From an optimization exercise on the open Yosys and OpenROAD flow, aimed at a short achievable clock period and few clock cycles; shortcuts taken in it are not production practice.
RTL that was checked went through simulation tests only; none was proved equivalent to the original.
Some runs may be left out. An edit can pass the tests and still lose a function that they never use.
For runs 2 to 4, 10 to 15, 17 to 20, 24 and 25, only the layout was checked, not whether the RTL still works.
The flow treats the clock pin as an ideal source, which a real chip does not have.
Power and IR drop assume default switching activity.

### design/flow/flow/run.sh
#!/bin/bash
set -u
bash standard.sh SETUP_SLACK_MARGIN=6.7 finish > standard_flow.log 2>&1
### design/flow/standard.sh
#!/bin/bash
# synth_recipe.tcl (not shown) runs the flow's synth.tcl, then flattens the netlist and writes it again
# the make line also repeats each setting of config.mk as NAME=value (left out here)
make -C /OpenROAD-flow-scripts/flow DESIGN_CONFIG=/design/flow/config.mk WORK_HOME=/design/flow/orfs CLKGATE_MAP_FILE= SYNTH_SCRIPT=/design/flow/synth_recipe.tcl "${@:-finish}"
### design/flow/config.mk
export PLATFORM = sky130hd
export DESIGN_NAME = riscv
export DESIGN_NICKNAME = riscv
export VERILOG_FILES = /design/flow/design.v
export SDC_FILE = /design/flow/constraint.sdc
export NUM_CORES = 8
export LEC_CHECK = 0
export CAP_MARGIN = 20
export CORE_MARGIN = 2
export CORE_UTILIZATION = 40
export CTS_CLUSTER_DIAMETER = 150
export CTS_CLUSTER_SIZE = 20
export PLACE_DENSITY = 0.6
export SLEW_MARGIN = 20
export SYNTH_HIERARCHICAL = 1
export TNS_END_PERCENT = 100
### design/flow/constraint.sdc
create_clock -name core_clock -period 10.0 [get_ports {clk}]
set_input_delay 2.0000 -clock core_clock [delete_from_list [all_inputs] [get_ports {clk}]]
set_output_delay 2.0000 -clock core_clock [all_outputs]
set_load 0.01 [all_outputs]
### design/flow/design.v
module riscv_if(
	input	[12+1:2]		pcn_i,	 
	input	[16-1:0]		v_i,
	input	[16-1:0]		tk_i,	 
	input	[16-1:0]		ret_i,
	input	[16*12-1:0]	tag_i,
	input	[16*12-1:0]	tgt_i,
	input	[16*2-1:0]		ctr_i,
	input	[12+1:2]		ras_i,
	output	[16-1:0]		match_o,
	output				hit_o,
	output				pred_o,
	output	[1:0]			ctr_o,
	output	[12+1:2]		ptgt_o
);
integer i;
reg	[12+1:2]	t;
reg	[1:0]		c;
reg			r;
always @(*) begin
	t = {12{1'b0}};
	c = 2'd0;
	r = 1'b0;
	for (i = 0; i < 16; i = i + 1) begin
		t = t | ({12{match_o[i]}} & tgt_i[i*12 +: 12]);
		c = c | ({2{match_o[i]}} & ctr_i[i*2 +: 2]);
		r = r | (match_o[i] & ret_i[i]);
	end
end
genvar gi;
generate
	for (gi = 0; gi < 16; gi = gi + 1) begin : g_m
		assign match_o[gi] = v_i[gi] & (tag_i[gi*12 +: 12] == ~pcn_i);
	end
endgenerate
assign	hit_o  = |match_o;
assign	pred_o = |(match_o & tk_i);
assign	ctr_o  = c;
assign	ptgt_o = r ? ras_i : t;
endmodule
module riscv_if_static(
	input	[31:0]		pc_i,
	input	[31:0]		inst_i,
	input	[12+1:2]	ras_i,
	input			fus_i,		 
	input	[31:0]		epc_i,		 
	input	[31:12]		esum_i,		 
	output			pred_o,
	output	[31:2]		tgt_o
);
wire	[4:0]	opc = inst_i[6:2];
wire	[4:0]	rd  = inst_i[11:7];
wire	[4:0]	rs1 = inst_i[19:15];
wire	s   = inst_i[31];
wire	jal = (opc == 5'b11011) & (inst_i[19:12] == {8{s}});
wire	bb  = (opc == 5'b11000) & s;
wire	ret = (opc == 5'b11001) & ((rs1 == 5'd1) | (rs1 == 5'd5)) & ~((rd == 5'd1) | (rd == 5'd5));
wire	[12:1]	jimm = {s, inst_i[20], inst_i[30:21]};
wire	[12:1]	bimm = {s, inst_i[7], inst_i[30:25], inst_i[11:8]};
wire	[12:1]	jlo, blo;
wire		jc, bc;
riscv_if_add12 JA(.a_i(pc_i[12:1]), .b_i(jimm), .s_o(jlo), .c_o(jc));
riscv_if_add12 BA(.a_i(pc_i[12:1]), .b_i(bimm), .s_o(blo), .c_o(bc));
wire	[11:0]	flo;
wire		fc;
riscv_if_add12 FA(.a_i(epc_i[11:0]), .b_i(inst_i[31:20]), .s_o(flo), .c_o(fc));
riscv_if_ssel SEL(
	.fus_i(fus_i),
	.fc_i(fc),
	.flo_i(flo[11:2]),
	.fhi_i(esum_i),
	.jal_i(jal),
	.bb_i(bb),
	.ret_i(ret),
	.s_i(s),
	.jc_i(jc),
	.bc_i(bc),
	.jlo_i(jlo[12:2]),
	.blo_i(blo[12:2]),
	.hi_i(pc_i[31:13]),
	.ras_i(ras_i),
	.pred_o(pred_o),
	.tgt_o(tgt_o)
);
endmodule
module riscv_if_ssel(
	input		fus_i,
	input		fc_i,
	input	[11:2]	flo_i,
	input	[31:12]	fhi_i,
	input		jal_i,
	input		bb_i,
	input		ret_i,
	input		s_i,
	input		jc_i,
	input		bc_i,
	input	[12:2]	jlo_i,
	input	[12:2]	blo_i,
	input	[31:13]	hi_i,
	input	[12+1:2]	ras_i,
	output		pred_o,
	output	[31:2]	tgt_o
);
assign	pred_o = jal_i | bb_i | fus_i | ret_i;
assign	tgt_o  = jal_i ? {hi_i, jlo_i} : bb_i ? {hi_i, blo_i} : fus_i ? {fhi_i, flo_i} :
		 {hi_i[31:12+2], ras_i};
endmodule
module riscv_if_add12(
	input	[11:0]	a_i,
	input	[11:0]	b_i,
	output	[11:0]	s_o,
	output		c_o
);
wire	[11:0]	g0, p0, g1, p1, g2, p2, g3, p3, g4, p4;
riscv_if_pg12 PG(.a_i(a_i), .b_i(b_i), .g_o(g0), .p_o(p0));
riscv_alu_pfx #(.D(1), .INV(0), .W(12)) L1(.g_i(g0), .p_i(p0), .g_o(g1), .p_o(p1));
riscv_alu_pfx #(.D(2), .INV(1), .W(12)) L2(.g_i(g1), .p_i(p1), .g_o(g2), .p_o(p2));
riscv_alu_pfx #(.D(4), .INV(0), .W(12)) L3(.g_i(g2), .p_i(p2), .g_o(g3), .p_o(p3));
riscv_alu_pfx #(.D(8), .INV(1), .W(12)) L4(.g_i(g3), .p_i(p3), .g_o(g4), .p_o(p4));
riscv_if_sum12 SU(.p_i(p0), .c_i(g4), .s_o(s_o), .c_o(c_o));
endmodule
module riscv_if_pg12(
	input	[11:0]	a_i,
	input	[11:0]	b_i,
	output	[11:0]	g_o,
	output	[11:0]	p_o
);
assign	g_o = a_i & b_i;
assign	p_o = a_i ^ b_i;
endmodule
module riscv_if_sum12(
	input	[11:0]	p_i,
	input	[11:0]	c_i,
	output	[11:0]	s_o,
	output		c_o
);
assign	s_o = p_i ^ {c_i[10:0], 1'b0};
assign	c_o = c_i[11];
endmodule
module riscv_id(
	input	[31:0]		inst_i,
	output	[4:0]		rd_o,
	output	[4:0]		rs1_o,
	output	[4:0]		rs2_o,
	output			lui_o,
	output			auipc_o,
	output			jal_o,
	output			jalr_o,
	output			br_o,
	output			load_o,
	output			store_o,
	output			use1_o,		 
	output			use2_o,		 
	output			wr_o,		 
	output			rs2b_o,		 
	output			call_o,
	output			ret_o,
	output	[31:0]		imm_o,		 
	output	[31:0]		timm_o,		 
	output	[5:0]		brc_o,		 
	output	[11-1:0]	op_o
);
wire	[31:0]	inst = inst_i;
wire	[4:0]	opc  = inst[6:2];
wire	[2:0]	f3   = inst[14:12];
assign	rd_o  = inst[11:7];
assign	rs1_o = inst[19:15];
assign	rs2_o = inst[24:20];
wire	opimm = (opc == 5'b00100);
wire	op    = (opc == 5'b01100);
assign	lui_o   = (opc == 5'b01101);
assign	auipc_o = (opc == 5'b00101);
assign	jal_o   = (opc == 5'b11011);
assign	jalr_o  = (opc == 5'b11001);
assign	br_o    = (opc == 5'b11000);
assign	load_o  = (opc == 5'b00000);
assign	store_o = (opc == 5'b01000);
assign	use1_o  = jalr_o | br_o | load_o | store_o | opimm | op;
assign	use2_o  = br_o | store_o | op;
assign	wr_o    = lui_o | auipc_o | jal_o | jalr_o | load_o | opimm | op;
assign	rs2b_o  = br_o | op;
wire	rd_link  = (rd_o == 5'd1) | (rd_o == 5'd5);
wire	rs1_link = (rs1_o == 5'd1) | (rs1_o == 5'd5);
assign	call_o  = (jal_o | jalr_o) & rd_link;
assign	ret_o   = jalr_o & rs1_link & ~rd_link;
wire	[31:0]	imm_i = {{20{inst[31]}}, inst[31:20]};
wire	[31:0]	imm_s = {{20{inst[31]}}, inst[31:25], inst[11:7]};
wire	[31:0]	imm_b = {{20{inst[31]}}, inst[7], inst[30:25], inst[11:8], 1'b0};
wire	[31:0]	imm_u = {inst[31:12], 12'b0};
wire	[31:0]	imm_j = {{12{inst[31]}}, inst[19:12], inst[20], inst[30:21], 1'b0};
assign	imm_o  = store_o ? imm_s : (lui_o | auipc_o) ? imm_u : imm_i;
assign	timm_o = jal_o ? imm_j : imm_b;
assign	brc_o = {f3 == 3'd7, f3 == 3'd6, f3 == 3'd5, f3 == 3'd4, f3 == 3'd1, f3 == 3'd0} & {6{br_o}};
wire	alu = op | opimm;
assign	op_o[0]  = lui_o | auipc_o | load_o | store_o | (opimm & f3 == 3'd0) | (op & f3 == 3'd0 & ~inst[30]);
assign	op_o[1]  = op & f3 == 3'd0 & inst[30];
assign	op_o[2]  = alu & f3 == 3'd2;
assign	op_o[3] = alu & f3 == 3'd3;
assign	op_o[4]  = alu & f3 == 3'd4;
assign	op_o[5]   = alu & f3 == 3'd6;
assign	op_o[6]  = alu & f3 == 3'd7;
assign	op_o[7]  = alu & f3 == 3'd1;
assign	op_o[8]  = alu & f3 == 3'd5 & ~inst[30];
assign	op_o[9]  = alu & f3 == 3'd5 & inst[30];
assign	op_o[10] = jal_o | jalr_o;
endmodule
module riscv_alu(
	input	[31:0]		a_i,
	input	[31:0]		b_i,
	input	[11-1:0]	op_i,
	input	[31:0]		pc4_i,
	input	[31:0]		sum_i,		 
	input	[31:0]		diff_i,		 
	input			ltu_i,
	input			lts_i,
	output	[31:0]		res_o
);
wire	[31:0]	sh;
riscv_alu_shift SH(
	.a_i(a_i),
	.sh_i(b_i[4:0]),
	.left_i(op_i[7]),
	.arith_i(op_i[9]),
	.res_o(sh)
);
wire	[31:0]	other;
riscv_alu_other OTH(
	.a_i(a_i),
	.b_i(b_i),
	.op_i(op_i),
	.pc4_i(pc4_i),
	.sh_i(sh),
	.res_o(other)
);
riscv_alu_mux MUX(
	.add_i(op_i[0]),
	.sub_i(op_i[1]),
	.slt_i(op_i[2]),
	.sltu_i(op_i[3]),
	.sum_i(sum_i),
	.diff_i(diff_i),
	.lts_i(lts_i),
	.ltu_i(ltu_i),
	.other_i(other),
	.res_o(res_o)
);
endmodule
module riscv_alu_other(
	input	[31:0]		a_i,
	input	[31:0]		b_i,
	input	[11-1:0]	op_i,
	input	[31:0]		pc4_i,
	input	[31:0]		sh_i,
	output	[31:0]		res_o
);
assign	res_o = ({32{op_i[4]}}  & (a_i ^ b_i)) |
		({32{op_i[5]}}   & (a_i | b_i)) |
		({32{op_i[6]}}  & (a_i & b_i)) |
		({32{op_i[7] | op_i[8] | op_i[9]}} & sh_i) |
		({32{op_i[10]}} & pc4_i);
endmodule
module riscv_alu_mux(
	input		add_i,
	input		sub_i,
	input		slt_i,
	input		sltu_i,
	input	[31:0]	sum_i,
	input	[31:0]	diff_i,
	input		lts_i,
	input		ltu_i,
	input	[31:0]	other_i,
	output	[31:0]	res_o
);
assign	res_o = ({32{add_i}} & sum_i) | ({32{sub_i}} & diff_i) | other_i |
		{31'd0, (slt_i & lts_i) | (sltu_i & ltu_i)};
endmodule
module riscv_alu_shift(
	input	[31:0]	a_i,
	input	[4:0]	sh_i,
	input		left_i,
	input		arith_i,
	output	[31:0]	res_o
);
wire	[31:0]	sl  = a_i << sh_i;
wire	[31:0]	sr  = a_i >> sh_i;
wire	[31:0]	sra = sr | ({32{a_i[31]}} & ~(32'hffffffff >> sh_i));
assign	res_o = left_i ? sl : arith_i ? sra : sr;
endmodule
module riscv_alu_add #(
	parameter SUB = 0
)(
	input	[31:0]	a_i,
	input	[31:0]	b_i,
	output	[31:0]	s_o
);
wire	[31:0]	p0, g0, g1, p1, g2, p2, g3, p3, g4, p4, g5, p5;
riscv_alu_pg #(.SUB(SUB)) PG(.a_i(a_i), .b_i(b_i), .g_o(g0), .p_o(p0));
riscv_alu_pfx #(.D(1),  .INV(0)) L1(.g_i(g0), .p_i(p0), .g_o(g1), .p_o(p1));
riscv_alu_pfx #(.D(2),  .INV(1)) L2(.g_i(g1), .p_i(p1), .g_o(g2), .p_o(p2));
riscv_alu_pfx #(.D(4),  .INV(0)) L3(.g_i(g2), .p_i(p2), .g_o(g3), .p_o(p3));
riscv_alu_pfx #(.D(8),  .INV(1)) L4(.g_i(g3), .p_i(p3), .g_o(g4), .p_o(p4));
riscv_alu_pfx #(.D(16), .INV(0)) L5(.g_i(g4), .p_i(p4), .g_o(g5), .p_o(p5));
riscv_alu_xsum #(.SUB(SUB)) XS(.p_i(p0), .nc_i(g5), .s_o(s_o));
endmodule
module riscv_alu_pg #(
	parameter SUB = 0
)(
	input	[31:0]	a_i,
	input	[31:0]	b_i,
	output	[31:0]	g_o,
	output	[31:0]	p_o
);
wire	[31:0]	b = SUB ? ~b_i : b_i;
assign	p_o = a_i ^ b;
assign	g_o = SUB ? {a_i[31:1] & b[31:1], a_i[0] | b[0]} : (a_i & b);
endmodule
module riscv_alu_pfx #(
	parameter D = 1,
	parameter INV = 0,
	parameter W = 32
)(
	input	[W-1:0]	g_i,
	input	[W-1:0]	p_i,
	output	[W-1:0]	g_o,
	output	[W-1:0]	p_o
);
genvar i;
generate
	for (i = 0; i < W; i = i + 1) begin : g_b
		if (i < D) begin : g_pass
			assign g_o[i] = ~g_i[i];
			assign p_o[i] = ~p_i[i];
		end else if (INV == 0) begin : g_aoi
			assign g_o[i] = ~(g_i[i] | (p_i[i] & g_i[i-D]));
			assign p_o[i] = ~(p_i[i] & p_i[i-D]);
		end else begin : g_oai
			assign g_o[i] = ~(g_i[i] & (p_i[i] | g_i[i-D]));
			assign p_o[i] = ~(p_i[i] | p_i[i-D]);
		end
	end
endgenerate
endmodule
module riscv_alu_xsum #(
	parameter SUB = 0
)(
	input	[31:0]	p_i,
	input	[31:0]	nc_i,
	output	[31:0]	s_o
);
assign	s_o = p_i ^ {~nc_i[30:0], SUB ? 1'b1 : 1'b0};
endmodule
module riscv_ex(
	input		valid_i,
	input		btaken_i,	 
	input	[31:0]	jsum_i,		 
	input		jok_i,		 
	input	[31:0]	btgt_i,		 
	input		bok_i,		 
	input	[31:0]	pc4_i,
	input		br_i,
	input		jal_i,
	input		jalr_i,
	input		pred_i,		 
	output		mispred_o,
	output		taken_o,
	output	[31:0]	tgt_o,
	output	[31:0]	redir_o
);
wire	mis_t   = ~(pred_i & bok_i);
wire	mis_oth = jal_i  ? mis_t :
		  jalr_i ? ~(pred_i & jok_i) : pred_i;
wire	mis_br  = btaken_i ? mis_t : pred_i;
assign	mispred_o = valid_i & (br_i ? mis_br : mis_oth);
assign	taken_o   = jal_i | jalr_i | (br_i & btaken_i);
assign	tgt_o     = jalr_i ? {jsum_i[31:1], 1'b0} : btgt_i;
assign	redir_o   = br_i ? (btaken_i ? btgt_i : pc4_i) : (jal_i | jalr_i) ? tgt_o : pc4_i;
endmodule
module riscv_ex_cmp(
	input	[31:0]	a_i,
	input	[31:0]	b_i,
	input	[5:0]	brc_i,		 
	output		eq_o,
	output		ltu_o,
	output		lts_o,
	output		taken_o		 
);
wire	[31:0]	g0 = {1'b0, ~a_i[30:0] & b_i[30:0]};
wire	[31:0]	e0 = {1'b1, ~(a_i[30:0] ^ b_i[30:0])};
wire	[15:0]	g1, e1;
wire	[7:0]	g2, e2;
wire	[3:0]	g3, e3;
wire	[1:0]	g4, e4;
wire		g5, e5;
riscv_ex_cmpl #(.W(16), .INV(0)) C1(.g_i(g0), .e_i(e0), .g_o(g1), .e_o(e1));
riscv_ex_cmpl #(.W(8),  .INV(1)) C2(.g_i(g1), .e_i(e1), .g_o(g2), .e_o(e2));
riscv_ex_cmpl #(.W(4),  .INV(0)) C3(.g_i(g2), .e_i(e2), .g_o(g3), .e_o(e3));
riscv_ex_cmpl #(.W(2),  .INV(1)) C4(.g_i(g3), .e_i(e3), .g_o(g4), .e_o(e4));
riscv_ex_cmpl #(.W(1),  .INV(0)) C5(.g_i(g4), .e_i(e4), .g_o(g5), .e_o(e5));
riscv_ex_cmpf CF(.a31_i(a_i[31]), .b31_i(b_i[31]), .ng_i(g5), .ne_i(e5), .brc_i(brc_i),
	.eq_o(eq_o), .ltu_o(ltu_o), .lts_o(lts_o), .taken_o(taken_o));
endmodule
module riscv_ex_cmpl #(
	parameter W = 1,
	parameter INV = 0
)(
	input	[2*W-1:0]	g_i,
	input	[2*W-1:0]	e_i,
	output	[W-1:0]		g_o,
	output	[W-1:0]		e_o
);
genvar i;
generate
	for (i = 0; i < W; i = i + 1) begin : g_b
		if (INV == 0) begin : g_aoi
			assign g_o[i] = ~(g_i[2*i+1] | (e_i[2*i+1] & g_i[2*i]));
			assign e_o[i] = ~(e_i[2*i+1] & e_i[2*i]);
		end else begin : g_oai
			assign g_o[i] = ~(g_i[2*i+1] & (e_i[2*i+1] | g_i[2*i]));
			assign e_o[i] = ~(e_i[2*i+1] | e_i[2*i]);
		end
	end
endgenerate
endmodule
module riscv_ex_cmpf(
	input		a31_i,
	input		b31_i,
	input		ng_i,
	input		ne_i,
	input	[5:0]	brc_i,
	output		eq_o,
	output		ltu_o,
	output		lts_o,
	output		taken_o
);
wire	e31 = ~(a31_i ^ b31_i);
assign	eq_o  = e31 & ~ne_i;
assign	ltu_o = (~a31_i & b31_i) | (e31 & ~ng_i);
assign	lts_o = (a31_i & ~b31_i) | (e31 & ~ng_i);
assign	taken_o = (brc_i[0] & eq_o) | (brc_i[1] & ~eq_o) | (brc_i[2] & lts_o) | (brc_i[3] & ~lts_o) |
		  (brc_i[4] & ltu_o) | (brc_i[5] & ~ltu_o);
endmodule
module riscv_ex_sumeq(
	input	[31:0]	a_i,
	input	[31:0]	b_i,
	input	[31:0]	k_i,
	output		eq_o
);
wire	[31:0]	x, r, g;
wire	[30:0]	ok;
riscv_ex_xor2 X1(.a_i(a_i), .b_i(b_i), .y_o(x));
riscv_ex_xor2 X2(.a_i(x), .b_i(k_i), .y_o(r));
riscv_ex_sumeq_g G(.a_i(a_i), .b_i(b_i), .x_i(x), .r_i(r), .g_o(g));
riscv_ex_sumeq_ok K(.r_i(r), .g_i(g), .a0_i(a_i[0]), .b0_i(b_i[0]), .ok_o(ok));
riscv_ex_and31 A(.x_i(ok), .y_o(eq_o));
endmodule
module riscv_ex_xor2(
	input	[31:0]	a_i,
	input	[31:0]	b_i,
	output	[31:0]	y_o
);
assign	y_o = a_i ^ b_i;
endmodule
module riscv_ex_sumeq_g(
	input	[31:0]	a_i,
	input	[31:0]	b_i,
	input	[31:0]	x_i,
	input	[31:0]	r_i,
	output	[31:0]	g_o
);
assign	g_o = (a_i & b_i) | (x_i & r_i);
endmodule
module riscv_ex_sumeq_ok(
	input	[31:0]	r_i,
	input	[31:0]	g_i,
	input		a0_i,
	input		b0_i,
	output	[30:0]	ok_o
);
assign	ok_o = {~(r_i[31:2] ^ g_i[30:1]), ~(r_i[1] ^ (a0_i & b0_i))};
endmodule
module riscv_ex_and31(
	input	[30:0]	x_i,
	output		y_o
);
wire	[7:0]	n1;
wire	[1:0]	a2;
wire		n3;
riscv_ex_nand4 #(.W(8)) L1(.x_i({1'b1, x_i}), .y_o(n1));
riscv_ex_nor4  #(.W(2)) L2(.x_i(n1), .y_o(a2));
riscv_ex_nand2 #(.W(1)) L3(.x_i(a2), .y_o(n3));
assign	y_o = ~n3;
endmodule
module riscv_ex_nand4 #(
	parameter W = 1
)(
	input	[4*W-1:0]	x_i,
	output	[W-1:0]		y_o
);
genvar i;
generate
	for (i = 0; i < W; i = i + 1) begin : g_b
		assign y_o[i] = ~&x_i[4*i +: 4];
	end
endgenerate
endmodule
module riscv_ex_nor4 #(
	parameter W = 1
)(
	input	[4*W-1:0]	x_i,
	output	[W-1:0]		y_o
);
genvar i;
generate
	for (i = 0; i < W; i = i + 1) begin : g_b
		assign y_o[i] = ~|x_i[4*i +: 4];
	end
endgenerate
endmodule
module riscv_ex_nor2 #(
	parameter W = 1
)(
	input	[2*W-1:0]	x_i,
	output	[W-1:0]		y_o
);
genvar i;
generate
	for (i = 0; i < W; i = i + 1) begin : g_b
		assign y_o[i] = ~|x_i[2*i +: 2];
	end
endgenerate
endmodule
module riscv_ex_nand2 #(
	parameter W = 1
)(
	input	[2*W-1:0]	x_i,
	output	[W-1:0]		y_o
);
genvar i;
generate
	for (i = 0; i < W; i = i + 1) begin : g_b
		assign y_o[i] = ~&x_i[2*i +: 2];
	end
endgenerate
endmodule
module riscv_wb(
	input	[31:0]		pc_i,
	input			stall_i,
	input			pred_i,
	input	[12+1:2]	ptgt_i,
	output	[31:0]		next_o,
	output	[31:0]		pc4_o
);
assign	pc4_o  = pc_i + 32'd4;
assign	next_o = stall_i ? pc_i :
		 pred_i  ? {pc_i[31:12+2], ptgt_i, 2'b00} : pc4_o;
endmodule
module riscv_wb_s(
	input			en_i,
	input			stall_i,
	input			pred_i,		 
	input			spred_i,	 
	input	[31:2]		stgt_i,
	input	[31:0]		next_i,
	output	[31:0]		next_o
);
wire	use_s = ~stall_i & ~pred_i & spred_i;
wire	sel_s = en_i & use_s;
wire	sel_o = en_i & ~use_s;
assign	next_o = ({32{sel_s}} & {stgt_i, 2'b00}) | ({32{sel_o}} & next_i);
endmodule
module riscv_wb_f(
	input			mispred_i,
	input	[31:0]		redir_i,
	input	[31:0]		next_i,
	output	[31:0]		next_o
);
assign	next_o = mispred_i ? redir_i : next_i;
endmodule
module riscv_register(
	input	[32*32-1:0]	rf_i,
	input	[4:0]		idx_i,
	output	[31:0]		val_o
);
wire	[31:0]	sel_lo, sel_hi;
riscv_register_dec DECL(.idx_i(idx_i), .sel_o(sel_lo));
riscv_register_dec DECH(.idx_i(idx_i), .sel_o(sel_hi));
genvar b;
generate
	for (b = 0; b < 32; b = b + 1) begin : g_bit
		wire	[31:0]	col;
		wire	[15:0]	l1;
		wire	[3:0]	l2;
		wire	[1:0]	l3;
		genvar r;
		for (r = 0; r < 32; r = r + 1) begin : g_col
			assign col[r] = rf_i[r*32 + b];
		end
		riscv_register_aoi22 L1(.s_i(b < 16 ? sel_lo : sel_hi), .d_i(col), .y_o(l1));
		riscv_ex_nand4 #(.W(4)) L2(.x_i(l1), .y_o(l2));
		riscv_ex_nor2  #(.W(2)) L3(.x_i(l2), .y_o(l3));
		riscv_ex_nand2 #(.W(1)) L4(.x_i(l3), .y_o(val_o[b]));
	end
endgenerate
endmodule
module riscv_register_dec(
	input	[4:0]	idx_i,
	output	[31:0]	sel_o
);
genvar i;
generate
	for (i = 0; i < 32; i = i + 1) begin : g_d
		assign sel_o[i] = (i != 0) && (idx_i == i);
	end
endgenerate
endmodule
module riscv_register_aoi22(
	input	[31:0]	s_i,
	input	[31:0]	d_i,
	output	[15:0]	y_o
);
genvar i;
generate
	for (i = 0; i < 16; i = i + 1) begin : g_b
		assign y_o[i] = ~((s_i[2*i] & d_i[2*i]) | (s_i[2*i+1] & d_i[2*i+1]));
	end
endgenerate
endmodule
module riscv_stall(
	input	[4:0]	rs1_i,
	input	[4:0]	rs2_i,
	input		use1_i,
	input		use2_i,
	input		e_fwd_i,	 
	input		e_load_i,	 
	input	[4:0]	e_rd_i,
	input		m_fwd_i,	 
	input	[4:0]	m_rd_i,
	output		h1e_o,
	output		h1m_o,
	output		h2e_o,
	output		h2m_o,
	output		stall_o
);
wire	eq1 = (e_rd_i == rs1_i);
wire	eq2 = (e_rd_i == rs2_i);
assign	h1e_o = e_fwd_i & eq1;
assign	h1m_o = m_fwd_i & (m_rd_i == rs1_i);
assign	h2e_o = e_fwd_i & eq2;
assign	h2m_o = m_fwd_i & (m_rd_i == rs2_i);
assign	stall_o = e_load_i & ((use1_i & eq1) | (use2_i & eq2));
endmodule
module riscv_forward(
	input		sel_e_i,
	input	[31:0]	e_i,
	input		sel_r_i,
	input	[31:0]	r_i,
	input	[31:0]	o_i,
	output	[31:0]	val_o
);
assign	val_o = sel_e_i ? e_i : sel_r_i ? r_i : o_i;
endmodule
module riscv_forward_pre(
	input		sel_m_i,	 
	input		sel_x_i,	 
	input	[31:0]	m_i,
	input	[31:0]	x_i,
	output	[31:0]	val_o
);
assign	val_o = ({32{sel_m_i}} & m_i) | ({32{sel_x_i}} & x_i);
endmodule
module riscv(
	input	wire		clk,
	input	wire		rst,		 
	input	wire	[31:0]	inst_i,		 
	output	wire	[31:0]	inst_addr_o,	 
	output	wire		inst_ce_o,	 
	input	wire	[31:0]	data_i,		 
	output	wire		data_we_o,	 
	output	wire		data_ce_o,	 
	output	wire	[31:0]	data_addr_o,	 
	output	wire	[31:0]	data_o		 
);
assign	inst_ce_o = 1'b1;
assign	data_ce_o = 1'b1;
reg	[31:0]	pc_out;
reg	[31:0]	pc;
reg	[12+1:2]	pc_btb_n;	 
reg		e_valid;
reg	[31:0]	e_pc;
reg	[31:0]	e_pc4;
reg	[31:0]	e_a;		 
reg	[31:0]	e_b;		 
reg	[31:0]	e_s;		 
reg	[31:0]	e_timm;		 
reg	[4:0]	e_rd;
reg		e_we;		 
reg		e_load;
reg		e_store;
reg		e_br;
reg		e_jal;
reg		e_jalr;
reg		e_auipc;
reg		e_call;
reg		e_ret;
reg	[5:0]	e_brc;		 
reg	[11-1:0]	e_op;	 
reg		e_pred;		 
reg	[31:2]	e_ptgt;		 
reg		e_hit;		 
reg	[16-1:0]	e_match;	 
reg	[1:0]	e_ctr;		 
reg	[2:0]	e_it, e_tr;	 
reg		e_lc;
reg		m_valid;
reg	[31:0]	m_addr;
reg	[31:0]	m_res_n;
reg	[31:0]	m_sd;
reg		m_we_mem;
reg	[4:0]	m_rd;
reg		m_we;
reg		m_load;
reg	[31:0]	rf [1:31];
reg	[31:0]	rf_v;		 
reg	[16-1:0]	btb_v;
reg	[16-1:0]	btb_tk;		 
reg	[16-1:0]	btb_ret;	 
reg	[12+1:2]	btb_tag [0:16-1];
reg	[12+1:2]	btb_tgt [0:16-1];
reg	[1:0]	btb_ctr [0:16-1];
reg	[2:0]	btb_it  [0:16-1];
reg	[2:0]	btb_tr  [0:16-1];
reg	[16-1:0]	btb_lc;
reg	[16-1:0]	btb_rr;		 
reg	[12+1:2]	ras0, ras1, ras2, ras3;
reg		u_btb;
reg		u_alloc;
reg	[16-1:0]	u_sel;
reg	[12+1:2]	u_tag;
reg	[12+1:2]	u_atgt;		 
reg	[12+1:2]	u_ptgt;		 
reg		u_taken, u_hit, u_v, u_jmp, u_ret;
reg	[1:0]	u_octr;
reg		u_bwd;
reg	[2:0]	u_oit, u_otr;
reg		u_olc;
reg		u_call, u_pop;
reg	[12+1:2]	u_link;
wire	[31:0]	m_res = ~m_res_n;
wire	[31:0]	m_val = m_load ? data_i : m_res;
wire	[31:0]	sum, diff;
wire		ltu, lts, eq, btaken;
riscv_alu_add #(.SUB(0)) ADD(.a_i(e_a), .b_i(e_b), .s_o(sum));
riscv_alu_add #(.SUB(1)) SUB(.a_i(e_a), .b_i(e_b), .s_o(diff));
riscv_ex_cmp CMP(.a_i(e_a), .b_i(e_b), .brc_i(e_brc), .eq_o(eq), .ltu_o(ltu), .lts_o(lts), .taken_o(btaken));
wire	[31:0]	res;
riscv_alu ALU(
	.a_i(e_a),
	.b_i(e_b),
	.op_i(e_op),
	.pc4_i(e_pc4),
	.sum_i(sum),
	.diff_i(diff),
	.ltu_i(ltu),
	.lts_i(lts),
	.res_o(res)
);
wire	[31:0]	e_pfull = {e_ptgt, 2'b00};
wire	[31:0]	btgt;
wire		jok, bok;
riscv_alu_add BTGT(.a_i(e_pc), .b_i(e_timm), .s_o(btgt));
riscv_ex_sumeq JOK(.a_i(e_a), .b_i(e_b), .k_i(e_pfull), .eq_o(jok));
riscv_ex_sumeq BOK(.a_i(e_pc), .b_i(e_timm), .k_i(e_pfull), .eq_o(bok));
wire		mispred;
wire		act_taken;
wire	[31:0]	act_tgt;
wire	[31:0]	redir_pc;
riscv_ex BR(
	.valid_i(e_valid),
	.btaken_i(btaken),
	.jsum_i(sum),
	.jok_i(jok),
	.btgt_i(btgt),
	.bok_i(bok),
	.pc4_i(e_pc4),
	.br_i(e_br),
	.jal_i(e_jal),
	.jalr_i(e_jalr),
	.pred_i(e_pred),
	.mispred_o(mispred),
	.taken_o(act_taken),
	.tgt_o(act_tgt),
	.redir_o(redir_pc)
);
wire	[4:0]	rd, rs1, rs2;
wire		d_lui, d_auipc, d_jal, d_jalr, d_br, d_load, d_store;
wire		d_use1, d_use2, d_wr, d_rs2b, d_call, d_ret;
wire	[31:0]	d_imm, d_timm;
wire	[5:0]	d_brc;
wire	[11-1:0]	d_op;
riscv_id DEC(
	.inst_i(inst_i),
	.rd_o(rd),
	.rs1_o(rs1),
	.rs2_o(rs2),
	.lui_o(d_lui),
	.auipc_o(d_auipc),
	.jal_o(d_jal),
	.jalr_o(d_jalr),
	.br_o(d_br),
	.load_o(d_load),
	.store_o(d_store),
	.use1_o(d_use1),
	.use2_o(d_use2),
	.wr_o(d_wr),
	.rs2b_o(d_rs2b),
	.call_o(d_call),
	.ret_o(d_ret),
	.imm_o(d_imm),
	.timm_o(d_timm),
	.brc_o(d_brc),
	.op_o(d_op)
);
wire	[32*32-1:0]	rf_flat;
assign	rf_flat[31:0] = 32'd0;
genvar gi;
generate
	for (gi = 1; gi < 32; gi = gi + 1) begin : g_rf
		assign rf_flat[gi*32 +: 32] = rf[gi] & {32{rf_v[gi]}};
	end
endgenerate
wire	[31:0]	rf1, rf2;
riscv_register RD1(.rf_i(rf_flat), .idx_i(rs1), .val_o(rf1));
riscv_register RD2(.rf_i(rf_flat), .idx_i(rs2), .val_o(rf2));
wire	h1e, h1m, h2e, h2m, stall;
riscv_stall HAZ(
	.rs1_i(rs1),
	.rs2_i(rs2),
	.use1_i(d_use1),
	.use2_i(d_use2),
	.e_fwd_i(e_valid & e_we),
	.e_load_i(e_valid & e_load & e_we),
	.e_rd_i(e_rd),
	.m_fwd_i(m_valid & m_we),
	.m_rd_i(m_rd),
	.h1e_o(h1e),
	.h1m_o(h1m),
	.h2e_o(h2e),
	.h2m_o(h2m),
	.stall_o(stall)
);
wire	a_reg = ~d_auipc & ~d_lui;
wire	[31:0]	pre_a, pre_b, pre_s, opa, opb, ops;
riscv_forward_pre PA(.sel_m_i(a_reg & h1m), .sel_x_i(d_auipc), .m_i(m_val), .x_i(pc), .val_o(pre_a));
riscv_forward_pre PB(.sel_m_i(d_rs2b & h2m), .sel_x_i(~d_rs2b), .m_i(m_val), .x_i(d_imm), .val_o(pre_b));
riscv_forward_pre PS(.sel_m_i(h2m), .sel_x_i(1'b0), .m_i(m_val), .x_i(32'd0), .val_o(pre_s));
riscv_forward FA(.sel_e_i(a_reg & h1e), .e_i(res), .sel_r_i(a_reg & ~h1m), .r_i(rf1), .o_i(pre_a), .val_o(opa));
riscv_forward FB(.sel_e_i(d_rs2b & h2e), .e_i(res), .sel_r_i(d_rs2b & ~h2m), .r_i(rf2), .o_i(pre_b), .val_o(opb));
riscv_forward FS(.sel_e_i(h2e), .e_i(res), .sel_r_i(~h2m), .r_i(rf2), .o_i(pre_s), .val_o(ops));
wire	[16*12-1:0]	bt_flat;
wire	[16*12-1:0]	bg_flat;
wire	[16*2-1:0]		bc_flat;
generate
	for (gi = 0; gi < 16; gi = gi + 1) begin : g_btb
		assign bt_flat[gi*12 +: 12] = btb_tag[gi];
		assign bg_flat[gi*12 +: 12] = btb_tgt[gi];
		assign bc_flat[gi*2 +: 2] = btb_ctr[gi];
	end
endgenerate
wire	[16-1:0]	f_match;
reg	[2:0]	f_it, f_tr;
integer fi;
always @(*) begin
	f_it = 3'd0;
	f_tr = 3'd0;
	for (fi = 0; fi < 16; fi = fi + 1) begin
		f_it = f_it | ({3{f_match[fi]}} & btb_it[fi]);
		f_tr = f_tr | ({3{f_match[fi]}} & btb_tr[fi]);
	end
end
wire		f_hit, f_pred;
wire	[1:0]	f_ctr;
wire	[12+1:2]	f_ptgt;
riscv_if BTB(
	.pcn_i(pc_btb_n),
	.v_i(btb_v),
	.tk_i(btb_tk),
	.ret_i(btb_ret),
	.tag_i(bt_flat),
	.tgt_i(bg_flat),
	.ctr_i(bc_flat),
	.ras_i(ras0),
	.match_o(f_match),
	.hit_o(f_hit),
	.pred_o(f_pred),
	.ctr_o(f_ctr),
	.ptgt_o(f_ptgt)
);
wire		s_pred;
wire	[31:2]	s_tgt;
riscv_if_static SP(
	.pc_i(pc),
	.inst_i(inst_i),
	.ras_i(ras0),
	.fus_i(d_jalr & e_auipc & h1e),
	.epc_i(e_pc),
	.esum_i(sum[31:12]),
	.pred_o(s_pred),
	.tgt_o(s_tgt)
);
wire	s_use = ~f_hit & s_pred;
wire	[31:0]	next_pc, next_pc_out, next_pc_b, next_pc_s, next_pc_so, pc4;
riscv_wb NPC(
	.pc_i(pc),
	.stall_i(stall),
	.pred_i(f_pred),
	.ptgt_i(f_ptgt),
	.next_o(next_pc_b),
	.pc4_o(pc4)
);
riscv_wb_s NPCS(
	.en_i(1'b1),
	.stall_i(stall),
	.pred_i(f_pred),
	.spred_i(s_use),
	.stgt_i(s_tgt),
	.next_i(next_pc_b),
	.next_o(next_pc_s)
);
riscv_wb_f NPCF(.mispred_i(mispred), .redir_i(redir_pc), .next_i(next_pc_s), .next_o(next_pc));
riscv_wb_s NPCSO(
	.en_i(~rst),
	.stall_i(stall),
	.pred_i(f_pred),
	.spred_i(s_use),
	.stgt_i(s_tgt),
	.next_i(next_pc_b),
	.next_o(next_pc_so)
);
riscv_wb_f NPCFO(.mispred_i(mispred), .redir_i(redir_pc), .next_i(next_pc_so), .next_o(next_pc_out));
always @(posedge clk) begin
	pc_out   <= next_pc_out;
	pc_btb_n <= ~next_pc_out[12+1:2];
end
always @(posedge clk or posedge rst) begin
	if (rst) begin
		pc <= 32'd0;
	end else begin
		pc <= next_pc;
	end
end
assign	inst_addr_o = pc_out;
always @(posedge clk or posedge rst) begin
	if (rst) begin
		e_valid <= 1'b0;
	end else begin
		e_valid <= ~mispred & ~stall;
	end
end
always @(posedge clk) begin
	e_pc    <= pc;
	e_pc4   <= pc4;
	e_a     <= opa;
	e_b     <= opb;
	e_s     <= ops;
	e_timm  <= d_timm;
	e_rd    <= rd;
	e_we    <= d_wr & (rd != 5'd0);
	e_load  <= d_load;
	e_store <= d_store;
	e_br    <= d_br;
	e_jal   <= d_jal;
	e_jalr  <= d_jalr;
	e_auipc <= d_auipc;
	e_call  <= d_call;
	e_ret   <= d_ret;
	e_brc   <= d_brc;
	e_op    <= d_op;
	e_pred  <= f_pred | s_use;
	e_ptgt  <= f_hit ? {pc[31:12+2], f_ptgt} : s_tgt;
	e_hit   <= f_hit;
	e_match <= f_match;
	e_ctr   <= f_ctr;
	e_it    <= f_it;
	e_tr    <= f_tr;
	e_lc    <= |(f_match & btb_lc);
end
always @(posedge clk or posedge rst) begin
	if (rst) begin
		m_valid  <= 1'b0;
	end else begin
		m_valid  <= e_valid;
	end
end
always @(posedge clk) begin
	m_we_mem <= ~rst & e_valid & e_store;
	m_addr   <= res;
	m_res_n  <= ~res;
	m_sd     <= e_s;
	m_rd     <= e_rd;
	m_we     <= e_we;
	m_load   <= e_load;
end
assign	data_addr_o = m_addr;
assign	data_o      = m_sd;
assign	data_we_o   = m_we_mem;
always @(posedge clk) begin
	if (m_valid & m_we)
		rf[m_rd] <= m_val;
end
integer k;
always @(posedge clk or posedge rst) begin
	if (rst) begin
		rf_v <= 32'd0;
	end else if (m_valid & m_we) begin
		for (k = 1; k < 32; k = k + 1)
			if (m_rd == k)
				rf_v[k] <= 1'b1;
	end
end
wire	e_ctl = e_br | e_jal | e_jalr;
always @(posedge clk or posedge rst) begin
	if (rst) begin
		u_btb   <= 1'b0;
		u_alloc <= 1'b0;
		u_call  <= 1'b0;
		u_pop   <= 1'b0;
	end else begin
		u_btb   <= e_valid & (act_taken | e_hit);
		u_alloc <= e_valid & act_taken & ~e_hit;
		u_call  <= e_valid & e_call;
		u_pop   <= e_valid & e_ret;
	end
end
always @(posedge clk) begin
	u_sel   <= e_hit ? e_match : btb_rr;
	u_tag   <= e_pc[12+1:2];
	u_atgt  <= act_tgt[12+1:2];
	u_ptgt  <= e_ptgt[12+1:2];
	u_taken <= act_taken;
	u_hit   <= e_hit;
	u_octr  <= e_ctr;
	u_bwd   <= e_br & e_timm[31];
	u_oit   <= e_it;
	u_otr   <= e_tr;
	u_olc   <= e_lc;
	u_v     <= e_ctl;
	u_jmp   <= e_jal | e_jalr;
	u_ret   <= e_ret;
	u_link  <= e_pc4[12+1:2];
end
wire	[1:0]	u_ctr = ~u_hit ? 2'd2 :
			u_taken ? ((u_octr == 2'd3) ? 2'd3 : u_octr + 2'd1) :
				  ((u_octr == 2'd0) ? 2'd0 : u_octr - 2'd1);
wire	[2:0]	u_it  = ~u_taken ? 3'd0 : ~u_hit ? 3'd1 : (u_oit == 3'd7) ? 3'd7 : u_oit + 3'd1;
wire	[2:0]	u_tr  = ~u_hit ? 3'd7 : ~u_taken ? u_oit : u_otr;
wire		u_lc  = ~u_hit ? 1'b0 : u_taken ? u_olc : (u_oit == u_otr) & (u_oit != 3'd7);
wire		u_tk  = u_jmp | (u_ctr[1] & ~(u_bwd & u_lc & (u_it == u_tr)));
wire	[12+1:2]	u_tgt = u_taken ? u_atgt : u_ptgt;
integer j;
always @(posedge clk or posedge rst) begin
	if (rst) begin
		btb_v  <= {16{1'b0}};
		btb_rr <= {{(16-1){1'b0}}, 1'b1};
	end else begin
		if (u_btb)
			btb_v <= (btb_v & ~u_sel) | ({16{u_v}} & u_sel);
		if (u_alloc)
			btb_rr <= {btb_rr[16-2:0], btb_rr[16-1]};
	end
end
always @(posedge clk) begin
	for (j = 0; j < 16; j = j + 1) begin
		if (u_btb & u_sel[j]) begin
			btb_tk[j]  <= u_tk;
			btb_ret[j] <= u_ret;
			btb_tag[j] <= u_tag;
			btb_tgt[j] <= u_tgt;
			btb_ctr[j] <= u_ctr;
			btb_it[j]  <= u_it;
			btb_tr[j]  <= u_tr;
			btb_lc[j]  <= u_lc;
		end
	end
end
always @(posedge clk or posedge rst) begin
	if (rst) begin
		ras0 <= {12{1'b0}};
		ras1 <= {12{1'b0}};
		ras2 <= {12{1'b0}};
		ras3 <= {12{1'b0}};
	end else if (u_call & u_pop) begin
		ras0 <= u_link;
	end else if (u_call) begin
		ras0 <= u_link;
		ras1 <= ras0;
		ras2 <= ras1;
		ras3 <= ras2;
	end else if (u_pop) begin
		ras0 <= ras1;
		ras1 <= ras2;
		ras2 <= ras3;
	end
end
endmodule
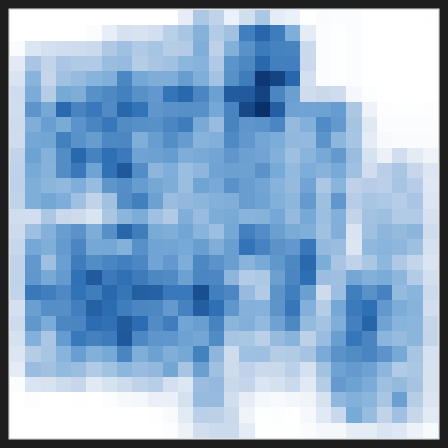
*Signal metal coverage by tile, run 1*
The die is cut into 28 by 28 equal tiles; white is low, dark blue is high, scaled to the fullest tile. Values are wire area over tile area, all layers added.
tiles over half the peak: 36%
nearly empty tiles: 13%
fullest tile: 0.76

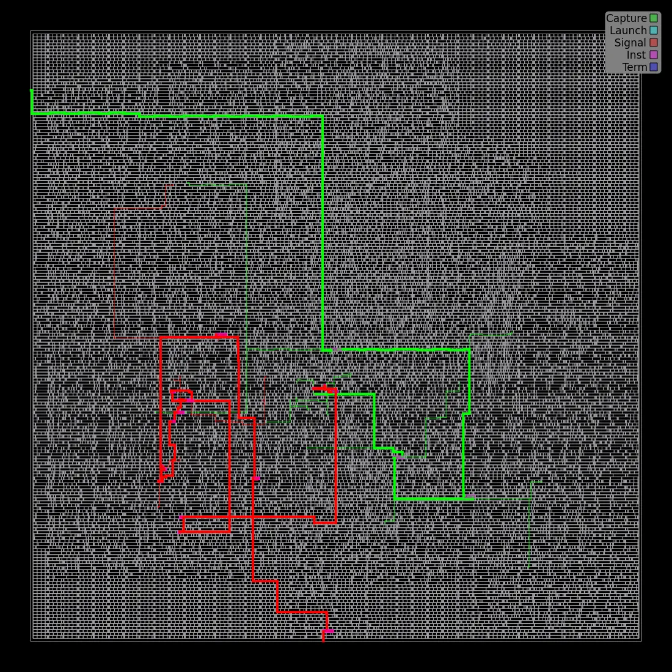
*Critical path on the layout, run 1*
Final Critical Period: 3.78 ns
Final Util: 50.1%
post-route setup slack: 6.22 ns
fin cells: 15,600
Sum Neg Setup Slack: 0 ns

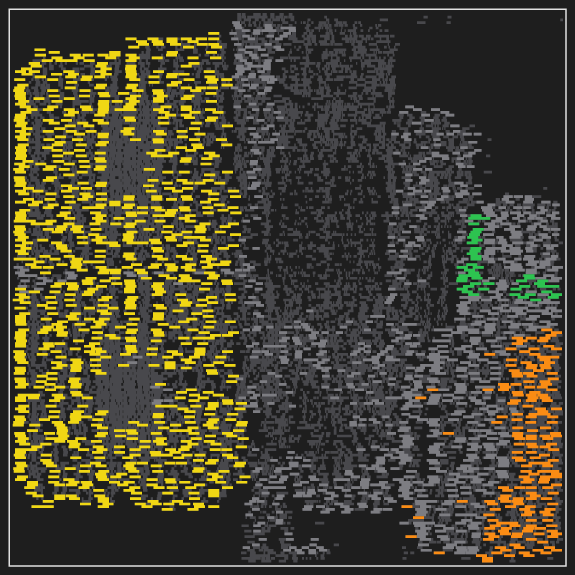
*Register map, names as in the netlist, run 1*
Drawn at 1 px/um. Other sequential cells in the stronger gray, the rest of the logic in the fainter gray.
legend:
  yellow:
    netlist_name: rf
    sequential_cells: 992
  green:
    netlist_name: btb_tr
    sequential_cells: 48
    where: middle right
  orange:
    netlist_name: btb_tag
    sequential_cells: 192
    where: lower right
not colored: 976

run 1: sequential cells by signal (all words and copies together), names as in the netlist, 30 cells and up, named ones only:
| signal | cells |
|---|---|
| btb_tag | 192 |
| rf_v | 31 |
| rf | 992 |
| e_s | 32 |
| e_pc4 | 32 |
| m_sd | 32 |
| btb_it | 48 |
| btb_ctr | 32 |
| pc | 32 |
| m_addr | 32 |
| pc_out | 32 |
| e_b | 32 |
| e_timm | 32 |
| btb_tgt | 192 |
| e_pc | 32 |
| m_res_n | 32 |
| btb_tr | 48 |
| e_a | 32 |
| e_ptgt | 30 |
run 1: area by class of cell:
class                           instances  share of cell area [%]
Multi-Input combinational cell       7344                    41.1
Sequential cell                      2208                    40.2
Timing Repair Buffer                 1474                    11.9
Tap cell                             3978                    3.29
Clock buffer                          209                    2.46
Inverter                              402                    1.02
Clock inverter                         12                   0.101
Antenna cell                           14                  0.0231
run 1: per-stage QoR:
step                      worst slack (ns)  std cells
final                                 6.22      15600
after floorplan                       4.89      10500
after global routing                  6.16      15600
after detailed placement              3.45      14300
after global placement                3.52      14300
after CTS                             6.36      15400
==> run summary, run 1 <==
* Status: no timing/DRC/antenna violations
* Worst reg-to-reg path cell count at 18
* Number of CTS-inserted buffers at 134
* Vias per cell at 6.23
* Top-Level Pins at 165
* Mean Syn Cell Area at 11.7 sq um
* Syn. warnings at 13
* GRT Overall Usage at 33.0%
* Max VDD drop at 0.000161 V
* Net Switching at 6.97 mW
* Reg2reg start: pc_btb_n[4]$_DFF_P_
* 1st-iter DRT viols at 11,500
* Final hold vios at 0
* Mapped cell area at 122,000 sq um
* Crit Path Max Fanout at 8
* CTS Root Cell: clkbuf_16
* Number of remaining DRC errors at 0
* Seq pwr share at 49.3%
* Met2 wire len at 248,000 um
* Syn Inst Count at 10,400
* Most numerous cell on the critical path: buf_12
* Total power at 21.6 mW
* Total wire length at 532,000 um
* Maxcap violations at 0
* CTS Sinks at 2,208
* Sequential power at 10.6 mW
* Cts hold-fix bufs at 0
* Crit Path Class: input pin to flop
* Post-cts sizing count at 1,710
* Switching Share at 32.3%
* Commonest non-fill, non-tap cells in the layout: edfxtp_1, a22oi_2, and2_1, buf_4, nand2_1
* Worst path top cell family by delay: simple AND/OR/NAND/NOR gates
* Pin count of the biggest net entering global routing at 74
* Number of global-route vias before repair at 93,800
* Worst setup path end: e_b[6]$_DFF_P_
* Required @ worst endpoint at 10.77 ns
* Rows at 202
* Final setup vio count at 0
* H-tree levels at 4
* Die ar. at 308,000 sq um
* Most used routing layer: met2
* Grt met3 use at 5.94%
* CTS Buffer Depth at 4
* Fin nets at 11,900
* Worst hold path type: flop to flop
* DR vias at 97,400
* P_comb at 5.12 mW
* First-pass GRT wire length at 723,000 um
* Detail Route Antenna Nets at 0
* Area Overhead vs Synth at 24.6%
* Initial core utilization at 40.2%
* Crit path launch: inst_i[22]
* Fin crit share at 37.8%
* Initial antenna violation count at 37
* Met2 GRT Util at 54.3%
Testbench counts for the RTL of run 1, summed over its fixed seeds: cycles 149,965.
==> run 2, diff against run 1 <==
--- a/design/flow/design.v
+++ b/design/flow/design.v
@@ -687,2 +687,13 @@
 reg	[12+1:2]	pc_btb_n;	 
+reg		d_valid;
+reg	[31:0]	d_inst;
+reg	[31:0]	d_pc;
+reg	[31:0]	d_pc4;
+reg		d_pred;		 
+reg	[31:2]	d_ptgt;		 
+reg		d_hit;
+reg	[16-1:0]	d_match;
+reg	[1:0]	d_ctr;
+reg	[2:0]	d_it, d_tr;
+reg		d_lc;
 reg		e_valid;
@@ -800,3 +811,3 @@
 riscv_id DEC(
-	.inst_i(inst_i),
+	.inst_i(d_inst),
 	.rd_o(rd),
@@ -833,3 +844,3 @@
 riscv_register RD2(.rf_i(rf_flat), .idx_i(rs2), .val_o(rf2));
-wire	h1e, h1m, h2e, h2m, stall;
+wire	h1e, h1m, h2e, h2m, stall_raw;
 riscv_stall HAZ(
@@ -848,7 +859,8 @@
 	.h2m_o(h2m),
-	.stall_o(stall)
+	.stall_o(stall_raw)
 );
+wire	stall = d_valid & stall_raw;
 wire	a_reg = ~d_auipc & ~d_lui;
 wire	[31:0]	pre_a, pre_b, pre_s, opa, opb, ops;
-riscv_forward_pre PA(.sel_m_i(a_reg & h1m), .sel_x_i(d_auipc), .m_i(m_val), .x_i(pc), .val_o(pre_a));
+riscv_forward_pre PA(.sel_m_i(a_reg & h1m), .sel_x_i(d_auipc), .m_i(m_val), .x_i(d_pc), .val_o(pre_a));
 riscv_forward_pre PB(.sel_m_i(d_rs2b & h2m), .sel_x_i(~d_rs2b), .m_i(m_val), .x_i(d_imm), .val_o(pre_b));
@@ -900,4 +912,4 @@
 riscv_if_static SP(
-	.pc_i(pc),
-	.inst_i(inst_i),
+	.pc_i(d_pc),
+	.inst_i(d_inst),
 	.ras_i(ras0),
@@ -909,3 +921,4 @@
 );
-wire	s_use = ~f_hit & s_pred;
+wire	s_use = ~d_hit & s_pred;
+wire	dred  = d_valid & s_use & ~stall;
 wire	[31:0]	next_pc, next_pc_out, next_pc_b, next_pc_s, next_pc_so, pc4;
@@ -921,5 +934,5 @@
 	.en_i(1'b1),
-	.stall_i(stall),
-	.pred_i(f_pred),
-	.spred_i(s_use),
+	.stall_i(1'b0),
+	.pred_i(1'b0),
+	.spred_i(dred),
 	.stgt_i(s_tgt),
@@ -931,5 +944,5 @@
 	.en_i(~rst),
-	.stall_i(stall),
-	.pred_i(f_pred),
-	.spred_i(s_use),
+	.stall_i(1'b0),
+	.pred_i(1'b0),
+	.spred_i(dred),
 	.stgt_i(s_tgt),
@@ -951,2 +964,27 @@
 assign	inst_addr_o = pc_out;
+wire	d_take = ~stall | mispred;
+always @(posedge clk or posedge rst) begin
+	if (rst) begin
+		d_valid <= 1'b0;
+	end else if (mispred | dred) begin
+		d_valid <= 1'b0;
+	end else if (~stall) begin
+		d_valid <= 1'b1;
+	end
+end
+always @(posedge clk) begin
+	if (d_take) begin
+		d_inst  <= inst_i;
+		d_pc    <= pc;
+		d_pc4   <= pc4;
+		d_pred  <= f_pred;
+		d_ptgt  <= {pc[31:12+2], f_ptgt};
+		d_hit   <= f_hit;
+		d_match <= f_match;
+		d_ctr   <= f_ctr;
+		d_it    <= f_it;
+		d_tr    <= f_tr;
+		d_lc    <= |(f_match & btb_lc);
+	end
+end
 always @(posedge clk or posedge rst) begin
@@ -955,3 +993,3 @@
 	end else begin
-		e_valid <= ~mispred & ~stall;
+		e_valid <= d_valid & ~mispred & ~stall;
 	end
@@ -959,4 +997,4 @@
 always @(posedge clk) begin
-	e_pc    <= pc;
-	e_pc4   <= pc4;
+	e_pc    <= d_pc;
+	e_pc4   <= d_pc4;
 	e_a     <= opa;
@@ -977,10 +1015,10 @@
 	e_op    <= d_op;
-	e_pred  <= f_pred | s_use;
-	e_ptgt  <= f_hit ? {pc[31:12+2], f_ptgt} : s_tgt;
-	e_hit   <= f_hit;
-	e_match <= f_match;
-	e_ctr   <= f_ctr;
-	e_it    <= f_it;
-	e_tr    <= f_tr;
-	e_lc    <= |(f_match & btb_lc);
+	e_pred  <= d_pred | s_use;
+	e_ptgt  <= d_hit ? d_ptgt : s_tgt;
+	e_hit   <= d_hit;
+	e_match <= d_match;
+	e_ctr   <= d_ctr;
+	e_it    <= d_it;
+	e_tr    <= d_tr;
+	e_lc    <= d_lc;
 end
@@ -1084,2 +1122,4 @@
 end
+wire	r_call = e_valid & e_call;
+wire	r_pop  = e_valid & e_ret;
 always @(posedge clk or posedge rst) begin
@@ -1090,6 +1130,6 @@
 		ras3 <= {12{1'b0}};
-	end else if (u_call & u_pop) begin
-		ras0 <= u_link;
-	end else if (u_call) begin
-		ras0 <= u_link;
+	end else if (r_call & r_pop) begin
+		ras0 <= e_pc4[12+1:2];
+	end else if (r_call) begin
+		ras0 <= e_pc4[12+1:2];
 		ras1 <= ras0;
@@ -1097,3 +1137,3 @@
 		ras3 <= ras2;
-	end else if (u_pop) begin
+	end else if (r_pop) begin
 		ras0 <= ras1;
==> run 2 against run 1 <==
  * Utilization fell by 3.2 points
  * Non-clock buffer count fell by 486
  * Hold slack got worse by 0.0064 ns
  * Critical endpoint is now d_ptgt[6]$_DFFE_PP_
  * Largest power group unchanged
==> run summary, run 2 <==
* Status: no timing/DRC/antenna violations
* Largest Register: rf
* Worst reg-to-reg path cell count at 15 (-3)
* Syn. warnings at 13 (unchanged)
* Crit Path Max Fanout at 9 (+1)
* Final hold vios at 0 (unchanged)
* Fin nets at 11,500 (-3.1%)
* Top-Level Pins at 165 (unchanged)
* Reg2reg start: e_b[16]$_DFF_P_
* Initial core utilization at 40.2% (about the same)
* First-pass GRT wire length at 699,000 um (-3.4%)
* Largest regs: rf: 992 flops, btb_tag: 192 flops, btb_tgt: 192 flops
* Net Switching at 7.09 mW (+1.7%)
* Post-cts sizing count at 1,034 (-40%)
* DIE HEIGHT at 563 um
* P_comb at 5.00 mW (-2%)
* Worst setup path end: d_ptgt[6]$_DFFE_PP_
* Final setup vio count at 0 (unchanged)
* Mean Syn Cell Area at 12.0 sq um (+1.9%)
* Initial antenna violation count at 40 (+8.1%)
* Total power at 22.2 mW (+2.7%)
* Required @ worst endpoint at 10.59 ns (-0.18 ns)
* Number of CTS-inserted buffers at 140 (+4.5%)
* Maxcap violations at 0 (unchanged)
* Register area at 64,600 sq um
* Rows at 205 (+1.5%)
* DR vias at 95,100 (-2.4%)
* CTS Root Cell: clkbuf_16
* Crit path launch: e_b[16]$_DFF_P_
* Switching Share at 32.0% (-0.31 points)
* GRT Overall Usage at 31.0% (-2.0 points)
* Pre-CTS WS at 4.45 ns (+0.999 ns)
* Detail Route Antenna Nets at 0 (unchanged)
* Commonest non-fill, non-tap cells in the layout: edfxtp_1, a22oi_2, and2_1, nand2_1, buf_4
* Die ar. at 317,000 sq um (+3.0%)
* Max FFs per register at 992 (unchanged)
* Sum Neg Setup Slack at 0 ns (unchanged)
* Mapped cell area at 125,000 sq um (+3.0%)
* Worst hold path type: flop to flop
* Number of global-route vias before repair at 89,800 (-4.3%)
* Vias per cell at 6.16 (-1.2%)
* Most numerous cell on the critical path: nand2_2
* H-tree levels at 4 (unchanged)
* Pin count of the biggest net entering global routing at 66 (-11%)
* CTS Sinks at 2,328 (+5.4%)
* Area Overhead vs Synth at 16.7%
* Cts hold-fix bufs at 0 (unchanged)
* Seq pwr share at 50.0% (+0.7 points)
* Fin crit share at 37.7% (-0.13 points)
* 1st-iter DRT viols at 11,800 (+3.0%)
* DP Cell Count at 14,700 (+2.6%)
==> run 2: changes by cell type in the layout (fill, tap and decap cells not counted), moves of 19 or more <==
cell	previous run	this run
buf_12	316	77
nor2_4	219	47
buf_6	262	122
edfxtp_1	1552	1685
nor2_2	44	150
buf_4	716	621
nor2_1	346	411
nand2_1	635	682
clkdlybuf4s50_1	33	63
nand2_4	33	6
buf_16	58	35
dfxtp_2	97	76
inv_1	383	362
dfxtp_4	51	70
==> run 2: layer usage <==
metal  up-vias  part of all wire [%]  wire length (um)  GRT usage, %
met5         -                 0.012                60             0
met4        10                   5.9             30500          15.1
li1      40600                     -                 -             -
met2      5262                    43            221000          46.4
met3       989                   9.9             50600          6.96
met1     48300                    41            211000          42.2
==> run 2: layout make-up <==
type / count / share of cell area [%]
diodes: 17 / 0.0291
clock buffers: 232 / 2.69
clock inverters: 8 / 0.0694
inverters: 400 / 1.05
multi-input cells: 7336 / 41.4
flip-flops and latches: 2328 / 44.2
well taps: 4140 / 3.55
repair buffers: 988 / 7.02
repair inverters: 1 / 0.00514
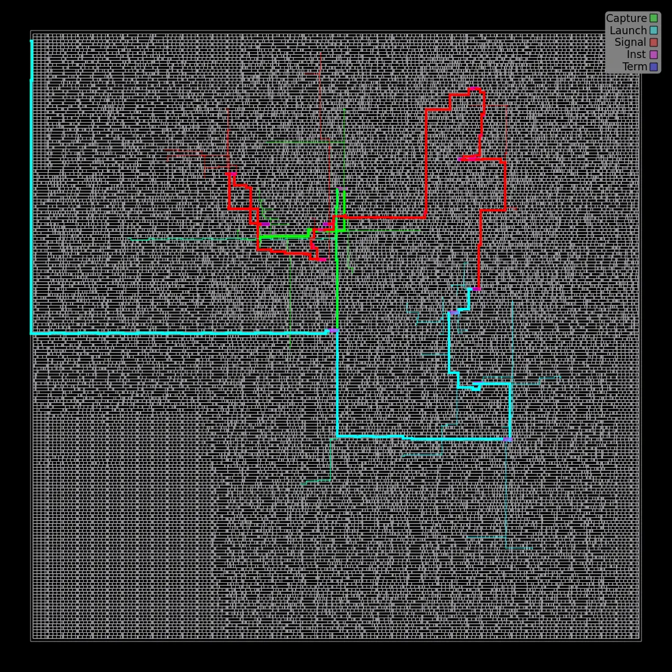
*Critical path on the layout, run 2*
post-route setup slack: 6.23 ns
Final Util: 46.9%
fin cells: 15,500
Final Critical Period: 3.77 ns

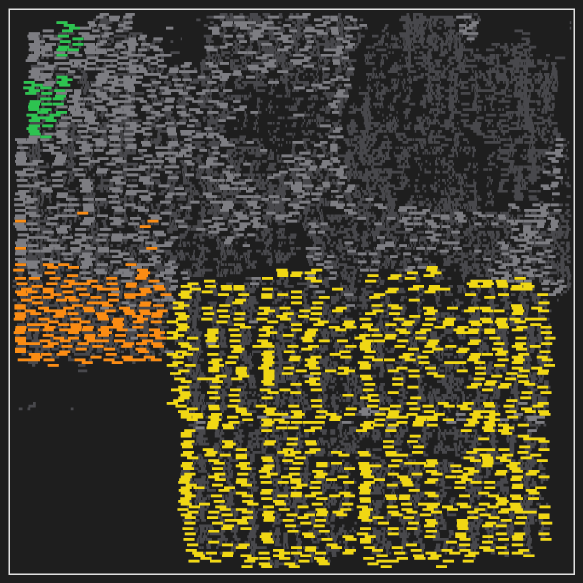
*Register map, names as in the netlist, run 2*
Drawn at 1 px/um. Other sequential cells in the stronger gray, the rest of the logic in the fainter gray.
legend:
  green:
    netlist_name: btb_tr
    sequential_cells: 48
    where: upper left
  yellow:
    netlist_name: rf
    sequential_cells: 992
  orange:
    netlist_name: btb_tag
    sequential_cells: 192
    where: middle left
not colored: 1,096

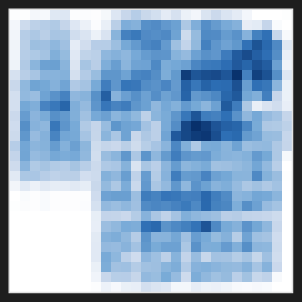
*Signal metal coverage by tile, run 2*
Drawn at 0.5 px/um. The die is cut into 28 by 28 equal tiles; white is low, dark blue is high, scaled to the fullest tile. Values are wire area over tile area, all layers added.
mean over tiles: 0.28
fullest tile: 0.72
nearly empty tiles: 13%
emptiest ninth of the die: lower left
tiles over half the peak: 33%

==> run 3, diff against run 2 <==
--- a/design/flow/design.v
+++ b/design/flow/design.v
@@ -964,3 +964,3 @@
 assign	inst_addr_o = pc_out;
-wire	d_take = ~stall | mispred;
+wire	d_take = ~stall;
 always @(posedge clk or posedge rst) begin
==> run 3 against run 2 <==
  * Clock power rose by 1%
  * Via count increased by 0.51%
  * Final area shrank 0.39%
  * Non-clock buffer count shrank 5
  * Sequential cell count is the same
  * First-iteration DRC count increased by 12%
  * Largest power group unchanged
  * Still clean
  * Clock-buffer cell count shrank 4
  * Die area about the same
  * Critical path depth rose by 1
==> run summary, run 3 <==
* Status: no timing/DRC/antenna violations
* Worst-Skew Late Latency at 0.88 ns
* CTS Sinks at 2,328 (unchanged)
* Largest regs: rf: 992 flops, btb_tag: 192 flops, btb_tgt: 192 flops
* Total wire length at 507,000 um
* Grt met3 use at 6.74% (-0.22 points)
* Number of CTS-inserted buffers at 141 (+0.71%)
* Final hold vios at 0 (unchanged)
* Fin crit share at 36.9% (-0.79 points)
* Metal-1 WL at 210,000 um (-0.25%)
* Mean Syn Cell Area at 12.0 sq um (about the same)
* Top-Level Pins at 165 (unchanged)
* Final setup vio count at 0 (unchanged)
* Max FFs per register at 992 (unchanged)
* Grt met1 use at 43.0% (+0.86 points)
* Hold Startpoint: e_s[12]$_DFF_P_
* Cts hold-fix bufs at 0 (unchanged)
* Crit path launch: e_a[16]$_DFF_P_
* CTS Root Cell: clkbuf_16
* Worst hold path type: flop to flop
* Worst setup path end: pc[3]$_DFF_PP0_
* Largest Register: rf
* Highest routed layer: met5
* Crit path buf inv count at 5
* Vias per cell at 6.19 (+0.54%)
* Initial core utilization at 40.2% (about the same)
* Die ar. at 317,000 sq um (about the same)
* Met3 wire len at 53,600 um (+5.8%)
* Required @ worst endpoint at 10.76 ns (+0.17 ns)
* Met2 wire len at 216,000 um (-2.2%)
* GRT Overall Usage at 30.7% (-0.26 points)
* Met2 GRT Util at 45.5% (-0.93 points)
* Number of global-route vias before repair at 89,400 (-0.37%)
* Pin count of the biggest net entering global routing at 137 (+110%)
* Number of remaining DRC errors at 0
* Initial antenna violation count at 29 (-28%)
* Detail Route Antenna Nets at 0 (unchanged)
* Worst reg-to-reg path cell count at 16 (+1)
* Pre-CTS WS at 4.17 ns (-0.274 ns)
* Sum Neg Setup Slack at 0 ns (unchanged)
* H-tree levels at 4 (unchanged)
* Commonest non-fill, non-tap cells in the layout: edfxtp_1, a22oi_2, and2_1, nand2_1, buf_4
* Syn. warnings at 13 (unchanged)
* DR vias at 95,600 (+0.51%)
* Rows at 205 (unchanged)
* Most numerous cell on the critical path: buf_12
* Cell Pwr Density at 151 nW/um^2
* Mapped cell area at 125,000 sq um (about the same)
* 1st-iter DRT viols at 13,300 (+12%)
* Reg2reg start: e_a[16]$_DFF_P_
* Crit Path Max Fanout at 8 (-1)
* First-pass GRT wire length at 695,000 um (-0.51%)
* Syn Inst Count at 10,500
* Core area at 312,000 sq um
* Fin nets at 11,500 (-0.0087%)
* Area Overhead vs Synth at 16.2%
* DIE HEIGHT at 563 um (about the same)
* Maxcap violations at 0 (unchanged)
[run 3: through the flow]
| stage | hold slack (ns) | instances | power [mW] |
|---|---|---|---|
| global route | 0.329 | 15400 | 22.5 |
| CTS | 0.320 | 15300 | 21.6 |
| floorplan | 0.310 | 10600 | 13.4 |
| global placement | 0.313 | 14800 | 15.1 |
| detailed placement | 0.312 | 14800 | 15.2 |
| finish | 0.316 | 15400 | 22.0 |
[run 3: final cells by class]
| class | instances | area, sq um |
|---|---|---|
| antenna | 14 | 35.0 |
| clock buffer | 228 | 3920 |
| clock inverter | 13 | 173 |
| fill | 27900 | 166000 |
| inverter | 400 | 1540 |
| multi-input combinational | 7340 | 60200 |
| sequential | 2328 | 64500 |
| tap | 4140 | 5180 |
| timing repair buffer | 983 | 9960 |
[run 3: report_power, final]
part	internal, mW	leakage [nW]	total [mW]	switching (mW)
Combinational	1.70	27.5	4.84	3.14
Sequential	10.6	22.0	11.0	0.383
Clock	2.74	1.95	6.15	3.41
Total	15.0	51.5	22.0	6.94
[run 3: timing repair]
item                       in CTS  in global routing
setup endpoints to repair     504                307
setup buffers                 241                146
pin swaps                      76                112
gates resized for setup       998                451
cloned                         29                 10
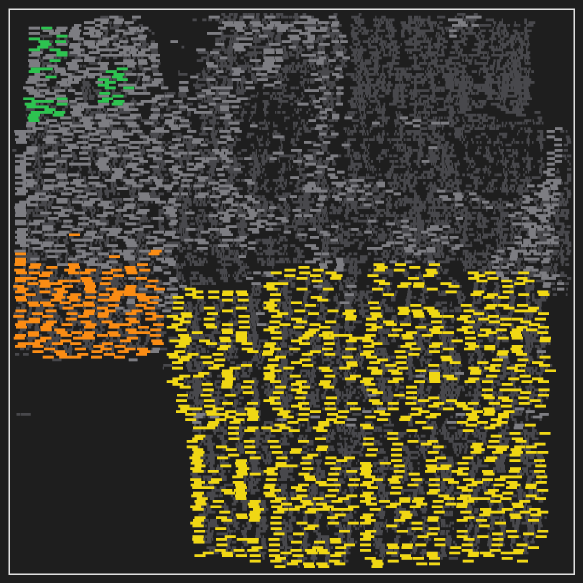
*Register map, names as in the netlist, run 3*
Drawn at 1 px/um. Other sequential cells in the stronger gray, the rest of the logic in the fainter gray.
legend:
  green:
    netlist_name: btb_tr
    sequential_cells: 48
    where: upper left
  orange:
    netlist_name: btb_tag
    sequential_cells: 192
    where: middle left
  yellow:
    netlist_name: rf
    sequential_cells: 992
not colored: 1,096

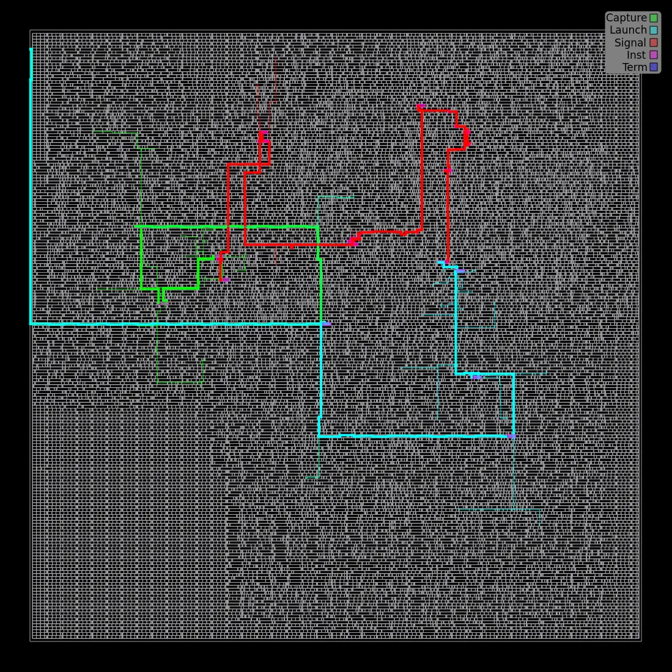
*Critical path on the layout, run 3*
post-route setup slack: 6.31 ns
Final Critical Period: 3.69 ns
fin cells: 15,400
Final Util: 46.7%

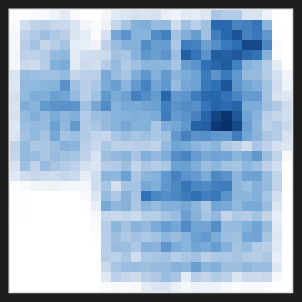
*Signal metal coverage by tile, run 3*
Drawn at 0.5 px/um. The die is cut into 28 by 28 equal tiles; white is low, dark blue is high, scaled to the fullest tile. Values are wire area over tile area, all layers added.
nearly empty tiles: 14%
tiles over half the peak: 24%
emptiest ninth of the die: lower left
fullest tile: 0.79
mean over tiles: 0.27

==> run 4, diff against run 3 <==
--- a/design/flow/design.v
+++ b/design/flow/design.v
@@ -29,2 +29,16 @@
 end
+wire	[16-1:0]	match_p;
+riscv_if_match MP(.pcn_i(pcn_i), .v_i(v_i), .tag_i(tag_i), .match_o(match_p));
+riscv_if_match MT(.pcn_i(pcn_i), .v_i(v_i), .tag_i(tag_i), .match_o(match_o));
+assign	hit_o  = |match_p;
+assign	pred_o = |(match_p & tk_i);
+assign	ctr_o  = c;
+assign	ptgt_o = r ? ras_i : t;
+endmodule
+module riscv_if_match(
+	input	[12+1:2]		pcn_i,	 
+	input	[16-1:0]		v_i,
+	input	[16*12-1:0]	tag_i,
+	output	[16-1:0]		match_o
+);
 genvar gi;
@@ -35,6 +49,2 @@
 endgenerate
-assign	hit_o  = |match_o;
-assign	pred_o = |(match_o & tk_i);
-assign	ctr_o  = c;
-assign	ptgt_o = r ? ras_i : t;
 endmodule
@@ -355,5 +365,5 @@
 	input	[31:0]	jsum_i,		 
-	input		jok_i,		 
+	input		jne_i,		 
 	input	[31:0]	btgt_i,		 
-	input		bok_i,		 
+	input		bne_i,		 
 	input	[31:0]	pc4_i,
@@ -368,5 +378,5 @@
 );
-wire	mis_t   = ~(pred_i & bok_i);
+wire	mis_t   = ~pred_i | bne_i;
 wire	mis_oth = jal_i  ? mis_t :
-		  jalr_i ? ~(pred_i & jok_i) : pred_i;
+		  jalr_i ? (~pred_i | jne_i) : pred_i;
 wire	mis_br  = btaken_i ? mis_t : pred_i;
@@ -445,3 +455,3 @@
 	input	[31:0]	k_i,
-	output		eq_o
+	output		ne_o
 );
@@ -453,3 +463,3 @@
 riscv_ex_sumeq_ok K(.r_i(r), .g_i(g), .a0_i(a_i[0]), .b0_i(b_i[0]), .ok_o(ok));
-riscv_ex_and31 A(.x_i(ok), .y_o(eq_o));
+riscv_ex_and31 A(.x_i(ok), .yn_o(ne_o));
 endmodule
@@ -482,11 +492,9 @@
 	input	[30:0]	x_i,
-	output		y_o
+	output		yn_o
 );
 wire	[7:0]	n1;
-wire	[1:0]	a2;
-wire		n3;
+wire	[3:0]	a2;
 riscv_ex_nand4 #(.W(8)) L1(.x_i({1'b1, x_i}), .y_o(n1));
-riscv_ex_nor4  #(.W(2)) L2(.x_i(n1), .y_o(a2));
-riscv_ex_nand2 #(.W(1)) L3(.x_i(a2), .y_o(n3));
-assign	y_o = ~n3;
+riscv_ex_nor2  #(.W(4)) L2(.x_i(n1), .y_o(a2));
+riscv_ex_nand4 #(.W(1)) L3(.x_i(a2), .y_o(yn_o));
 endmodule
@@ -545,6 +553,7 @@
 module riscv_wb(
+	input			en_i,
 	input	[31:0]		pc_i,
+	input			dred_i,
+	input	[31:2]		stgt_i,
 	input			stall_i,
-	input			pred_i,
-	input	[12+1:2]	ptgt_i,
 	output	[31:0]		next_o,
@@ -553,11 +562,10 @@
 assign	pc4_o  = pc_i + 32'd4;
-assign	next_o = stall_i ? pc_i :
-		 pred_i  ? {pc_i[31:12+2], ptgt_i, 2'b00} : pc4_o;
+assign	next_o = ~en_i   ? 32'd0 :
+		 dred_i  ? {stgt_i, 2'b00} :
+		 stall_i ? pc_i : pc4_o;
 endmodule
 module riscv_wb_s(
-	input			en_i,
-	input			stall_i,
-	input			pred_i,		 
-	input			spred_i,	 
-	input	[31:2]		stgt_i,
+	input			sel_i,
+	input	[31:12+2]	hi_i,
+	input	[12+1:2]	ptgt_i,
 	input	[31:0]		next_i,
@@ -565,6 +573,3 @@
 );
-wire	use_s = ~stall_i & ~pred_i & spred_i;
-wire	sel_s = en_i & use_s;
-wire	sel_o = en_i & ~use_s;
-assign	next_o = ({32{sel_s}} & {stgt_i, 2'b00}) | ({32{sel_o}} & next_i);
+assign	next_o = sel_i ? {hi_i, ptgt_i, 2'b00} : next_i;
 endmodule
@@ -779,6 +784,6 @@
 wire	[31:0]	btgt;
-wire		jok, bok;
+wire		jne, bne;
 riscv_alu_add BTGT(.a_i(e_pc), .b_i(e_timm), .s_o(btgt));
-riscv_ex_sumeq JOK(.a_i(e_a), .b_i(e_b), .k_i(e_pfull), .eq_o(jok));
-riscv_ex_sumeq BOK(.a_i(e_pc), .b_i(e_timm), .k_i(e_pfull), .eq_o(bok));
+riscv_ex_sumeq JOK(.a_i(e_a), .b_i(e_b), .k_i(e_pfull), .ne_o(jne));
+riscv_ex_sumeq BOK(.a_i(e_pc), .b_i(e_timm), .k_i(e_pfull), .ne_o(bne));
 wire		mispred;
@@ -791,5 +796,5 @@
 	.jsum_i(sum),
-	.jok_i(jok),
+	.jne_i(jne),
 	.btgt_i(btgt),
-	.bok_i(bok),
+	.bne_i(bne),
 	.pc4_i(e_pc4),
@@ -923,31 +928,11 @@
 wire	dred  = d_valid & s_use & ~stall;
-wire	[31:0]	next_pc, next_pc_out, next_pc_b, next_pc_s, next_pc_so, pc4;
-riscv_wb NPC(
-	.pc_i(pc),
-	.stall_i(stall),
-	.pred_i(f_pred),
-	.ptgt_i(f_ptgt),
-	.next_o(next_pc_b),
-	.pc4_o(pc4)
-);
-riscv_wb_s NPCS(
-	.en_i(1'b1),
-	.stall_i(1'b0),
-	.pred_i(1'b0),
-	.spred_i(dred),
-	.stgt_i(s_tgt),
-	.next_i(next_pc_b),
-	.next_o(next_pc_s)
-);
-riscv_wb_f NPCF(.mispred_i(mispred), .redir_i(redir_pc), .next_i(next_pc_s), .next_o(next_pc));
-riscv_wb_s NPCSO(
-	.en_i(~rst),
-	.stall_i(1'b0),
-	.pred_i(1'b0),
-	.spred_i(dred),
-	.stgt_i(s_tgt),
-	.next_i(next_pc_b),
-	.next_o(next_pc_so)
-);
-riscv_wb_f NPCFO(.mispred_i(mispred), .redir_i(redir_pc), .next_i(next_pc_so), .next_o(next_pc_out));
+wire	[31:0]	next_pc, next_pc_out, next_x, next_xo, next_b, next_bo, pc4;
+wire	btb_q = ~dred & ~stall;
+riscv_wb NPCX(.en_i(1'b1), .pc_i(pc), .dred_i(dred), .stgt_i(s_tgt), .stall_i(stall), .next_o(next_x), .pc4_o(pc4));
+riscv_wb_s NPCB(.sel_i(f_pred & btb_q), .hi_i(pc[31:12+2]), .ptgt_i(f_ptgt), .next_i(next_x), .next_o(next_b));
+riscv_wb_f NPCF(.mispred_i(mispred), .redir_i(redir_pc), .next_i(next_b), .next_o(next_pc));
+wire	[31:0]	pc4_unused;
+riscv_wb NPCXO(.en_i(~rst), .pc_i(pc), .dred_i(dred), .stgt_i(s_tgt), .stall_i(stall), .next_o(next_xo), .pc4_o(pc4_unused));
+riscv_wb_s NPCBO(.sel_i(f_pred & btb_q & ~rst), .hi_i(pc[31:12+2]), .ptgt_i(f_ptgt), .next_i(next_xo), .next_o(next_bo));
+riscv_wb_f NPCFO(.mispred_i(mispred), .redir_i(redir_pc), .next_i(next_bo), .next_o(next_pc_out));
 always @(posedge clk) begin
==> run 4 against run 3 <==
  * Highest routed layer unchanged
  * Still clean on timing, DRC and antenna
  * Largest power group unchanged
  * Sequential cell count did not move
  * Clock power about the same
  * Via count decreased by 0.33%
  * Critical path type unchanged
==> run summary, run 4 <==
* Post-route setup slack at 6.20 ns (-0.110 ns)
* Worst hold slack at 0.290 ns (-0.0253 ns)
* Met2 GRT Util at 46.1% (+0.57 points)
* Fill count at 28,500 (+2.4%)
* Worst reg-to-reg path cell count at 15 (-1)
* Comb power frac at 22.1% (about the same)
* Total power at 22.1 mW (+0.39%)
* Rows at 206 (+0.49%)
* Metal-1 WL at 202,000 um (-4.0%)
* Worst hold path type: flop to flop
* Syn Inst Count at 10,500 (+0.38%)
* Detail Route Antenna Nets at 0 (unchanged)
* Die ar. at 322,000 sq um (+1.4%)
* Reg2reg start: e_a[26]$_DFF_P_
* 1st-iter DRT viols at 12,200 (-7.9%)
* DR vias at 95,300 (-0.33%)
* Seq pwr share at 50.1% (about the same)
* Clock share of power at 27.8% (-0.2 points)
* Syn. warnings at 13 (unchanged)
* Number of CTS-inserted buffers at 139 (-1.4%)
* Largest Register: rf
* Cts hold-fix bufs at 0 (unchanged)
* Grt met3 use at 6.46% (-0.27 points)
* Mapped cell area at 127,000 sq um (+1.4%)
* Fin nets at 11,400 (-1.1%)
* Mean Syn Cell Area at 12.1 sq um (+1.0%)
* Vias per cell at 6.21 (+0.37%)
* Number of remaining DRC errors at 0 (unchanged)
* Crit Path Max Fanout at 7 (-1)
* Fin cells at 15,300 (-0.70%)
* Internal at 15.1 mW (+0.37%)
* Core area at 315,000 sq um (+1.2%)
* Pre-CTS WS at 4.63 ns (+0.460 ns)
* Status: no timing/DRC/antenna violations
* Maxcap violations at 0 (unchanged)
* Initial antenna violation count at 36 (+24%)
* Cell Pwr Density at 153 nW/um^2 (+0.97%)
* Highest routed layer: met5
* Grt met1 use at 39.8% (-3.2 points)
* Sum Neg Setup Slack at 0 ns (unchanged)
* Final hold vios at 0 (unchanged)
* Total wire length at 509,000 um (+0.35%)
* Worst setup path end: pc_out[29]$_DFF_P_
* Top power group: sequential cells
* Max FFs per register at 992 (unchanged)
* Switching Share at 31.6% (about the same)
* Crit path launch: e_a[26]$_DFF_P_
* Net Switching at 6.97 mW (+0.43%)
* H-tree levels at 4 (unchanged)
* Met2 wire len at 222,000 um (+2.8%)
* Fin crit share at 38.0% (+1.1 points)
* Pin count of the biggest net entering global routing at 66 (-52%)
* CTS Sinks at 2,328 (unchanged)
[run 4: cell type report]
class / count / area [sq um] / share of cell area, %
diodes: 18 / 45.0 / 0.0311
clock buffers: 227 / 3890 / 2.69
clock inverters: 11 / 190 / 0.131
inverters: 379 / 1450 / 1.00
multi-input cells: 7409 / 61000 / 42.1
flip-flops and latches: 2328 / 64500 / 44.6
well taps: 4160 / 5200 / 3.60
repair buffers: 805 / 8400 / 5.80
repair inverters: 1 / 7.51 / 0.00519
[run 4: worst max-delay path, cell delays in order (launching register included)]
cell and delay [ns]:
dfxtp_2 0.36, buf_12 0.15, xor2_4 0.19, xor2_2 0.20, a22o_1 0.20, xnor2_2 0.11, nand4_1 0.20, nor2_4 0.21
nand4_1 0.37, or4b_1 0.60, o211ai_1 0.15, a21boi_4 0.14, buf_12 0.19, buf_12 0.14, buf_16 0.13, mux2_4 0.30
[run 4: what timing repair did]
action | CTS | global route
setup endpoints to repair | 431 | 267
cloned | 27 | 14
buffers inserted | 150 | 95
pin swaps | 42 | 41
gates resized for setup | 878 | 290
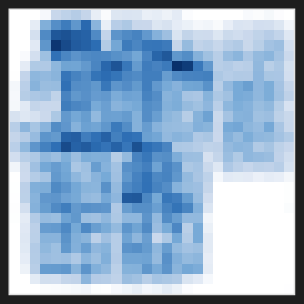
*Signal metal coverage by tile, run 4*
Drawn at 0.5 px/um. The die is cut into 28 by 28 equal tiles; white is low, dark blue is high, scaled to the fullest tile. Values are wire area over tile area, all layers added.
emptiest ninth of the die: lower right
mean over tiles: 0.27
nearly empty tiles: 17%
tiles over half the peak: 31%

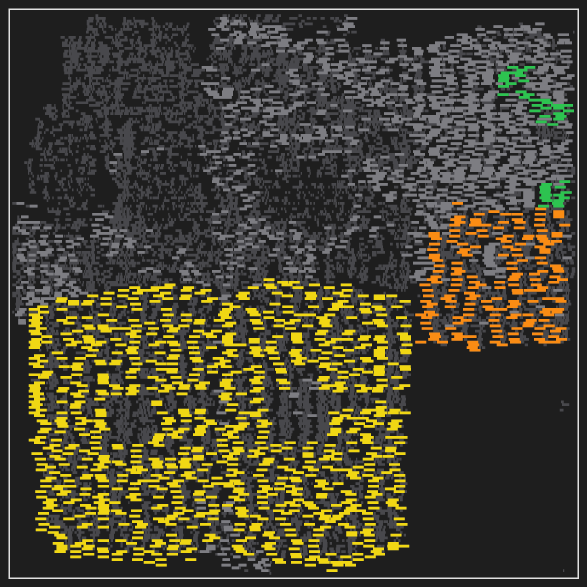
*Register map, names as in the netlist, run 4*
Drawn at 1 px/um. Other sequential cells in the stronger gray, the rest of the logic in the fainter gray.
legend:
  yellow:
    netlist_name: rf
    sequential_cells: 992
  orange:
    netlist_name: btb_tag
    sequential_cells: 192
    where: middle right
  green:
    netlist_name: btb_tr
    sequential_cells: 48
    where: upper right
not colored: 1,096

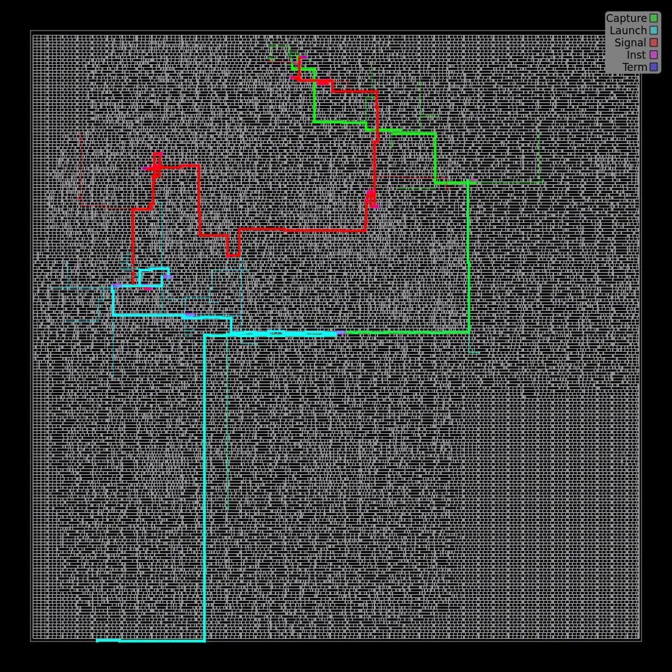
*Critical path on the layout, run 4*
Final Critical Period: 3.80 ns
Final Util: 45.9%

==> run 5, diff against run 4 <==
--- a/design/flow/design.v
+++ b/design/flow/design.v
@@ -553,7 +553,6 @@
 module riscv_wb(
-	input			en_i,
 	input	[31:0]		pc_i,
-	input			dred_i,
-	input	[31:2]		stgt_i,
 	input			stall_i,
+	input			pred_i,
+	input	[12+1:2]	ptgt_i,
 	output	[31:0]		next_o,
@@ -562,10 +561,11 @@
 assign	pc4_o  = pc_i + 32'd4;
-assign	next_o = ~en_i   ? 32'd0 :
-		 dred_i  ? {stgt_i, 2'b00} :
-		 stall_i ? pc_i : pc4_o;
+assign	next_o = stall_i ? pc_i :
+		 pred_i  ? {pc_i[31:12+2], ptgt_i, 2'b00} : pc4_o;
 endmodule
 module riscv_wb_s(
-	input			sel_i,
-	input	[31:12+2]	hi_i,
-	input	[12+1:2]	ptgt_i,
+	input			en_i,
+	input			stall_i,
+	input			pred_i,		 
+	input			spred_i,	 
+	input	[31:2]		stgt_i,
 	input	[31:0]		next_i,
@@ -573,3 +573,6 @@
 );
-assign	next_o = sel_i ? {hi_i, ptgt_i, 2'b00} : next_i;
+wire	use_s = ~stall_i & ~pred_i & spred_i;
+wire	sel_s = en_i & use_s;
+wire	sel_o = en_i & ~use_s;
+assign	next_o = ({32{sel_s}} & {stgt_i, 2'b00}) | ({32{sel_o}} & next_i);
 endmodule
@@ -692,13 +695,2 @@
 reg	[12+1:2]	pc_btb_n;	 
-reg		d_valid;
-reg	[31:0]	d_inst;
-reg	[31:0]	d_pc;
-reg	[31:0]	d_pc4;
-reg		d_pred;		 
-reg	[31:2]	d_ptgt;		 
-reg		d_hit;
-reg	[16-1:0]	d_match;
-reg	[1:0]	d_ctr;
-reg	[2:0]	d_it, d_tr;
-reg		d_lc;
 reg		e_valid;
@@ -816,3 +808,3 @@
 riscv_id DEC(
-	.inst_i(d_inst),
+	.inst_i(inst_i),
 	.rd_o(rd),
@@ -849,3 +841,3 @@
 riscv_register RD2(.rf_i(rf_flat), .idx_i(rs2), .val_o(rf2));
-wire	h1e, h1m, h2e, h2m, stall_raw;
+wire	h1e, h1m, h2e, h2m, stall;
 riscv_stall HAZ(
@@ -864,8 +856,7 @@
 	.h2m_o(h2m),
-	.stall_o(stall_raw)
+	.stall_o(stall)
 );
-wire	stall = d_valid & stall_raw;
 wire	a_reg = ~d_auipc & ~d_lui;
 wire	[31:0]	pre_a, pre_b, pre_s, opa, opb, ops;
-riscv_forward_pre PA(.sel_m_i(a_reg & h1m), .sel_x_i(d_auipc), .m_i(m_val), .x_i(d_pc), .val_o(pre_a));
+riscv_forward_pre PA(.sel_m_i(a_reg & h1m), .sel_x_i(d_auipc), .m_i(m_val), .x_i(pc), .val_o(pre_a));
 riscv_forward_pre PB(.sel_m_i(d_rs2b & h2m), .sel_x_i(~d_rs2b), .m_i(m_val), .x_i(d_imm), .val_o(pre_b));
@@ -917,4 +908,4 @@
 riscv_if_static SP(
-	.pc_i(d_pc),
-	.inst_i(d_inst),
+	.pc_i(pc),
+	.inst_i(inst_i),
 	.ras_i(ras0),
@@ -926,13 +917,32 @@
 );
-wire	s_use = ~d_hit & s_pred;
-wire	dred  = d_valid & s_use & ~stall;
-wire	[31:0]	next_pc, next_pc_out, next_x, next_xo, next_b, next_bo, pc4;
-wire	btb_q = ~dred & ~stall;
-riscv_wb NPCX(.en_i(1'b1), .pc_i(pc), .dred_i(dred), .stgt_i(s_tgt), .stall_i(stall), .next_o(next_x), .pc4_o(pc4));
-riscv_wb_s NPCB(.sel_i(f_pred & btb_q), .hi_i(pc[31:12+2]), .ptgt_i(f_ptgt), .next_i(next_x), .next_o(next_b));
-riscv_wb_f NPCF(.mispred_i(mispred), .redir_i(redir_pc), .next_i(next_b), .next_o(next_pc));
-wire	[31:0]	pc4_unused;
-riscv_wb NPCXO(.en_i(~rst), .pc_i(pc), .dred_i(dred), .stgt_i(s_tgt), .stall_i(stall), .next_o(next_xo), .pc4_o(pc4_unused));
-riscv_wb_s NPCBO(.sel_i(f_pred & btb_q & ~rst), .hi_i(pc[31:12+2]), .ptgt_i(f_ptgt), .next_i(next_xo), .next_o(next_bo));
-riscv_wb_f NPCFO(.mispred_i(mispred), .redir_i(redir_pc), .next_i(next_bo), .next_o(next_pc_out));
+wire	s_use = ~f_hit & s_pred;
+wire	[31:0]	next_pc, next_pc_out, next_pc_b, next_pc_s, next_pc_so, pc4;
+riscv_wb NPC(
+	.pc_i(pc),
+	.stall_i(stall),
+	.pred_i(f_pred),
+	.ptgt_i(f_ptgt),
+	.next_o(next_pc_b),
+	.pc4_o(pc4)
+);
+riscv_wb_s NPCS(
+	.en_i(1'b1),
+	.stall_i(stall),
+	.pred_i(f_pred),
+	.spred_i(s_use),
+	.stgt_i(s_tgt),
+	.next_i(next_pc_b),
+	.next_o(next_pc_s)
+);
+riscv_wb_f NPCF(.mispred_i(mispred), .redir_i(redir_pc), .next_i(next_pc_s), .next_o(next_pc));
+riscv_wb_s NPCSO(
+	.en_i(~rst),
+	.stall_i(stall),
+	.pred_i(f_pred),
+	.spred_i(s_use),
+	.stgt_i(s_tgt),
+	.next_i(next_pc_b),
+	.next_o(next_pc_so)
+);
+riscv_wb_f NPCFO(.mispred_i(mispred), .redir_i(redir_pc), .next_i(next_pc_so), .next_o(next_pc_out));
 always @(posedge clk) begin
@@ -949,27 +959,2 @@
 assign	inst_addr_o = pc_out;
-wire	d_take = ~stall;
-always @(posedge clk or posedge rst) begin
-	if (rst) begin
-		d_valid <= 1'b0;
-	end else if (mispred | dred) begin
-		d_valid <= 1'b0;
-	end else if (~stall) begin
-		d_valid <= 1'b1;
-	end
-end
-always @(posedge clk) begin
-	if (d_take) begin
-		d_inst  <= inst_i;
-		d_pc    <= pc;
-		d_pc4   <= pc4;
-		d_pred  <= f_pred;
-		d_ptgt  <= {pc[31:12+2], f_ptgt};
-		d_hit   <= f_hit;
-		d_match <= f_match;
-		d_ctr   <= f_ctr;
-		d_it    <= f_it;
-		d_tr    <= f_tr;
-		d_lc    <= |(f_match & btb_lc);
-	end
-end
 always @(posedge clk or posedge rst) begin
@@ -978,3 +963,3 @@
 	end else begin
-		e_valid <= d_valid & ~mispred & ~stall;
+		e_valid <= ~mispred & ~stall;
 	end
@@ -982,4 +967,4 @@
 always @(posedge clk) begin
-	e_pc    <= d_pc;
-	e_pc4   <= d_pc4;
+	e_pc    <= pc;
+	e_pc4   <= pc4;
 	e_a     <= opa;
@@ -1000,10 +985,10 @@
 	e_op    <= d_op;
-	e_pred  <= d_pred | s_use;
-	e_ptgt  <= d_hit ? d_ptgt : s_tgt;
-	e_hit   <= d_hit;
-	e_match <= d_match;
-	e_ctr   <= d_ctr;
-	e_it    <= d_it;
-	e_tr    <= d_tr;
-	e_lc    <= d_lc;
+	e_pred  <= f_pred | s_use;
+	e_ptgt  <= f_hit ? {pc[31:12+2], f_ptgt} : s_tgt;
+	e_hit   <= f_hit;
+	e_match <= f_match;
+	e_ctr   <= f_ctr;
+	e_it    <= f_it;
+	e_tr    <= f_tr;
+	e_lc    <= |(f_match & btb_lc);
 end
@@ -1107,4 +1092,2 @@
 end
-wire	r_call = e_valid & e_call;
-wire	r_pop  = e_valid & e_ret;
 always @(posedge clk or posedge rst) begin
@@ -1115,6 +1098,6 @@
 		ras3 <= {12{1'b0}};
-	end else if (r_call & r_pop) begin
-		ras0 <= e_pc4[12+1:2];
-	end else if (r_call) begin
-		ras0 <= e_pc4[12+1:2];
+	end else if (u_call & u_pop) begin
+		ras0 <= u_link;
+	end else if (u_call) begin
+		ras0 <= u_link;
 		ras1 <= ras0;
@@ -1122,3 +1105,3 @@
 		ras3 <= ras2;
-	end else if (r_pop) begin
+	end else if (u_pop) begin
 		ras0 <= ras1;
==> run 5 against run 4 <==
  * Die area shrank 4.0%
  * Non-clock buffer count increased by 732
  * Clock power decreased by 8.8%
  * Critical path type is now input pin to flop
  * Sequential share of layout area is 4.8 points lower
  * Via count rose by 2.7%
  * Final area grew 5.7%
  * Cell count grew 2.0%
  * Wire length increased by 4.2%
  * Highest routed layer unchanged
  * Area after synthesis down 4.1%
==> run summary, run 5 <==
* Status: no timing/DRC/antenna violations
* Worst hold slack at 0.301 ns (+0.0108 ns)
* Fin crit share at 37.9% (-0.12 points)
* Clock share of power at 26.2% (-1.6 points)
* Max FFs per register at 992 (unchanged)
* Seq pwr share at 49.8% (-0.3 points)
* H-tree levels at 3 (-1)
* Net Switching at 6.88 mW (-1.3%)
* Critical path cell sequence: buf_12, buf_12, buf_6, buf_12, or3b_4, buf_12, buf_4, nor2_4, buf_12, a22oi_2, nand4_1, nor2_1, nand2_2, mux2i_1, o21ai_1
* Number of remaining DRC errors at 0 (unchanged)
* Sum Neg Setup Slack at 0 ns (unchanged)
* Grt met3 use at 7.27% (+0.80 points)
* Reg2reg start: pc_btb_n[4]$_DFF_P_
* Core area at 303,000 sq um (-4.0%)
* Worst reg-to-reg path cell count at 16 (+1)
* Switching Share at 32.3% (+0.72 points)
* Fin nets at 11,800 (+4.2%)
* Vias per cell at 6.25 (+0.69%)
* Syn. warnings at 13 (unchanged)
* Top power group: sequential cells
* Mean Syn Cell Area at 11.9 sq um (-1.5%)
* Largest Register: rf
* Metal-1 WL at 200,000 um (-0.66%)
* Detail Route Antenna Nets at 0 (unchanged)
* CTS Sinks at 2,208 (-5.2%)
* Number of CTS-inserted buffers at 125 (-10%)
* Cell Pwr Density at 139 nW/um^2 (-8.7%)
* Total power at 21.3 mW (-3.4%)
* Die ar. at 309,000 sq um (-4.0%)
* WP depth at 15 (unchanged)
* 1st-iter DRT viols at 12,400 (+1.6%)
* Mapped cell area at 122,000 sq um (-4.1%)
* Worst path max stage delay at 0.35 ns (-0.25 ns)
* Final hold vios at 0 (unchanged)
* Pin count of the biggest net entering global routing at 72 (+9.1%)
Testbench counts for the RTL of run 5, summed over its fixed seeds: cycles 149,965.
[run 5: worst max-delay path by stage]
| stage | start | to |
|---|---|---|
| 2_1_floorplan | rst | pc_out[2]$_DFF_P_ |
| 6_report | inst_i[15] | e_a[29]$_DFF_P_ |
| 3_5_place_dp | inst_i[16] | pc_out[0]$_DFF_P_ |
| 5_1_grt | inst_i[15] | e_a[29]$_DFF_P_ |
| 3_3_place_gp | inst_i[16] | pc_out[0]$_DFF_P_ |
| 4_1_cts | inst_i[14] | pc_out[0]$_DFF_P_ |
[run 5: timing repair]
item	4_1_cts	5_1_grt
setup endpoints to repair	368	363
gates resized for setup	1712	462
pin swaps	431	476
setup buffers	789	261
hold buffers	0	0
cloned	90	29
[run 5: cell type report]
| cell class | count | area [sq um] |
|---|---|---|
| antenna | 28 | 70.1 |
| clock buffer | 219 | 3520 |
| clock inverter | 6 | 92.6 |
| fill | 25800 | 150000 |
| inverter | 373 | 1420 |
| multi-input combinational | 7291 | 62100 |
| sequential | 2208 | 60800 |
| tap | 3978 | 4980 |
| timing repair buffer | 1537 | 19900 |
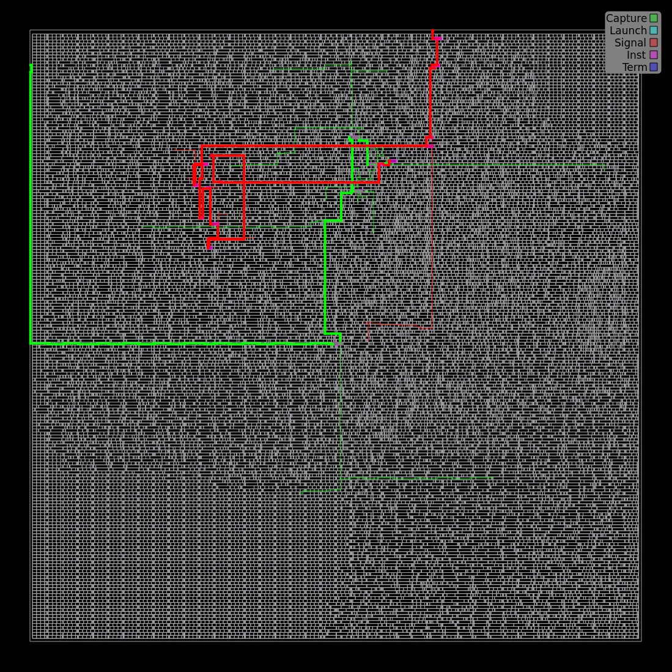
*Critical path on the layout, run 5*
post-route setup slack: 6.21 ns
Final Critical Period: 3.79 ns
fin cells: 15,600
Final Util: 50.5%

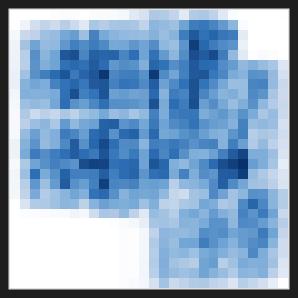
*Signal metal coverage by tile, run 5*
Drawn at 0.5 px/um. The die is cut into 28 by 28 equal tiles; white is low, dark blue is high, scaled to the fullest tile. Values are wire area over tile area, all layers added.
emptiest ninth of the die: lower left
tiles over half the peak: 43%
nearly empty tiles: 15%
fullest tile: 0.70
densest ninth of the die: center

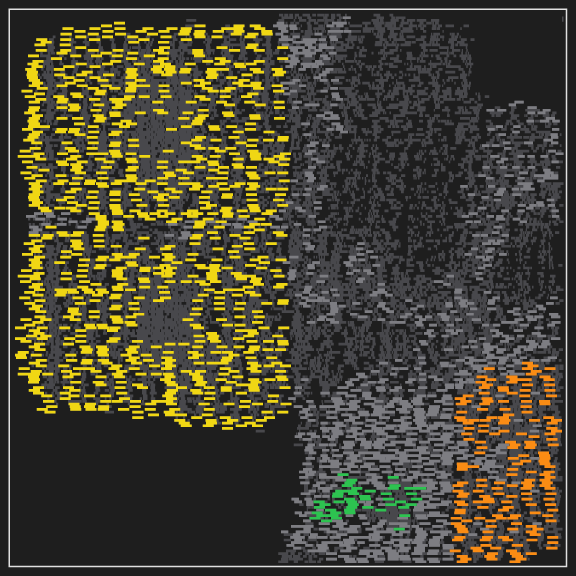
*Register map, names as in the netlist, run 5*
Drawn at 1 px/um. Other sequential cells in the stronger gray, the rest of the logic in the fainter gray.
legend:
  yellow:
    netlist_name: rf
    sequential_cells: 992
  green:
    netlist_name: btb_tr
    sequential_cells: 48
    where: bottom center
  orange:
    netlist_name: btb_tag
    sequential_cells: 192
    where: lower right

==> run 6, diff against run 5 <==
--- a/design/flow/design.v
+++ b/design/flow/design.v
@@ -591,5 +591,7 @@
 );
-wire	[31:0]	sel_lo, sel_hi;
-riscv_register_dec DECL(.idx_i(idx_i), .sel_o(sel_lo));
-riscv_register_dec DECH(.idx_i(idx_i), .sel_o(sel_hi));
+wire	[31:0]	sel0, sel1, sel2, sel3;
+riscv_register_dec DEC0(.idx_i(idx_i), .sel_o(sel0));
+riscv_register_dec DEC1(.idx_i(idx_i), .sel_o(sel1));
+riscv_register_dec DEC2(.idx_i(idx_i), .sel_o(sel2));
+riscv_register_dec DEC3(.idx_i(idx_i), .sel_o(sel3));
 genvar b;
@@ -605,3 +607,3 @@
 		end
-		riscv_register_aoi22 L1(.s_i(b < 16 ? sel_lo : sel_hi), .d_i(col), .y_o(l1));
+		riscv_register_aoi22 L1(.s_i(b < 8 ? sel0 : b < 16 ? sel1 : b < 24 ? sel2 : sel3), .d_i(col), .y_o(l1));
 		riscv_ex_nand4 #(.W(4)) L2(.x_i(l1), .y_o(l2));
==> design/flow/flow/run.sh (replaced) <==
#!/bin/bash
set -u
bash standard.sh SETUP_SLACK_MARGIN=6.3 finish > standard_flow.log 2>&1
==> run 6 against run 5 <==
  * Largest cell class unchanged
  * Non-clock buffer count is 887 lower
  * Still clean on timing, DRC and antenna
  * Register-to-register slack worse by 0.10 ns
  * Area after synthesis is 0.75% higher
  * Sequential cell count stayed put
  * Wire length is 9.5% lower
  * Global-route usage is 3.1 points lower
==> run summary, run 6 <==
* Fin cells at 15,100 (-3.7%)
* Critical path cell sequence: buf_4, buf_16, nand2b_4, nor2_4, buf_12, a22oi_2, nand4_1, nor2_1, nand2_1, mux2i_1, o21ai_1
* Worst path max stage delay at 0.43 ns (+0.08 ns)
* Status: no timing/DRC/antenna violations
* Fill count at 27,800 (+7.8%)
* Non-CTS buffers at 650 (-58%)
* Mapped cell area at 123,000 sq um (+0.75%)
* Number of CTS-inserted buffers at 134 (+7.2%)
* Register area at 60,600 sq um (-0.34%)
* Seq pwr share at 49.4% (-0.4 points)
* Reg2reg start: e_b[1]$_DFF_P_
* Sum Neg Setup Slack at 0 ns (unchanged)
* Multi-input logic area at 61,600 sq um (-0.77%)
* Final hold vios at 0 (unchanged)
* Mean Syn Cell Area at 11.8 sq um (-1.1%)
* Total power at 21.0 mW (-1.4%)
* Top power group: sequential cells
* Die ar. at 311,000 sq um (+0.75%)
* Syn. warnings at 13 (unchanged)
* Fraction of area in multi-input gates at 43.9% (+3.3 points)
* H-tree levels at 4 (+1)
* Signal buf overhead at 5.44% (-7.6 points)
* Clock-cell share at 2.78% (+0.42 points)
* Proportion of cell area occupied by registers at 43.2% (+3.4 points)
* Tap cells at 4,100 (+3.1%)
* Cts hold-fix bufs at 0 (unchanged)
* Clock share of power at 27.9% (+1.7 points)
* Cell Pwr Density at 150 nW/um^2 (+7.4%)
Testbench counts for the RTL of run 6, summed over its fixed seeds: cycles 149,965.
## run 6: repair_timing
item                                    4_1_cts  5_1_grt
resized for setup                           827      327
endpoints found under the setup margin      366      177
cloned                                       27       27
setup buffers                               104      105
pin swaps                                    48       54
## run 6: worst max path at each step
stage	from	to	slack, ns	cells past startpoint
2_1_floorplan	rst	pc_out[2]$_DFF_P_	4.89	6
3_5_place_dp	inst_i[31]	pc[1]$_DFF_PP0_	3.49	12
4_1_cts	inst_i[31]	pc[20]$_DFF_PP0_	6.26	14
6_report	inst_i[19]	e_a[28]$_DFF_P_	6.15	11
3_3_place_gp	inst_i[31]	pc[1]$_DFF_PP0_	3.58	12
5_1_grt	inst_i[22]	e_s[11]$_DFF_P_	6.21	10
## run 6: routing by layer
metal / part of all wire [%] / track usage [%] / routed length [um] / vias to the layer above
met1: 41 / 39.3 / 198000 / 46800
met5: 0.012 / 0 / 58 / -
met3: 7.3 / 4.11 / 34900 / 869
met2: 46 / 47.3 / 222000 / 4082
li1: - / - / - / 39400
met4: 5.2 / 12.9 / 24800 / 8
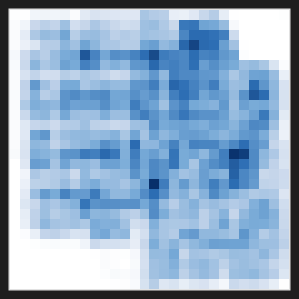
*Signal metal coverage by tile, run 6*
Drawn at 0.5 px/um. The die is cut into 28 by 28 equal tiles; white is low, dark blue is high, scaled to the fullest tile. Values are wire area over tile area, all layers added.
mean over tiles: 0.25
tiles over half the peak: 30%
emptiest ninth of the die: lower left
fullest tile: 0.68

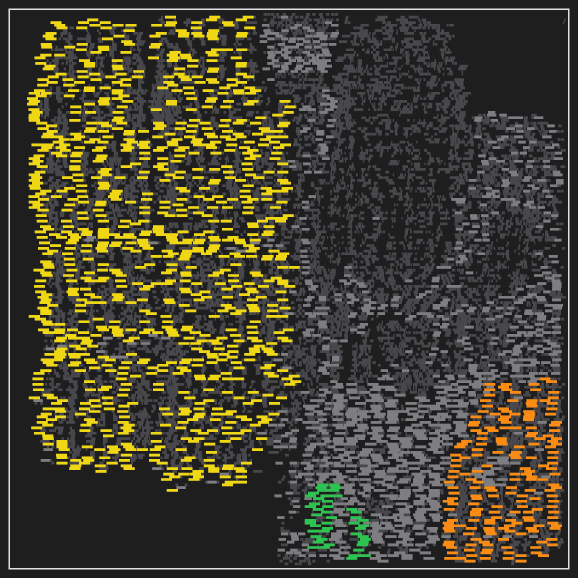
*Register map, names as in the netlist, run 6*
Drawn at 1 px/um. Other sequential cells in the stronger gray, the rest of the logic in the fainter gray.
legend:
  orange:
    netlist_name: btb_tag
    sequential_cells: 192
    where: lower right
  green:
    netlist_name: btb_tr
    sequential_cells: 48
    where: bottom center
  yellow:
    netlist_name: rf
    sequential_cells: 992
not colored: 976

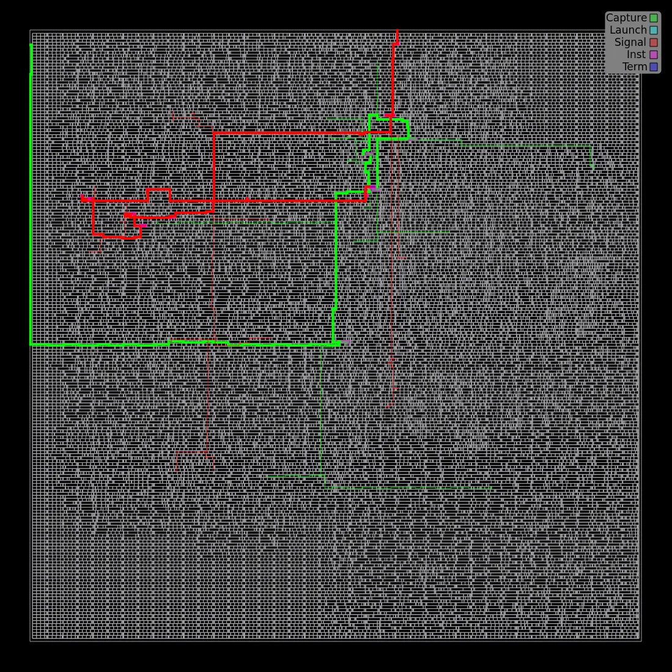
*Critical path on the layout, run 6*
Final Util: 46.0%
Final Critical Period: 3.85 ns

==> run 7, diff against run 6 <==
==> design/flow/flow/run.sh (replaced) <==
#!/bin/bash
set -u
bash standard.sh SETUP_SLACK_MARGIN=7.2 finish > standard_flow.log 2>&1
==> run 7 against run 6 <==
  * Largest power group unchanged
  * Total power increased by 2.4%
  * Synthesized cell count unchanged
  * Utilization increased by 3.9 points
  * Setup slack improved by 0.11 ns
==> run summary, run 7 <==
* Initial antenna violation count at 39
* Syn. warnings at 13 (unchanged)
* H-tree levels at 3 (-1)
* Worst path max stage delay at 0.27 ns (-0.16 ns)
* Critical path cell sequence: buf_16, buf_16, buf_8, xnor2_4, nand3_2, o22ai_4, and2_4, or2_4, nor4_4, buf_6, buf_12, nand4_1, xnor2_1, nand2_1, mux2i_1, mux2_4
* Register area at 60,800 sq um (+0.40%)
* Top power group: sequential cells
* Cts hold-fix bufs at 0 (unchanged)
* Mean Syn Cell Area at 11.8 sq um (unchanged)
* Drt first pass iters at 6
* Vias per cell at 6.14
* Die ar. at 311,000 sq um (unchanged)
* Final Critical Period at 3.74 ns (-0.111 ns)
* Clock share of power at 25.5% (-2.4 points)
* Setup bufs post-CTS at 552 (+430%)
* Max FFs per register at 992
* Crit Path Max Fanout at 5
* Multi-input logic area at 65,300 sq um (+5.9%)
* Area Overhead vs Synth at 24.0%
* Reg2reg start: pc_btb_n[5]$_DFF_P_
* Fill count at 26,600 (-4.2%)
* Sum Neg Setup Slack at 0 ns (unchanged)
* Final Skew at 0.122 ns
* Crit path launch: inst_i[17]
* Mapped cell area at 123,000 sq um (unchanged)
* Total power at 21.5 mW (+2.4%)
* Global route overflow at 0
* Internal at 14.5 mW
* Most used routing layer: met2
* Grt met1 use at 40.6% (+1.3 points)
* Met2 GRT Util at 50.5% (+3.2 points)
* Post-cts sizing count at 2,088 (+150%)
* Number of CTS-inserted buffers at 124 (-7.5%)
* Cell Pwr Density at 141 nW/um^2 (-5.5%)
* Seq pwr share at 48.4% (-1.0 points)
* Status: no timing/DRC/antenna violations
## run 7: layout make-up
type / count / area share [%]
inverter: 373 / 0.971
antenna: 19 / 0.0312
sequential: 2208 / 40.0
tap: 4100 / 3.37
clock buffer: 211 / 2.28
timing repair buffer: 1258 / 10.5
multi-input combinational: 7474 / 42.9
clock inverter: 3 / 0.0140
## run 7: worst max-delay path: cells and delay by family
family	cells	cell delay, ns
AO/OA/AOI/OAI	1	0.08
XOR/XNOR	2	0.33
buffers and inverters	5	0.72
multiplexers	2	0.35
AND/OR/NAND/NOR	6	1.02
## run 7: per-layer routing
layer | vias up | share of wire, %
li1 | 40700 | -
met1 | 49000 | 39
met2 | 5140 | 46
met3 | 1201 | 8.3
met4 | 10 | 6.7
met5 | - | 0.013
## run 7: worst max-delay path by stage
stage / end / depth (start not counted)
after detailed placement: pc_out[0]$_DFF_P_ / 13
after CTS: pc_out[24]$_DFF_P_ / 15
after global placement: pc_out[1]$_DFF_P_ / 13
after floorplan: pc_out[2]$_DFF_P_ / 6
after global routing: pc_out[30]$_DFF_P_ / 16
final: pc_out[24]$_DFF_P_ / 16
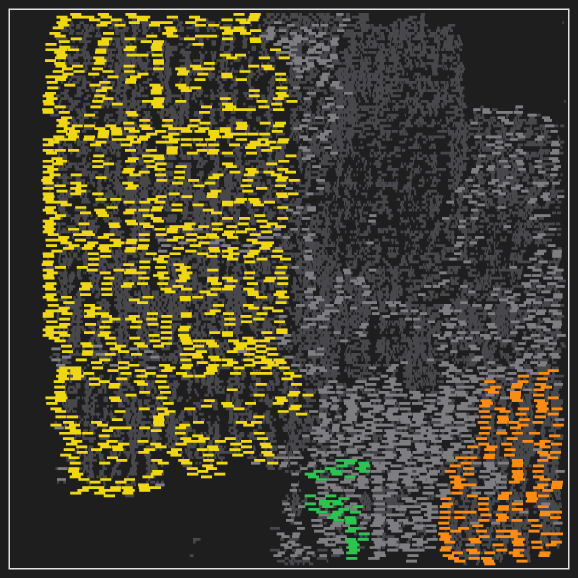
*Register map, names as in the netlist, run 7*
Drawn at 1 px/um. Other sequential cells in the stronger gray, the rest of the logic in the fainter gray.
legend:
  yellow:
    netlist_name: rf
    sequential_cells: 992
  orange:
    netlist_name: btb_tag
    sequential_cells: 192
    where: lower right
  green:
    netlist_name: btb_tr
    sequential_cells: 48
    where: bottom center

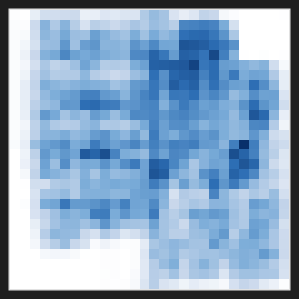
*Signal metal coverage by tile, run 7*
Drawn at 0.5 px/um. The die is cut into 28 by 28 equal tiles; white is low, dark blue is high, scaled to the fullest tile. Values are wire area over tile area, all layers added.
tiles over half the peak: 33%
fullest tile: 0.73
nearly empty tiles: 12%
emptiest ninth of the die: lower left
mean over tiles: 0.28

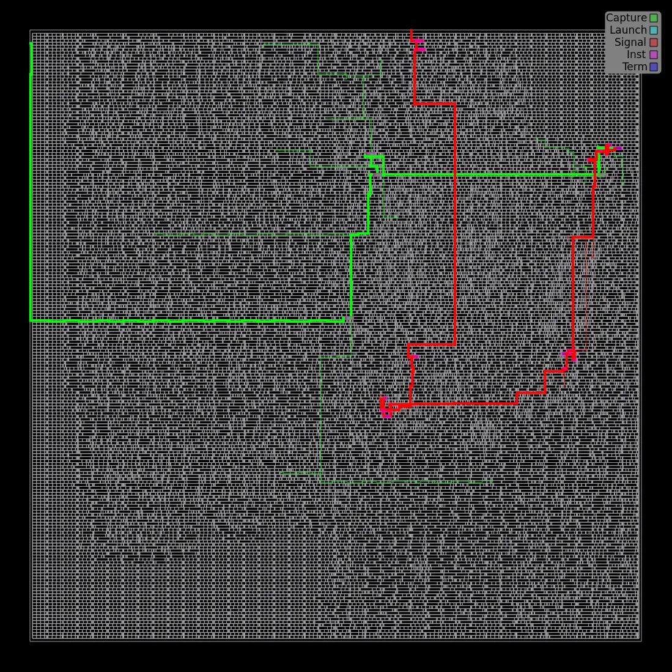
*Critical path on the layout, run 7*
post-route setup slack: 6.26 ns
fin cells: 15,600
Final Util: 49.8%

==> run 8, diff against run 7 <==
==> design/flow/flow/run.sh (replaced) <==
#!/bin/bash
set -u
bash standard.sh SETUP_SLACK_MARGIN=6.7 finish > standard_flow.log 2>&1
==> run 8 against run 7 <==
  * Still clean on timing, DRC and antenna
  * Area after synthesis unchanged
  * Clock-buffer cell count fell by 2
  * Sequential power about the same
  * Clock power hardly changed
  * Utilization fell by 0.85 points
  * Via count is 1.6% lower
  * Sequential share of layout area up 0.63 points
  * Clock skew up 0.028 ns
  * Setup slack improved by 0.024 ns
  * Critical endpoint is now pc_out[30]$_DFF_P_
  * Largest power group unchanged
==> run summary, run 8 <==
* Status: no timing/DRC/antenna violations
* Seq pwr share at 49.1% (+0.7 points)
* Comb power frac at 24.9%
* Hold Startpoint: e_tr[1]$_DFF_P_
* Worst hold path type: flop to flop
* Die Span X at 558 um
* CTS Buffer Depth at 4
* Worst path top cell family by delay: simple AND/OR/NAND/NOR gates
* Crit path buf inv count at 5 (unchanged)
* Fin crit share at 37.2%
* Critical Path AT at 4.50 ns
* Internal at 14.4 mW (-0.89%)
* Worst path max stage delay at 0.28 ns (about the same)
* Final Skew at 0.150 ns (+0.0281 ns)
* Cell Pwr Density at 142 nW/um^2 (+0.42%)
* Critical path cell sequence: buf_6, buf_12, buf_6, xnor2_2, nand3_2, o22ai_4, and2_4, or2_4, nor4_4, buf_6, buf_12, nand4_1, xnor2_1, nand2_1, mux2i_1, mux2_4
* Core area at 306,000 sq um
* Clock share of power at 26.0% (+0.5 points)
* Global route overflow at 0 (unchanged)
* Worst slew pin tran at 1.22 ns
* Die ar. at 311,000 sq um (unchanged)
* Reg2reg start: pc_btb_n[2]$_DFF_P_
* Cts hold-fix bufs at 0 (unchanged)
* Crit path launch: inst_i[15]
* Mapped cell area at 123,000 sq um (unchanged)
* Max FFs per register at 992 (unchanged)
* H-tree levels at 3 (unchanged)
* Number of CTS-inserted buffers at 125 (+0.81%)
* Maxcap violations at 0
* Total power at 21.2 mW (-1.3%)
* Detail Route Antenna Nets at 0
* Syn. warnings at 13 (unchanged)
* Crit. End Element: flop
* Switching Share at 32.1%
* Crit-path slowest cell: or2_4
* Largest regs: rf: 992 flops, btb_tag: 192 flops, btb_tgt: 192 flops
* Drt first pass iters at 8 (+2)
* Startpoint types: input pin
* Vias per cell at 6.09 (-0.72%)
* Syn Inst Count at 10,400
* Mean Syn Cell Area at 11.8 sq um (unchanged)
* Sum Neg Setup Slack at 0 ns (unchanged)
* Required @ worst endpoint at 10.78 ns
* Initial antenna violation count at 39 (unchanged)
* Crit Path Max Fanout at 8 (+3)
* Top power group: sequential cells
* Post-cts sizing count at 1,733 (-17%)
* Net Switching at 6.82 mW
* Crit Path Class: input pin to flop
* Area Overhead vs Synth at 21.9%
* Worst-path clk slew at 0.09 ns
* Fin cells at 15,500 (-0.90%)
* Setup bufs post-CTS at 415 (-25%)
[run 8: worst paths after layout]
path                                         to  slack, ns  cells after the start
max in group asynchronous  rf_v[10]$_DFFE_PP0P_       6.82                      4
hold reg to reg                u_otr[1]$_DFF_P_       0.28                      0
min in group asynchronous       pc[4]$_DFF_PP0_       1.45                      2
setup / recovery             pc_out[30]$_DFF_P_       6.28                     16
hold / removal                 u_otr[1]$_DFF_P_       0.28                      0
setup reg to reg             pc_out[30]$_DFF_P_       6.33                     18
[run 8: final cells by class]
| cell class | count | area, sq um |
|---|---|---|
| diodes | 20 | 50.0 |
| well taps | 4100 | 5130 |
| clock buffers | 209 | 3460 |
| repair buffers | 1127 | 14500 |
| flip-flops and latches | 2208 | 60700 |
| inverters | 373 | 1430 |
| multi-input cells | 7461 | 64200 |
| fillers | 26800 | 156000 |
| clock inverters | 7 | 92.6 |
[run 8: layer usage]
| layer | GRT usage [%] | up-vias | part of all wire, % |
|---|---|---|---|
| met5 | 0 | - | 0.018 |
| met4 | 14.2 | 16 | 5.8 |
| met3 | 4.48 | 1067 | 7.9 |
| met2 | 50.0 | 4711 | 46 |
| met1 | 41.0 | 48300 | 40 |
| li1 | - | 40400 | - |
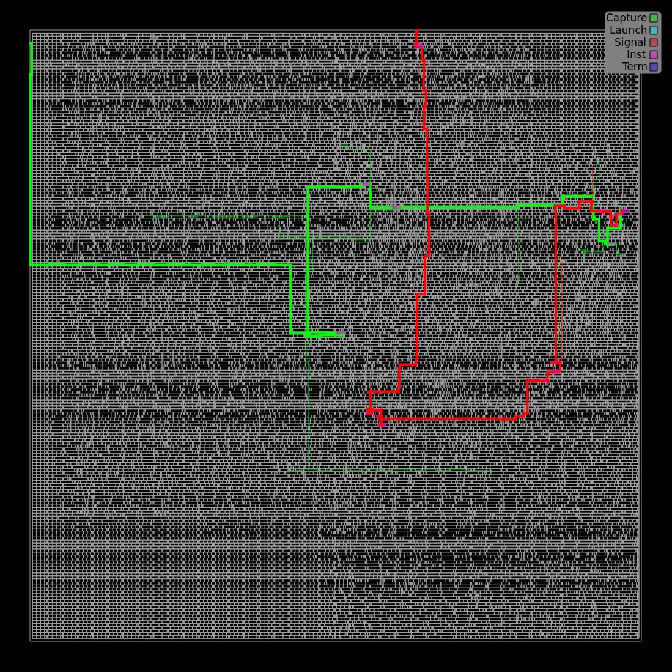
*Critical path on the layout, run 8*
Final Critical Period: 3.72 ns
post-route setup slack: 6.28 ns
Final Util: 49.0%

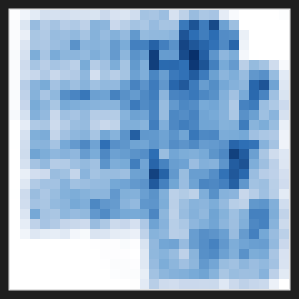
*Signal metal coverage by tile, run 8*
Drawn at 0.5 px/um. The die is cut into 28 by 28 equal tiles; white is low, dark blue is high, scaled to the fullest tile. Values are wire area over tile area, all layers added.
nearly empty tiles: 12%
tiles over half the peak: 31%
fullest tile: 0.70

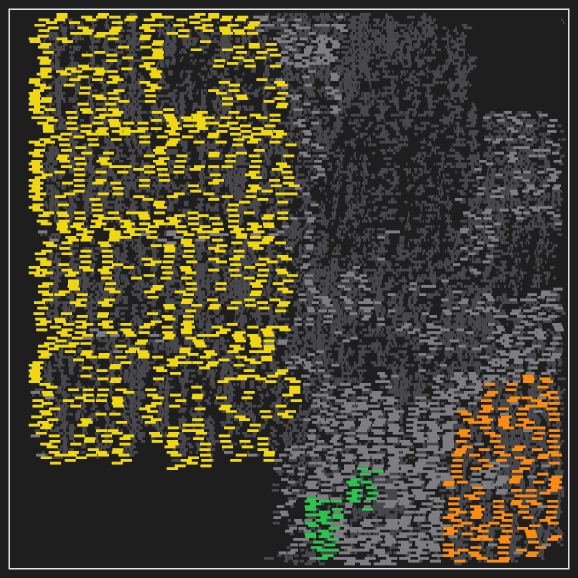
*Register map, names as in the netlist, run 8*
Drawn at 1 px/um. Other sequential cells in the stronger gray, the rest of the logic in the fainter gray.
legend:
  orange:
    netlist_name: btb_tag
    sequential_cells: 192
    where: lower right
  green:
    netlist_name: btb_tr
    sequential_cells: 48
    where: bottom center
  yellow:
    netlist_name: rf
    sequential_cells: 992
not colored: 976

==> run 9, diff against run 8 <==
--- a/design/flow/design.v
+++ b/design/flow/design.v
@@ -64,5 +64,5 @@
 wire	s   = inst_i[31];
-wire	jal = (opc == 5'b11011) & (inst_i[19:12] == {8{s}});
-wire	bb  = (opc == 5'b11000) & s;
-wire	ret = (opc == 5'b11001) & ((rs1 == 5'd1) | (rs1 == 5'd5)) & ~((rd == 5'd1) | (rd == 5'd5));
+wire	jal  = (opc == 5'b11011);
+wire	jalr = (opc == 5'b11001);
+wire	bb   = (opc == 5'b11000) & s;
 wire	[12:1]	jimm = {s, inst_i[20], inst_i[30:21]};
@@ -83,3 +83,3 @@
 	.bb_i(bb),
-	.ret_i(ret),
+	.jalr_i(jalr),
 	.s_i(s),
@@ -102,3 +102,3 @@
 	input		bb_i,
-	input		ret_i,
+	input		jalr_i,
 	input		s_i,
@@ -113,3 +113,3 @@
 );
-assign	pred_o = jal_i | bb_i | fus_i | ret_i;
+assign	pred_o = jal_i | bb_i | jalr_i;
 assign	tgt_o  = jal_i ? {hi_i, jlo_i} : bb_i ? {hi_i, blo_i} : fus_i ? {fhi_i, flo_i} :
==> run 9 against run 8 <==
  * Hold slack gained 0.029 ns
  * Sequential power is essentially flat
  * Via count down 0.48%
  * Clock power fell by 0.7%
  * Global-route usage fell by 0.79 points
  * Sequential cell count unchanged
  * Critical path type is now flop to flop
  * Highest routed layer unchanged
==> run summary, run 9 <==
* Setup bufs post-CTS at 390 (-6.0%)
* Maxcap violations at 0 (unchanged)
* Crit path launch: e_b[3]$_DFF_P_
* Most used routing layer: met2
* Drt first pass iters at 8 (unchanged)
* Grt met3 use at 4.45% (-0.023 points)
* Worst path max stage delay at 0.49 ns (+0.21 ns)
* Worst path top cell family by delay: simple AND/OR/NAND/NOR gates
* Status: no timing/DRC/antenna violations
* Initial antenna violation count at 48 (+23%)
* Mean Syn Cell Area at 11.8 sq um (about the same)
* Crit Path Max Fanout at 7 (-1)
* Fill count at 27,100 (+1.4%)
* Global route overflow at 0 (unchanged)
* Crit. End Element: flop
* CTS Buffer Depth at 4 (unchanged)
* Reg2reg start: e_b[3]$_DFF_P_
* Largest regs: rf: 992 flops, btb_tag: 192 flops, btb_tgt: 192 flops
* H-tree levels at 3 (unchanged)
* Grt met1 use at 39.6% (-1.5 points)
* Number of CTS-inserted buffers at 125 (unchanged)
* Met2 wire len at 229,000 um (-0.94%)
* Crit-path slowest cell: or4b_1
* Metal-1 WL at 197,000 um (-3.0%)
* Worst reg-to-reg path cell count at 16 (-2)
* Fin crit share at 36.5% (-0.67 points)
* Critical path cell sequence: buf_12, xor2_2, xor2_1, a22o_1, xnor2_1, nand4_1, nor2_2, nand4_1, or4b_1, o211ai_1, a21boi_4, buf_12, buf_12, buf_12, buf_16, mux2_4
* Post-cts sizing count at 1,635 (-5.7%)
* Syn Inst Count at 10,400 (-0.13%)
* Critical Path AT at 4.47 ns (-0.03 ns)
* Worst hold path type: flop to flop
* Die Span X at 558 um (about the same)
* Syn. warnings at 13 (unchanged)
* Hold Startpoint: e_tr[2]$_DFF_P_
* Detail Route Antenna Nets at 0 (unchanged)
* Final Skew at 0.124 ns (-0.0262 ns)
* Vias per cell at 6.10 (+0.10%)
* Highest routed layer: met5
* Reg2reg end: pc_out[2]$_DFF_P_
* Die ar. at 311,000 sq um (about the same)
* Total power at 20.7 mW (-2.4%)
* Required @ worst endpoint at 10.82 ns (+0.04 ns)
* Worst setup path end: pc_out[2]$_DFF_P_
* Worst slew pin tran at 1.19 ns (-0.0287 ns)
* WP depth at 16 (unchanged)
* Met3 wire len at 39,700 um (-0.56%)
* Cts hold-fix bufs at 0 (unchanged)
Testbench counts for the RTL of run 9, summed over its fixed seeds: cycles 149,965.
## run 9: cell count changes in the layout (fill, tap and decap cells not counted), sizes merged, moves of 2 or more
cell,delta
buf,-77
bufbuf,-16
clkbuf,+10
clkdlybuf4s50,+3
clkinv,-2
diode,+4
nand3,-3
nand4,-2
nor2,-2
## run 9: power breakdown
group	switching (mW)	internal [mW]	leakage, nW
logic	3.09	1.77	28.1
registers	0.344	10.0	20.7
clock network	3.10	2.37	1.68
## run 9: layout make-up
cell class	instances	area [sq um]	area share, %
clock buffers	211	3470	2.36
multi-input cells	7449	63400	43.0
well taps	4100	5130	3.48
inverters	373	1420	0.964
flip-flops and latches	2208	60700	41.2
diodes	24	60.1	0.0407
repair buffers	1047	13200	8.95
clock inverters	3	52.6	0.0356
## run 9: worst min-delay path by stage
| stage | endpoint | cells past startpoint |
|---|---|---|
| finish | u_otr[2]$_DFF_P_ | 0 |
| global route | u_otr[2]$_DFF_P_ | 0 |
| CTS | u_otr[2]$_DFF_P_ | 0 |
| detailed placement | m_sd[18]$_DFF_P_ | 0 |
| global placement | m_sd[18]$_DFF_P_ | 0 |
| floorplan | m_sd[0]$_DFF_P_ | 0 |
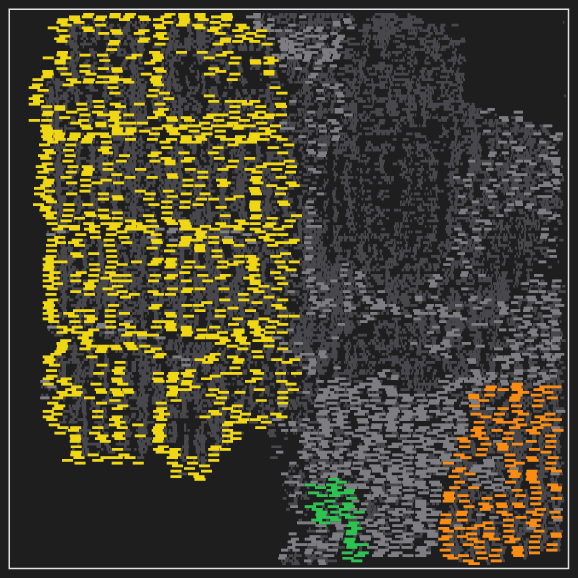
*Register map, names as in the netlist, run 9*
Drawn at 1 px/um. Other sequential cells in the stronger gray, the rest of the logic in the fainter gray.
legend:
  green:
    netlist_name: btb_tr
    sequential_cells: 48
    where: bottom center
  yellow:
    netlist_name: rf
    sequential_cells: 992
  orange:
    netlist_name: btb_tag
    sequential_cells: 192
    where: lower right
not colored: 976

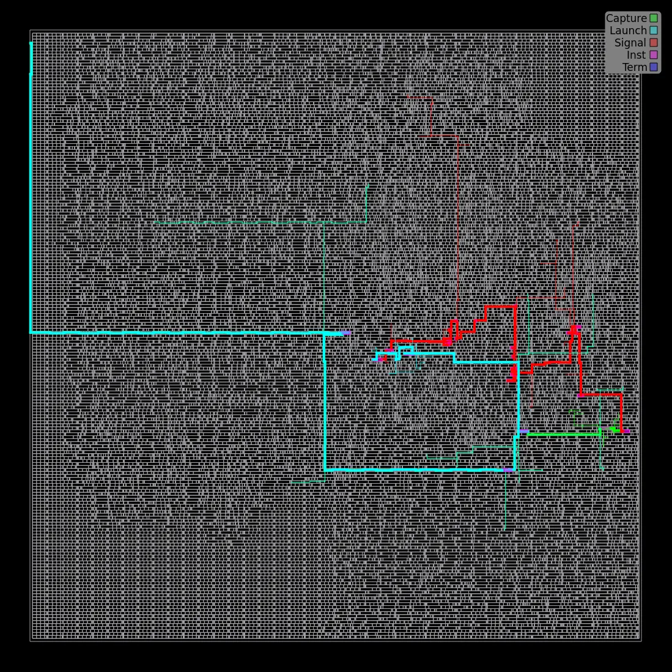
*Critical path on the layout, run 9*
Final Util: 48.2%
Final Critical Period: 3.65 ns
post-route setup slack: 6.35 ns
fin cells: 15,400

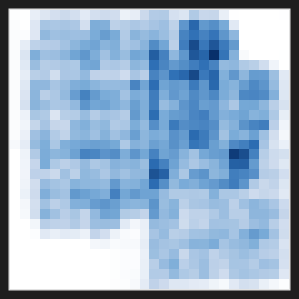
*Signal metal coverage by tile, run 9*
Drawn at 0.5 px/um. The die is cut into 28 by 28 equal tiles; white is low, dark blue is high, scaled to the fullest tile. Values are wire area over tile area, all layers added.
mean over tiles: 0.27
nearly empty tiles: 14%
emptiest ninth of the die: lower left
fullest tile: 0.77
tiles over half the peak: 23%

==> run 10, diff against run 9 <==
--- a/design/flow/design.v
+++ b/design/flow/design.v
@@ -54,3 +54,4 @@
 	input	[12+1:2]	ras_i,
-	input			fus_i,		 
+	input			eauipc_i,	 
+	input	[4:0]		erd_i,		 
 	input	[31:0]		epc_i,		 
@@ -67,2 +68,3 @@
 wire	bb   = (opc == 5'b11000) & s;
+wire	fus_i = eauipc_i & (rs1 == erd_i);
 wire	[12:1]	jimm = {s, inst_i[20], inst_i[30:21]};
@@ -913,3 +915,4 @@
 	.ras_i(ras0),
-	.fus_i(d_jalr & e_auipc & h1e),
+	.eauipc_i(e_valid & e_we & e_auipc),
+	.erd_i(e_rd),
 	.epc_i(e_pc),
==> run 10 against run 9 <==
  * First-iteration DRC count rose by 1.3%
  * Die area is essentially flat
  * Clock skew about the same
  * Largest power group unchanged
==> run summary, run 10 <==
* P_comb at 4.92 mW (+1%)
* Comb power frac at 23.6% (+0.2 points)
* Global route overflow at 0 (unchanged)
* Status: no timing/DRC/antenna violations
* Critical Path AT at 4.51 ns (+0.04 ns)
* Clock net power at 5.53 mW (+1%)
* Grt met1 use at 40.9% (+1.4 points)
* Initial antenna violation count at 48 (unchanged)
* Detail Route Antenna Nets at 0 (unchanged)
* Final Skew at 0.124 ns (-0.0000130 ns)
* Seq pwr share at 49.9% (-0.3 points)
* Worst hold path type: flop to flop
* Sequential power at 10.4 mW (about the same)
* Top power group: sequential cells
* Fin crit share at 37.7% (+1.2 points)
* Internal at 14.3 mW (+0.64%)
* Switching Share at 31.6% (+0.087 points)
* H-tree levels at 3 (unchanged)
* Net Switching at 6.60 mW (+1.1%)
* Syn Inst Count at 10,400 (+0.067%)
* Grt met3 use at 5.46% (+1.0 points)
* Reg2reg start: pc[2]$_DFF_PP0_
* Mean Syn Cell Area at 11.8 sq um (about the same)
* Required @ worst endpoint at 10.75 ns (-0.07 ns)
* Share of layout cells above drive strength 1 at 34.5%
* Die Span X at 558 um (about the same)
* Crit Path Max Fanout at 8 (+1)
* Number of CTS-inserted buffers at 125 (unchanged)
* Syn. warnings at 13 (unchanged)
* Drt first pass iters at 6 (-2)
* Largest regs: rf: 992 flops, btb_tag: 192 flops, btb_tgt: 192 flops
* Total power at 20.9 mW (+0.77%)
* Die ar. at 311,000 sq um (about the same)
* Cts hold-fix bufs at 0 (unchanged)
* Crit. End Element: flop
* Maxcap violations at 0 (unchanged)
## run 10: critical path: stages, from the launching register on
cell and delay [ns]:
dfrtp_1 0.82, ha_1 0.46, nand4_1 0.69, nor4_4 0.45, buf_6 0.19, buf_12 0.15, nand3_2 0.10, xnor2_2 0.19
nand2_1 0.10, mux2i_1 0.09, mux2_4 0.30
## run 10: final timing paths
path                       slack [ns]  cells past startpoint                         end
setup / recovery                 6.23                     10          pc_out[20]$_DFF_P_
hold / removal                   0.27                      0            u_otr[1]$_DFF_P_
setup reg to reg                 6.23                     10          pc_out[20]$_DFF_P_
hold reg to reg                  0.27                      0            u_otr[1]$_DFF_P_
max in group asynchronous        7.38                      4            u_call$_DFF_PP0_
min in group asynchronous        1.59                      2  asynchronous set/reset pin
## run 10: layout make-up
cell class / instances / area, sq um
diodes: 28 / 70.1
multi-input cells: 7453 / 63700
inverters: 373 / 1430
repair inverters: 1 / 5.00
well taps: 4100 / 5130
flip-flops and latches: 2208 / 60800
clock buffers: 210 / 3480
repair buffers: 1259 / 16100
clock inverters: 5 / 91.3
fillers: 26700 / 155000
## run 10: layer usage
metal  wire, um  up-vias
met5         80        -
met4      31300       12
met3      42800     1128
met2     231000     4730
met1     201000    48300
li1           -    40700
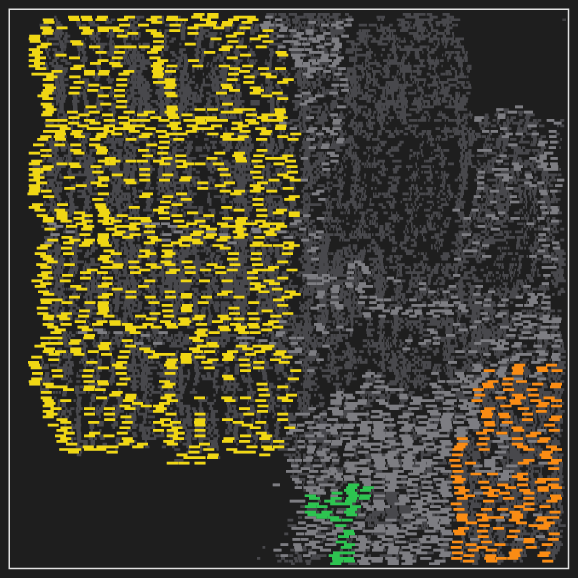
*Register map, names as in the netlist, run 10*
Drawn at 1 px/um. Other sequential cells in the stronger gray, the rest of the logic in the fainter gray.
legend:
  green:
    netlist_name: btb_tr
    sequential_cells: 48
    where: bottom center
  yellow:
    netlist_name: rf
    sequential_cells: 992
  orange:
    netlist_name: btb_tag
    sequential_cells: 192
    where: lower right

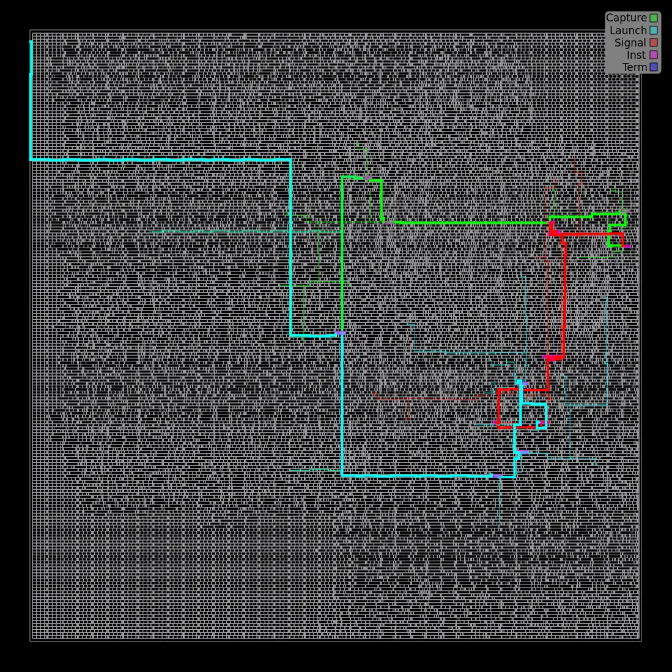
*Critical path on the layout, run 10*
Final Critical Period: 3.77 ns
Final Util: 49.3%
post-route setup slack: 6.23 ns

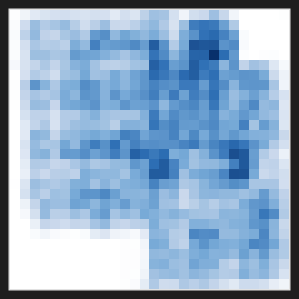
*Signal metal coverage by tile, run 10*
Drawn at 0.5 px/um. The die is cut into 28 by 28 equal tiles; white is low, dark blue is high, scaled to the fullest tile. Values are wire area over tile area, all layers added.
mean over tiles: 0.27
tiles over half the peak: 30%
fullest tile: 0.73
nearly empty tiles: 14%
densest ninth of the die: center
emptiest ninth of the die: lower left

==> run 11, diff against run 10 <==
--- a/design/flow/design.v
+++ b/design/flow/design.v
@@ -54,4 +54,3 @@
 	input	[12+1:2]	ras_i,
-	input			eauipc_i,	 
-	input	[4:0]		erd_i,		 
+	input			fus_i,		 
 	input	[31:0]		epc_i,		 
@@ -65,6 +64,5 @@
 wire	s   = inst_i[31];
-wire	jal  = (opc == 5'b11011);
-wire	jalr = (opc == 5'b11001);
-wire	bb   = (opc == 5'b11000) & s;
-wire	fus_i = eauipc_i & (rs1 == erd_i);
+wire	jal = (opc == 5'b11011) & (inst_i[19:12] == {8{s}});
+wire	bb  = (opc == 5'b11000) & s;
+wire	ret = (opc == 5'b11001) & ((rs1 == 5'd1) | (rs1 == 5'd5)) & ~((rd == 5'd1) | (rd == 5'd5));
 wire	[12:1]	jimm = {s, inst_i[20], inst_i[30:21]};
@@ -85,3 +83,3 @@
 	.bb_i(bb),
-	.jalr_i(jalr),
+	.ret_i(ret),
 	.s_i(s),
@@ -104,3 +102,3 @@
 	input		bb_i,
-	input		jalr_i,
+	input		ret_i,
 	input		s_i,
@@ -115,3 +113,3 @@
 );
-assign	pred_o = jal_i | bb_i | jalr_i;
+assign	pred_o = jal_i | bb_i | fus_i | ret_i;
 assign	tgt_o  = jal_i ? {hi_i, jlo_i} : bb_i ? {hi_i, blo_i} : fus_i ? {fhi_i, flo_i} :
@@ -556,3 +554,2 @@
 	input	[31:0]		pc_i,
-	input			stall_i,
 	input			pred_i,
@@ -563,4 +560,3 @@
 assign	pc4_o  = pc_i + 32'd4;
-assign	next_o = stall_i ? pc_i :
-		 pred_i  ? {pc_i[31:12+2], ptgt_i, 2'b00} : pc4_o;
+assign	next_o = pred_i ? {pc_i[31:12+2], ptgt_i, 2'b00} : pc4_o;
 endmodule
@@ -568,4 +564,4 @@
 	input			en_i,
+	input	[31:0]		pc_i,
 	input			stall_i,
-	input			pred_i,		 
 	input			spred_i,	 
@@ -575,6 +571,6 @@
 );
-wire	use_s = ~stall_i & ~pred_i & spred_i;
-wire	sel_s = en_i & use_s;
-wire	sel_o = en_i & ~use_s;
-assign	next_o = ({32{sel_s}} & {stgt_i, 2'b00}) | ({32{sel_o}} & next_i);
+wire	sel_p = en_i & stall_i;
+wire	sel_s = en_i & ~stall_i & spred_i;
+wire	sel_o = en_i & ~stall_i & ~spred_i;
+assign	next_o = ({32{sel_p}} & pc_i) | ({32{sel_s}} & {stgt_i, 2'b00}) | ({32{sel_o}} & next_i);
 endmodule
@@ -915,4 +911,3 @@
 	.ras_i(ras0),
-	.eauipc_i(e_valid & e_we & e_auipc),
-	.erd_i(e_rd),
+	.fus_i(d_jalr & e_auipc & h1e),
 	.epc_i(e_pc),
@@ -926,3 +921,2 @@
 	.pc_i(pc),
-	.stall_i(stall),
 	.pred_i(f_pred),
@@ -934,4 +928,4 @@
 	.en_i(1'b1),
+	.pc_i(pc),
 	.stall_i(stall),
-	.pred_i(f_pred),
 	.spred_i(s_use),
@@ -944,4 +938,4 @@
 	.en_i(~rst),
+	.pc_i(pc),
 	.stall_i(stall),
-	.pred_i(f_pred),
 	.spred_i(s_use),
==> design/flow/flow/run.sh (replaced) <==
#!/bin/bash
set -u
here=$(pwd)
bash standard.sh SETUP_SLACK_MARGIN=6.7 POST_CTS_TCL="$here/flow/post_cts.tcl" finish > standard_flow.log 2>&1
==> design/flow/flow/post_cts.tcl (new file) <==
# Sourced by ORFS at the end of its CTS step: one more setup repair, this
# time without the platform's cell-footprint restriction, then legalize.
puts "post_cts.tcl: extra repair_timing"
repair_timing -setup -setup_margin 6.7 -repair_tns 100 -max_passes 50 -verbose
detailed_placement
check_placement -verbose
==> run 11 against run 10 <==
  * Clock-buffer cell count increased by 2
  * Critical path depth increased by 5
  * Combinational power rose by 2%
  * Setup slack worse by 0.012 ns
  * Clock skew down 0.0024 ns
  * Sequential share of layout area decreased by 0.25 points
  * First-iteration DRC count shrank 2.1%
  * Final area rose by 0.50%
  * Register-to-register slack is essentially flat
  * Critical path type unchanged
  * Critical endpoint is now pc_btb_n[11]$_DFF_P_
  * Largest power group unchanged
  * Highest routed layer unchanged
==> run summary, run 11 <==
* Mapped cell area at 123,000 sq um
* Critical Path AT at 4.59 ns (+0.08 ns)
* DP Cell Count at 14,500
* Drt first pass iters at 6 (unchanged)
* Crit Path Max Fanout at 8 (unchanged)
* Largest regs: rf: 992 flops, btb_tag: 192 flops, btb_tgt: 192 flops
* Fin crit share at 37.8% (+0.12 points)
* Maxcap violations at 0 (unchanged)
* Required @ worst endpoint at 10.81 ns (+0.06 ns)
* Die Span X at 559 um (+0.29%)
* Dpl hpwl at 326,000 um
* Relative slew margins at 18.5%
* Post-route cell area at 152,000 sq um
* Worst-Skew Late Latency at 0.90 ns
* Reg2reg start: pc_btb_n[13]$_DFF_P_
* Crit path buf inv count at 5 (+3)
* WHS Path Cells at 0 (unchanged)
* Pin count of the biggest net entering global routing at 125
* RSZ-0062 raised after global routing: true
* Number of global-route vias before repair at 93,100
* Critical path cell sequence: buf_12, buf_6, xor2_1, nand4_1, nor4_4, buf_12, a221oi_4, buf_6, and4_4, mux2_4, mux2_4, mux2_4, o211a_1, mux2_4, inv_2
* Most numerous cell on the critical path: mux2_4
* Hold EP: u_otr[2]$_DFF_P_
* Cell Pwr Density at 140 nW/um^2
* Crit-path slowest cell: nor4_4
* Rows at 203
* Worst path top cell family by delay: multiplexers
* Crit. End Element: flop
* Syn. warnings at 13 (unchanged)
* Number of remaining DRC errors at 0
* Reg2reg end: pc_btb_n[11]$_DFF_P_
* Top-Level Pins at 165
* Worst reg-to-reg path cell count at 15 (+5)
* Final Skew at 0.122 ns (-0.00242 ns)
* Die ar. at 313,000 sq um (+0.58%)
* Detail Route Antenna Nets at 0 (unchanged)
* Crit Path Class: flop to flop
* CTS tree: yes
* Crit path launch: pc_btb_n[13]$_DFF_P_
* Share of layout cells above drive strength 1 at 34.9% (+0.36 points)
* DIE HEIGHT at 559 um
* Total wire length at 510,000 um
* Status: no timing/DRC/antenna violations
* Syn Inst Count at 10,400 (-0.23%)
* Global route overflow at 0 (unchanged)
* Fin nets at 11,700
* Flop2flop setup slack at 6.22 ns (about the same)
* Worst path max stage delay at 0.47 ns (-0.35 ns)
* Worst setup path end: pc_btb_n[11]$_DFF_P_
* Mean Syn Cell Area at 11.9 sq um (+0.81%)
* Worst hold path type: flop to flop
* Initial antenna violation count at 36 (-25%)
* WP depth at 15 (+5)
[run 11: cell count changes in the layout (fill, tap and decap cells not counted), moves of 52 or more]
cell     change
nand2_1     -99
mux2_4      +67
mux2i_1     -76
o211a_1     +60
buf_4       -52
buf_6       +61
[run 11: per-layer routing]
| metal | wire length, um | track usage [%] |
|---|---|---|
| met3 | 38600 | 4.63 |
| met5 | 22 | 0 |
| met1 | 206000 | 40.8 |
| met4 | 31100 | 16.2 |
| met2 | 234000 | 50.0 |
[run 11: cell type report]
type / count / area [sq um]
clock buffer: 212 / 3710
tap: 4100 / 5130
fill: 26900 / 155000
multi-input combinational: 7435 / 64700
inverter: 370 / 1410
clock inverter: 13 / 170
antenna: 19 / 47.5
timing repair buffer: 1253 / 15700
sequential: 2208 / 60700
[run 11: stage by stage]
step | total power [mW] | hold WS, ns
floorplan | 13.1 | 0.310
global placement | 14.7 | 0.314
detailed placement | 14.7 | 0.312
global route | 21.9 | 0.330
finish | 21.3 | 0.311
[run 11: report_power, final]
| part | internal (mW) | switching [mW] |
|---|---|---|
| clock network | 2.60 | 3.24 |
| registers | 10.1 | 0.367 |
| logic | 1.82 | 3.19 |
| total | 14.5 | 6.80 |
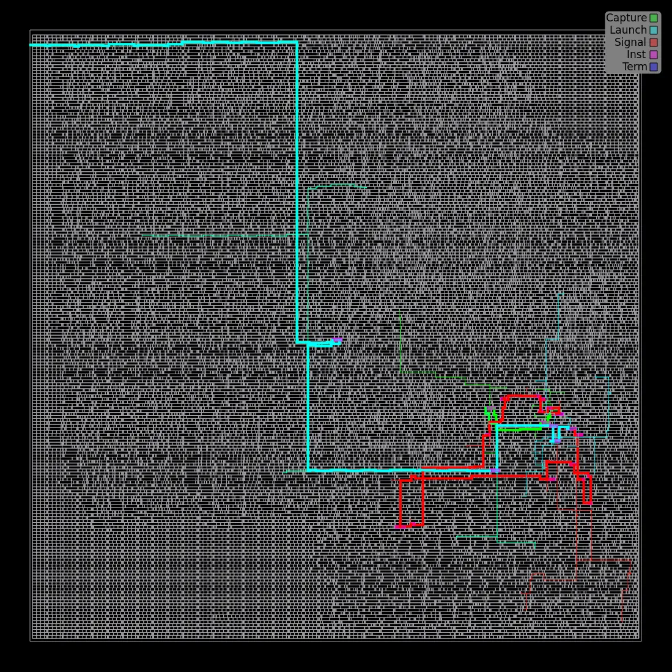
*Critical path on the layout, run 11*
Final Util: 49.5%
Final Critical Period: 3.78 ns
fin cells: 15,600
post-route setup slack: 6.22 ns

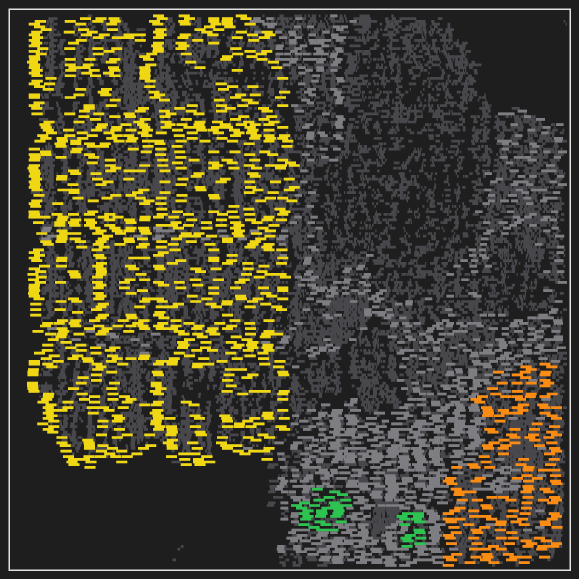
*Register map, names as in the netlist, run 11*
Drawn at 1 px/um. Other sequential cells in the stronger gray, the rest of the logic in the fainter gray.
legend:
  orange:
    netlist_name: btb_tag
    sequential_cells: 192
    where: lower right
  yellow:
    netlist_name: rf
    sequential_cells: 992
  green:
    netlist_name: btb_tr
    sequential_cells: 48
    where: bottom center
not colored: 976

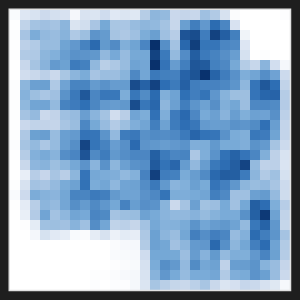
*Signal metal coverage by tile, run 11*
Drawn at 0.5 px/um. The die is cut into 28 by 28 equal tiles; white is low, dark blue is high, scaled to the fullest tile. Values are wire area over tile area, all layers added.
nearly empty tiles: 13%
fullest tile: 0.63
emptiest ninth of the die: lower left
mean over tiles: 0.27

==> run 12, diff against run 11 <==
--- a/design/flow/config.mk
+++ b/design/flow/config.mk
@@ -9,6 +9,6 @@
 export CORE_MARGIN = 2
-export CORE_UTILIZATION = 40
+export CORE_UTILIZATION = 35
 export CTS_CLUSTER_DIAMETER = 150
 export CTS_CLUSTER_SIZE = 20
-export PLACE_DENSITY = 0.6
+export PLACE_DENSITY = 0.5
 export SLEW_MARGIN = 20
==> run 12 against run 11 <==
  * Critical endpoint is now pc_out[17]$_DFF_P_
  * Total power shrank 0.38%
  * Synthesized cell count is the same
  * Utilization shrank 7.0 points
  * Clock-buffer cell count shrank 2
  * Sequential share of layout area grew 0.58 points
==> run summary, run 12 <==
* Status: no timing/DRC/antenna violations
* Syn Inst Count at 10,400 (unchanged)
* Die ar. at 357,000 sq um (+14%)
* Number of global-route vias before repair at 91,400 (-1.8%)
* Worst hold slack at 0.268 ns (-0.0436 ns)
* Post-route setup slack at 5.97 ns (-0.246 ns)
* Fin crit share at 40.3% (+2.5 points)
* Global route overflow at 0 (unchanged)
* Worst-Skew Late Latency at 0.98 ns (+0.08 ns)
* Crit Path Max Fanout at 8 (unchanged)
* Top-Level Pins at 165 (unchanged)
* Initial antenna violation count at 38 (+5.6%)
* DP Cell Count at 15,000 (+3.7%)
* Required @ worst endpoint at 10.78 ns (-0.03 ns)
* Largest regs: rf: 992 flops, btb_tag: 192 flops, btb_tgt: 192 flops
* Detail Route Antenna Nets at 0 (unchanged)
* Critical Path AT at 4.80 ns (+0.21 ns)
* Number of remaining DRC errors at 0 (unchanged)
* Hold EP: u_otr[2]$_DFF_P_
* Worst setup path end: pc_out[17]$_DFF_P_
* Crit path launch: inst_i[18]
* Worst path max stage delay at 0.30 ns (-0.17 ns)
* Crit-path slowest cell: mux2_4
* CTS tree: yes
* Crit Path Class: input pin to flop
* Dpl hpwl at 339,000 um (+4.1%)
* Pin count of the biggest net entering global routing at 80 (-36%)
run 12: layout make-up:
type / count / area (sq um)
flip-flops and latches: 2208 / 60800
diodes: 23 / 57.6
clock inverters: 5 / 101
well taps: 4620 / 5780
clock buffers: 210 / 3460
multi-input cells: 7436 / 64300
repair buffers: 1104 / 13600
fillers: 32700 / 202000
inverters: 370 / 1430
run 12: routing by layer:
layer / wire length, um / track usage (%) / vias to the layer above
met5: 72 / 0 / -
met4: 27400 / 12.5 / 10
met3: 34500 / 4.03 / 857
met2: 244000 / 46.2 / 3679
met1: 222000 / 38.0 / 47900
li1: - / - / 40300
run 12: power breakdown:
group	switching [mW]	total, mW	internal (mW)
combinational	3.27	5.16	1.89
sequential	0.395	10.4	10.1
clock	3.18	5.59	2.41
total	6.84	21.2	14.3
run 12: through the flow:
stage | cell area, sq um | utilization (%)
after global placement | 132000 | 37.4
after detailed placement | 132000 | 37.5
final | 149000 | 42.5
after global routing | 149000 | 42.5
after floorplan | 126000 | -
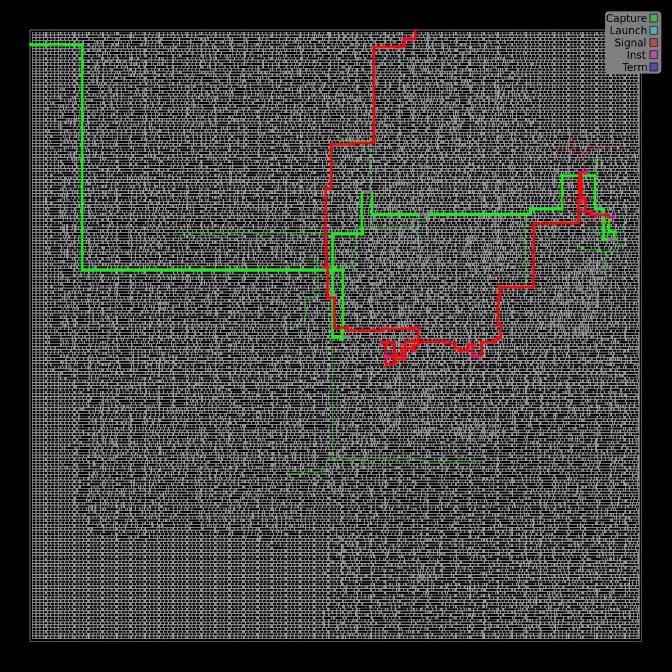
*Critical path on the layout, run 12*
Final Util: 42.5%
fin cells: 16,000

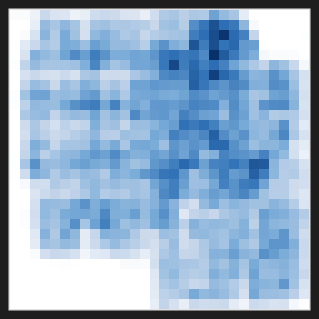
*Signal metal coverage by tile, run 12*
Drawn at 0.5 px/um. The die is cut into 30 by 30 equal tiles; white is low, dark blue is high, scaled to the fullest tile. Values are wire area over tile area, all layers added.
mean over tiles: 0.24
nearly empty tiles: 14%
emptiest ninth of the die: lower left
tiles over half the peak: 27%
fullest tile: 0.66

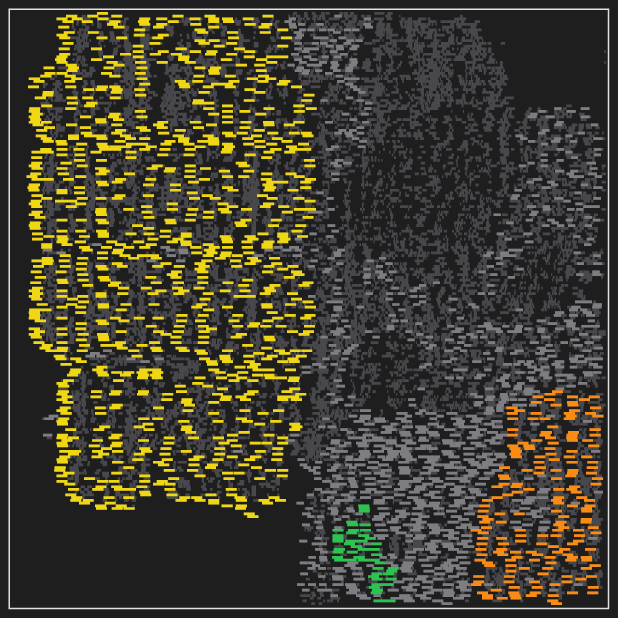
*Register map, names as in the netlist, run 12*
Drawn at 1 px/um. Other sequential cells in the stronger gray, the rest of the logic in the fainter gray.
legend:
  green:
    netlist_name: btb_tr
    sequential_cells: 48
    where: bottom center
  orange:
    netlist_name: btb_tag
    sequential_cells: 192
    where: lower right
  yellow:
    netlist_name: rf
    sequential_cells: 992
not colored: 976

==> run 13, diff against run 12 <==
--- a/design/flow/config.mk
+++ b/design/flow/config.mk
@@ -9,6 +9,6 @@
 export CORE_MARGIN = 2
-export CORE_UTILIZATION = 35
+export CORE_UTILIZATION = 45
 export CTS_CLUSTER_DIAMETER = 150
 export CTS_CLUSTER_SIZE = 20
-export PLACE_DENSITY = 0.5
+export PLACE_DENSITY = 0.65
 export SLEW_MARGIN = 20
==> run 13 against run 12 <==
  * Maximum frequency up 1.6%
  * First-iteration DRC count is 19% higher
  * Sequential power about the same
==> run summary, run 13 <==
* CTS tree: yes
* Number of global-route vias before repair at 91,400 (+0.016%)
* Global route overflow at 0 (unchanged)
* Highest routed layer: met5
* Met2 wire len at 220,000 um (-9.6%)
* Syn Inst Count at 10,400 (unchanged)
* Fill count at 22,900 (-30%)
* Sum Neg Setup Slack at 0 ns
* Critical path cell sequence: clkdlybuf4s15_2, inv_1, nor3b_4, and3_4, nor3b_4, buf_12, buf_12, buf_16, mux2_4, mux2_4, o211a_1, mux2_4
* Worst-Skew Late Latency at 0.89 ns (-0.09 ns)
* Pre-CTS WS at 3.41 ns
* Detail Route Antenna Nets at 0 (unchanged)
* Crit Path Max Fanout at 13 (+5)
* Crit path launch: inst_i[2]
* Worst hold slack at 0.324 ns (+0.0566 ns)
* Critical Path AT at 4.70 ns (-0.10 ns)
* Status: no timing/DRC/antenna violations
* Initial antenna violation count at 46 (+21%)
* Dpl hpwl at 312,000 um (-7.9%)
* Worst path max stage delay at 0.36 ns (+0.06 ns)
* Worst setup path end: pc_out[26]$_DFF_P_
* Required @ worst endpoint at 10.73 ns (-0.05 ns)
* Metal-1 WL at 190,000 um (-14%)
* Largest regs: rf: 992 flops, btb_tag: 192 flops, btb_tgt: 192 flops
* Crit Path Class: input pin to flop
* Crit-path slowest cell: clkdlybuf4s15_2
* Grt met1 use at 43.8% (+5.8 points)
* Met2 GRT Util at 53.1% (+6.9 points)
* Number of remaining DRC errors at 0 (unchanged)
* Post-placement cell area at 130,000 sq um (-1.1%)
* Pin count of the biggest net entering global routing at 115 (+44%)
* DP Cell Count at 14,000 (-7.0%)
* Met3 wire len at 41,400 um (+20%)
* Grt met3 use at 5.84% (+1.8 points)
* Fin crit share at 39.6% (-0.62 points)
* Max FFs per register at 992
* Post-route cell area at 147,000 sq um (-1.8%)
* Fin cells at 14,900 (-6.9%)
* Most used routing layer: met2
* Top-Level Pins at 165 (unchanged)
* GRT Overall Usage at 33.5%
* Die ar. at 278,000 sq um (-22%)
* Relative slew margins at 19.3%
run 13: final cells by class:
type                            instances  area, sq um  share of cell area, %
Clock buffer                          204         3320                   2.26
Multi-Input combinational cell       7433        64100                   43.7
Sequential cell                      2208        60700                   41.3
Clock inverter                          9          215                  0.147
Antenna cell                           18         45.0                 0.0307
Timing Repair Buffer                 1037        12500                   8.53
Inverter                              370         1410                  0.961
Timing Repair inverter                  1         7.51                0.00512
Tap cell                             3589         4490                   3.06
run 13: how the worst min path moves through the flow:
stage | startpoint | end | slack [ns]
after floorplan | e_s[0]$_DFF_P_ | m_sd[0]$_DFF_P_ | 0.31
after global placement | e_s[29]$_DFF_P_ | m_sd[29]$_DFF_P_ | 0.32
after detailed placement | e_tr[1]$_DFF_P_ | u_otr[1]$_DFF_P_ | 0.31
after global routing | e_tr[2]$_DFF_P_ | u_otr[2]$_DFF_P_ | 0.33
final | e_tr[2]$_DFF_P_ | u_otr[2]$_DFF_P_ | 0.32
run 13: report_power, final:
| group | leakage (nW) | internal (mW) | switching (mW) |
|---|---|---|---|
| combinational | 29.2 | 1.76 | 3.14 |
| sequential | 20.9 | 10.1 | 0.357 |
| clock | 1.66 | 2.29 | 3.15 |
| total | 51.7 | 14.1 | 6.65 |
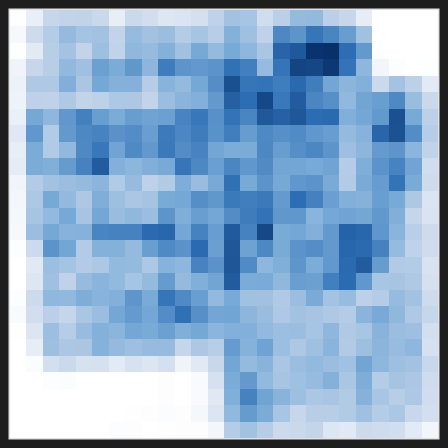
*Signal metal coverage by tile, run 13*
The die is cut into 26 by 26 equal tiles; white is low, dark blue is high, scaled to the fullest tile. Values are wire area over tile area, all layers added.
fullest tile: 0.72
mean over tiles: 0.29
tiles over half the peak: 34%
emptiest ninth of the die: lower left
nearly empty tiles: 10%

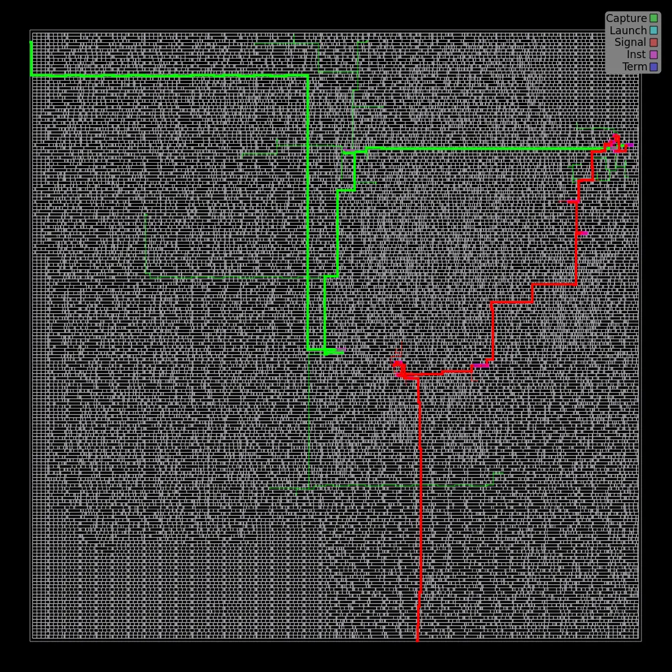
*Critical path on the layout, run 13*
Final Critical Period: 3.96 ns
Final Util: 53.7%
post-route setup slack: 6.04 ns

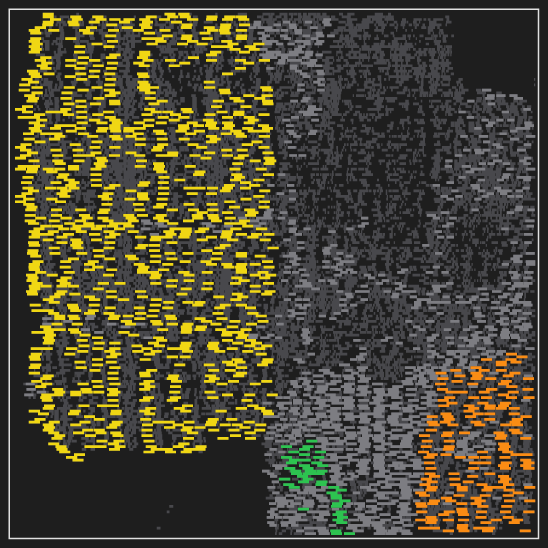
*Register map, names as in the netlist, run 13*
Drawn at 1 px/um. Other sequential cells in the stronger gray, the rest of the logic in the fainter gray.
legend:
  green:
    netlist_name: btb_tr
    sequential_cells: 48
    where: bottom center
  yellow:
    netlist_name: rf
    sequential_cells: 992
  orange:
    netlist_name: btb_tag
    sequential_cells: 192
    where: lower right
not colored: 976

==> run 14, diff against run 13 <==
--- a/design/flow/design.v
+++ b/design/flow/design.v
@@ -693,3 +693,3 @@
 reg	[31:0]	pc_out;
-reg	[31:0]	pc;
+wire	[31:0]	pc = pc_out;
 reg	[12+1:2]	pc_btb_n;	 
@@ -918,3 +918,3 @@
 wire	s_use = ~f_hit & s_pred;
-wire	[31:0]	next_pc, next_pc_out, next_pc_b, next_pc_s, next_pc_so, pc4;
+wire	[31:0]	next_pc_out, next_pc_b, next_pc_so, pc4;
 riscv_wb NPC(
@@ -926,12 +926,2 @@
 );
-riscv_wb_s NPCS(
-	.en_i(1'b1),
-	.pc_i(pc),
-	.stall_i(stall),
-	.spred_i(s_use),
-	.stgt_i(s_tgt),
-	.next_i(next_pc_b),
-	.next_o(next_pc_s)
-);
-riscv_wb_f NPCF(.mispred_i(mispred), .redir_i(redir_pc), .next_i(next_pc_s), .next_o(next_pc));
 riscv_wb_s NPCSO(
@@ -950,9 +940,2 @@
 end
-always @(posedge clk or posedge rst) begin
-	if (rst) begin
-		pc <= 32'd0;
-	end else begin
-		pc <= next_pc;
-	end
-end
 assign	inst_addr_o = pc_out;
--- a/design/flow/config.mk
+++ b/design/flow/config.mk
@@ -9,6 +9,6 @@
 export CORE_MARGIN = 2
-export CORE_UTILIZATION = 45
+export CORE_UTILIZATION = 40
 export CTS_CLUSTER_DIAMETER = 150
 export CTS_CLUSTER_SIZE = 20
-export PLACE_DENSITY = 0.65
+export PLACE_DENSITY = 0.6
 export SLEW_MARGIN = 20
==> run 14 against run 13 <==
  * Combinational power increased by 1%
  * Clock skew increased by 0.055 ns
  * Cell count increased by 1.4%
  * Non-clock buffer count decreased by 8
  * Sequential cell count decreased by 32
  * Largest cell class unchanged
  * Critical path type unchanged
  * Clock power increased by 1%
  * Utilization decreased by 5.4 points
  * Final area decreased by 1.1%
  * Global-route usage decreased by 3.1 points
  * Still clean on timing, DRC and antenna
  * Die area increased by 10%
==> run summary, run 14 <==
* Global route overflow at 0 (unchanged)
* Number of global-route vias before repair at 88,800 (-2.9%)
* Critical Path AT at 4.65 ns (-0.05 ns)
* Top power group: sequential cells
* Clock share of power at 26.6% (+0.4 points)
* Seq pwr share at 49.4% (-0.8 points)
* Post-placement cell area at 129,000 sq um (-1.3%)
* Fin crit share at 38.8% (-0.85 points)
* Post-route cell area at 145,000 sq um (-1.1%)
* DP Cell Count at 14,200 (+1.7%)
* Max FFs per register at 992 (unchanged)
* Number of remaining DRC errors at 0 (unchanged)
* P_comb at 4.96 mW (+1%)
* Pin count of the biggest net entering global routing at 67 (-42%)
* Detail Route Antenna Nets at 0 (unchanged)
* Switching Share at 32.0% (-0.079 points)
* Clock net power at 5.50 mW (+1%)
* Area Overhead vs Synth at 19.9%
* Sequential power at 10.2 mW (about the same)
* Top-Level Pins at 165 (unchanged)
* Internal at 14.1 mW (-0.16%)
* Crit Path Class: input pin to flop
* 1st-iter DRT viols at 10,900
* Die ar. at 307,000 sq um (+10%)
* Pre-CTS WS at 3.74 ns (+0.327 ns)
* GRT Overall Usage at 30.4% (-3.1 points)
* Worst-path clk slew at 0.09 ns
* Hold Startpoint: e_it[0]$_DFF_P_
* Status: no timing/DRC/antenna violations
* Required @ worst endpoint at 10.78 ns (+0.05 ns)
* Largest regs: rf: 992 flops, btb_tag: 192 flops, btb_tgt: 192 flops
* Syn Inst Count at 10,200 (-1.6%)
* Crit Path Max Fanout at 9 (-4)
* Worst path max stage delay at 0.31 ns (-0.05 ns)
* CTS tree: yes
* Dpl hpwl at 315,000 um (+0.83%)
* Comb power frac at 24.0% (+0.4 points)
==> run 14: final timing paths <==
check,endpoint,depth (start not counted)
max in group asynchronous,rf_v[12]$_DFFE_PP0P_,5
worst max-delay path,pc_out[17]$_DFF_P_,14
worst max register to register,pc_out[19]$_DFF_P_,16
worst min-delay path,u_oit[0]$_DFF_P_,0
min in group asynchronous,ras0[7]$_DFFE_PP0P_,2
worst min register to register,u_oit[0]$_DFF_P_,0
==> run 14: layout make-up <==
cell class	instances	area [sq um]	share of cell area [%]
timing repair buffer	1029	12900	8.86
tap	3958	4950	3.41
clock inverter	6	93.8	0.0646
clock buffer	204	3470	2.39
antenna	19	47.5	0.0328
multi-input combinational	7314	62300	42.9
inverter	370	1420	0.977
timing repair inverter	1	7.51	0.00517
sequential	2176	60000	41.3
==> run 14: routing by layer <==
metal | GRT usage, % | up-vias | wire length (um)
li1 | - | 39600 | -
met1 | 40.1 | 47000 | 195000
met2 | 48.7 | 4665 | 224000
met3 | 4.76 | 1036 | 40400
met4 | 14.7 | 10 | 29000
met5 | 0 | - | 98
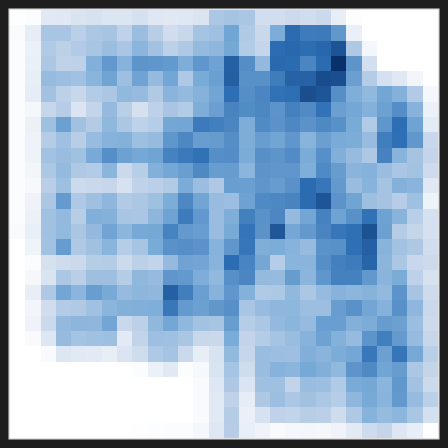
*Signal metal coverage by tile, run 14*
The die is cut into 28 by 28 equal tiles; white is low, dark blue is high, scaled to the fullest tile. Values are wire area over tile area, all layers added.
tiles over half the peak: 29%
emptiest ninth of the die: lower left
fullest tile: 0.73
nearly empty tiles: 11%
mean over tiles: 0.27

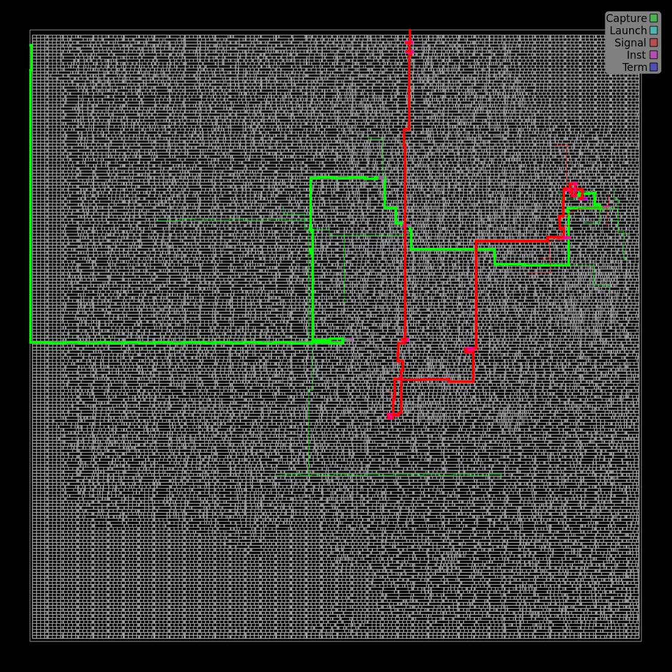
*Critical path on the layout, run 14*
Final Critical Period: 3.88 ns
fin cells: 15,100
post-route setup slack: 6.12 ns
Final Util: 48.3%

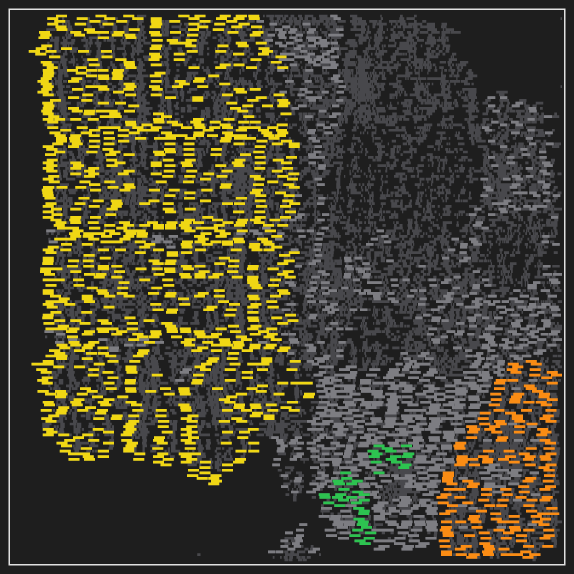
*Register map, names as in the netlist, run 14*
Drawn at 1 px/um. Other sequential cells in the stronger gray, the rest of the logic in the fainter gray.
legend:
  green:
    netlist_name: btb_tr
    sequential_cells: 48
  orange:
    netlist_name: btb_tag
    sequential_cells: 192
    where: lower right
  yellow:
    netlist_name: rf
    sequential_cells: 992
not colored: 944

==> run 15, diff against run 14 <==
--- a/design/flow/design.v
+++ b/design/flow/design.v
@@ -54,3 +54,4 @@
 	input	[12+1:2]	ras_i,
-	input			fus_i,		 
+	input			eauipc_i,	 
+	input	[4:0]		erd_i,		 
 	input	[31:0]		epc_i,		 
@@ -67,2 +68,3 @@
 wire	ret = (opc == 5'b11001) & ((rs1 == 5'd1) | (rs1 == 5'd5)) & ~((rd == 5'd1) | (rd == 5'd5));
+wire	fus_i = (opc == 5'b11001) & eauipc_i & (rs1 == erd_i);
 wire	[12:1]	jimm = {s, inst_i[20], inst_i[30:21]};
@@ -114,4 +116,5 @@
 assign	pred_o = jal_i | bb_i | fus_i | ret_i;
-assign	tgt_o  = jal_i ? {hi_i, jlo_i} : bb_i ? {hi_i, blo_i} : fus_i ? {fhi_i, flo_i} :
-		 {hi_i[31:12+2], ras_i};
+wire	ret_s = ret_i & ~fus_i;
+assign	tgt_o  = ({30{jal_i}} & {hi_i, jlo_i}) | ({30{bb_i}} & {hi_i, blo_i}) |
+		 ({30{fus_i}} & {fhi_i, flo_i}) | ({30{ret_s}} & {hi_i[31:12+2], ras_i});
 endmodule
@@ -693,3 +696,3 @@
 reg	[31:0]	pc_out;
-wire	[31:0]	pc = pc_out;
+reg	[31:0]	pc;
 reg	[12+1:2]	pc_btb_n;	 
@@ -911,3 +914,4 @@
 	.ras_i(ras0),
-	.fus_i(d_jalr & e_auipc & h1e),
+	.eauipc_i(e_valid & e_we & e_auipc),
+	.erd_i(e_rd),
 	.epc_i(e_pc),
@@ -918,3 +922,3 @@
 wire	s_use = ~f_hit & s_pred;
-wire	[31:0]	next_pc_out, next_pc_b, next_pc_so, pc4;
+wire	[31:0]	next_pc, next_pc_out, next_pc_b, next_pc_s, next_pc_so, pc4;
 riscv_wb NPC(
@@ -926,2 +930,12 @@
 );
+riscv_wb_s NPCS(
+	.en_i(1'b1),
+	.pc_i(pc),
+	.stall_i(stall),
+	.spred_i(s_use),
+	.stgt_i(s_tgt),
+	.next_i(next_pc_b),
+	.next_o(next_pc_s)
+);
+riscv_wb_f NPCF(.mispred_i(mispred), .redir_i(redir_pc), .next_i(next_pc_s), .next_o(next_pc));
 riscv_wb_s NPCSO(
@@ -940,2 +954,9 @@
 end
+always @(posedge clk or posedge rst) begin
+	if (rst) begin
+		pc <= 32'd0;
+	end else begin
+		pc <= next_pc;
+	end
+end
 assign	inst_addr_o = pc_out;
==> run 15 against run 14 <==
  * Area after synthesis increased by 1.8%
  * Total power increased by 0.22%
  * Setup slack got worse by 0.22 ns
  * Clock-buffer cell count increased by 6
  * Critical endpoint is now pc_out[10]$_DFF_P_
  * Sequential cell count increased by 32
  * Still clean
  * Cell count increased by 1.3%
  * Combinational power decreased by 2%
  * Global-route usage decreased by 0.50 points
==> run summary, run 15 <==
* Commonest non-fill, non-tap cells in the layout: edfxtp_1, a22oi_2, and2_1, xor2_1, nand2_1
* Fin crit share at 41.0% (+2.2 points)
* Worst slew pin tran at 1.17 ns
* Global route overflow at 0 (unchanged)
* Syn Inst Count at 10,400 (+1.6%)
* Hold EP: u_otr[2]$_DFF_P_
* Top-Level Pins at 165 (unchanged)
* Dpl hpwl at 322,000 um (+2.2%)
* Die ar. at 312,000 sq um (+1.8%)
* Status: no timing/DRC/antenna violations
* Number of remaining DRC errors at 0 (unchanged)
* Reg2reg end: pc_out[23]$_DFF_P_
* Post-route cell area at 146,000 sq um (+0.66%)
* Hold Startpoint: e_tr[2]$_DFF_P_
* Worst reg-to-reg path cell count at 15 (-1)
* Required @ worst endpoint at 10.85 ns (+0.07 ns)
* Post-placement cell area at 131,000 sq um (+2.1%)
* Pin count of the biggest net entering global routing at 108 (+61%)
* 1st-iter DRT viols at 10,600 (-3.2%)
* GRT Overall Usage at 29.9% (-0.50 points)
* Crit Path Class: input pin to flop
* WP depth at 14 (unchanged)
* CTS tree: yes
* Worst-path clk slew at 0.09 ns (about the same)
* Crit Path Max Fanout at 3 (-6)
* Max FFs per register at 992 (unchanged)
* Worst setup path end: pc_out[10]$_DFF_P_
* Max VDD drop at 0.000176 V
* Worst path max stage delay at 0.77 ns (+0.46 ns)
* WHS Path Cells at 0 (unchanged)
* Number of global-route vias before repair at 90,900 (+2.5%)
* Fmax at 244 MHz
* Largest regs: rf: 992 flops, btb_tag: 192 flops, btb_tgt: 192 flops
* Area Overhead vs Synth at 18.6%
* Critical Path AT at 4.95 ns (+0.30 ns)
* I/O Buffers at 160
## run 15: layout make-up
class                           count  area [sq um]
Antenna cell                       24          60.1
Clock buffer                      210          3470
Clock inverter                      7          88.8
Fill cell                       27100        160000
Inverter                          372          1420
Multi-Input combinational cell   7429         63800
Sequential cell                  2208         60700
Tap cell                         4100          5130
Timing Repair Buffer              922         11400
## run 15: routing by layer
layer	up-vias	share of wire (%)	global-route usage [%]
met4	8	5.5	14.1
met2	4334	46	48.1
met1	47300	41	39.8
met5	-	0.0093	0
met3	946	7.5	4.25
li1	40000	-	-
## run 15: stage by stage
step	setup slack (ns)	utilization (%)	hold WS, ns	cells
5_1_grt	5.92	47.7	0.272	15300
2_1_floorplan	4.97	-	0.310	10500
3_5_place_dp	3.51	42.9	0.313	14500
3_3_place_gp	3.51	42.9	0.315	14500
6_report	5.90	47.7	0.269	15300
## run 15: where the power goes
| part | leakage [nW] | switching (mW) | total [mW] | internal (mW) |
|---|---|---|---|---|
| Sequential | 20.9 | 0.326 | 10.4 | 10.0 |
| Combinational | 28.5 | 3.13 | 4.88 | 1.75 |
| Clock | 1.69 | 3.10 | 5.50 | 2.39 |
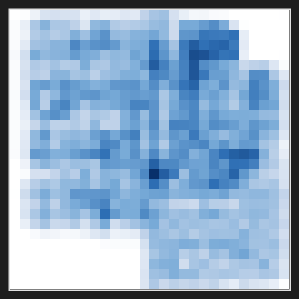
*Signal metal coverage by tile, run 15*
Drawn at 0.5 px/um. The die is cut into 28 by 28 equal tiles; white is low, dark blue is high, scaled to the fullest tile. Values are wire area over tile area, all layers added.
mean over tiles: 0.26
fullest tile: 0.70
emptiest ninth of the die: lower left
tiles over half the peak: 28%
nearly empty tiles: 12%
densest ninth of the die: center

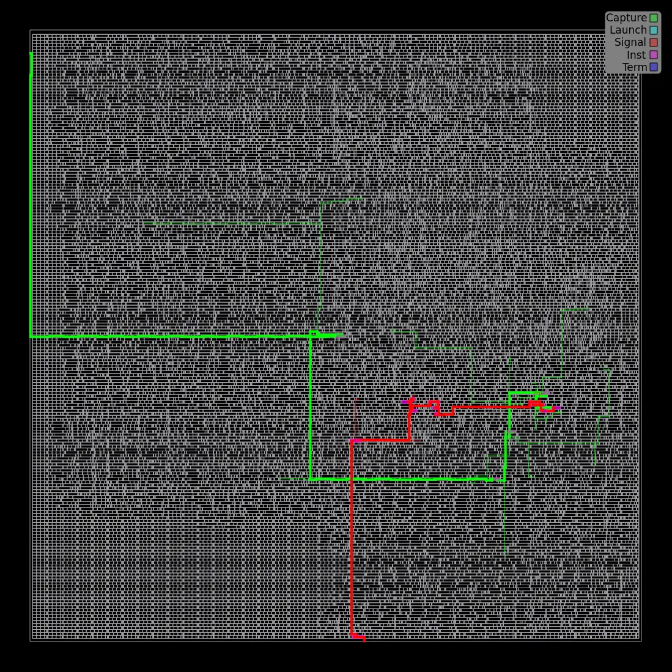
*Critical path on the layout, run 15*
post-route setup slack: 5.90 ns
Final Util: 47.7%
fin cells: 15,300
Final Critical Period: 4.10 ns

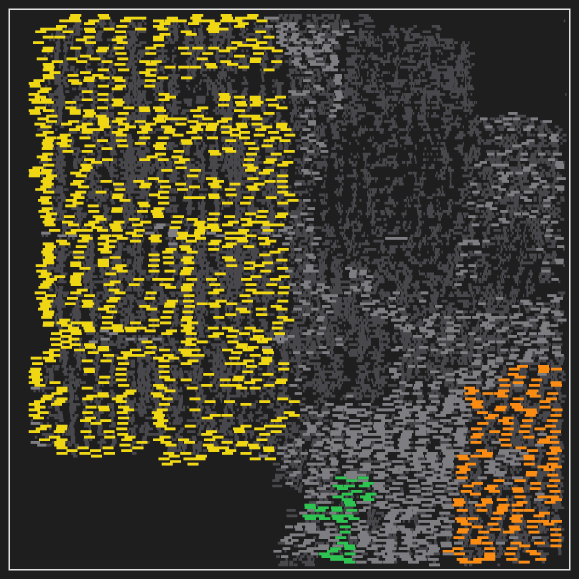
*Register map, names as in the netlist, run 15*
Drawn at 1 px/um. Other sequential cells in the stronger gray, the rest of the logic in the fainter gray.
legend:
  orange:
    netlist_name: btb_tag
    sequential_cells: 192
    where: lower right
  green:
    netlist_name: btb_tr
    sequential_cells: 48
    where: bottom center
  yellow:
    netlist_name: rf
    sequential_cells: 992
not colored: 976

==> run 16, diff against run 15 <==
--- a/design/flow/design.v
+++ b/design/flow/design.v
@@ -54,4 +54,3 @@
 	input	[12+1:2]	ras_i,
-	input			eauipc_i,	 
-	input	[4:0]		erd_i,		 
+	input			fus_i,		 
 	input	[31:0]		epc_i,		 
@@ -68,3 +67,2 @@
 wire	ret = (opc == 5'b11001) & ((rs1 == 5'd1) | (rs1 == 5'd5)) & ~((rd == 5'd1) | (rd == 5'd5));
-wire	fus_i = (opc == 5'b11001) & eauipc_i & (rs1 == erd_i);
 wire	[12:1]	jimm = {s, inst_i[20], inst_i[30:21]};
@@ -116,5 +114,4 @@
 assign	pred_o = jal_i | bb_i | fus_i | ret_i;
-wire	ret_s = ret_i & ~fus_i;
-assign	tgt_o  = ({30{jal_i}} & {hi_i, jlo_i}) | ({30{bb_i}} & {hi_i, blo_i}) |
-		 ({30{fus_i}} & {fhi_i, flo_i}) | ({30{ret_s}} & {hi_i[31:12+2], ras_i});
+assign	tgt_o  = jal_i ? {hi_i, jlo_i} : bb_i ? {hi_i, blo_i} : fus_i ? {fhi_i, flo_i} :
+		 {hi_i[31:12+2], ras_i};
 endmodule
@@ -557,2 +554,3 @@
 	input	[31:0]		pc_i,
+	input			stall_i,
 	input			pred_i,
@@ -563,3 +561,4 @@
 assign	pc4_o  = pc_i + 32'd4;
-assign	next_o = pred_i ? {pc_i[31:12+2], ptgt_i, 2'b00} : pc4_o;
+assign	next_o = stall_i ? pc_i :
+		 pred_i  ? {pc_i[31:12+2], ptgt_i, 2'b00} : pc4_o;
 endmodule
@@ -567,4 +566,4 @@
 	input			en_i,
-	input	[31:0]		pc_i,
 	input			stall_i,
+	input			pred_i,		 
 	input			spred_i,	 
@@ -574,6 +573,6 @@
 );
-wire	sel_p = en_i & stall_i;
-wire	sel_s = en_i & ~stall_i & spred_i;
-wire	sel_o = en_i & ~stall_i & ~spred_i;
-assign	next_o = ({32{sel_p}} & pc_i) | ({32{sel_s}} & {stgt_i, 2'b00}) | ({32{sel_o}} & next_i);
+wire	use_s = ~stall_i & ~pred_i & spred_i;
+wire	sel_s = en_i & use_s;
+wire	sel_o = en_i & ~use_s;
+assign	next_o = ({32{sel_s}} & {stgt_i, 2'b00}) | ({32{sel_o}} & next_i);
 endmodule
@@ -914,4 +913,3 @@
 	.ras_i(ras0),
-	.eauipc_i(e_valid & e_we & e_auipc),
-	.erd_i(e_rd),
+	.fus_i(d_jalr & e_auipc & h1e),
 	.epc_i(e_pc),
@@ -925,2 +923,3 @@
 	.pc_i(pc),
+	.stall_i(stall),
 	.pred_i(f_pred),
@@ -932,4 +931,4 @@
 	.en_i(1'b1),
-	.pc_i(pc),
 	.stall_i(stall),
+	.pred_i(f_pred),
 	.spred_i(s_use),
@@ -942,4 +941,4 @@
 	.en_i(~rst),
-	.pc_i(pc),
 	.stall_i(stall),
+	.pred_i(f_pred),
 	.spred_i(s_use),
==> run 16 against run 15 <==
  * Sequential cell count unchanged
  * Sequential power about the same
  * Final area is 2.0% higher
  * Critical endpoint is now pc_out[30]$_DFF_P_
  * Maximum frequency rose by 10%
  * Via count increased by 1.7%
  * Area after synthesis is 0.37% lower
  * Non-clock buffer count is 149 higher
  * Critical path type unchanged
  * Register-to-register slack gained 0.23 ns
  * Still clean on timing, DRC and antenna
  * Clock-buffer cell count down 1
  * Die area fell by 0.37%
==> run summary, run 16 <==
* Max FFs per register at 992 (unchanged)
* Post-route cell area at 149,000 sq um (+2.0%)
* 1st-iter DRT viols at 11,100 (+5.1%)
* Initial antenna violation count at 38
* I/O Buffers at 160 (unchanged)
* Status: no timing/DRC/antenna violations
* Post-placement cell area at 130,000 sq um (-0.80%)
* CTS tree: yes
* Max VDD drop at 0.000153 V (-13%)
* GRT Overall Usage at 31.2% (+1.3 points)
* Number of global-route vias before repair at 91,400 (+0.50%)
* Met2 wire len at 231,000 um (+3.3%)
* Dpl hpwl at 325,000 um (+0.96%)
* Final Skew at 0.140 ns
* Syn Inst Count at 10,400 (+0.35%)
* Worst hold slack at 0.282 ns (+0.0136 ns)
* Met2 GRT Util at 50.2% (+2.2 points)
* Fill count at 26,800 (-1.1%)
* Fmax at 269 MHz (+10%)
* Number of remaining DRC errors at 0 (unchanged)
* Met3 wire len at 39,900 um (+9.9%)
* Metal-1 WL at 203,000 um (+1.6%)
* Worst-path clk slew at 0.09 ns (about the same)
* Fin crit share at 37.1% (-3.9 points)
* Grt met1 use at 41.1% (+1.4 points)
* Pin count of the biggest net entering global routing at 69 (-36%)
* Global route overflow at 0 (unchanged)
* Pre-CTS WS at 3.34 ns (-0.165 ns)
* Crit Path Max Fanout at 6 (+3)
* Area Overhead vs Synth at 21.4%
* Most used routing layer: met2
* Top-Level Pins at 165 (unchanged)
* Commonest non-fill, non-tap cells in the layout: edfxtp_1, a22oi_2, and2_1, nand2_1, xor2_1
* Required @ worst endpoint at 10.78 ns (-0.07 ns)
* Grt met3 use at 4.69% (+0.44 points)
* Die ar. at 311,000 sq um (-0.37%)
* Worst slew pin tran at 1.22 ns (+0.0520 ns)
Testbench counts for the RTL of run 16, summed over its fixed seeds: cycles 149,965.
==> run 16: worst paths after layout <==
check / startpoint / to / depth (start not counted)
max: inst_i[15] / pc_out[30]$_DFF_P_ / 16
min: e_tr[1]$_DFF_P_ / u_otr[1]$_DFF_P_ / 0
min in group asynchronous: rst / pc[4]$_DFF_PP0_ / 2
max in group asynchronous: rst / rf_v[10]$_DFFE_PP0P_ / 4
max reg2reg: pc_btb_n[9]$_DFF_P_ / pc_out[30]$_DFF_P_ / 18
min reg2reg: e_tr[1]$_DFF_P_ / u_otr[1]$_DFF_P_ / 0
==> run 16: report_power, final <==
group / leakage, nW / total, mW / switching (mW) / internal (mW)
clock network: 1.69 / 5.52 / 3.13 / 2.39
logic: 28.7 / 5.27 / 3.34 / 1.93
registers: 20.6 / 10.4 / 0.355 / 10.1
total: 51.0 / 21.2 / 6.83 / 14.4
==> run 16: layout make-up <==
type,count,area (sq um),share of cell area (%)
Inverter,373,1430,0.962
Multi-Input combinational cell,7461,64100,43.0
Clock buffer,209,3460,2.33
Clock inverter,7,92.6,0.0621
Sequential cell,2208,60700,40.8
Timing Repair Buffer,1071,13900,9.36
Antenna cell,21,52.6,0.0353
Tap cell,4100,5130,3.44
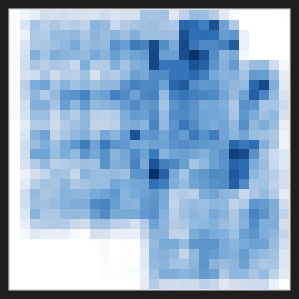
*Signal metal coverage by tile, run 16*
Drawn at 0.5 px/um. The die is cut into 28 by 28 equal tiles; white is low, dark blue is high, scaled to the fullest tile. Values are wire area over tile area, all layers added.
nearly empty tiles: 12%
emptiest ninth of the die: lower left
tiles over half the peak: 30%

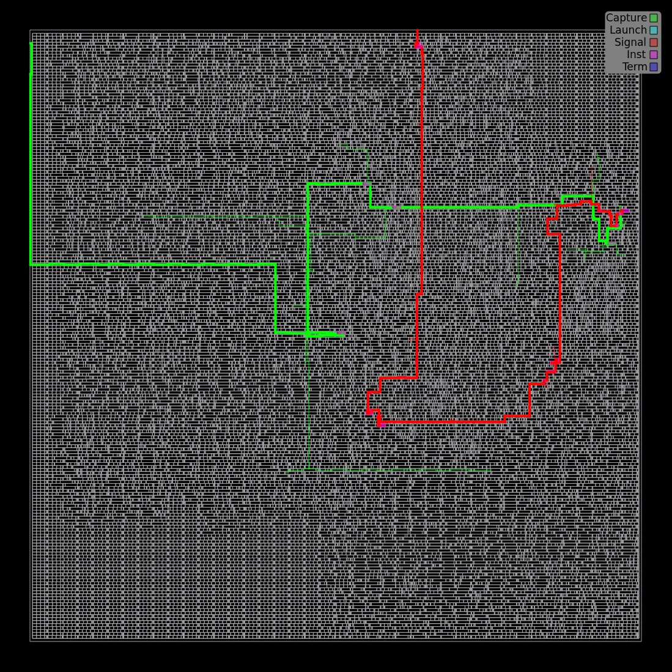
*Critical path on the layout, run 16*
Final Util: 48.8%
post-route setup slack: 6.29 ns
Final Critical Period: 3.71 ns
fin cells: 15,500

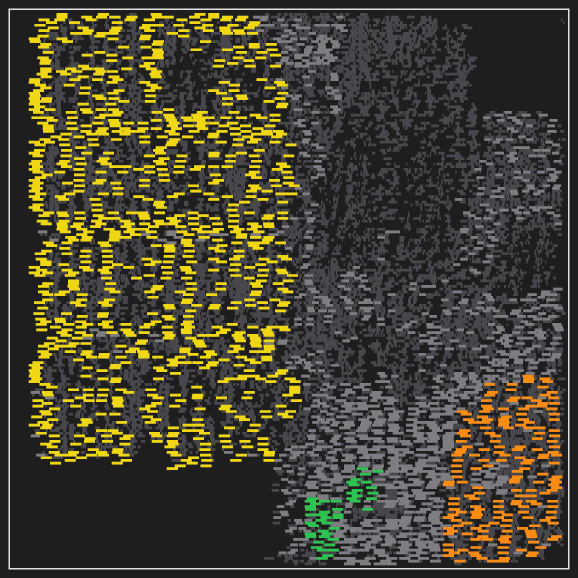
*Register map, names as in the netlist, run 16*
Drawn at 1 px/um. Other sequential cells in the stronger gray, the rest of the logic in the fainter gray.
legend:
  orange:
    netlist_name: btb_tag
    sequential_cells: 192
    where: lower right
  yellow:
    netlist_name: rf
    sequential_cells: 992
  green:
    netlist_name: btb_tr
    sequential_cells: 48
    where: bottom center
not colored: 976

==> run 17, diff against run 16 <==
--- a/design/flow/design.v
+++ b/design/flow/design.v
@@ -54,3 +54,4 @@
 	input	[12+1:2]	ras_i,
-	input			fus_i,		 
+	input			eauipc_i,	 
+	input	[4:0]		erd_i,		 
 	input	[31:0]		epc_i,		 
@@ -67,2 +68,3 @@
 wire	ret = (opc == 5'b11001) & ((rs1 == 5'd1) | (rs1 == 5'd5)) & ~((rd == 5'd1) | (rd == 5'd5));
+wire	fus_i = (opc == 5'b11001) & eauipc_i & (rs1 == erd_i);
 wire	[12:1]	jimm = {s, inst_i[20], inst_i[30:21]};
@@ -554,3 +556,2 @@
 	input	[31:0]		pc_i,
-	input			stall_i,
 	input			pred_i,
@@ -561,4 +562,3 @@
 assign	pc4_o  = pc_i + 32'd4;
-assign	next_o = stall_i ? pc_i :
-		 pred_i  ? {pc_i[31:12+2], ptgt_i, 2'b00} : pc4_o;
+assign	next_o = pred_i ? {pc_i[31:12+2], ptgt_i, 2'b00} : pc4_o;
 endmodule
@@ -566,4 +566,4 @@
 	input			en_i,
+	input	[31:0]		pc_i,
 	input			stall_i,
-	input			pred_i,		 
 	input			spred_i,	 
@@ -573,6 +573,6 @@
 );
-wire	use_s = ~stall_i & ~pred_i & spred_i;
-wire	sel_s = en_i & use_s;
-wire	sel_o = en_i & ~use_s;
-assign	next_o = ({32{sel_s}} & {stgt_i, 2'b00}) | ({32{sel_o}} & next_i);
+wire	sel_p = en_i & stall_i;
+wire	sel_s = en_i & ~stall_i & spred_i;
+wire	sel_o = en_i & ~stall_i & ~spred_i;
+assign	next_o = ({32{sel_p}} & pc_i) | ({32{sel_s}} & {stgt_i, 2'b00}) | ({32{sel_o}} & next_i);
 endmodule
@@ -589,3 +589,3 @@
 	input	[4:0]		idx_i,
-	output	[31:0]		val_o
+	output	[63:0]		nval_o		 
 );
@@ -602,3 +602,2 @@
 		wire	[3:0]	l2;
-		wire	[1:0]	l3;
 		genvar r;
@@ -609,4 +608,3 @@
 		riscv_ex_nand4 #(.W(4)) L2(.x_i(l1), .y_o(l2));
-		riscv_ex_nor2  #(.W(2)) L3(.x_i(l2), .y_o(l3));
-		riscv_ex_nand2 #(.W(1)) L4(.x_i(l3), .y_o(val_o[b]));
+		riscv_ex_nor2  #(.W(2)) L3(.x_i(l2), .y_o(nval_o[2*b +: 2]));
 	end
@@ -665,3 +663,3 @@
 	input		sel_r_i,
-	input	[31:0]	r_i,
+	input	[63:0]	nr_i,		 
 	input	[31:0]	o_i,
@@ -669,3 +667,9 @@
 );
-assign	val_o = sel_e_i ? e_i : sel_r_i ? r_i : o_i;
+genvar i;
+generate
+	for (i = 0; i < 32; i = i + 1) begin : g_b
+		wire	r = ~(nr_i[2*i] & nr_i[2*i+1]);
+		assign val_o[i] = sel_e_i ? e_i[i] : sel_r_i ? r : o_i[i];
+	end
+endgenerate
 endmodule
@@ -840,5 +844,5 @@
 endgenerate
-wire	[31:0]	rf1, rf2;
-riscv_register RD1(.rf_i(rf_flat), .idx_i(rs1), .val_o(rf1));
-riscv_register RD2(.rf_i(rf_flat), .idx_i(rs2), .val_o(rf2));
+wire	[63:0]	rf1n, rf2n;
+riscv_register RD1(.rf_i(rf_flat), .idx_i(rs1), .nval_o(rf1n));
+riscv_register RD2(.rf_i(rf_flat), .idx_i(rs2), .nval_o(rf2n));
 wire	h1e, h1m, h2e, h2m, stall;
@@ -865,5 +869,5 @@
 riscv_forward_pre PS(.sel_m_i(h2m), .sel_x_i(1'b0), .m_i(m_val), .x_i(32'd0), .val_o(pre_s));
-riscv_forward FA(.sel_e_i(a_reg & h1e), .e_i(res), .sel_r_i(a_reg & ~h1m), .r_i(rf1), .o_i(pre_a), .val_o(opa));
-riscv_forward FB(.sel_e_i(d_rs2b & h2e), .e_i(res), .sel_r_i(d_rs2b & ~h2m), .r_i(rf2), .o_i(pre_b), .val_o(opb));
-riscv_forward FS(.sel_e_i(h2e), .e_i(res), .sel_r_i(~h2m), .r_i(rf2), .o_i(pre_s), .val_o(ops));
+riscv_forward FA(.sel_e_i(a_reg & h1e), .e_i(res), .sel_r_i(a_reg & ~h1m), .nr_i(rf1n), .o_i(pre_a), .val_o(opa));
+riscv_forward FB(.sel_e_i(d_rs2b & h2e), .e_i(res), .sel_r_i(d_rs2b & ~h2m), .nr_i(rf2n), .o_i(pre_b), .val_o(opb));
+riscv_forward FS(.sel_e_i(h2e), .e_i(res), .sel_r_i(~h2m), .nr_i(rf2n), .o_i(pre_s), .val_o(ops));
 wire	[16*12-1:0]	bt_flat;
@@ -913,3 +917,4 @@
 	.ras_i(ras0),
-	.fus_i(d_jalr & e_auipc & h1e),
+	.eauipc_i(e_valid & e_we & e_auipc),
+	.erd_i(e_rd),
 	.epc_i(e_pc),
@@ -923,3 +928,2 @@
 	.pc_i(pc),
-	.stall_i(stall),
 	.pred_i(f_pred),
@@ -931,4 +935,4 @@
 	.en_i(1'b1),
+	.pc_i(pc),
 	.stall_i(stall),
-	.pred_i(f_pred),
 	.spred_i(s_use),
@@ -941,4 +945,4 @@
 	.en_i(~rst),
+	.pc_i(pc),
 	.stall_i(stall),
-	.pred_i(f_pred),
 	.spred_i(s_use),
==> run 17 against run 16 <==
  * Combinational power decreased by 9.3%
  * Largest power group unchanged
  * Register-to-register slack got worse by 0.38 ns
  * Setup slack got worse by 0.48 ns
==> run summary, run 17 <==
* Status: no timing/DRC/antenna violations
* Crit Path Max Fanout at 7 (+1)
* Fmax at 239 MHz (-11%)
* Net Switching at 6.59 mW (-3.4%)
* Number of remaining DRC errors at 0 (unchanged)
* Grt met1 use at 38.8% (-2.3 points)
* Fill count at 27,300 (+1.8%)
* Die ar. at 314,000 sq um (+0.91%)
* Max FFs per register at 992 (unchanged)
* Worst reg-to-reg path cell count at 17 (-1)
* Seq pwr share at 50.4% (+1.3 points)
* Clock net power at 5.48 mW (-0.7%)
* Met3 wire len at 41,400 um (+3.9%)
* Number of global-route vias before repair at 92,500 (+1.2%)
* Worst slew pin tran at 1.23 ns (+0.00836 ns)
* Global route overflow at 0 (unchanged)
* Area Overhead vs Synth at 19.5%
* Met2 GRT Util at 48.0% (-2.2 points)
* Syn Inst Count at 10,400 (+0.15%)
* Commonest non-fill, non-tap cells in the layout: edfxtp_1, a22oi_2, and2_1, xor2_1, nand2_1
* 1st-iter DRT viols at 10,700 (-3.4%)
* Top-Level Pins at 165 (unchanged)
* Clock share of power at 26.5% (+0.5 points)
* P_comb at 4.78 mW (-9.3%)
* Pre-CTS WS at 3.01 ns (-0.334 ns)
* Comb power frac at 23.1% (-1.7 points)
* CTS tree: yes
* Reg2reg start: pc_btb_n[7]$_DFF_P_
* GRT Overall Usage at 30.1% (-1.0 points)
* Met2 wire len at 224,000 um (-2.9%)
* Worst-path clk slew at 0.09 ns (about the same)
* Fin crit share at 41.9% (+4.8 points)
* Grt met3 use at 6.01% (+1.3 points)
* Hold Startpoint: e_tr[2]$_DFF_P_
* WHS Path Cells at 0 (unchanged)
-- run 17: area by class of cell --
class | count | area, sq um | area share [%]
Sequential cell | 2208 | 60700 | 41.0
Inverter | 372 | 1420 | 0.957
Multi-Input combinational cell | 7467 | 64100 | 43.3
Antenna cell | 23 | 57.6 | 0.0389
Tap cell | 4120 | 5150 | 3.48
Clock buffer | 208 | 3330 | 2.25
Clock inverter | 9 | 224 | 0.151
Timing Repair Buffer | 1068 | 13000 | 8.81
-- run 17: worst max-delay path by stage --
stage	to	start	cells past startpoint	slack, ns
2_1_floorplan	pc_out[10]$_DFF_P_	rst	4	4.97
3_3_place_gp	pc_out[31]$_DFF_P_	inst_i[31]	13	3.10
3_5_place_dp	pc_out[31]$_DFF_P_	inst_i[5]	11	3.01
5_1_grt	pc_out[14]$_DFF_P_	inst_i[31]	14	5.75
6_report	pc_out[28]$_DFF_P_	inst_i[17]	17	5.81
-- run 17: per-stage QoR --
stage / instances / area, sq um
2_1_floorplan: 10500 / 127000
3_3_place_gp: 14500 / 132000
3_5_place_dp: 14500 / 132000
5_1_grt: 15500 / 148000
6_report: 15500 / 148000
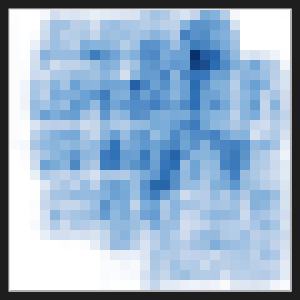
*Signal metal coverage by tile, run 17*
Drawn at 0.5 px/um. The die is cut into 28 by 28 equal tiles; white is low, dark blue is high, scaled to the fullest tile. Values are wire area over tile area, all layers added.
fullest tile: 0.79
tiles over half the peak: 21%
nearly empty tiles: 15%
densest ninth of the die: center
emptiest ninth of the die: lower left
mean over tiles: 0.26

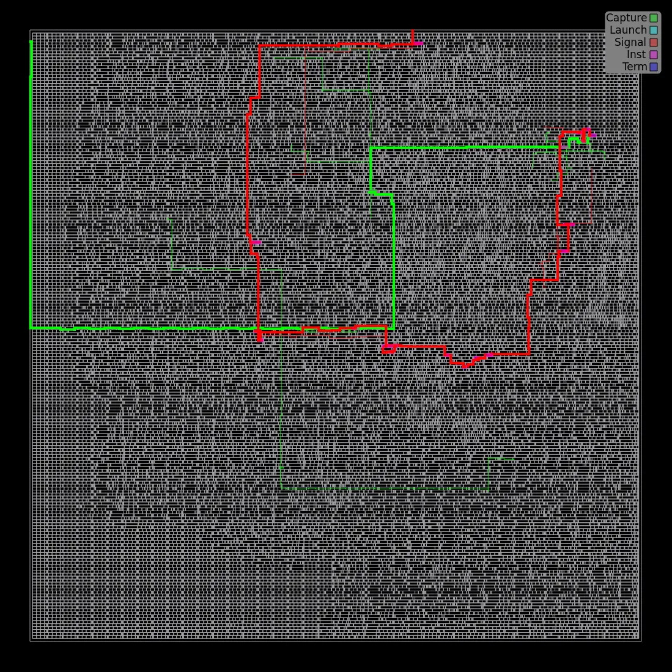
*Critical path on the layout, run 17*
fin cells: 15,500
post-route setup slack: 5.81 ns
Final Util: 48.0%
Final Critical Period: 4.19 ns

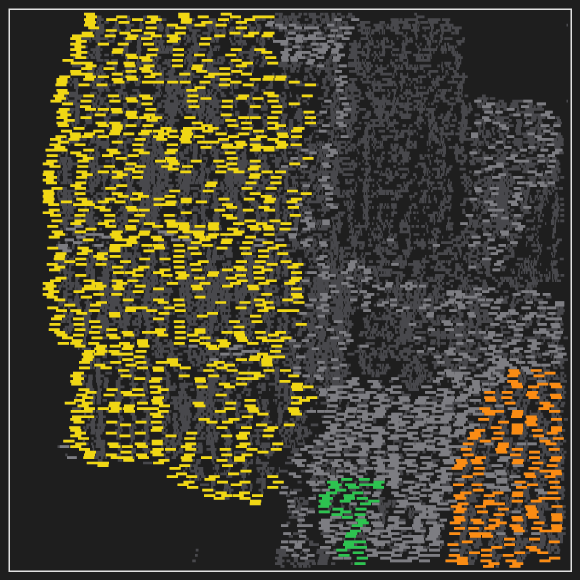
*Register map, names as in the netlist, run 17*
Drawn at 1 px/um. Other sequential cells in the stronger gray, the rest of the logic in the fainter gray.
legend:
  green:
    netlist_name: btb_tr
    sequential_cells: 48
    where: bottom center
  orange:
    netlist_name: btb_tag
    sequential_cells: 192
    where: lower right
  yellow:
    netlist_name: rf
    sequential_cells: 992

==> run 18, diff against run 17 <==
--- a/design/flow/design.v
+++ b/design/flow/design.v
@@ -65,6 +65,6 @@
 wire	s   = inst_i[31];
-wire	jal = (opc == 5'b11011) & (inst_i[19:12] == {8{s}});
-wire	bb  = (opc == 5'b11000) & s;
-wire	ret = (opc == 5'b11001) & ((rs1 == 5'd1) | (rs1 == 5'd5)) & ~((rd == 5'd1) | (rd == 5'd5));
-wire	fus_i = (opc == 5'b11001) & eauipc_i & (rs1 == erd_i);
+wire	jal  = (opc == 5'b11011);
+wire	jalr = (opc == 5'b11001);
+wire	bb   = (opc == 5'b11000) & s;
+wire	fus_i = eauipc_i & (rs1 == erd_i);
 wire	[12:1]	jimm = {s, inst_i[20], inst_i[30:21]};
@@ -85,3 +85,2 @@
 	.bb_i(bb),
-	.ret_i(ret),
 	.s_i(s),
@@ -93,2 +92,3 @@
 	.ras_i(ras_i),
+	.jalr_i(jalr),
 	.pred_o(pred_o),
@@ -104,3 +104,2 @@
 	input		bb_i,
-	input		ret_i,
 	input		s_i,
@@ -112,2 +111,3 @@
 	input	[12+1:2]	ras_i,
+	input		jalr_i,
 	output		pred_o,
@@ -115,3 +115,3 @@
 );
-assign	pred_o = jal_i | bb_i | fus_i | ret_i;
+assign	pred_o = jal_i | bb_i | jalr_i;
 assign	tgt_o  = jal_i ? {hi_i, jlo_i} : bb_i ? {hi_i, blo_i} : fus_i ? {fhi_i, flo_i} :
==> run 18 against run 17 <==
  * First-iteration DRC count up 0.47%
  * Clock power up 0.9%
  * Cell count up 1.0%
  * Hold slack better by 0.061 ns
  * Utilization up 1.4 points
  * Non-clock buffer count up 165
  * Clock-buffer cell count up 7
  * Sequential cell count unchanged
  * Maximum frequency up 5.8%
  * Clock skew up 0.028 ns
  * Critical path depth down 1
==> run summary, run 18 <==
* Crit Path Max Fanout at 8 (+1)
* Global route overflow at 0 (unchanged)
* I/O Buffers at 160
* Biggest Area Class: multi-input gates
* Max FFs per register at 992 (unchanged)
* Comb power frac at 24.9% (+1.8 points)
* Pin count of the biggest net entering global routing at 68
* Area Overhead vs Synth at 23.0%
* Layout clock buffer count at 215 (+3.4%)
* Die ar. at 314,000 sq um (about the same)
* Net Switching at 6.86 mW (+4.0%)
* Multi-input logic area at 65,400 sq um (+2.1%)
* 1st-iter DRT viols at 10,800 (+0.47%)
* Number of remaining DRC errors at 0 (unchanged)
* Tap cells at 4,120 (unchanged)
* Non-clk invs at 371 (-0.27%)
* Signal buf overhead at 10.4% (+1.6 points)
* Top-Level Pins at 165 (unchanged)
* Fin crit share at 39.6% (-2.3 points)
* GRT Overall Usage at 31.3% (+1.1 points)
* Syn Inst Count at 10,400 (-0.12%)
* Final hold vios at 0
* Worst-path clk slew at 0.08 ns (about the same)
* FF+latch count at 2,208 (unchanged)
* Comb_multi_in at 7,463 (-0.054%)
* DP Cell Count at 14,500 (-0.055%)
* Seq pwr share at 49.2% (-1.2 points)
* RSZ-0062 raised after global routing: true
* Pre-CTS WS at 3.56 ns (+0.551 ns)
* Non-CTS buffers at 1,233 (+15%)
* Fmax at 252 MHz (+5.8%)
* Worst slew pin tran at 1.22 ns (-0.0107 ns)
* Largest Register: rf
* Proportion of cell area occupied by registers at 39.9% (-1.1 points)
* Final Skew at 0.112 ns
* Clock share of power at 25.9% (-0.6 points)
* Status: no timing/DRC/antenna violations
* Crit-path slowest cell: a22oi_2
* Post-route cell area at 152,000 sq um (+2.8%)
* CTS tree: yes
* Fraction of area in multi-input gates at 43.0% (-0.32 points)
* Number of global-route vias before repair at 93,700 (+1.4%)
* Most numerous cell on the critical path: buf_8
* Register area at 60,800 sq um (about the same)
* Crit. End Element: flop
* Fill count at 26,900 (-1.2%)
* Diode count at 19 (-17%)
* Commonest non-fill, non-tap cells in the layout: edfxtp_1, a22oi_2, and2_1, xor2_1, buf_4
* Largest regs: rf: 992 flops, btb_tag: 192 flops, btb_tgt: 192 flops
* Clock-cell share at 2.34% (-0.066 points)
* Post-placement cell area at 132,000 sq um (+0.19%)
run 18: layer usage:
metal  routed length (um)  up-vias  track usage, %
met5                   62        -               0
met1               203000    48900            40.7
li1                     -    40800               -
met4                32000        8            16.0
met3                44200     1158            5.45
met2               233000     4903            49.9
run 18: power by group through the flow:
stage          Sequential [mW]  Clock, mW  Combinational, mW
2_1_floorplan             10.5          0               2.84
3_3_place_gp              10.7          0               4.22
3_5_place_dp              10.7          0               4.28
5_1_grt                   10.5       5.90               5.49
6_report                  10.5       5.53               5.31
run 18: final timing paths:
path | from | end | cells past startpoint
max reg2reg | pc_btb_n[8]$_DFF_P_ | pc[25]$_DFF_PP0_ | 16
max in group asynchronous | rst | pc[15]$_DFF_PP0_ | 4
max | inst_i[16] | e_a[3]$_DFF_P_ | 16
min | e_s[27]$_DFF_P_ | m_sd[27]$_DFF_P_ | 0
min in group asynchronous | rst | pc[2]$_DFF_PP0_ | 3
min reg2reg | e_s[27]$_DFF_P_ | m_sd[27]$_DFF_P_ | 0
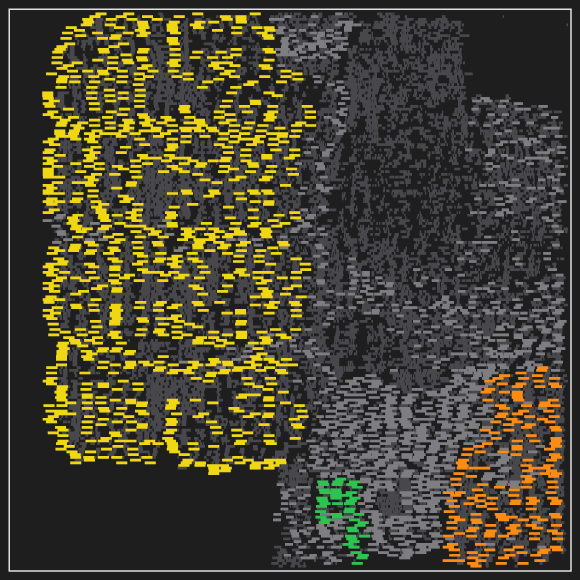
*Register map, names as in the netlist, run 18*
Drawn at 1 px/um. Other sequential cells in the stronger gray, the rest of the logic in the fainter gray.
legend:
  yellow:
    netlist_name: rf
    sequential_cells: 992
  orange:
    netlist_name: btb_tag
    sequential_cells: 192
    where: lower right
  green:
    netlist_name: btb_tr
    sequential_cells: 48
    where: bottom center

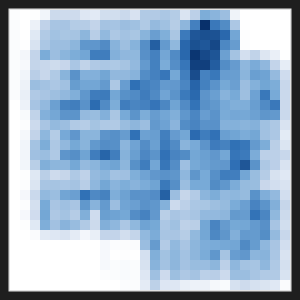
*Signal metal coverage by tile, run 18*
Drawn at 0.5 px/um. The die is cut into 28 by 28 equal tiles; white is low, dark blue is high, scaled to the fullest tile. Values are wire area over tile area, all layers added.
mean over tiles: 0.28
nearly empty tiles: 13%
fullest tile: 0.72
emptiest ninth of the die: lower left

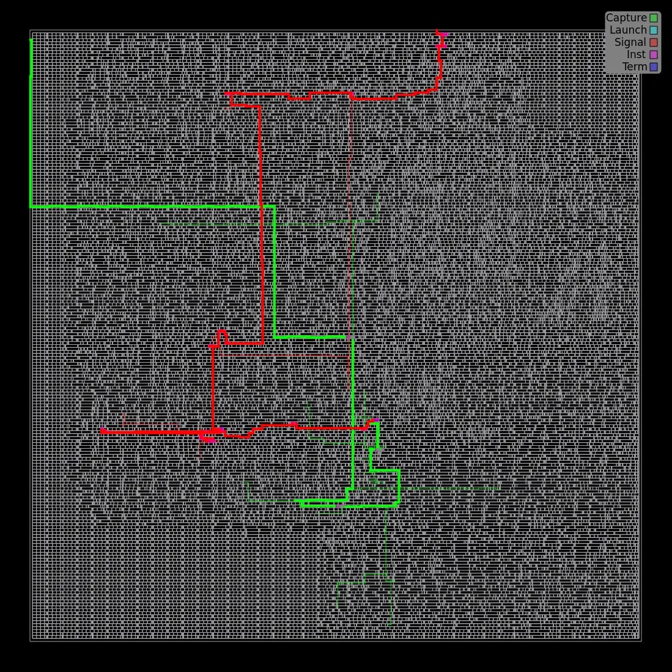
*Critical path on the layout, run 18*
Final Util: 49.4%
Final Critical Period: 3.96 ns
post-route setup slack: 6.04 ns
fin cells: 15,600

==> run 19, diff against run 18 <==
--- a/design/flow/design.v
+++ b/design/flow/design.v
@@ -54,4 +54,3 @@
 	input	[12+1:2]	ras_i,
-	input			eauipc_i,	 
-	input	[4:0]		erd_i,		 
+	input			fus_i,		 
 	input	[31:0]		epc_i,		 
@@ -68,3 +67,2 @@
 wire	bb   = (opc == 5'b11000) & s;
-wire	fus_i = eauipc_i & (rs1 == erd_i);
 wire	[12:1]	jimm = {s, inst_i[20], inst_i[30:21]};
@@ -85,2 +83,3 @@
 	.bb_i(bb),
+	.jalr_i(jalr),
 	.s_i(s),
@@ -92,3 +91,2 @@
 	.ras_i(ras_i),
-	.jalr_i(jalr),
 	.pred_o(pred_o),
@@ -104,2 +102,3 @@
 	input		bb_i,
+	input		jalr_i,
 	input		s_i,
@@ -111,3 +110,2 @@
 	input	[12+1:2]	ras_i,
-	input		jalr_i,
 	output		pred_o,
@@ -554,2 +552,26 @@
 endmodule
+module riscv_ex_mt(
+	input		valid_i,
+	input		br_i,
+	input		jal_i,
+	input		jalr_i,
+	input		pred_i,
+	output	[4:0]	t_o
+);
+assign	t_o[0] = valid_i & br_i & ~pred_i;
+assign	t_o[1] = valid_i & br_i & pred_i;
+assign	t_o[2] = valid_i & ((jal_i | jalr_i) & ~pred_i | ~(br_i | jal_i | jalr_i) & pred_i);
+assign	t_o[3] = valid_i & jal_i & pred_i;
+assign	t_o[4] = valid_i & jalr_i & pred_i;
+endmodule
+module riscv_ex_fin(
+	input	[4:0]	t_i,
+	input		btaken_i,
+	input		bne_i,
+	input		jne_i,
+	output		mispred_o
+);
+assign	mispred_o = (btaken_i & (t_i[0] | (t_i[1] & bne_i))) | (~btaken_i & t_i[1]) | t_i[2] |
+		    (t_i[3] & bne_i) | (t_i[4] & jne_i);
+endmodule
 module riscv_wb(
@@ -561,3 +583,3 @@
 );
-assign	pc4_o  = pc_i + 32'd4;
+riscv_wb_inc INC(.pc_i(pc_i), .pc4_o(pc4_o));
 assign	next_o = pred_i ? {pc_i[31:12+2], ptgt_i, 2'b00} : pc4_o;
@@ -573,6 +595,4 @@
 );
-wire	sel_p = en_i & stall_i;
-wire	sel_s = en_i & ~stall_i & spred_i;
-wire	sel_o = en_i & ~stall_i & ~spred_i;
-assign	next_o = ({32{sel_p}} & pc_i) | ({32{sel_s}} & {stgt_i, 2'b00}) | ({32{sel_o}} & next_i);
+wire	[31:0]	n = stall_i ? pc_i : spred_i ? {stgt_i, 2'b00} : next_i;
+assign	next_o = n & {32{en_i}};
 endmodule
@@ -586,2 +606,8 @@
 endmodule
+module riscv_wb_inc(
+	input	[31:0]	pc_i,
+	output	[31:0]	pc4_o
+);
+assign	pc4_o = pc_i + 32'd4;
+endmodule
 module riscv_register(
@@ -802,3 +828,3 @@
 	.pred_i(e_pred),
-	.mispred_o(mispred),
+	.mispred_o(),
 	.taken_o(act_taken),
@@ -807,2 +833,7 @@
 );
+wire	[4:0]	mt;
+wire		mispred_o;
+riscv_ex_mt MT(.valid_i(e_valid), .br_i(e_br), .jal_i(e_jal), .jalr_i(e_jalr), .pred_i(e_pred), .t_o(mt));
+riscv_ex_fin MF(.t_i(mt), .btaken_i(btaken), .bne_i(bne), .jne_i(jne), .mispred_o(mispred));
+riscv_ex_fin MFO(.t_i(mt), .btaken_i(btaken), .bne_i(bne), .jne_i(jne), .mispred_o(mispred_o));
 wire	[4:0]	rd, rs1, rs2;
@@ -917,4 +948,3 @@
 	.ras_i(ras0),
-	.eauipc_i(e_valid & e_we & e_auipc),
-	.erd_i(e_rd),
+	.fus_i(d_jalr & e_auipc & h1e),
 	.epc_i(e_pc),
@@ -952,3 +982,3 @@
 );
-riscv_wb_f NPCFO(.mispred_i(mispred), .redir_i(redir_pc), .next_i(next_pc_so), .next_o(next_pc_out));
+riscv_wb_f NPCFO(.mispred_i(mispred_o), .redir_i(redir_pc), .next_i(next_pc_so), .next_o(next_pc_out));
 always @(posedge clk) begin
==> design/flow/flow/run.sh (replaced) <==
#!/bin/bash
set -u
bash standard.sh SETUP_SLACK_MARGIN=6.7 finish > standard_flow.log 2>&1
removed: design/flow/flow/post_cts.tcl
==> run 19 against run 18 <==
  * Register-to-register slack better by 0.07 ns
  * First-iteration DRC count down 4.7%
  * Setup slack better by 0.16 ns
  * Die area about the same
  * Largest power group unchanged
  * Wire length down 1.2%
  * Global-route usage down 0.26 points
  * Highest routed layer unchanged
  * Total power up 2.2%
  * Critical endpoint is now pc[15]$_DFF_PP0_
  * Area after synthesis about the same
  * Via count down 0.37%
  * Still clean on timing, DRC and antenna
  * Critical path depth down 3
  * Largest cell class unchanged
==> run summary, run 19 <==
* Status: no timing/DRC/antenna violations
* Crit Path Class: input pin to flop
* Largest regs: rf: 992 flops, btb_tag: 192 flops, btb_tgt: 192 flops
* Non-clk invs at 371 (unchanged)
* Mean Syn Cell Area at 11.9 sq um
* Multi-input logic area at 64,600 sq um (-1.3%)
* Comb_multi_in at 7,428 (-0.47%)
* Final Skew at 0.0948 ns (-0.0172 ns)
* Syn Inst Count at 10,400 (-0.42%)
* GRT Overall Usage at 31.0% (-0.26 points)
* Pin count of the biggest net entering global routing at 72 (+5.9%)
* Highest routed layer: met5
* Seq pwr share at 48.4% (-0.8 points)
* Signal buf overhead at 9.80% (-0.63 points)
* DP Cell Count at 14,500 (-0.32%)
* Worst-path clk slew at 0.09 ns (about the same)
* 1st-iter DRT viols at 10,300 (-4.7%)
* Met3 wire len at 45,800 um (+3.5%)
* Layout clock buffer count at 216 (+0.47%)
* Drt first pass iters at 8
* Clock net power at 5.92 mW (+7.1%)
* Comb power frac at 24.4% (-0.5 points)
* Fmax at 263 MHz (+4.3%)
* Fin crit share at 38.0% (-1.6 points)
* Final hold vios at 0 (unchanged)
* Die ar. at 314,000 sq um (about the same)
* Net Switching at 7.04 mW (+2.6%)
* Top-Level Pins at 165 (unchanged)
* Clock share of power at 27.1% (+1.2 points)
* Metal-1 WL at 198,000 um (-2.3%)
* Pre-CTS WS at 3.33 ns (-0.232 ns)
* Area Overhead vs Synth at 21.7%
* Sequential power at 10.6 mW (about the same)
* Post-route cell area at 151,000 sq um (-1.1%)
* Worst slew pin tran at 1.18 ns (-0.0435 ns)
* Largest Register: rf
* CTS tree: yes
* Number of global-route vias before repair at 93,100 (-0.63%)
* FF+latch count at 2,208 (unchanged)
* RSZ-0062 raised after global routing: true
* Commonest non-fill, non-tap cells in the layout: edfxtp_1, a22oi_2, and2_1, xor2_1, buf_4
* Fraction of area in multi-input gates at 42.9% (-0.089 points)
* Non-CTS buffers at 1,178 (-4.5%)
* Clock-cell share at 2.61% (+0.27 points)
* Dpl hpwl at 316,000 um
* Fill count at 27,100 (+0.48%)
* P_comb at 5.33 mW (about the same)
* Met2 GRT Util at 49.0% (-0.89 points)
* Met2 wire len at 229,000 um (-1.8%)
* Post-placement cell area at 132,000 sq um (-0.41%)
* I/O Buffers at 160 (unchanged)
* Grt met3 use at 6.23% (+0.78 points)
* Max FFs per register at 992 (unchanged)
* Most used routing layer: met2
* Diode count at 18 (-1)
* Number of remaining DRC errors at 0 (unchanged)
* Proportion of cell area occupied by registers at 40.3% (+0.41 points)
* Biggest Area Class: multi-input gates
* Tap cells at 4,120 (unchanged)
* Crit. End Element: flop
## run 19: path summary, 6_finish.rpt
check / cells after the start / slack, ns / start / to
min in group asynchronous: 3 / 1.81 / rst / u_alloc$_DFF_PP0_
hold reg to reg: 0 / 0.30 / e_tr[1]$_DFF_P_ / u_otr[1]$_DFF_P_
max in group asynchronous: 4 / 7.36 / rst / ras2[11]$_DFFE_PP0P_
setup / recovery: 13 / 6.20 / inst_i[19] / pc[15]$_DFF_PP0_
setup reg to reg: 13 / 6.23 / pc_btb_n[3]$_DFF_P_ / pc_out[13]$_DFF_P_
hold / removal: 0 / 0.30 / e_tr[1]$_DFF_P_ / u_otr[1]$_DFF_P_
## run 19: what timing repair did
item                                    in CTS  in global routing
buffers inserted                           587                159
pin swaps                                  406                334
endpoints found under the setup margin     403                372
gates resized for setup                   1591                268
gates cloned                                62                  6
## run 19: worst max-delay path, stage by stage
cell	delay, ns
buf_12	0.10
buf_16	0.14
xnor2_4	0.17
nand3_4	0.12
nor2_4	0.11
and3_4	0.22
nor3b_4	0.22
buf_12	0.20
buf_16	0.17
mux2_4	0.32
mux2_4	0.26
o211a_1	0.22
mux2_4	0.26
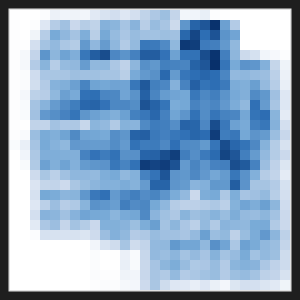
*Signal metal coverage by tile, run 19*
Drawn at 0.5 px/um. The die is cut into 28 by 28 equal tiles; white is low, dark blue is high, scaled to the fullest tile. Values are wire area over tile area, all layers added.
tiles over half the peak: 36%
mean over tiles: 0.27
nearly empty tiles: 14%
densest ninth of the die: center
fullest tile: 0.69

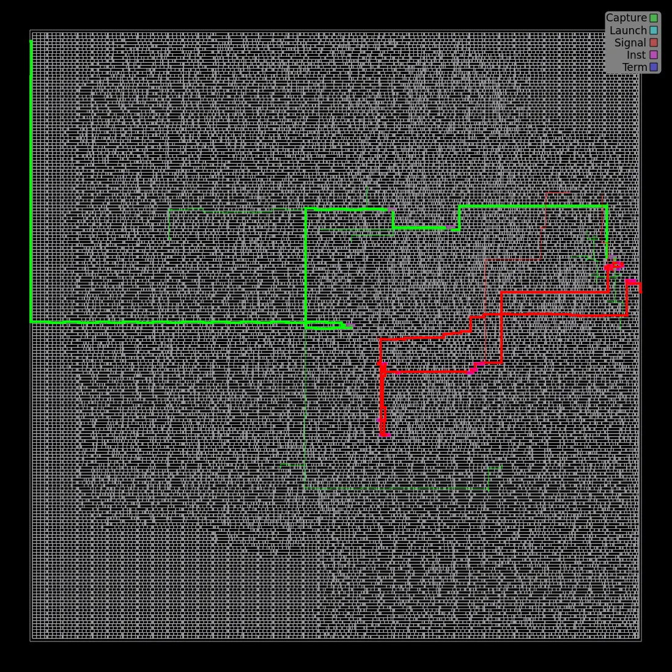
*Critical path on the layout, run 19*
Final Critical Period: 3.80 ns
post-route setup slack: 6.20 ns
Final Util: 48.8%
fin cells: 15,500

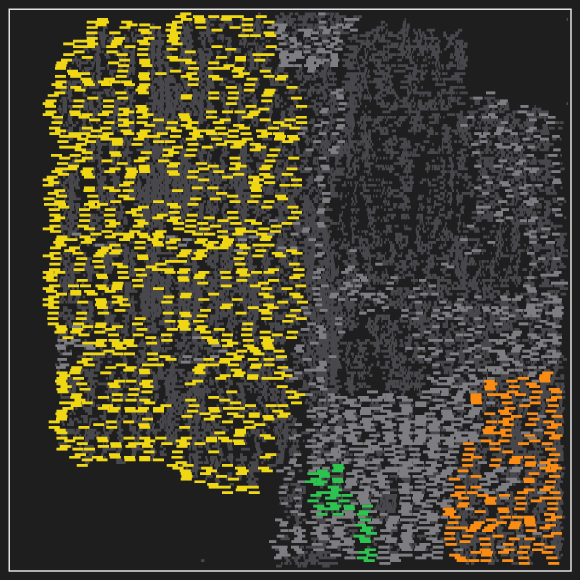
*Register map, names as in the netlist, run 19*
Drawn at 1 px/um. Other sequential cells in the stronger gray, the rest of the logic in the fainter gray.
legend:
  yellow:
    netlist_name: rf
    sequential_cells: 992
  green:
    netlist_name: btb_tr
    sequential_cells: 48
    where: bottom center
  orange:
    netlist_name: btb_tag
    sequential_cells: 192
    where: lower right

==> run 20, diff against run 19 <==
--- a/design/flow/design.v
+++ b/design/flow/design.v
@@ -578,2 +578,3 @@
 	input	[31:0]		pc_i,
+	input			stall_i,
 	input			pred_i,
@@ -584,3 +585,4 @@
 riscv_wb_inc INC(.pc_i(pc_i), .pc4_o(pc4_o));
-assign	next_o = pred_i ? {pc_i[31:12+2], ptgt_i, 2'b00} : pc4_o;
+assign	next_o = stall_i ? pc_i :
+		 pred_i  ? {pc_i[31:12+2], ptgt_i, 2'b00} : pc4_o;
 endmodule
@@ -588,4 +590,4 @@
 	input			en_i,
-	input	[31:0]		pc_i,
 	input			stall_i,
+	input			pred_i,		 
 	input			spred_i,	 
@@ -595,4 +597,6 @@
 );
-wire	[31:0]	n = stall_i ? pc_i : spred_i ? {stgt_i, 2'b00} : next_i;
-assign	next_o = n & {32{en_i}};
+wire	use_s = ~stall_i & ~pred_i & spred_i;
+wire	sel_s = en_i & use_s;
+wire	sel_o = en_i & ~use_s;
+assign	next_o = ({32{sel_s}} & {stgt_i, 2'b00}) | ({32{sel_o}} & next_i);
 endmodule
@@ -958,2 +962,3 @@
 	.pc_i(pc),
+	.stall_i(stall),
 	.pred_i(f_pred),
@@ -965,4 +970,4 @@
 	.en_i(1'b1),
-	.pc_i(pc),
 	.stall_i(stall),
+	.pred_i(f_pred),
 	.spred_i(s_use),
@@ -975,4 +980,4 @@
 	.en_i(~rst),
-	.pc_i(pc),
 	.stall_i(stall),
+	.pred_i(f_pred),
 	.spred_i(s_use),
==> run 20 against run 19 <==
  * Cell count rose by 0.28%
  * Clock-buffer cell count fell by 3
  * Synthesized cell count up 0.15%
  * Global-route usage grew 0.33 points
  * Via count about the same
  * Largest power group unchanged
  * Critical path type unchanged
  * Clock power is 1% lower
==> run summary, run 20 <==
* Status: no timing/DRC/antenna violations
* Reg2reg start: e_a[7]$_DFF_P_
* CTS tree: yes
* Die ar. at 312,000 sq um (-0.63%)
* Met2 wire len at 233,000 um (+1.6%)
* Cell Pwr Density at 143 nW/um^2
* Fill count at 26,600 (-1.8%)
* DP Cell Count at 14,500 (-0.035%)
* Number of remaining DRC errors at 0 (unchanged)
* Pin count of the biggest net entering global routing at 65 (-9.7%)
* Final Critical Period at 3.67 ns (-0.129 ns)
* Crit path launch: inst_i[17]
* Mean Syn Cell Area at 11.8 sq um (-0.78%)
* Net Switching at 6.96 mW (-1.2%)
* Drt first pass iters at 6 (-2)
* Post-route cell area at 151,000 sq um (+0.20%)
* Reg2reg end: pc_out[26]$_DFF_P_
* Top-Level Pins at 165 (unchanged)
* Comb power frac at 24.2% (-0.2 points)
* Number of global-route vias before repair at 92,500 (-0.71%)
* Worst path top cell family by delay: simple AND/OR/NAND/NOR gates
* Clock share of power at 27.1% (about the same)
* Crit Path Class: input pin to flop
* Setup bufs post-CTS at 597 (+1.7%)
* Fin crit share at 36.7% (-1.3 points)
* Share of layout cells above drive strength 1 at 34.9%
* Highest routed layer: met5
* Met2 GRT Util at 49.7% (+0.76 points)
* Most used routing layer: met2
* Metal-1 WL at 199,000 um (+0.31%)
* Final Skew at 0.0911 ns (-0.00377 ns)
* Most numerous cell on the critical path: buf_16
* Area Overhead vs Synth at 22.7%
* Post-placement cell area at 131,000 sq um (-0.61%)
* Final hold vios at 0 (unchanged)
* Grt met3 use at 6.18% (-0.048 points)
* Worst-path clk slew at 0.09 ns (about the same)
* Pre-CTS WS at 4.20 ns (+0.874 ns)
* Hold EP: m_sd[25]$_DFF_P_
* Hold Startpoint: e_s[25]$_DFF_P_
* 1st-iter DRT viols at 11,300 (+9.9%)
* Largest Register: rf
* RSZ-0062 raised after global routing: true
* Mapped cell area at 123,000 sq um
* Syn Inst Count at 10,400 (+0.15%)
* Flop2flop setup slack at 6.50 ns (+0.27 ns)
* WHS Path Cells at 0 (unchanged)
* Met3 wire len at 45,400 um (-0.90%)
* Crit. End Element: flop
* Crit-path slowest cell: mux2_4
* Critical path cell sequence: buf_16, buf_16, xnor2_4, nand3_2, nor2_4, and3_4, nor3b_4, buf_12, buf_16, mux2_4, nand2_1, mux2i_1, mux2_4
* Worst reg-to-reg path cell count at 13 (unchanged)
* Worst slew pin tran at 1.18 ns (+0.00185 ns)
* GRT Overall Usage at 31.3% (+0.33 points)
* Post-cts sizing count at 1,573 (-1.1%)
* Dpl hpwl at 321,000 um (+1.5%)
* Max FFs per register at 992 (unchanged)
* Crit path buf inv count at 4 (unchanged)
## run 20: power groups by stage
stage | sequential (mW) | clock [mW] | combinational (mW)
after global placement | 10.7 | 0 | 4.15
after global routing | 10.6 | 6.22 | 5.42
after CTS | 10.5 | 5.92 | 4.86
after floorplan | 10.5 | 0 | 2.83
after detailed placement | 10.7 | 0 | 4.20
final | 10.5 | 5.85 | 5.22
## run 20: cell type report
type                            count  share of cell area (%)
Antenna cell                       37                  0.0614
Clock buffer                      213                    2.48
Clock inverter                     10                  0.0896
Inverter                          371                   0.937
Multi-Input combinational cell   7443                    42.3
Sequential cell                  2208                    40.3
Tap cell                         4100                    3.40
Timing Repair Buffer             1208                    10.4
Timing Repair inverter              1                 0.00498
## run 20: how the worst max path moves through the flow
stage / end / slack [ns] / cells after the start
floorplan: pc_out[10]$_DFF_P_ / 4.89 / 6
global placement: e_b[31]$_DFF_P_ / 4.25 / 11
detailed placement: e_b[30]$_DFF_P_ / 4.20 / 11
CTS: pc_out[17]$_DFF_P_ / 6.43 / 13
global route: pc_out[15]$_DFF_P_ / 6.34 / 13
finish: pc_out[15]$_DFF_P_ / 6.33 / 13
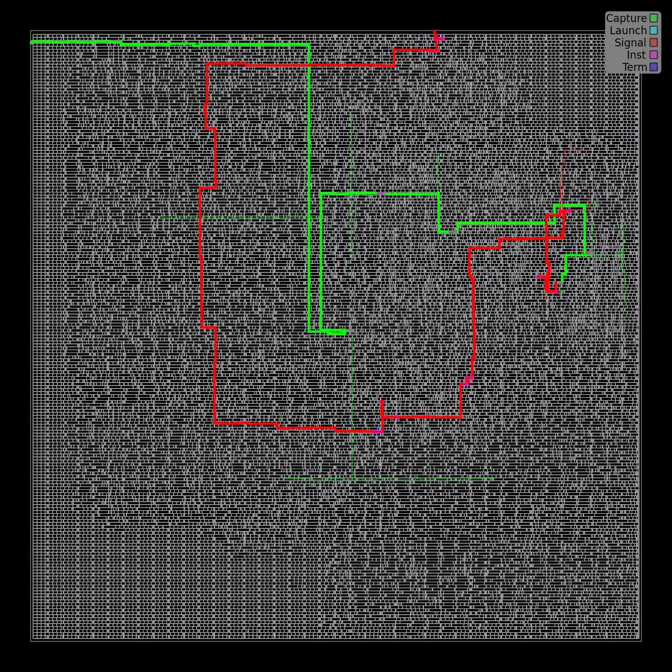
*Critical path on the layout, run 20*
post-route setup slack: 6.33 ns
fin cells: 15,600

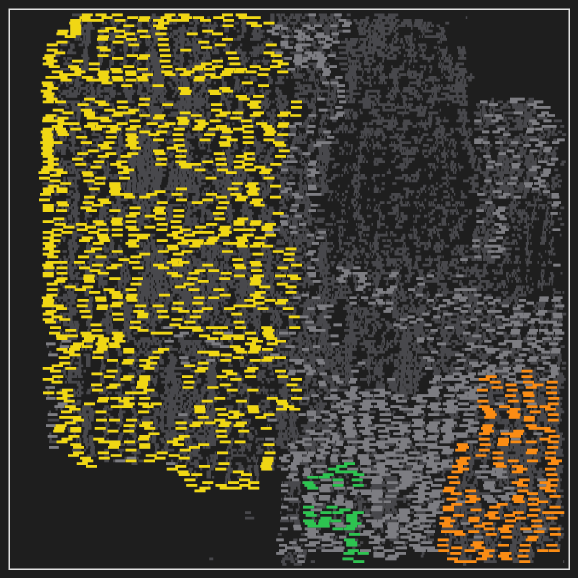
*Register map, names as in the netlist, run 20*
Drawn at 1 px/um. Other sequential cells in the stronger gray, the rest of the logic in the fainter gray.
legend:
  orange:
    netlist_name: btb_tag
    sequential_cells: 192
    where: lower right
  yellow:
    netlist_name: rf
    sequential_cells: 992
  green:
    netlist_name: btb_tr
    sequential_cells: 48
    where: bottom center

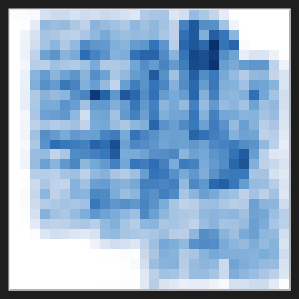
*Signal metal coverage by tile, run 20*
Drawn at 0.5 px/um. The die is cut into 28 by 28 equal tiles; white is low, dark blue is high, scaled to the fullest tile. Values are wire area over tile area, all layers added.
emptiest ninth of the die: lower left
nearly empty tiles: 14%
mean over tiles: 0.28
tiles over half the peak: 33%

==> run 21, diff against run 20 <==
--- a/design/flow/design.v
+++ b/design/flow/design.v
@@ -619,3 +619,3 @@
 	input	[4:0]		idx_i,
-	output	[63:0]		nval_o		 
+	output	[31:0]		val_o
 );
@@ -632,2 +632,3 @@
 		wire	[3:0]	l2;
+		wire	[1:0]	l3;
 		genvar r;
@@ -638,3 +639,4 @@
 		riscv_ex_nand4 #(.W(4)) L2(.x_i(l1), .y_o(l2));
-		riscv_ex_nor2  #(.W(2)) L3(.x_i(l2), .y_o(nval_o[2*b +: 2]));
+		riscv_ex_nor2  #(.W(2)) L3(.x_i(l2), .y_o(l3));
+		riscv_ex_nand2 #(.W(1)) L4(.x_i(l3), .y_o(val_o[b]));
 	end
@@ -693,3 +695,3 @@
 	input		sel_r_i,
-	input	[63:0]	nr_i,		 
+	input	[31:0]	r_i,
 	input	[31:0]	o_i,
@@ -697,9 +699,3 @@
 );
-genvar i;
-generate
-	for (i = 0; i < 32; i = i + 1) begin : g_b
-		wire	r = ~(nr_i[2*i] & nr_i[2*i+1]);
-		assign val_o[i] = sel_e_i ? e_i[i] : sel_r_i ? r : o_i[i];
-	end
-endgenerate
+assign	val_o = sel_e_i ? e_i : sel_r_i ? r_i : o_i;
 endmodule
@@ -879,5 +875,5 @@
 endgenerate
-wire	[63:0]	rf1n, rf2n;
-riscv_register RD1(.rf_i(rf_flat), .idx_i(rs1), .nval_o(rf1n));
-riscv_register RD2(.rf_i(rf_flat), .idx_i(rs2), .nval_o(rf2n));
+wire	[31:0]	rf1, rf2;
+riscv_register RD1(.rf_i(rf_flat), .idx_i(rs1), .val_o(rf1));
+riscv_register RD2(.rf_i(rf_flat), .idx_i(rs2), .val_o(rf2));
 wire	h1e, h1m, h2e, h2m, stall;
@@ -904,5 +900,5 @@
 riscv_forward_pre PS(.sel_m_i(h2m), .sel_x_i(1'b0), .m_i(m_val), .x_i(32'd0), .val_o(pre_s));
-riscv_forward FA(.sel_e_i(a_reg & h1e), .e_i(res), .sel_r_i(a_reg & ~h1m), .nr_i(rf1n), .o_i(pre_a), .val_o(opa));
-riscv_forward FB(.sel_e_i(d_rs2b & h2e), .e_i(res), .sel_r_i(d_rs2b & ~h2m), .nr_i(rf2n), .o_i(pre_b), .val_o(opb));
-riscv_forward FS(.sel_e_i(h2e), .e_i(res), .sel_r_i(~h2m), .nr_i(rf2n), .o_i(pre_s), .val_o(ops));
+riscv_forward FA(.sel_e_i(a_reg & h1e), .e_i(res), .sel_r_i(a_reg & ~h1m), .r_i(rf1), .o_i(pre_a), .val_o(opa));
+riscv_forward FB(.sel_e_i(d_rs2b & h2e), .e_i(res), .sel_r_i(d_rs2b & ~h2m), .r_i(rf2), .o_i(pre_b), .val_o(opb));
+riscv_forward FS(.sel_e_i(h2e), .e_i(res), .sel_r_i(~h2m), .r_i(rf2), .o_i(pre_s), .val_o(ops));
 wire	[16*12-1:0]	bt_flat;
--- a/design/flow/config.mk
+++ b/design/flow/config.mk
@@ -10,4 +10,4 @@
 export CORE_UTILIZATION = 40
-export CTS_CLUSTER_DIAMETER = 150
-export CTS_CLUSTER_SIZE = 20
+export CTS_CLUSTER_DIAMETER = 120
+export CTS_CLUSTER_SIZE = 24
 export PLACE_DENSITY = 0.6
==> run 21 against run 20 <==
  * Still clean on timing, DRC and antenna
  * Clock skew increased by 0.0026 ns
  * Total power is 4.2% lower
  * Final area shrank 1.4%
  * Non-clock buffer count decreased by 40
  * Register-to-register slack worse by 0.02 ns
  * Die area shrank 0.31%
  * Sequential power about the same
  * Clock-buffer cell count decreased by 39
  * Critical endpoint is now e_a[4]$_DFF_P_
  * Largest power group unchanged
==> run summary, run 21 <==
* Fill count at 26,800 (+0.88%)
* Status: no timing/DRC/antenna violations
* Post-route cell area at 149,000 sq um (-1.4%)
* Max FFs per register at 992 (unchanged)
* Fin crit share at 36.4% (-0.26 points)
* Comb_multi_in at 7,413 (-0.40%)
* Worst path top cell family by delay: simple AND/OR/NAND/NOR gates
* Crit path launch: inst_i[15]
* Met3 wire len at 44,800 um (-1.2%)
* Cell Pwr Density at 139 nW/um^2 (-2.9%)
* Worst setup path end: e_a[4]$_DFF_P_
* Metal-1 WL at 197,000 um (-1.1%)
* Crit Path Class: input pin to flop
* Dpl hpwl at 316,000 um (-1.6%)
* Biggest Area Class: multi-input gates
* Worst reg-to-reg path cell count at 8 (-5)
* Non-CTS buffers at 1,168 (-3.3%)
* Grt met3 use at 5.51% (-0.68 points)
* FF+latch count at 2,208 (unchanged)
* Crit. End Element: flop
* Hold Startpoint: e_tr[1]$_DFF_P_
* Mapped cell area at 123,000 sq um (-0.31%)
* Post-placement cell area at 130,000 sq um (-0.82%)
* Clock-cell share at 2.11% (-0.45 points)
* Top-Level Pins at 165 (unchanged)
* Crit-path slowest cell: or3b_4
* 1st-iter DRT viols at 11,800 (+4.8%)
* Layout clock buffer count at 174 (-18%)
* Proportion of cell area occupied by registers at 40.8% (+0.55 points)
* Most used routing layer: met2
* Drt first pass iters at 7 (+1)
* Share of layout cells above drive strength 1 at 33.9% (-1.1 points)
* Non-clk invs at 372 (unchanged)
* Hold EP: u_otr[1]$_DFF_P_
* Diode count at 17 (-54%)
* Fraction of area in multi-input gates at 42.6% (+0.29 points)
* Net Switching at 6.68 mW (-4.0%)
* Met2 GRT Util at 49.9% (+0.12 points)
* Worst slew pin tran at 1.28 ns (+0.0984 ns)
* Number of global-route vias before repair at 90,600 (-2.0%)
* Tap cells at 4,100 (unchanged)
* CTS tree: yes
* Flop2flop setup slack at 6.48 ns (-0.02 ns)
Testbench counts for the RTL of run 21, summed over its fixed seeds: cycles 149,965.
[run 21: power by group through the flow]
stage / logic, mW / clock network, mW / registers, mW
floorplan: 2.68 / 0 / 10.4
global placement: 3.95 / 0 / 10.7
detailed placement: 4.01 / 0 / 10.7
CTS: 4.67 / 5.24 / 10.5
global route: 5.23 / 5.53 / 10.5
finish: 5.05 / 5.18 / 10.5
[run 21: repair_timing]
action | in CTS | in global routing
gates cloned | 82 | 25
gates resized for setup | 1750 | 330
pin swaps | 286 | 375
setup buffers | 431 | 267
endpoints found under the setup margin | 402 | 342
[run 21: stage by stage]
| stage | hold slack [ns] | utilization (%) | worst slack (ns) | power (mW) | std cells |
|---|---|---|---|---|---|
| 3_3_place_gp | 0.314 | 42.5 | 4.18 | 14.6 | 14400 |
| 3_5_place_dp | 0.312 | 42.6 | 4.12 | 14.7 | 14400 |
| 2_1_floorplan | 0.310 | - | 4.89 | 13.1 | 10500 |
| 4_1_cts | 0.308 | 47.2 | 6.47 | 20.4 | 15200 |
| 6_report | 0.311 | 48.7 | 6.36 | 20.7 | 15500 |
| 5_1_grt | 0.321 | 48.7 | 6.40 | 21.2 | 15500 |
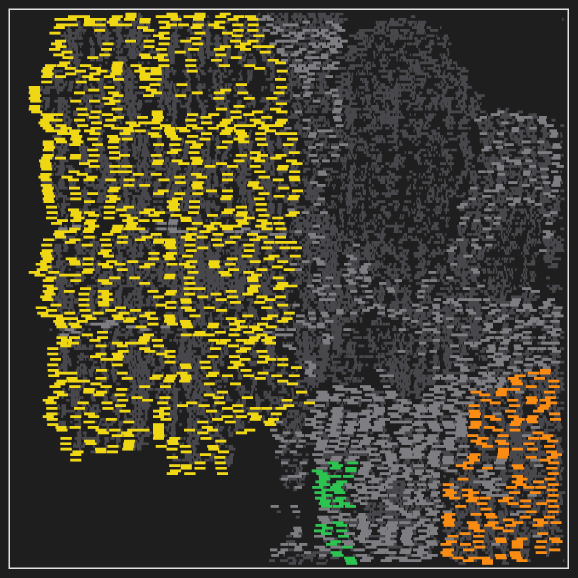
*Register map, names as in the netlist, run 21*
Drawn at 1 px/um. Other sequential cells in the stronger gray, the rest of the logic in the fainter gray.
legend:
  yellow:
    netlist_name: rf
    sequential_cells: 992
  orange:
    netlist_name: btb_tag
    sequential_cells: 192
    where: lower right
  green:
    netlist_name: btb_tr
    sequential_cells: 48
    where: bottom center
not colored: 976

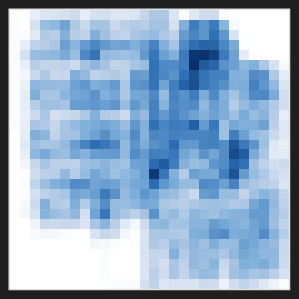
*Signal metal coverage by tile, run 21*
Drawn at 0.5 px/um. The die is cut into 28 by 28 equal tiles; white is low, dark blue is high, scaled to the fullest tile. Values are wire area over tile area, all layers added.
emptiest ninth of the die: lower left
densest ninth of the die: center
nearly empty tiles: 15%
mean over tiles: 0.27
tiles over half the peak: 28%

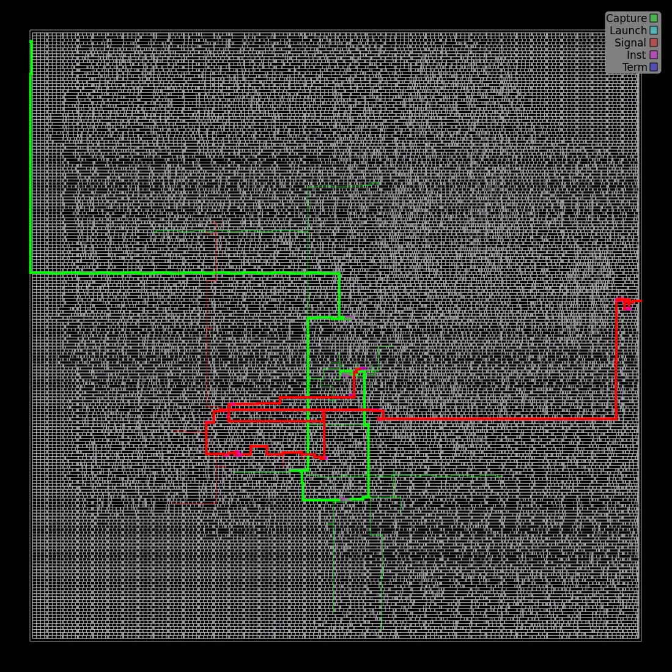
*Critical path on the layout, run 21*
Final Util: 48.7%
Final Critical Period: 3.64 ns
fin cells: 15,500
post-route setup slack: 6.36 ns

==> run 22, diff against run 21 <==
--- a/design/flow/config.mk
+++ b/design/flow/config.mk
@@ -10,4 +10,4 @@
 export CORE_UTILIZATION = 40
-export CTS_CLUSTER_DIAMETER = 120
-export CTS_CLUSTER_SIZE = 24
+export CTS_CLUSTER_DIAMETER = 150
+export CTS_CLUSTER_SIZE = 20
 export PLACE_DENSITY = 0.6
==> run 22 against run 21 <==
  * Still clean on timing, DRC and antenna
  * Register-to-register slack better by 0.05 ns
  * Via count is 0.56% higher
  * First-iteration DRC count is 1.2% lower
  * Critical path type unchanged
==> run summary, run 22 <==
* DP Cell Count at 14,400 (unchanged)
* Non-clk invs at 372 (unchanged)
* Diode count at 19 (+2)
* Relative slew margins at 15.7%
* Post-route cell area at 150,000 sq um (+0.76%)
* Worst reg-to-reg path cell count at 8 (unchanged)
* Total power at 21.2 mW (+2.2%)
* Max FFs per register at 992 (unchanged)
* Flop2flop setup slack at 6.53 ns (+0.05 ns)
* Crit-path slowest cell: or3b_4
* Cell Pwr Density at 141 nW/um^2 (+1.4%)
* Fraction of area in multi-input gates at 42.6% (+0.046 points)
* Fill count at 26,800 (-0.12%)
* Final Util at 49.1% (+0.37 points)
* Comb_multi_in at 7,413 (unchanged)
* 1st-iter DRT viols at 11,700 (-1.2%)
* Status: no timing/DRC/antenna violations
* Met3 wire len at 45,000 um (+0.30%)
* Drt first pass iters at 7 (unchanged)
* Metal-1 WL at 198,000 um (+0.77%)
* Clock-cell share at 2.37% (+0.26 points)
* Worst hold slack at 0.276 ns (-0.0344 ns)
* Top-Level Pins at 165 (unchanged)
* Crit Path Class: input pin to flop
* CTS tree: yes
* Fin crit share at 35.5% (-0.90 points)
* Number of global-route vias before repair at 90,800 (+0.13%)
* Hold EP: u_otr[1]$_DFF_P_
* Proportion of cell area occupied by registers at 40.5% (-0.30 points)
* Layout clock buffer count at 209 (+20%)
* Post-placement cell area at 130,000 sq um (unchanged)
* Post-route setup slack at 6.45 ns (+0.0900 ns)
* Non-CTS buffers at 1,190 (+1.9%)
* Hold Startpoint: e_tr[1]$_DFF_P_
* Biggest Area Class: multi-input gates
* FF+latch count at 2,208 (unchanged)
* Share of layout cells above drive strength 1 at 34.8% (+0.99 points)
* Mapped cell area at 123,000 sq um (unchanged)
* Worst slew pin tran at 1.26 ns (-0.0152 ns)
* Dpl hpwl at 316,000 um (unchanged)
* Tap cells at 4,100 (unchanged)
* Pre-CTS WS at 4.12 ns (unchanged)
* Crit. End Element: flop
## run 22: report_power, final
| part | internal [mW] | switching, mW |
|---|---|---|
| Sequential | 10.1 | 0.418 |
| Clock | 2.37 | 3.17 |
| Combinational | 1.94 | 3.22 |
## run 22: timing repair
action	in CTS	in global routing
gates cloned	81	32
pin swaps	216	500
endpoints found under the setup margin	402	346
buffers inserted	406	307
resized for setup	1721	483
## run 22: routing by layer
layer	vias up	GRT usage, %
met5	-	0
met4	16	15.1
met3	1175	5.62
met2	5027	49.8
met1	48200	39.9
li1	40300	-
## run 22: worst max path at each step
| stage | startpoint | endpoint | slack [ns] | cells past startpoint |
|---|---|---|---|---|
| 6_report | inst_i[15] | e_a[12]$_DFF_P_ | 6.45 | 13 |
| 5_1_grt | inst_i[19] | pc_out[19]$_DFF_P_ | 6.46 | 13 |
| 4_1_cts | pc_out[5]$_DFF_P_ | inst_addr_o[5] | 6.51 | 1 |
| 3_5_place_dp | inst_i[21] | e_b[2]$_DFF_P_ | 4.12 | 11 |
| 3_3_place_gp | inst_i[21] | e_b[0]$_DFF_P_ | 4.18 | 11 |
| 2_1_floorplan | rst | pc_out[10]$_DFF_P_ | 4.89 | 6 |
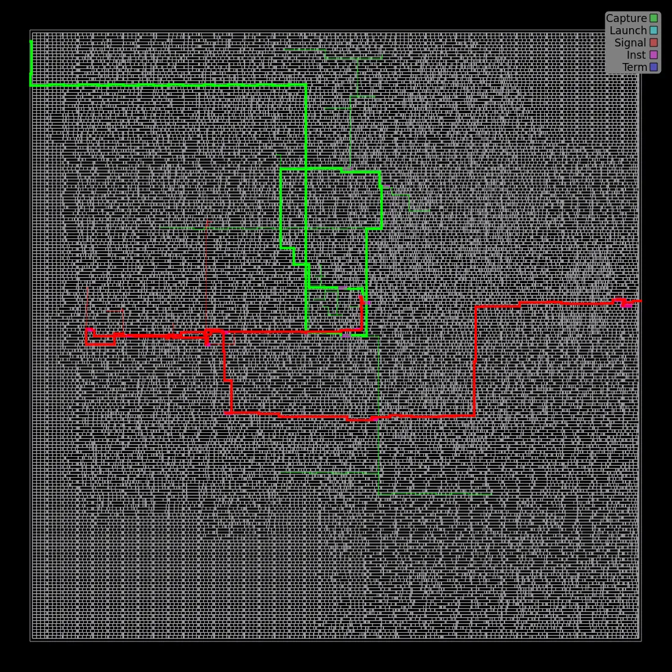
*Critical path on the layout, run 22*
fin cells: 15,500
Final Critical Period: 3.55 ns

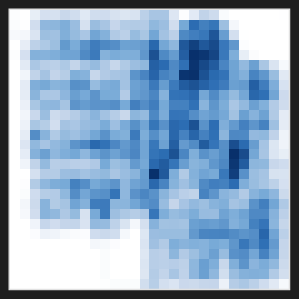
*Signal metal coverage by tile, run 22*
Drawn at 0.5 px/um. The die is cut into 28 by 28 equal tiles; white is low, dark blue is high, scaled to the fullest tile. Values are wire area over tile area, all layers added.
densest ninth of the die: center
mean over tiles: 0.28
nearly empty tiles: 14%

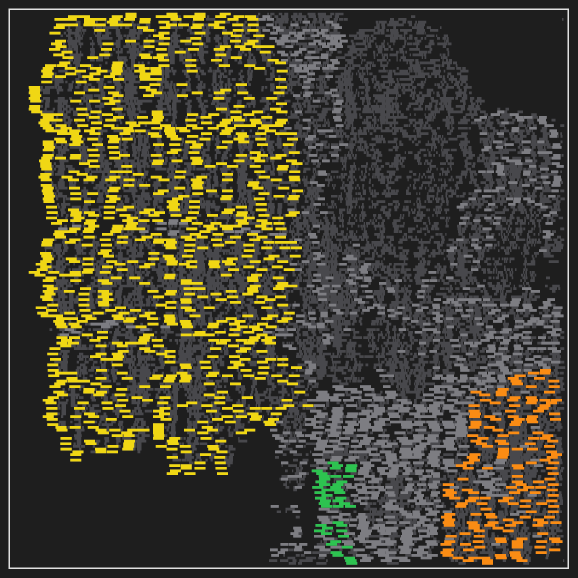
*Register map, names as in the netlist, run 22*
Drawn at 1 px/um. Other sequential cells in the stronger gray, the rest of the logic in the fainter gray.
legend:
  orange:
    netlist_name: btb_tag
    sequential_cells: 192
    where: lower right
  green:
    netlist_name: btb_tr
    sequential_cells: 48
    where: bottom center
  yellow:
    netlist_name: rf
    sequential_cells: 992
not colored: 976

==> run 23, diff against run 22 <==
==> design/flow/flow/run.sh (replaced) <==
#!/bin/bash
set -u
bash standard.sh SETUP_SLACK_MARGIN=6.9 finish > standard_flow.log 2>&1
==> run 23 against run 22 <==
  * Critical endpoint is now pc_out[18]$_DFF_P_
  * Still clean on timing, DRC and antenna
  * First-iteration DRC count is 7.7% lower
  * Critical path type unchanged
  * Combinational power is 3% higher
  * Setup slack worse by 0.098 ns
  * Critical path depth is 1 higher
  * Total power is 2.1% higher
  * Sequential share of layout area is 0.41 points lower
==> run summary, run 23 <==
* Met2 GRT Util at 50.8% (+0.99 points)
* Switching Share at 32.1% (-0.078 points)
* Comb power frac at 24.4% (about the same)
* Post-placement cell area at 130,000 sq um (about the same)
* Grt met3 use at 5.89% (+0.27 points)
* Hold EP: u_oit[1]$_DFF_P_
* Dpl hpwl at 318,000 um (+0.58%)
* Clock net power at 5.86 mW (+6.0%)
* Pre-CTS WS at 4.35 ns (+0.227 ns)
* Internal at 14.7 mW (+2.2%)
* Status: no timing/DRC/antenna violations
* Drt first pass iters at 6 (-1)
* Crit-path slowest cell: mux2_4
* 1st-iter DRT viols at 10,800 (-7.7%)
* Top-Level Pins at 165 (unchanged)
* Post-route cell area at 151,000 sq um (+1.0%)
* Clock share of power at 27.1% (+1.0 points)
* Hold Startpoint: e_it[1]$_DFF_P_
* Seq pwr share at 48.5% (-1.0 points)
* Top power group: sequential cells
* Net Switching at 6.93 mW (+1.9%)
* Cell Pwr Density at 143 nW/um^2 (+1.1%)
* Most used routing layer: met2
* Relative slew margins at 15.8% (+0.057 points)
* Crit Path Class: input pin to flop
* Number of global-route vias before repair at 92,300 (+1.7%)
* CTS tree: yes
* Flop2flop setup slack at 6.43 ns (-0.10 ns)
* Mapped cell area at 123,000 sq um (unchanged)
* Met3 wire len at 45,400 um (+0.94%)
* Share of layout cells above drive strength 1 at 35.3% (+0.41 points)
run 23: area by class of cell:
type                       count  area share [%]
timing repair inverter         1         0.00330
clock buffer                 215            2.48
inverter                     371           0.941
multi-input combinational   7412            42.4
clock inverter                 9          0.0735
antenna                       24          0.0396
sequential                  2208            40.1
timing repair buffer        1228            10.6
tap                         4100            3.39
run 23: metrics by stage:
stage	util (%)	hold slack, ns	std cells
6_report	49.6	0.289	15600
5_1_grt	49.6	0.309	15600
4_1_cts	48.4	0.311	15400
3_5_place_dp	42.6	0.312	14500
3_3_place_gp	42.6	0.315	14500
2_1_floorplan	-	0.310	10500
run 23: worst max-delay path by stage:
stage	from	end	slack [ns]	cells after the start
final	inst_i[19]	pc_out[18]$_DFF_P_	6.35	14
after global routing	inst_i[16]	pc_out[16]$_DFF_P_	6.32	14
after CTS	inst_i[15]	pc_out[16]$_DFF_P_	6.39	14
after detailed placement	inst_i[5]	pc[1]$_DFF_PP0_	4.35	9
after global placement	inst_i[4]	pc_out[17]$_DFF_P_	4.40	10
after floorplan	rst	pc_out[10]$_DFF_P_	4.89	6
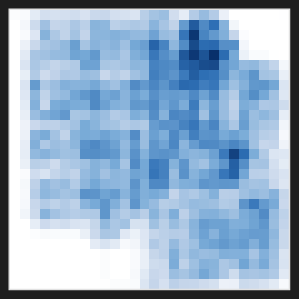
*Signal metal coverage by tile, run 23*
Drawn at 0.5 px/um. The die is cut into 28 by 28 equal tiles; white is low, dark blue is high, scaled to the fullest tile. Values are wire area over tile area, all layers added.
fullest tile: 0.78
tiles over half the peak: 26%
emptiest ninth of the die: lower left

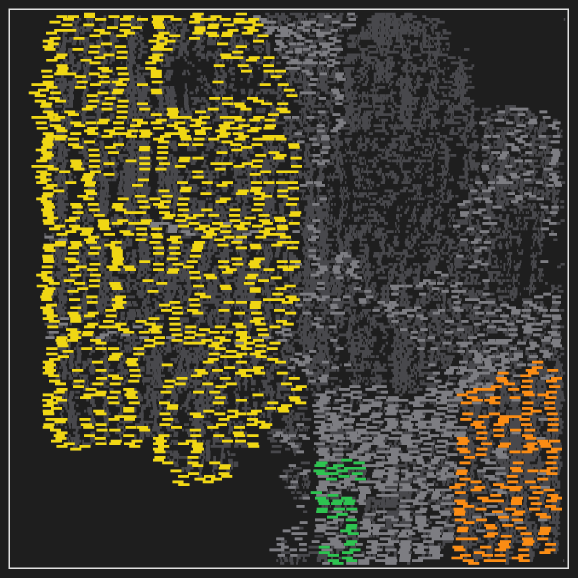
*Register map, names as in the netlist, run 23*
Drawn at 1 px/um. Other sequential cells in the stronger gray, the rest of the logic in the fainter gray.
legend:
  yellow:
    netlist_name: rf
    sequential_cells: 992
  orange:
    netlist_name: btb_tag
    sequential_cells: 192
    where: lower right
  green:
    netlist_name: btb_tr
    sequential_cells: 48
    where: bottom center
not colored: 976

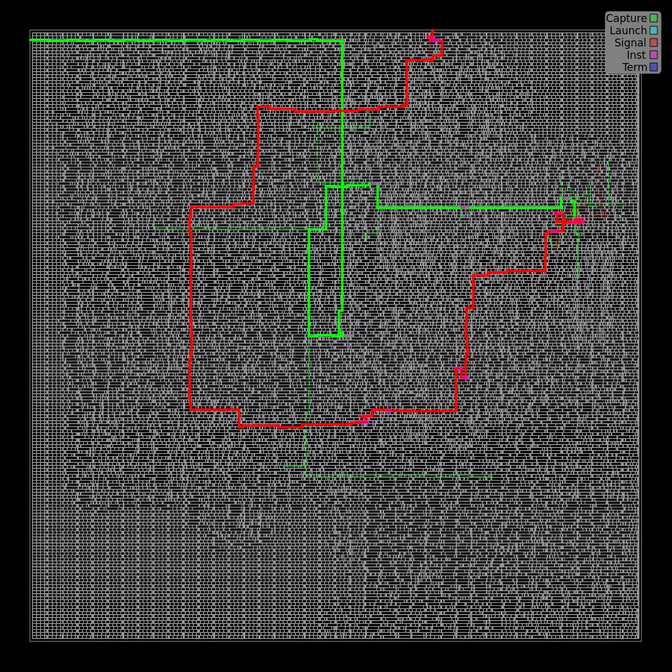
*Critical path on the layout, run 23*
fin cells: 15,600
post-route setup slack: 6.35 ns
Final Critical Period: 3.65 ns

==> run 24, diff against run 23 <==
--- a/design/flow/design.v
+++ b/design/flow/design.v
@@ -733,2 +733,3 @@
 reg	[31:0]	e_s;		 
+reg		e_sld;		 
 reg	[31:0]	e_timm;		 
@@ -883,3 +884,3 @@
 	.use1_i(d_use1),
-	.use2_i(d_use2),
+	.use2_i(d_rs2b),	 
 	.e_fwd_i(e_valid & e_we),
@@ -1014,2 +1015,3 @@
 	e_store <= d_store;
+	e_sld   <= d_store & h2e & e_load;
 	e_br    <= d_br;
@@ -1042,3 +1044,3 @@
 	m_res_n  <= ~res;
-	m_sd     <= e_s;
+	m_sd     <= e_sld ? data_i : e_s;
 	m_rd     <= e_rd;
@@ -1095,3 +1097,3 @@
 end
-wire	[1:0]	u_ctr = ~u_hit ? 2'd2 :
+wire	[1:0]	u_ctr = ~u_hit ? 2'd3 :
 			u_taken ? ((u_octr == 2'd3) ? 2'd3 : u_octr + 2'd1) :
==> design/flow/flow/run.sh (replaced) <==
#!/bin/bash
set -u
bash standard.sh SETUP_SLACK_MARGIN=6.7 finish > standard_flow.log 2>&1
==> run 24 against run 23 <==
  * Total power shrank 1.3%
  * Clock skew grew 0.0053 ns
  * Via count shrank 0.52%
  * Setup slack lost 0.018 ns
  * Die area grew 0.38%
  * Utilization shrank 0.84 points
  * Global-route usage shrank 1.1 points
  * Clock power is essentially flat
  * Cell count shrank 0.70%
  * Hold slack lost 0.015 ns
  * Critical path type unchanged
  * Largest power group unchanged
  * Highest routed layer unchanged
==> run summary, run 24 <==
* Status: no timing/DRC/antenna violations
* CTS tree: yes
* Worst hold path type: flop to flop
* Internal at 14.5 mW (-1.2%)
* Crit Path Class: input pin to flop
* Drt first pass iters at 6 (unchanged)
* Flop2flop setup slack at 6.45 ns (+0.02 ns)
* Post-cts sizing count at 1,631
* Number of global-route vias before repair at 90,400 (-2.1%)
* Comb power frac at 23.3% (-1.1 points)
* Cell Pwr Density at 143 nW/um^2 (+0.22%)
* Net Switching at 6.82 mW (-1.6%)
* Pre-CTS WS at 4.27 ns (-0.0768 ns)
* Post-route cell area at 149,000 sq um (-1.5%)
* 1st-iter DRT viols at 11,400 (+5.9%)
* Crit path launch: inst_i[15]
* Top-Level Pins at 165 (unchanged)
* Worst hold slack at 0.274 ns (-0.0148 ns)
* Switching Share at 32.0% (-0.081 points)
* Clock net power at 5.83 mW (about the same)
* Seq pwr share at 49.3% (+0.8 points)
* Clock share of power at 27.3% (+0.2 points)
* Top power group: sequential cells
* DP Cell Count at 14,500 (+0.22%)
* Most used routing layer: met2
* Met2 GRT Util at 49.4% (-1.5 points)
* Mapped cell area at 123,000 sq um (+0.38%)
* Relative slew margins at 15.4% (-0.34 points)
* Maxcap violations at 0
* Met3 wire len at 44,100 um (-2.7%)
* Worst setup path end: pc_out[16]$_DFF_P_
* Share of layout cells above drive strength 1 at 33.6% (-1.7 points)
* Crit-path slowest cell: mux2_4
## run 24: how the worst min path moves through the flow
stage	startpoint	endpoint	slack [ns]	cells past startpoint
3_3_place_gp	e_it[1]$_DFF_P_	u_oit[1]$_DFF_P_	0.31	0
6_report	e_it[1]$_DFF_P_	u_oit[1]$_DFF_P_	0.27	0
3_5_place_dp	e_it[1]$_DFF_P_	u_oit[1]$_DFF_P_	0.31	0
2_1_floorplan	e_ctr[0]$_DFF_P_	u_octr[0]$_DFF_P_	0.31	0
4_1_cts	e_it[1]$_DFF_P_	u_oit[1]$_DFF_P_	0.28	0
5_1_grt	e_it[1]$_DFF_P_	u_oit[1]$_DFF_P_	0.29	0
## run 24: final cells by class
class / instances / area (sq um) / area share, %
tap: 4100 / 5130 / 3.44
clock inverter: 11 / 141 / 0.0948
timing repair inverter: 1 / 5.00 / 0.00336
inverter: 401 / 1530 / 1.02
antenna: 25 / 62.6 / 0.0419
multi-input combinational: 7416 / 63900 / 42.8
clock buffer: 212 / 3710 / 2.49
timing repair buffer: 1084 / 13900 / 9.35
sequential: 2209 / 60800 / 40.7
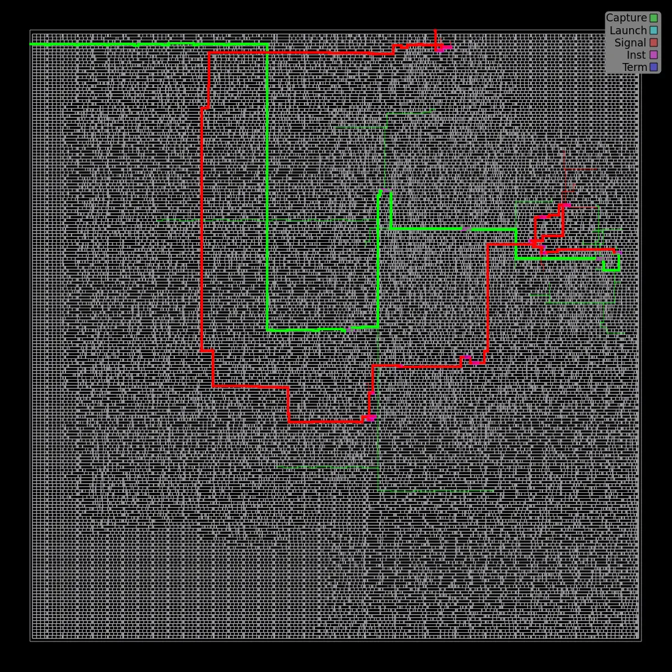
*Critical path on the layout, run 24*
fin cells: 15,500
Final Critical Period: 3.67 ns
post-route setup slack: 6.33 ns
Final Util: 48.8%

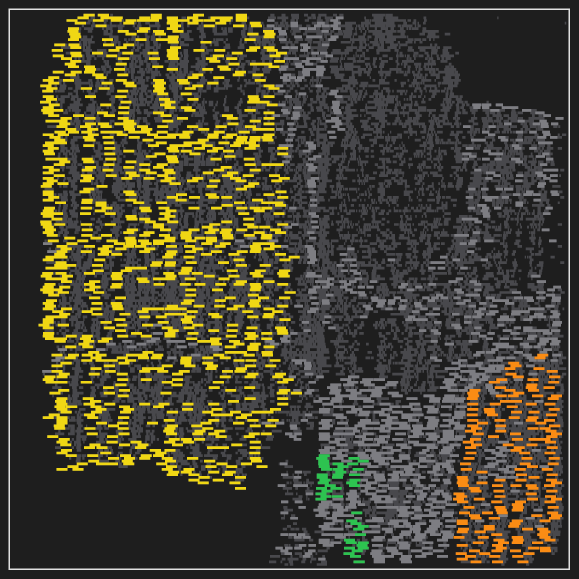
*Register map, names as in the netlist, run 24*
Drawn at 1 px/um. Other sequential cells in the stronger gray, the rest of the logic in the fainter gray.
legend:
  green:
    netlist_name: btb_tr
    sequential_cells: 48
    where: bottom center
  orange:
    netlist_name: btb_tag
    sequential_cells: 192
    where: lower right
  yellow:
    netlist_name: rf
    sequential_cells: 992

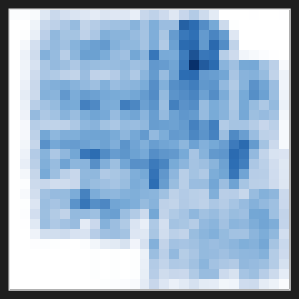
*Signal metal coverage by tile, run 24*
Drawn at 0.5 px/um. The die is cut into 28 by 28 equal tiles; white is low, dark blue is high, scaled to the fullest tile. Values are wire area over tile area, all layers added.
fullest tile: 0.81
nearly empty tiles: 15%
emptiest ninth of the die: lower left
mean over tiles: 0.27

==> run 25, diff against run 24 <==
--- a/design/flow/design.v
+++ b/design/flow/design.v
@@ -578,3 +578,2 @@
 	input	[31:0]		pc_i,
-	input			stall_i,
 	input			pred_i,
@@ -585,4 +584,3 @@
 riscv_wb_inc INC(.pc_i(pc_i), .pc4_o(pc4_o));
-assign	next_o = stall_i ? pc_i :
-		 pred_i  ? {pc_i[31:12+2], ptgt_i, 2'b00} : pc4_o;
+assign	next_o = pred_i ? {pc_i[31:12+2], ptgt_i, 2'b00} : pc4_o;
 endmodule
@@ -590,4 +588,4 @@
 	input			en_i,
+	input	[31:0]		pc_i,
 	input			stall_i,
-	input			pred_i,		 
 	input			spred_i,	 
@@ -597,6 +595,4 @@
 );
-wire	use_s = ~stall_i & ~pred_i & spred_i;
-wire	sel_s = en_i & use_s;
-wire	sel_o = en_i & ~use_s;
-assign	next_o = ({32{sel_s}} & {stgt_i, 2'b00}) | ({32{sel_o}} & next_i);
+wire	[31:0]	n = stall_i ? pc_i : spred_i ? {stgt_i, 2'b00} : next_i;
+assign	next_o = n & {32{en_i}};
 endmodule
@@ -733,3 +729,2 @@
 reg	[31:0]	e_s;		 
-reg		e_sld;		 
 reg	[31:0]	e_timm;		 
@@ -884,3 +879,3 @@
 	.use1_i(d_use1),
-	.use2_i(d_rs2b),	 
+	.use2_i(d_use2),
 	.e_fwd_i(e_valid & e_we),
@@ -959,3 +954,2 @@
 	.pc_i(pc),
-	.stall_i(stall),
 	.pred_i(f_pred),
@@ -967,4 +961,4 @@
 	.en_i(1'b1),
+	.pc_i(pc),
 	.stall_i(stall),
-	.pred_i(f_pred),
 	.spred_i(s_use),
@@ -977,4 +971,4 @@
 	.en_i(~rst),
+	.pc_i(pc),
 	.stall_i(stall),
-	.pred_i(f_pred),
 	.spred_i(s_use),
@@ -1015,3 +1009,2 @@
 	e_store <= d_store;
-	e_sld   <= d_store & h2e & e_load;
 	e_br    <= d_br;
@@ -1044,3 +1037,3 @@
 	m_res_n  <= ~res;
-	m_sd     <= e_sld ? data_i : e_s;
+	m_sd     <= e_s;
 	m_rd     <= e_rd;
@@ -1097,3 +1090,3 @@
 end
-wire	[1:0]	u_ctr = ~u_hit ? 2'd3 :
+wire	[1:0]	u_ctr = ~u_hit ? 2'd2 :
 			u_taken ? ((u_octr == 2'd3) ? 2'd3 : u_octr + 2'd1) :
==> run 25 against run 24 <==
  * Critical path depth is 3 lower
  * Critical endpoint is now pc[17]$_DFF_PP0_
  * Register-to-register slack worse by 0.29 ns
  * Sequential cell count is 1 lower
  * Final area is 2.2% lower
  * Clock power is 5.7% lower
  * Wire length is 3.3% lower
  * Utilization is 1.2 points lower
  * Non-clock buffer count is 193 lower
  * Hold slack better by 0.053 ns
  * Still clean
==> run summary, run 25 <==
* Clock net power at 5.50 mW (-5.7%)
* Register area at 60,700 sq um (about the same)
* Switching Share at 31.8% (-0.13 points)
* WHS Path Cells at 0 (unchanged)
* Net Switching at 6.63 mW (-2.8%)
* Worst hold slack at 0.328 ns (+0.0531 ns)
* Met2 GRT Util at 48.0% (-1.3 points)
* Flop2flop setup slack at 6.16 ns (-0.29 ns)
* Status: no timing/DRC/antenna violations
* Worst hold path type: flop to flop
* Number of global-route vias before repair at 89,200 (-1.4%)
* Top-Level Pins at 165 (unchanged)
* CTS tree: yes
* Most used routing layer: met2
* Maxcap violations at 0 (unchanged)
* Final Critical Period at 3.84 ns (+0.170 ns)
* Crit Path Class: input pin to flop
* Top power group: sequential cells
* Pre-CTS WS at 3.20 ns (-1.08 ns)
* Hold EP: u_oit[1]$_DFF_P_
* DP Cell Count at 14,500 (-0.20%)
* Drt first pass iters at 6 (unchanged)
* Mapped cell area at 123,000 sq um (+0.30%)
* Seq pwr share at 50.1% (+0.8 points)
* 1st-iter DRT viols at 10,800 (-5.6%)
-- run 25: timing repair --
action | 4_1_cts | 5_1_grt
pin swaps | 182 | 278
gates resized for setup | 1472 | 389
endpoints found under the hold margin | 0 | 0
gates cloned | 48 | 33
setup buffers | 286 | 143
endpoints found under the setup margin | 378 | 313
-- run 25: cell type report --
type	instances	area share (%)
Multi-Input combinational cell	7403	43.8
Sequential cell	2208	41.6
Timing Repair Buffer	891	7.68
Tap cell	4100	3.52
Clock buffer	209	2.38
Inverter	371	0.969
Clock inverter	5	0.0420
Antenna cell	9	0.0154
-- run 25: worst max path at each step --
stage | end
finish | pc[17]$_DFF_PP0_
global route | pc_out[16]$_DFF_P_
CTS | pc[20]$_DFF_PP0_
floorplan | pc_out[10]$_DFF_P_
detailed placement | pc_out[31]$_DFF_P_
global placement | pc_out[31]$_DFF_P_
-- run 25: layer usage --
| layer | part of all wire [%] | wire, um | up-vias |
|---|---|---|---|
| met2 | 47 | 229000 | 4310 |
| li1 | - | - | 39700 |
| met5 | 0.0026 | 13 | - |
| met1 | 41 | 201000 | 47400 |
| met4 | 4.8 | 23400 | 2 |
| met3 | 7.7 | 37700 | 853 |
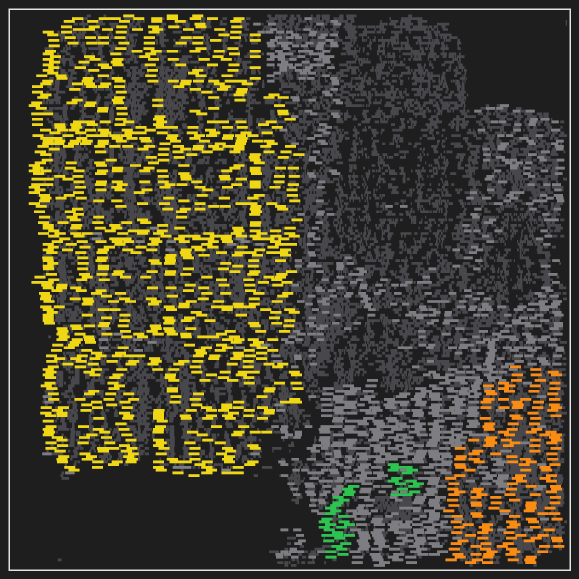
*Register map, names as in the netlist, run 25*
Drawn at 1 px/um. Other sequential cells in the stronger gray, the rest of the logic in the fainter gray.
legend:
  yellow:
    netlist_name: rf
    sequential_cells: 992
  orange:
    netlist_name: btb_tag
    sequential_cells: 192
    where: lower right
  green:
    netlist_name: btb_tr
    sequential_cells: 48
    where: bottom center

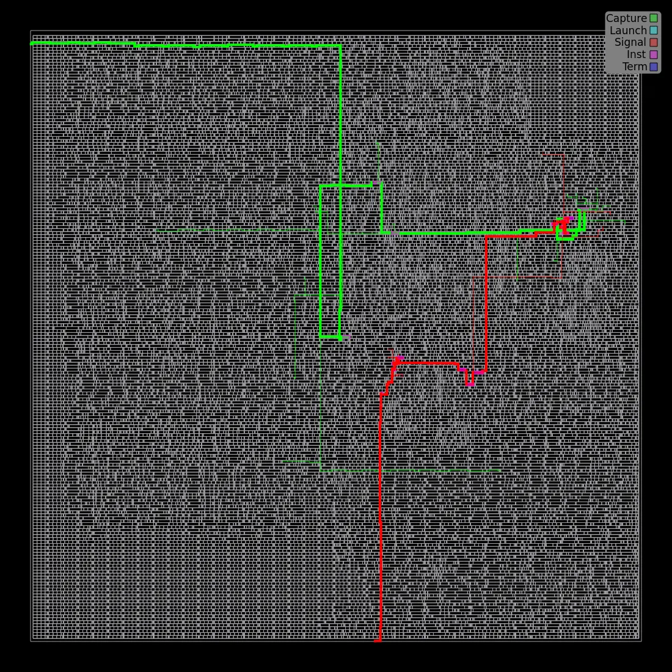
*Critical path on the layout, run 25*
post-route setup slack: 6.16 ns
Final Util: 47.6%
fin cells: 15,200

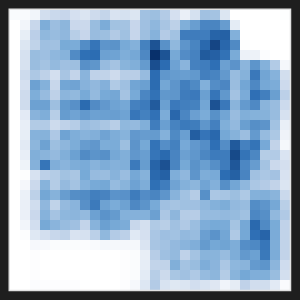
*Signal metal coverage by tile, run 25*
Drawn at 0.5 px/um. The die is cut into 28 by 28 equal tiles; white is low, dark blue is high, scaled to the fullest tile. Values are wire area over tile area, all layers added.
mean over tiles: 0.26
fullest tile: 0.66
tiles over half the peak: 34%
emptiest ninth of the die: lower left
nearly empty tiles: 13%

==> what the ideal ports hide <==
In the flow no input, the clock included, has a driving cell. The finished layouts below were timed again as built, in two steps.
Step 1: set_driving_cell puts a clkbuf_16 on clk and a buf_2 on each other input, an assumption about the parent block.
Step 2, shift: input delay + t, output delay - t, t = (earliest + latest rising clock arrival at the registers) / 2. This alone moves slack from input paths to output paths.
a / b / c = ideal / step 1 / step 2; a / b = the first two.
run	t, ns	setup slack, ns	worst slew at a driven data input, ns
run 1	0.978	6.218 / 6.232 / 5.299	0.18
run 2	0.932	6.231 / 6.231 / 5.958	0.07
run 3	0.939	6.310 / 6.310 / 5.960	0.04
run 4	0.949	6.200 / 6.200 / 5.507	0.07
run 5	1.008	6.212 / 6.240 / 5.232	0.24
run 6	0.968	6.149 / 6.177 / 5.209	0.23
run 7	1.024	6.260 / 6.179 / 5.155	0.25
run 8	1.002	6.284 / 6.225 / 5.223	0.29
run 9	0.994	6.351 / 6.351 / 5.364	0.22
run 10	1.016	6.233 / 6.233 / 5.220	0.23
run 11	0.956	6.221 / 6.144 / 5.188	0.29
run 12	1.026	5.975 / 5.832 / 4.806	0.29
run 13	0.971	6.037 / 5.964 / 4.994	0.23
run 14	1.007	6.122 / 6.068 / 5.061	0.24
run 15	0.988	5.901 / 5.850 / 4.862	0.27
run 16	0.998	6.286 / 6.231 / 5.233	0.30
run 17	0.951	5.809 / 5.686 / 4.735	0.29
run 18	1.018	6.038 / 6.103 / 5.084	0.24
run 19	0.953	6.202 / 6.134 / 5.181	0.26
run 20	0.982	6.330 / 6.367 / 5.385	0.24
run 21	0.997	6.357 / 6.335 / 5.338	0.24
run 22	1.036	6.447 / 6.413 / 5.379	0.24
run 23	0.974	6.349 / 6.368 / 5.395	0.19
run 24	0.974	6.330 / 6.329 / 5.355	0.24
run 25	1.030	6.160 / 6.101 / 5.071	0.23
After both steps every run listed still meets setup and hold. For run 12, which loses most, drivers alone change the setup slack by -0.143 ns; drivers and shift together by -1.169 ns.
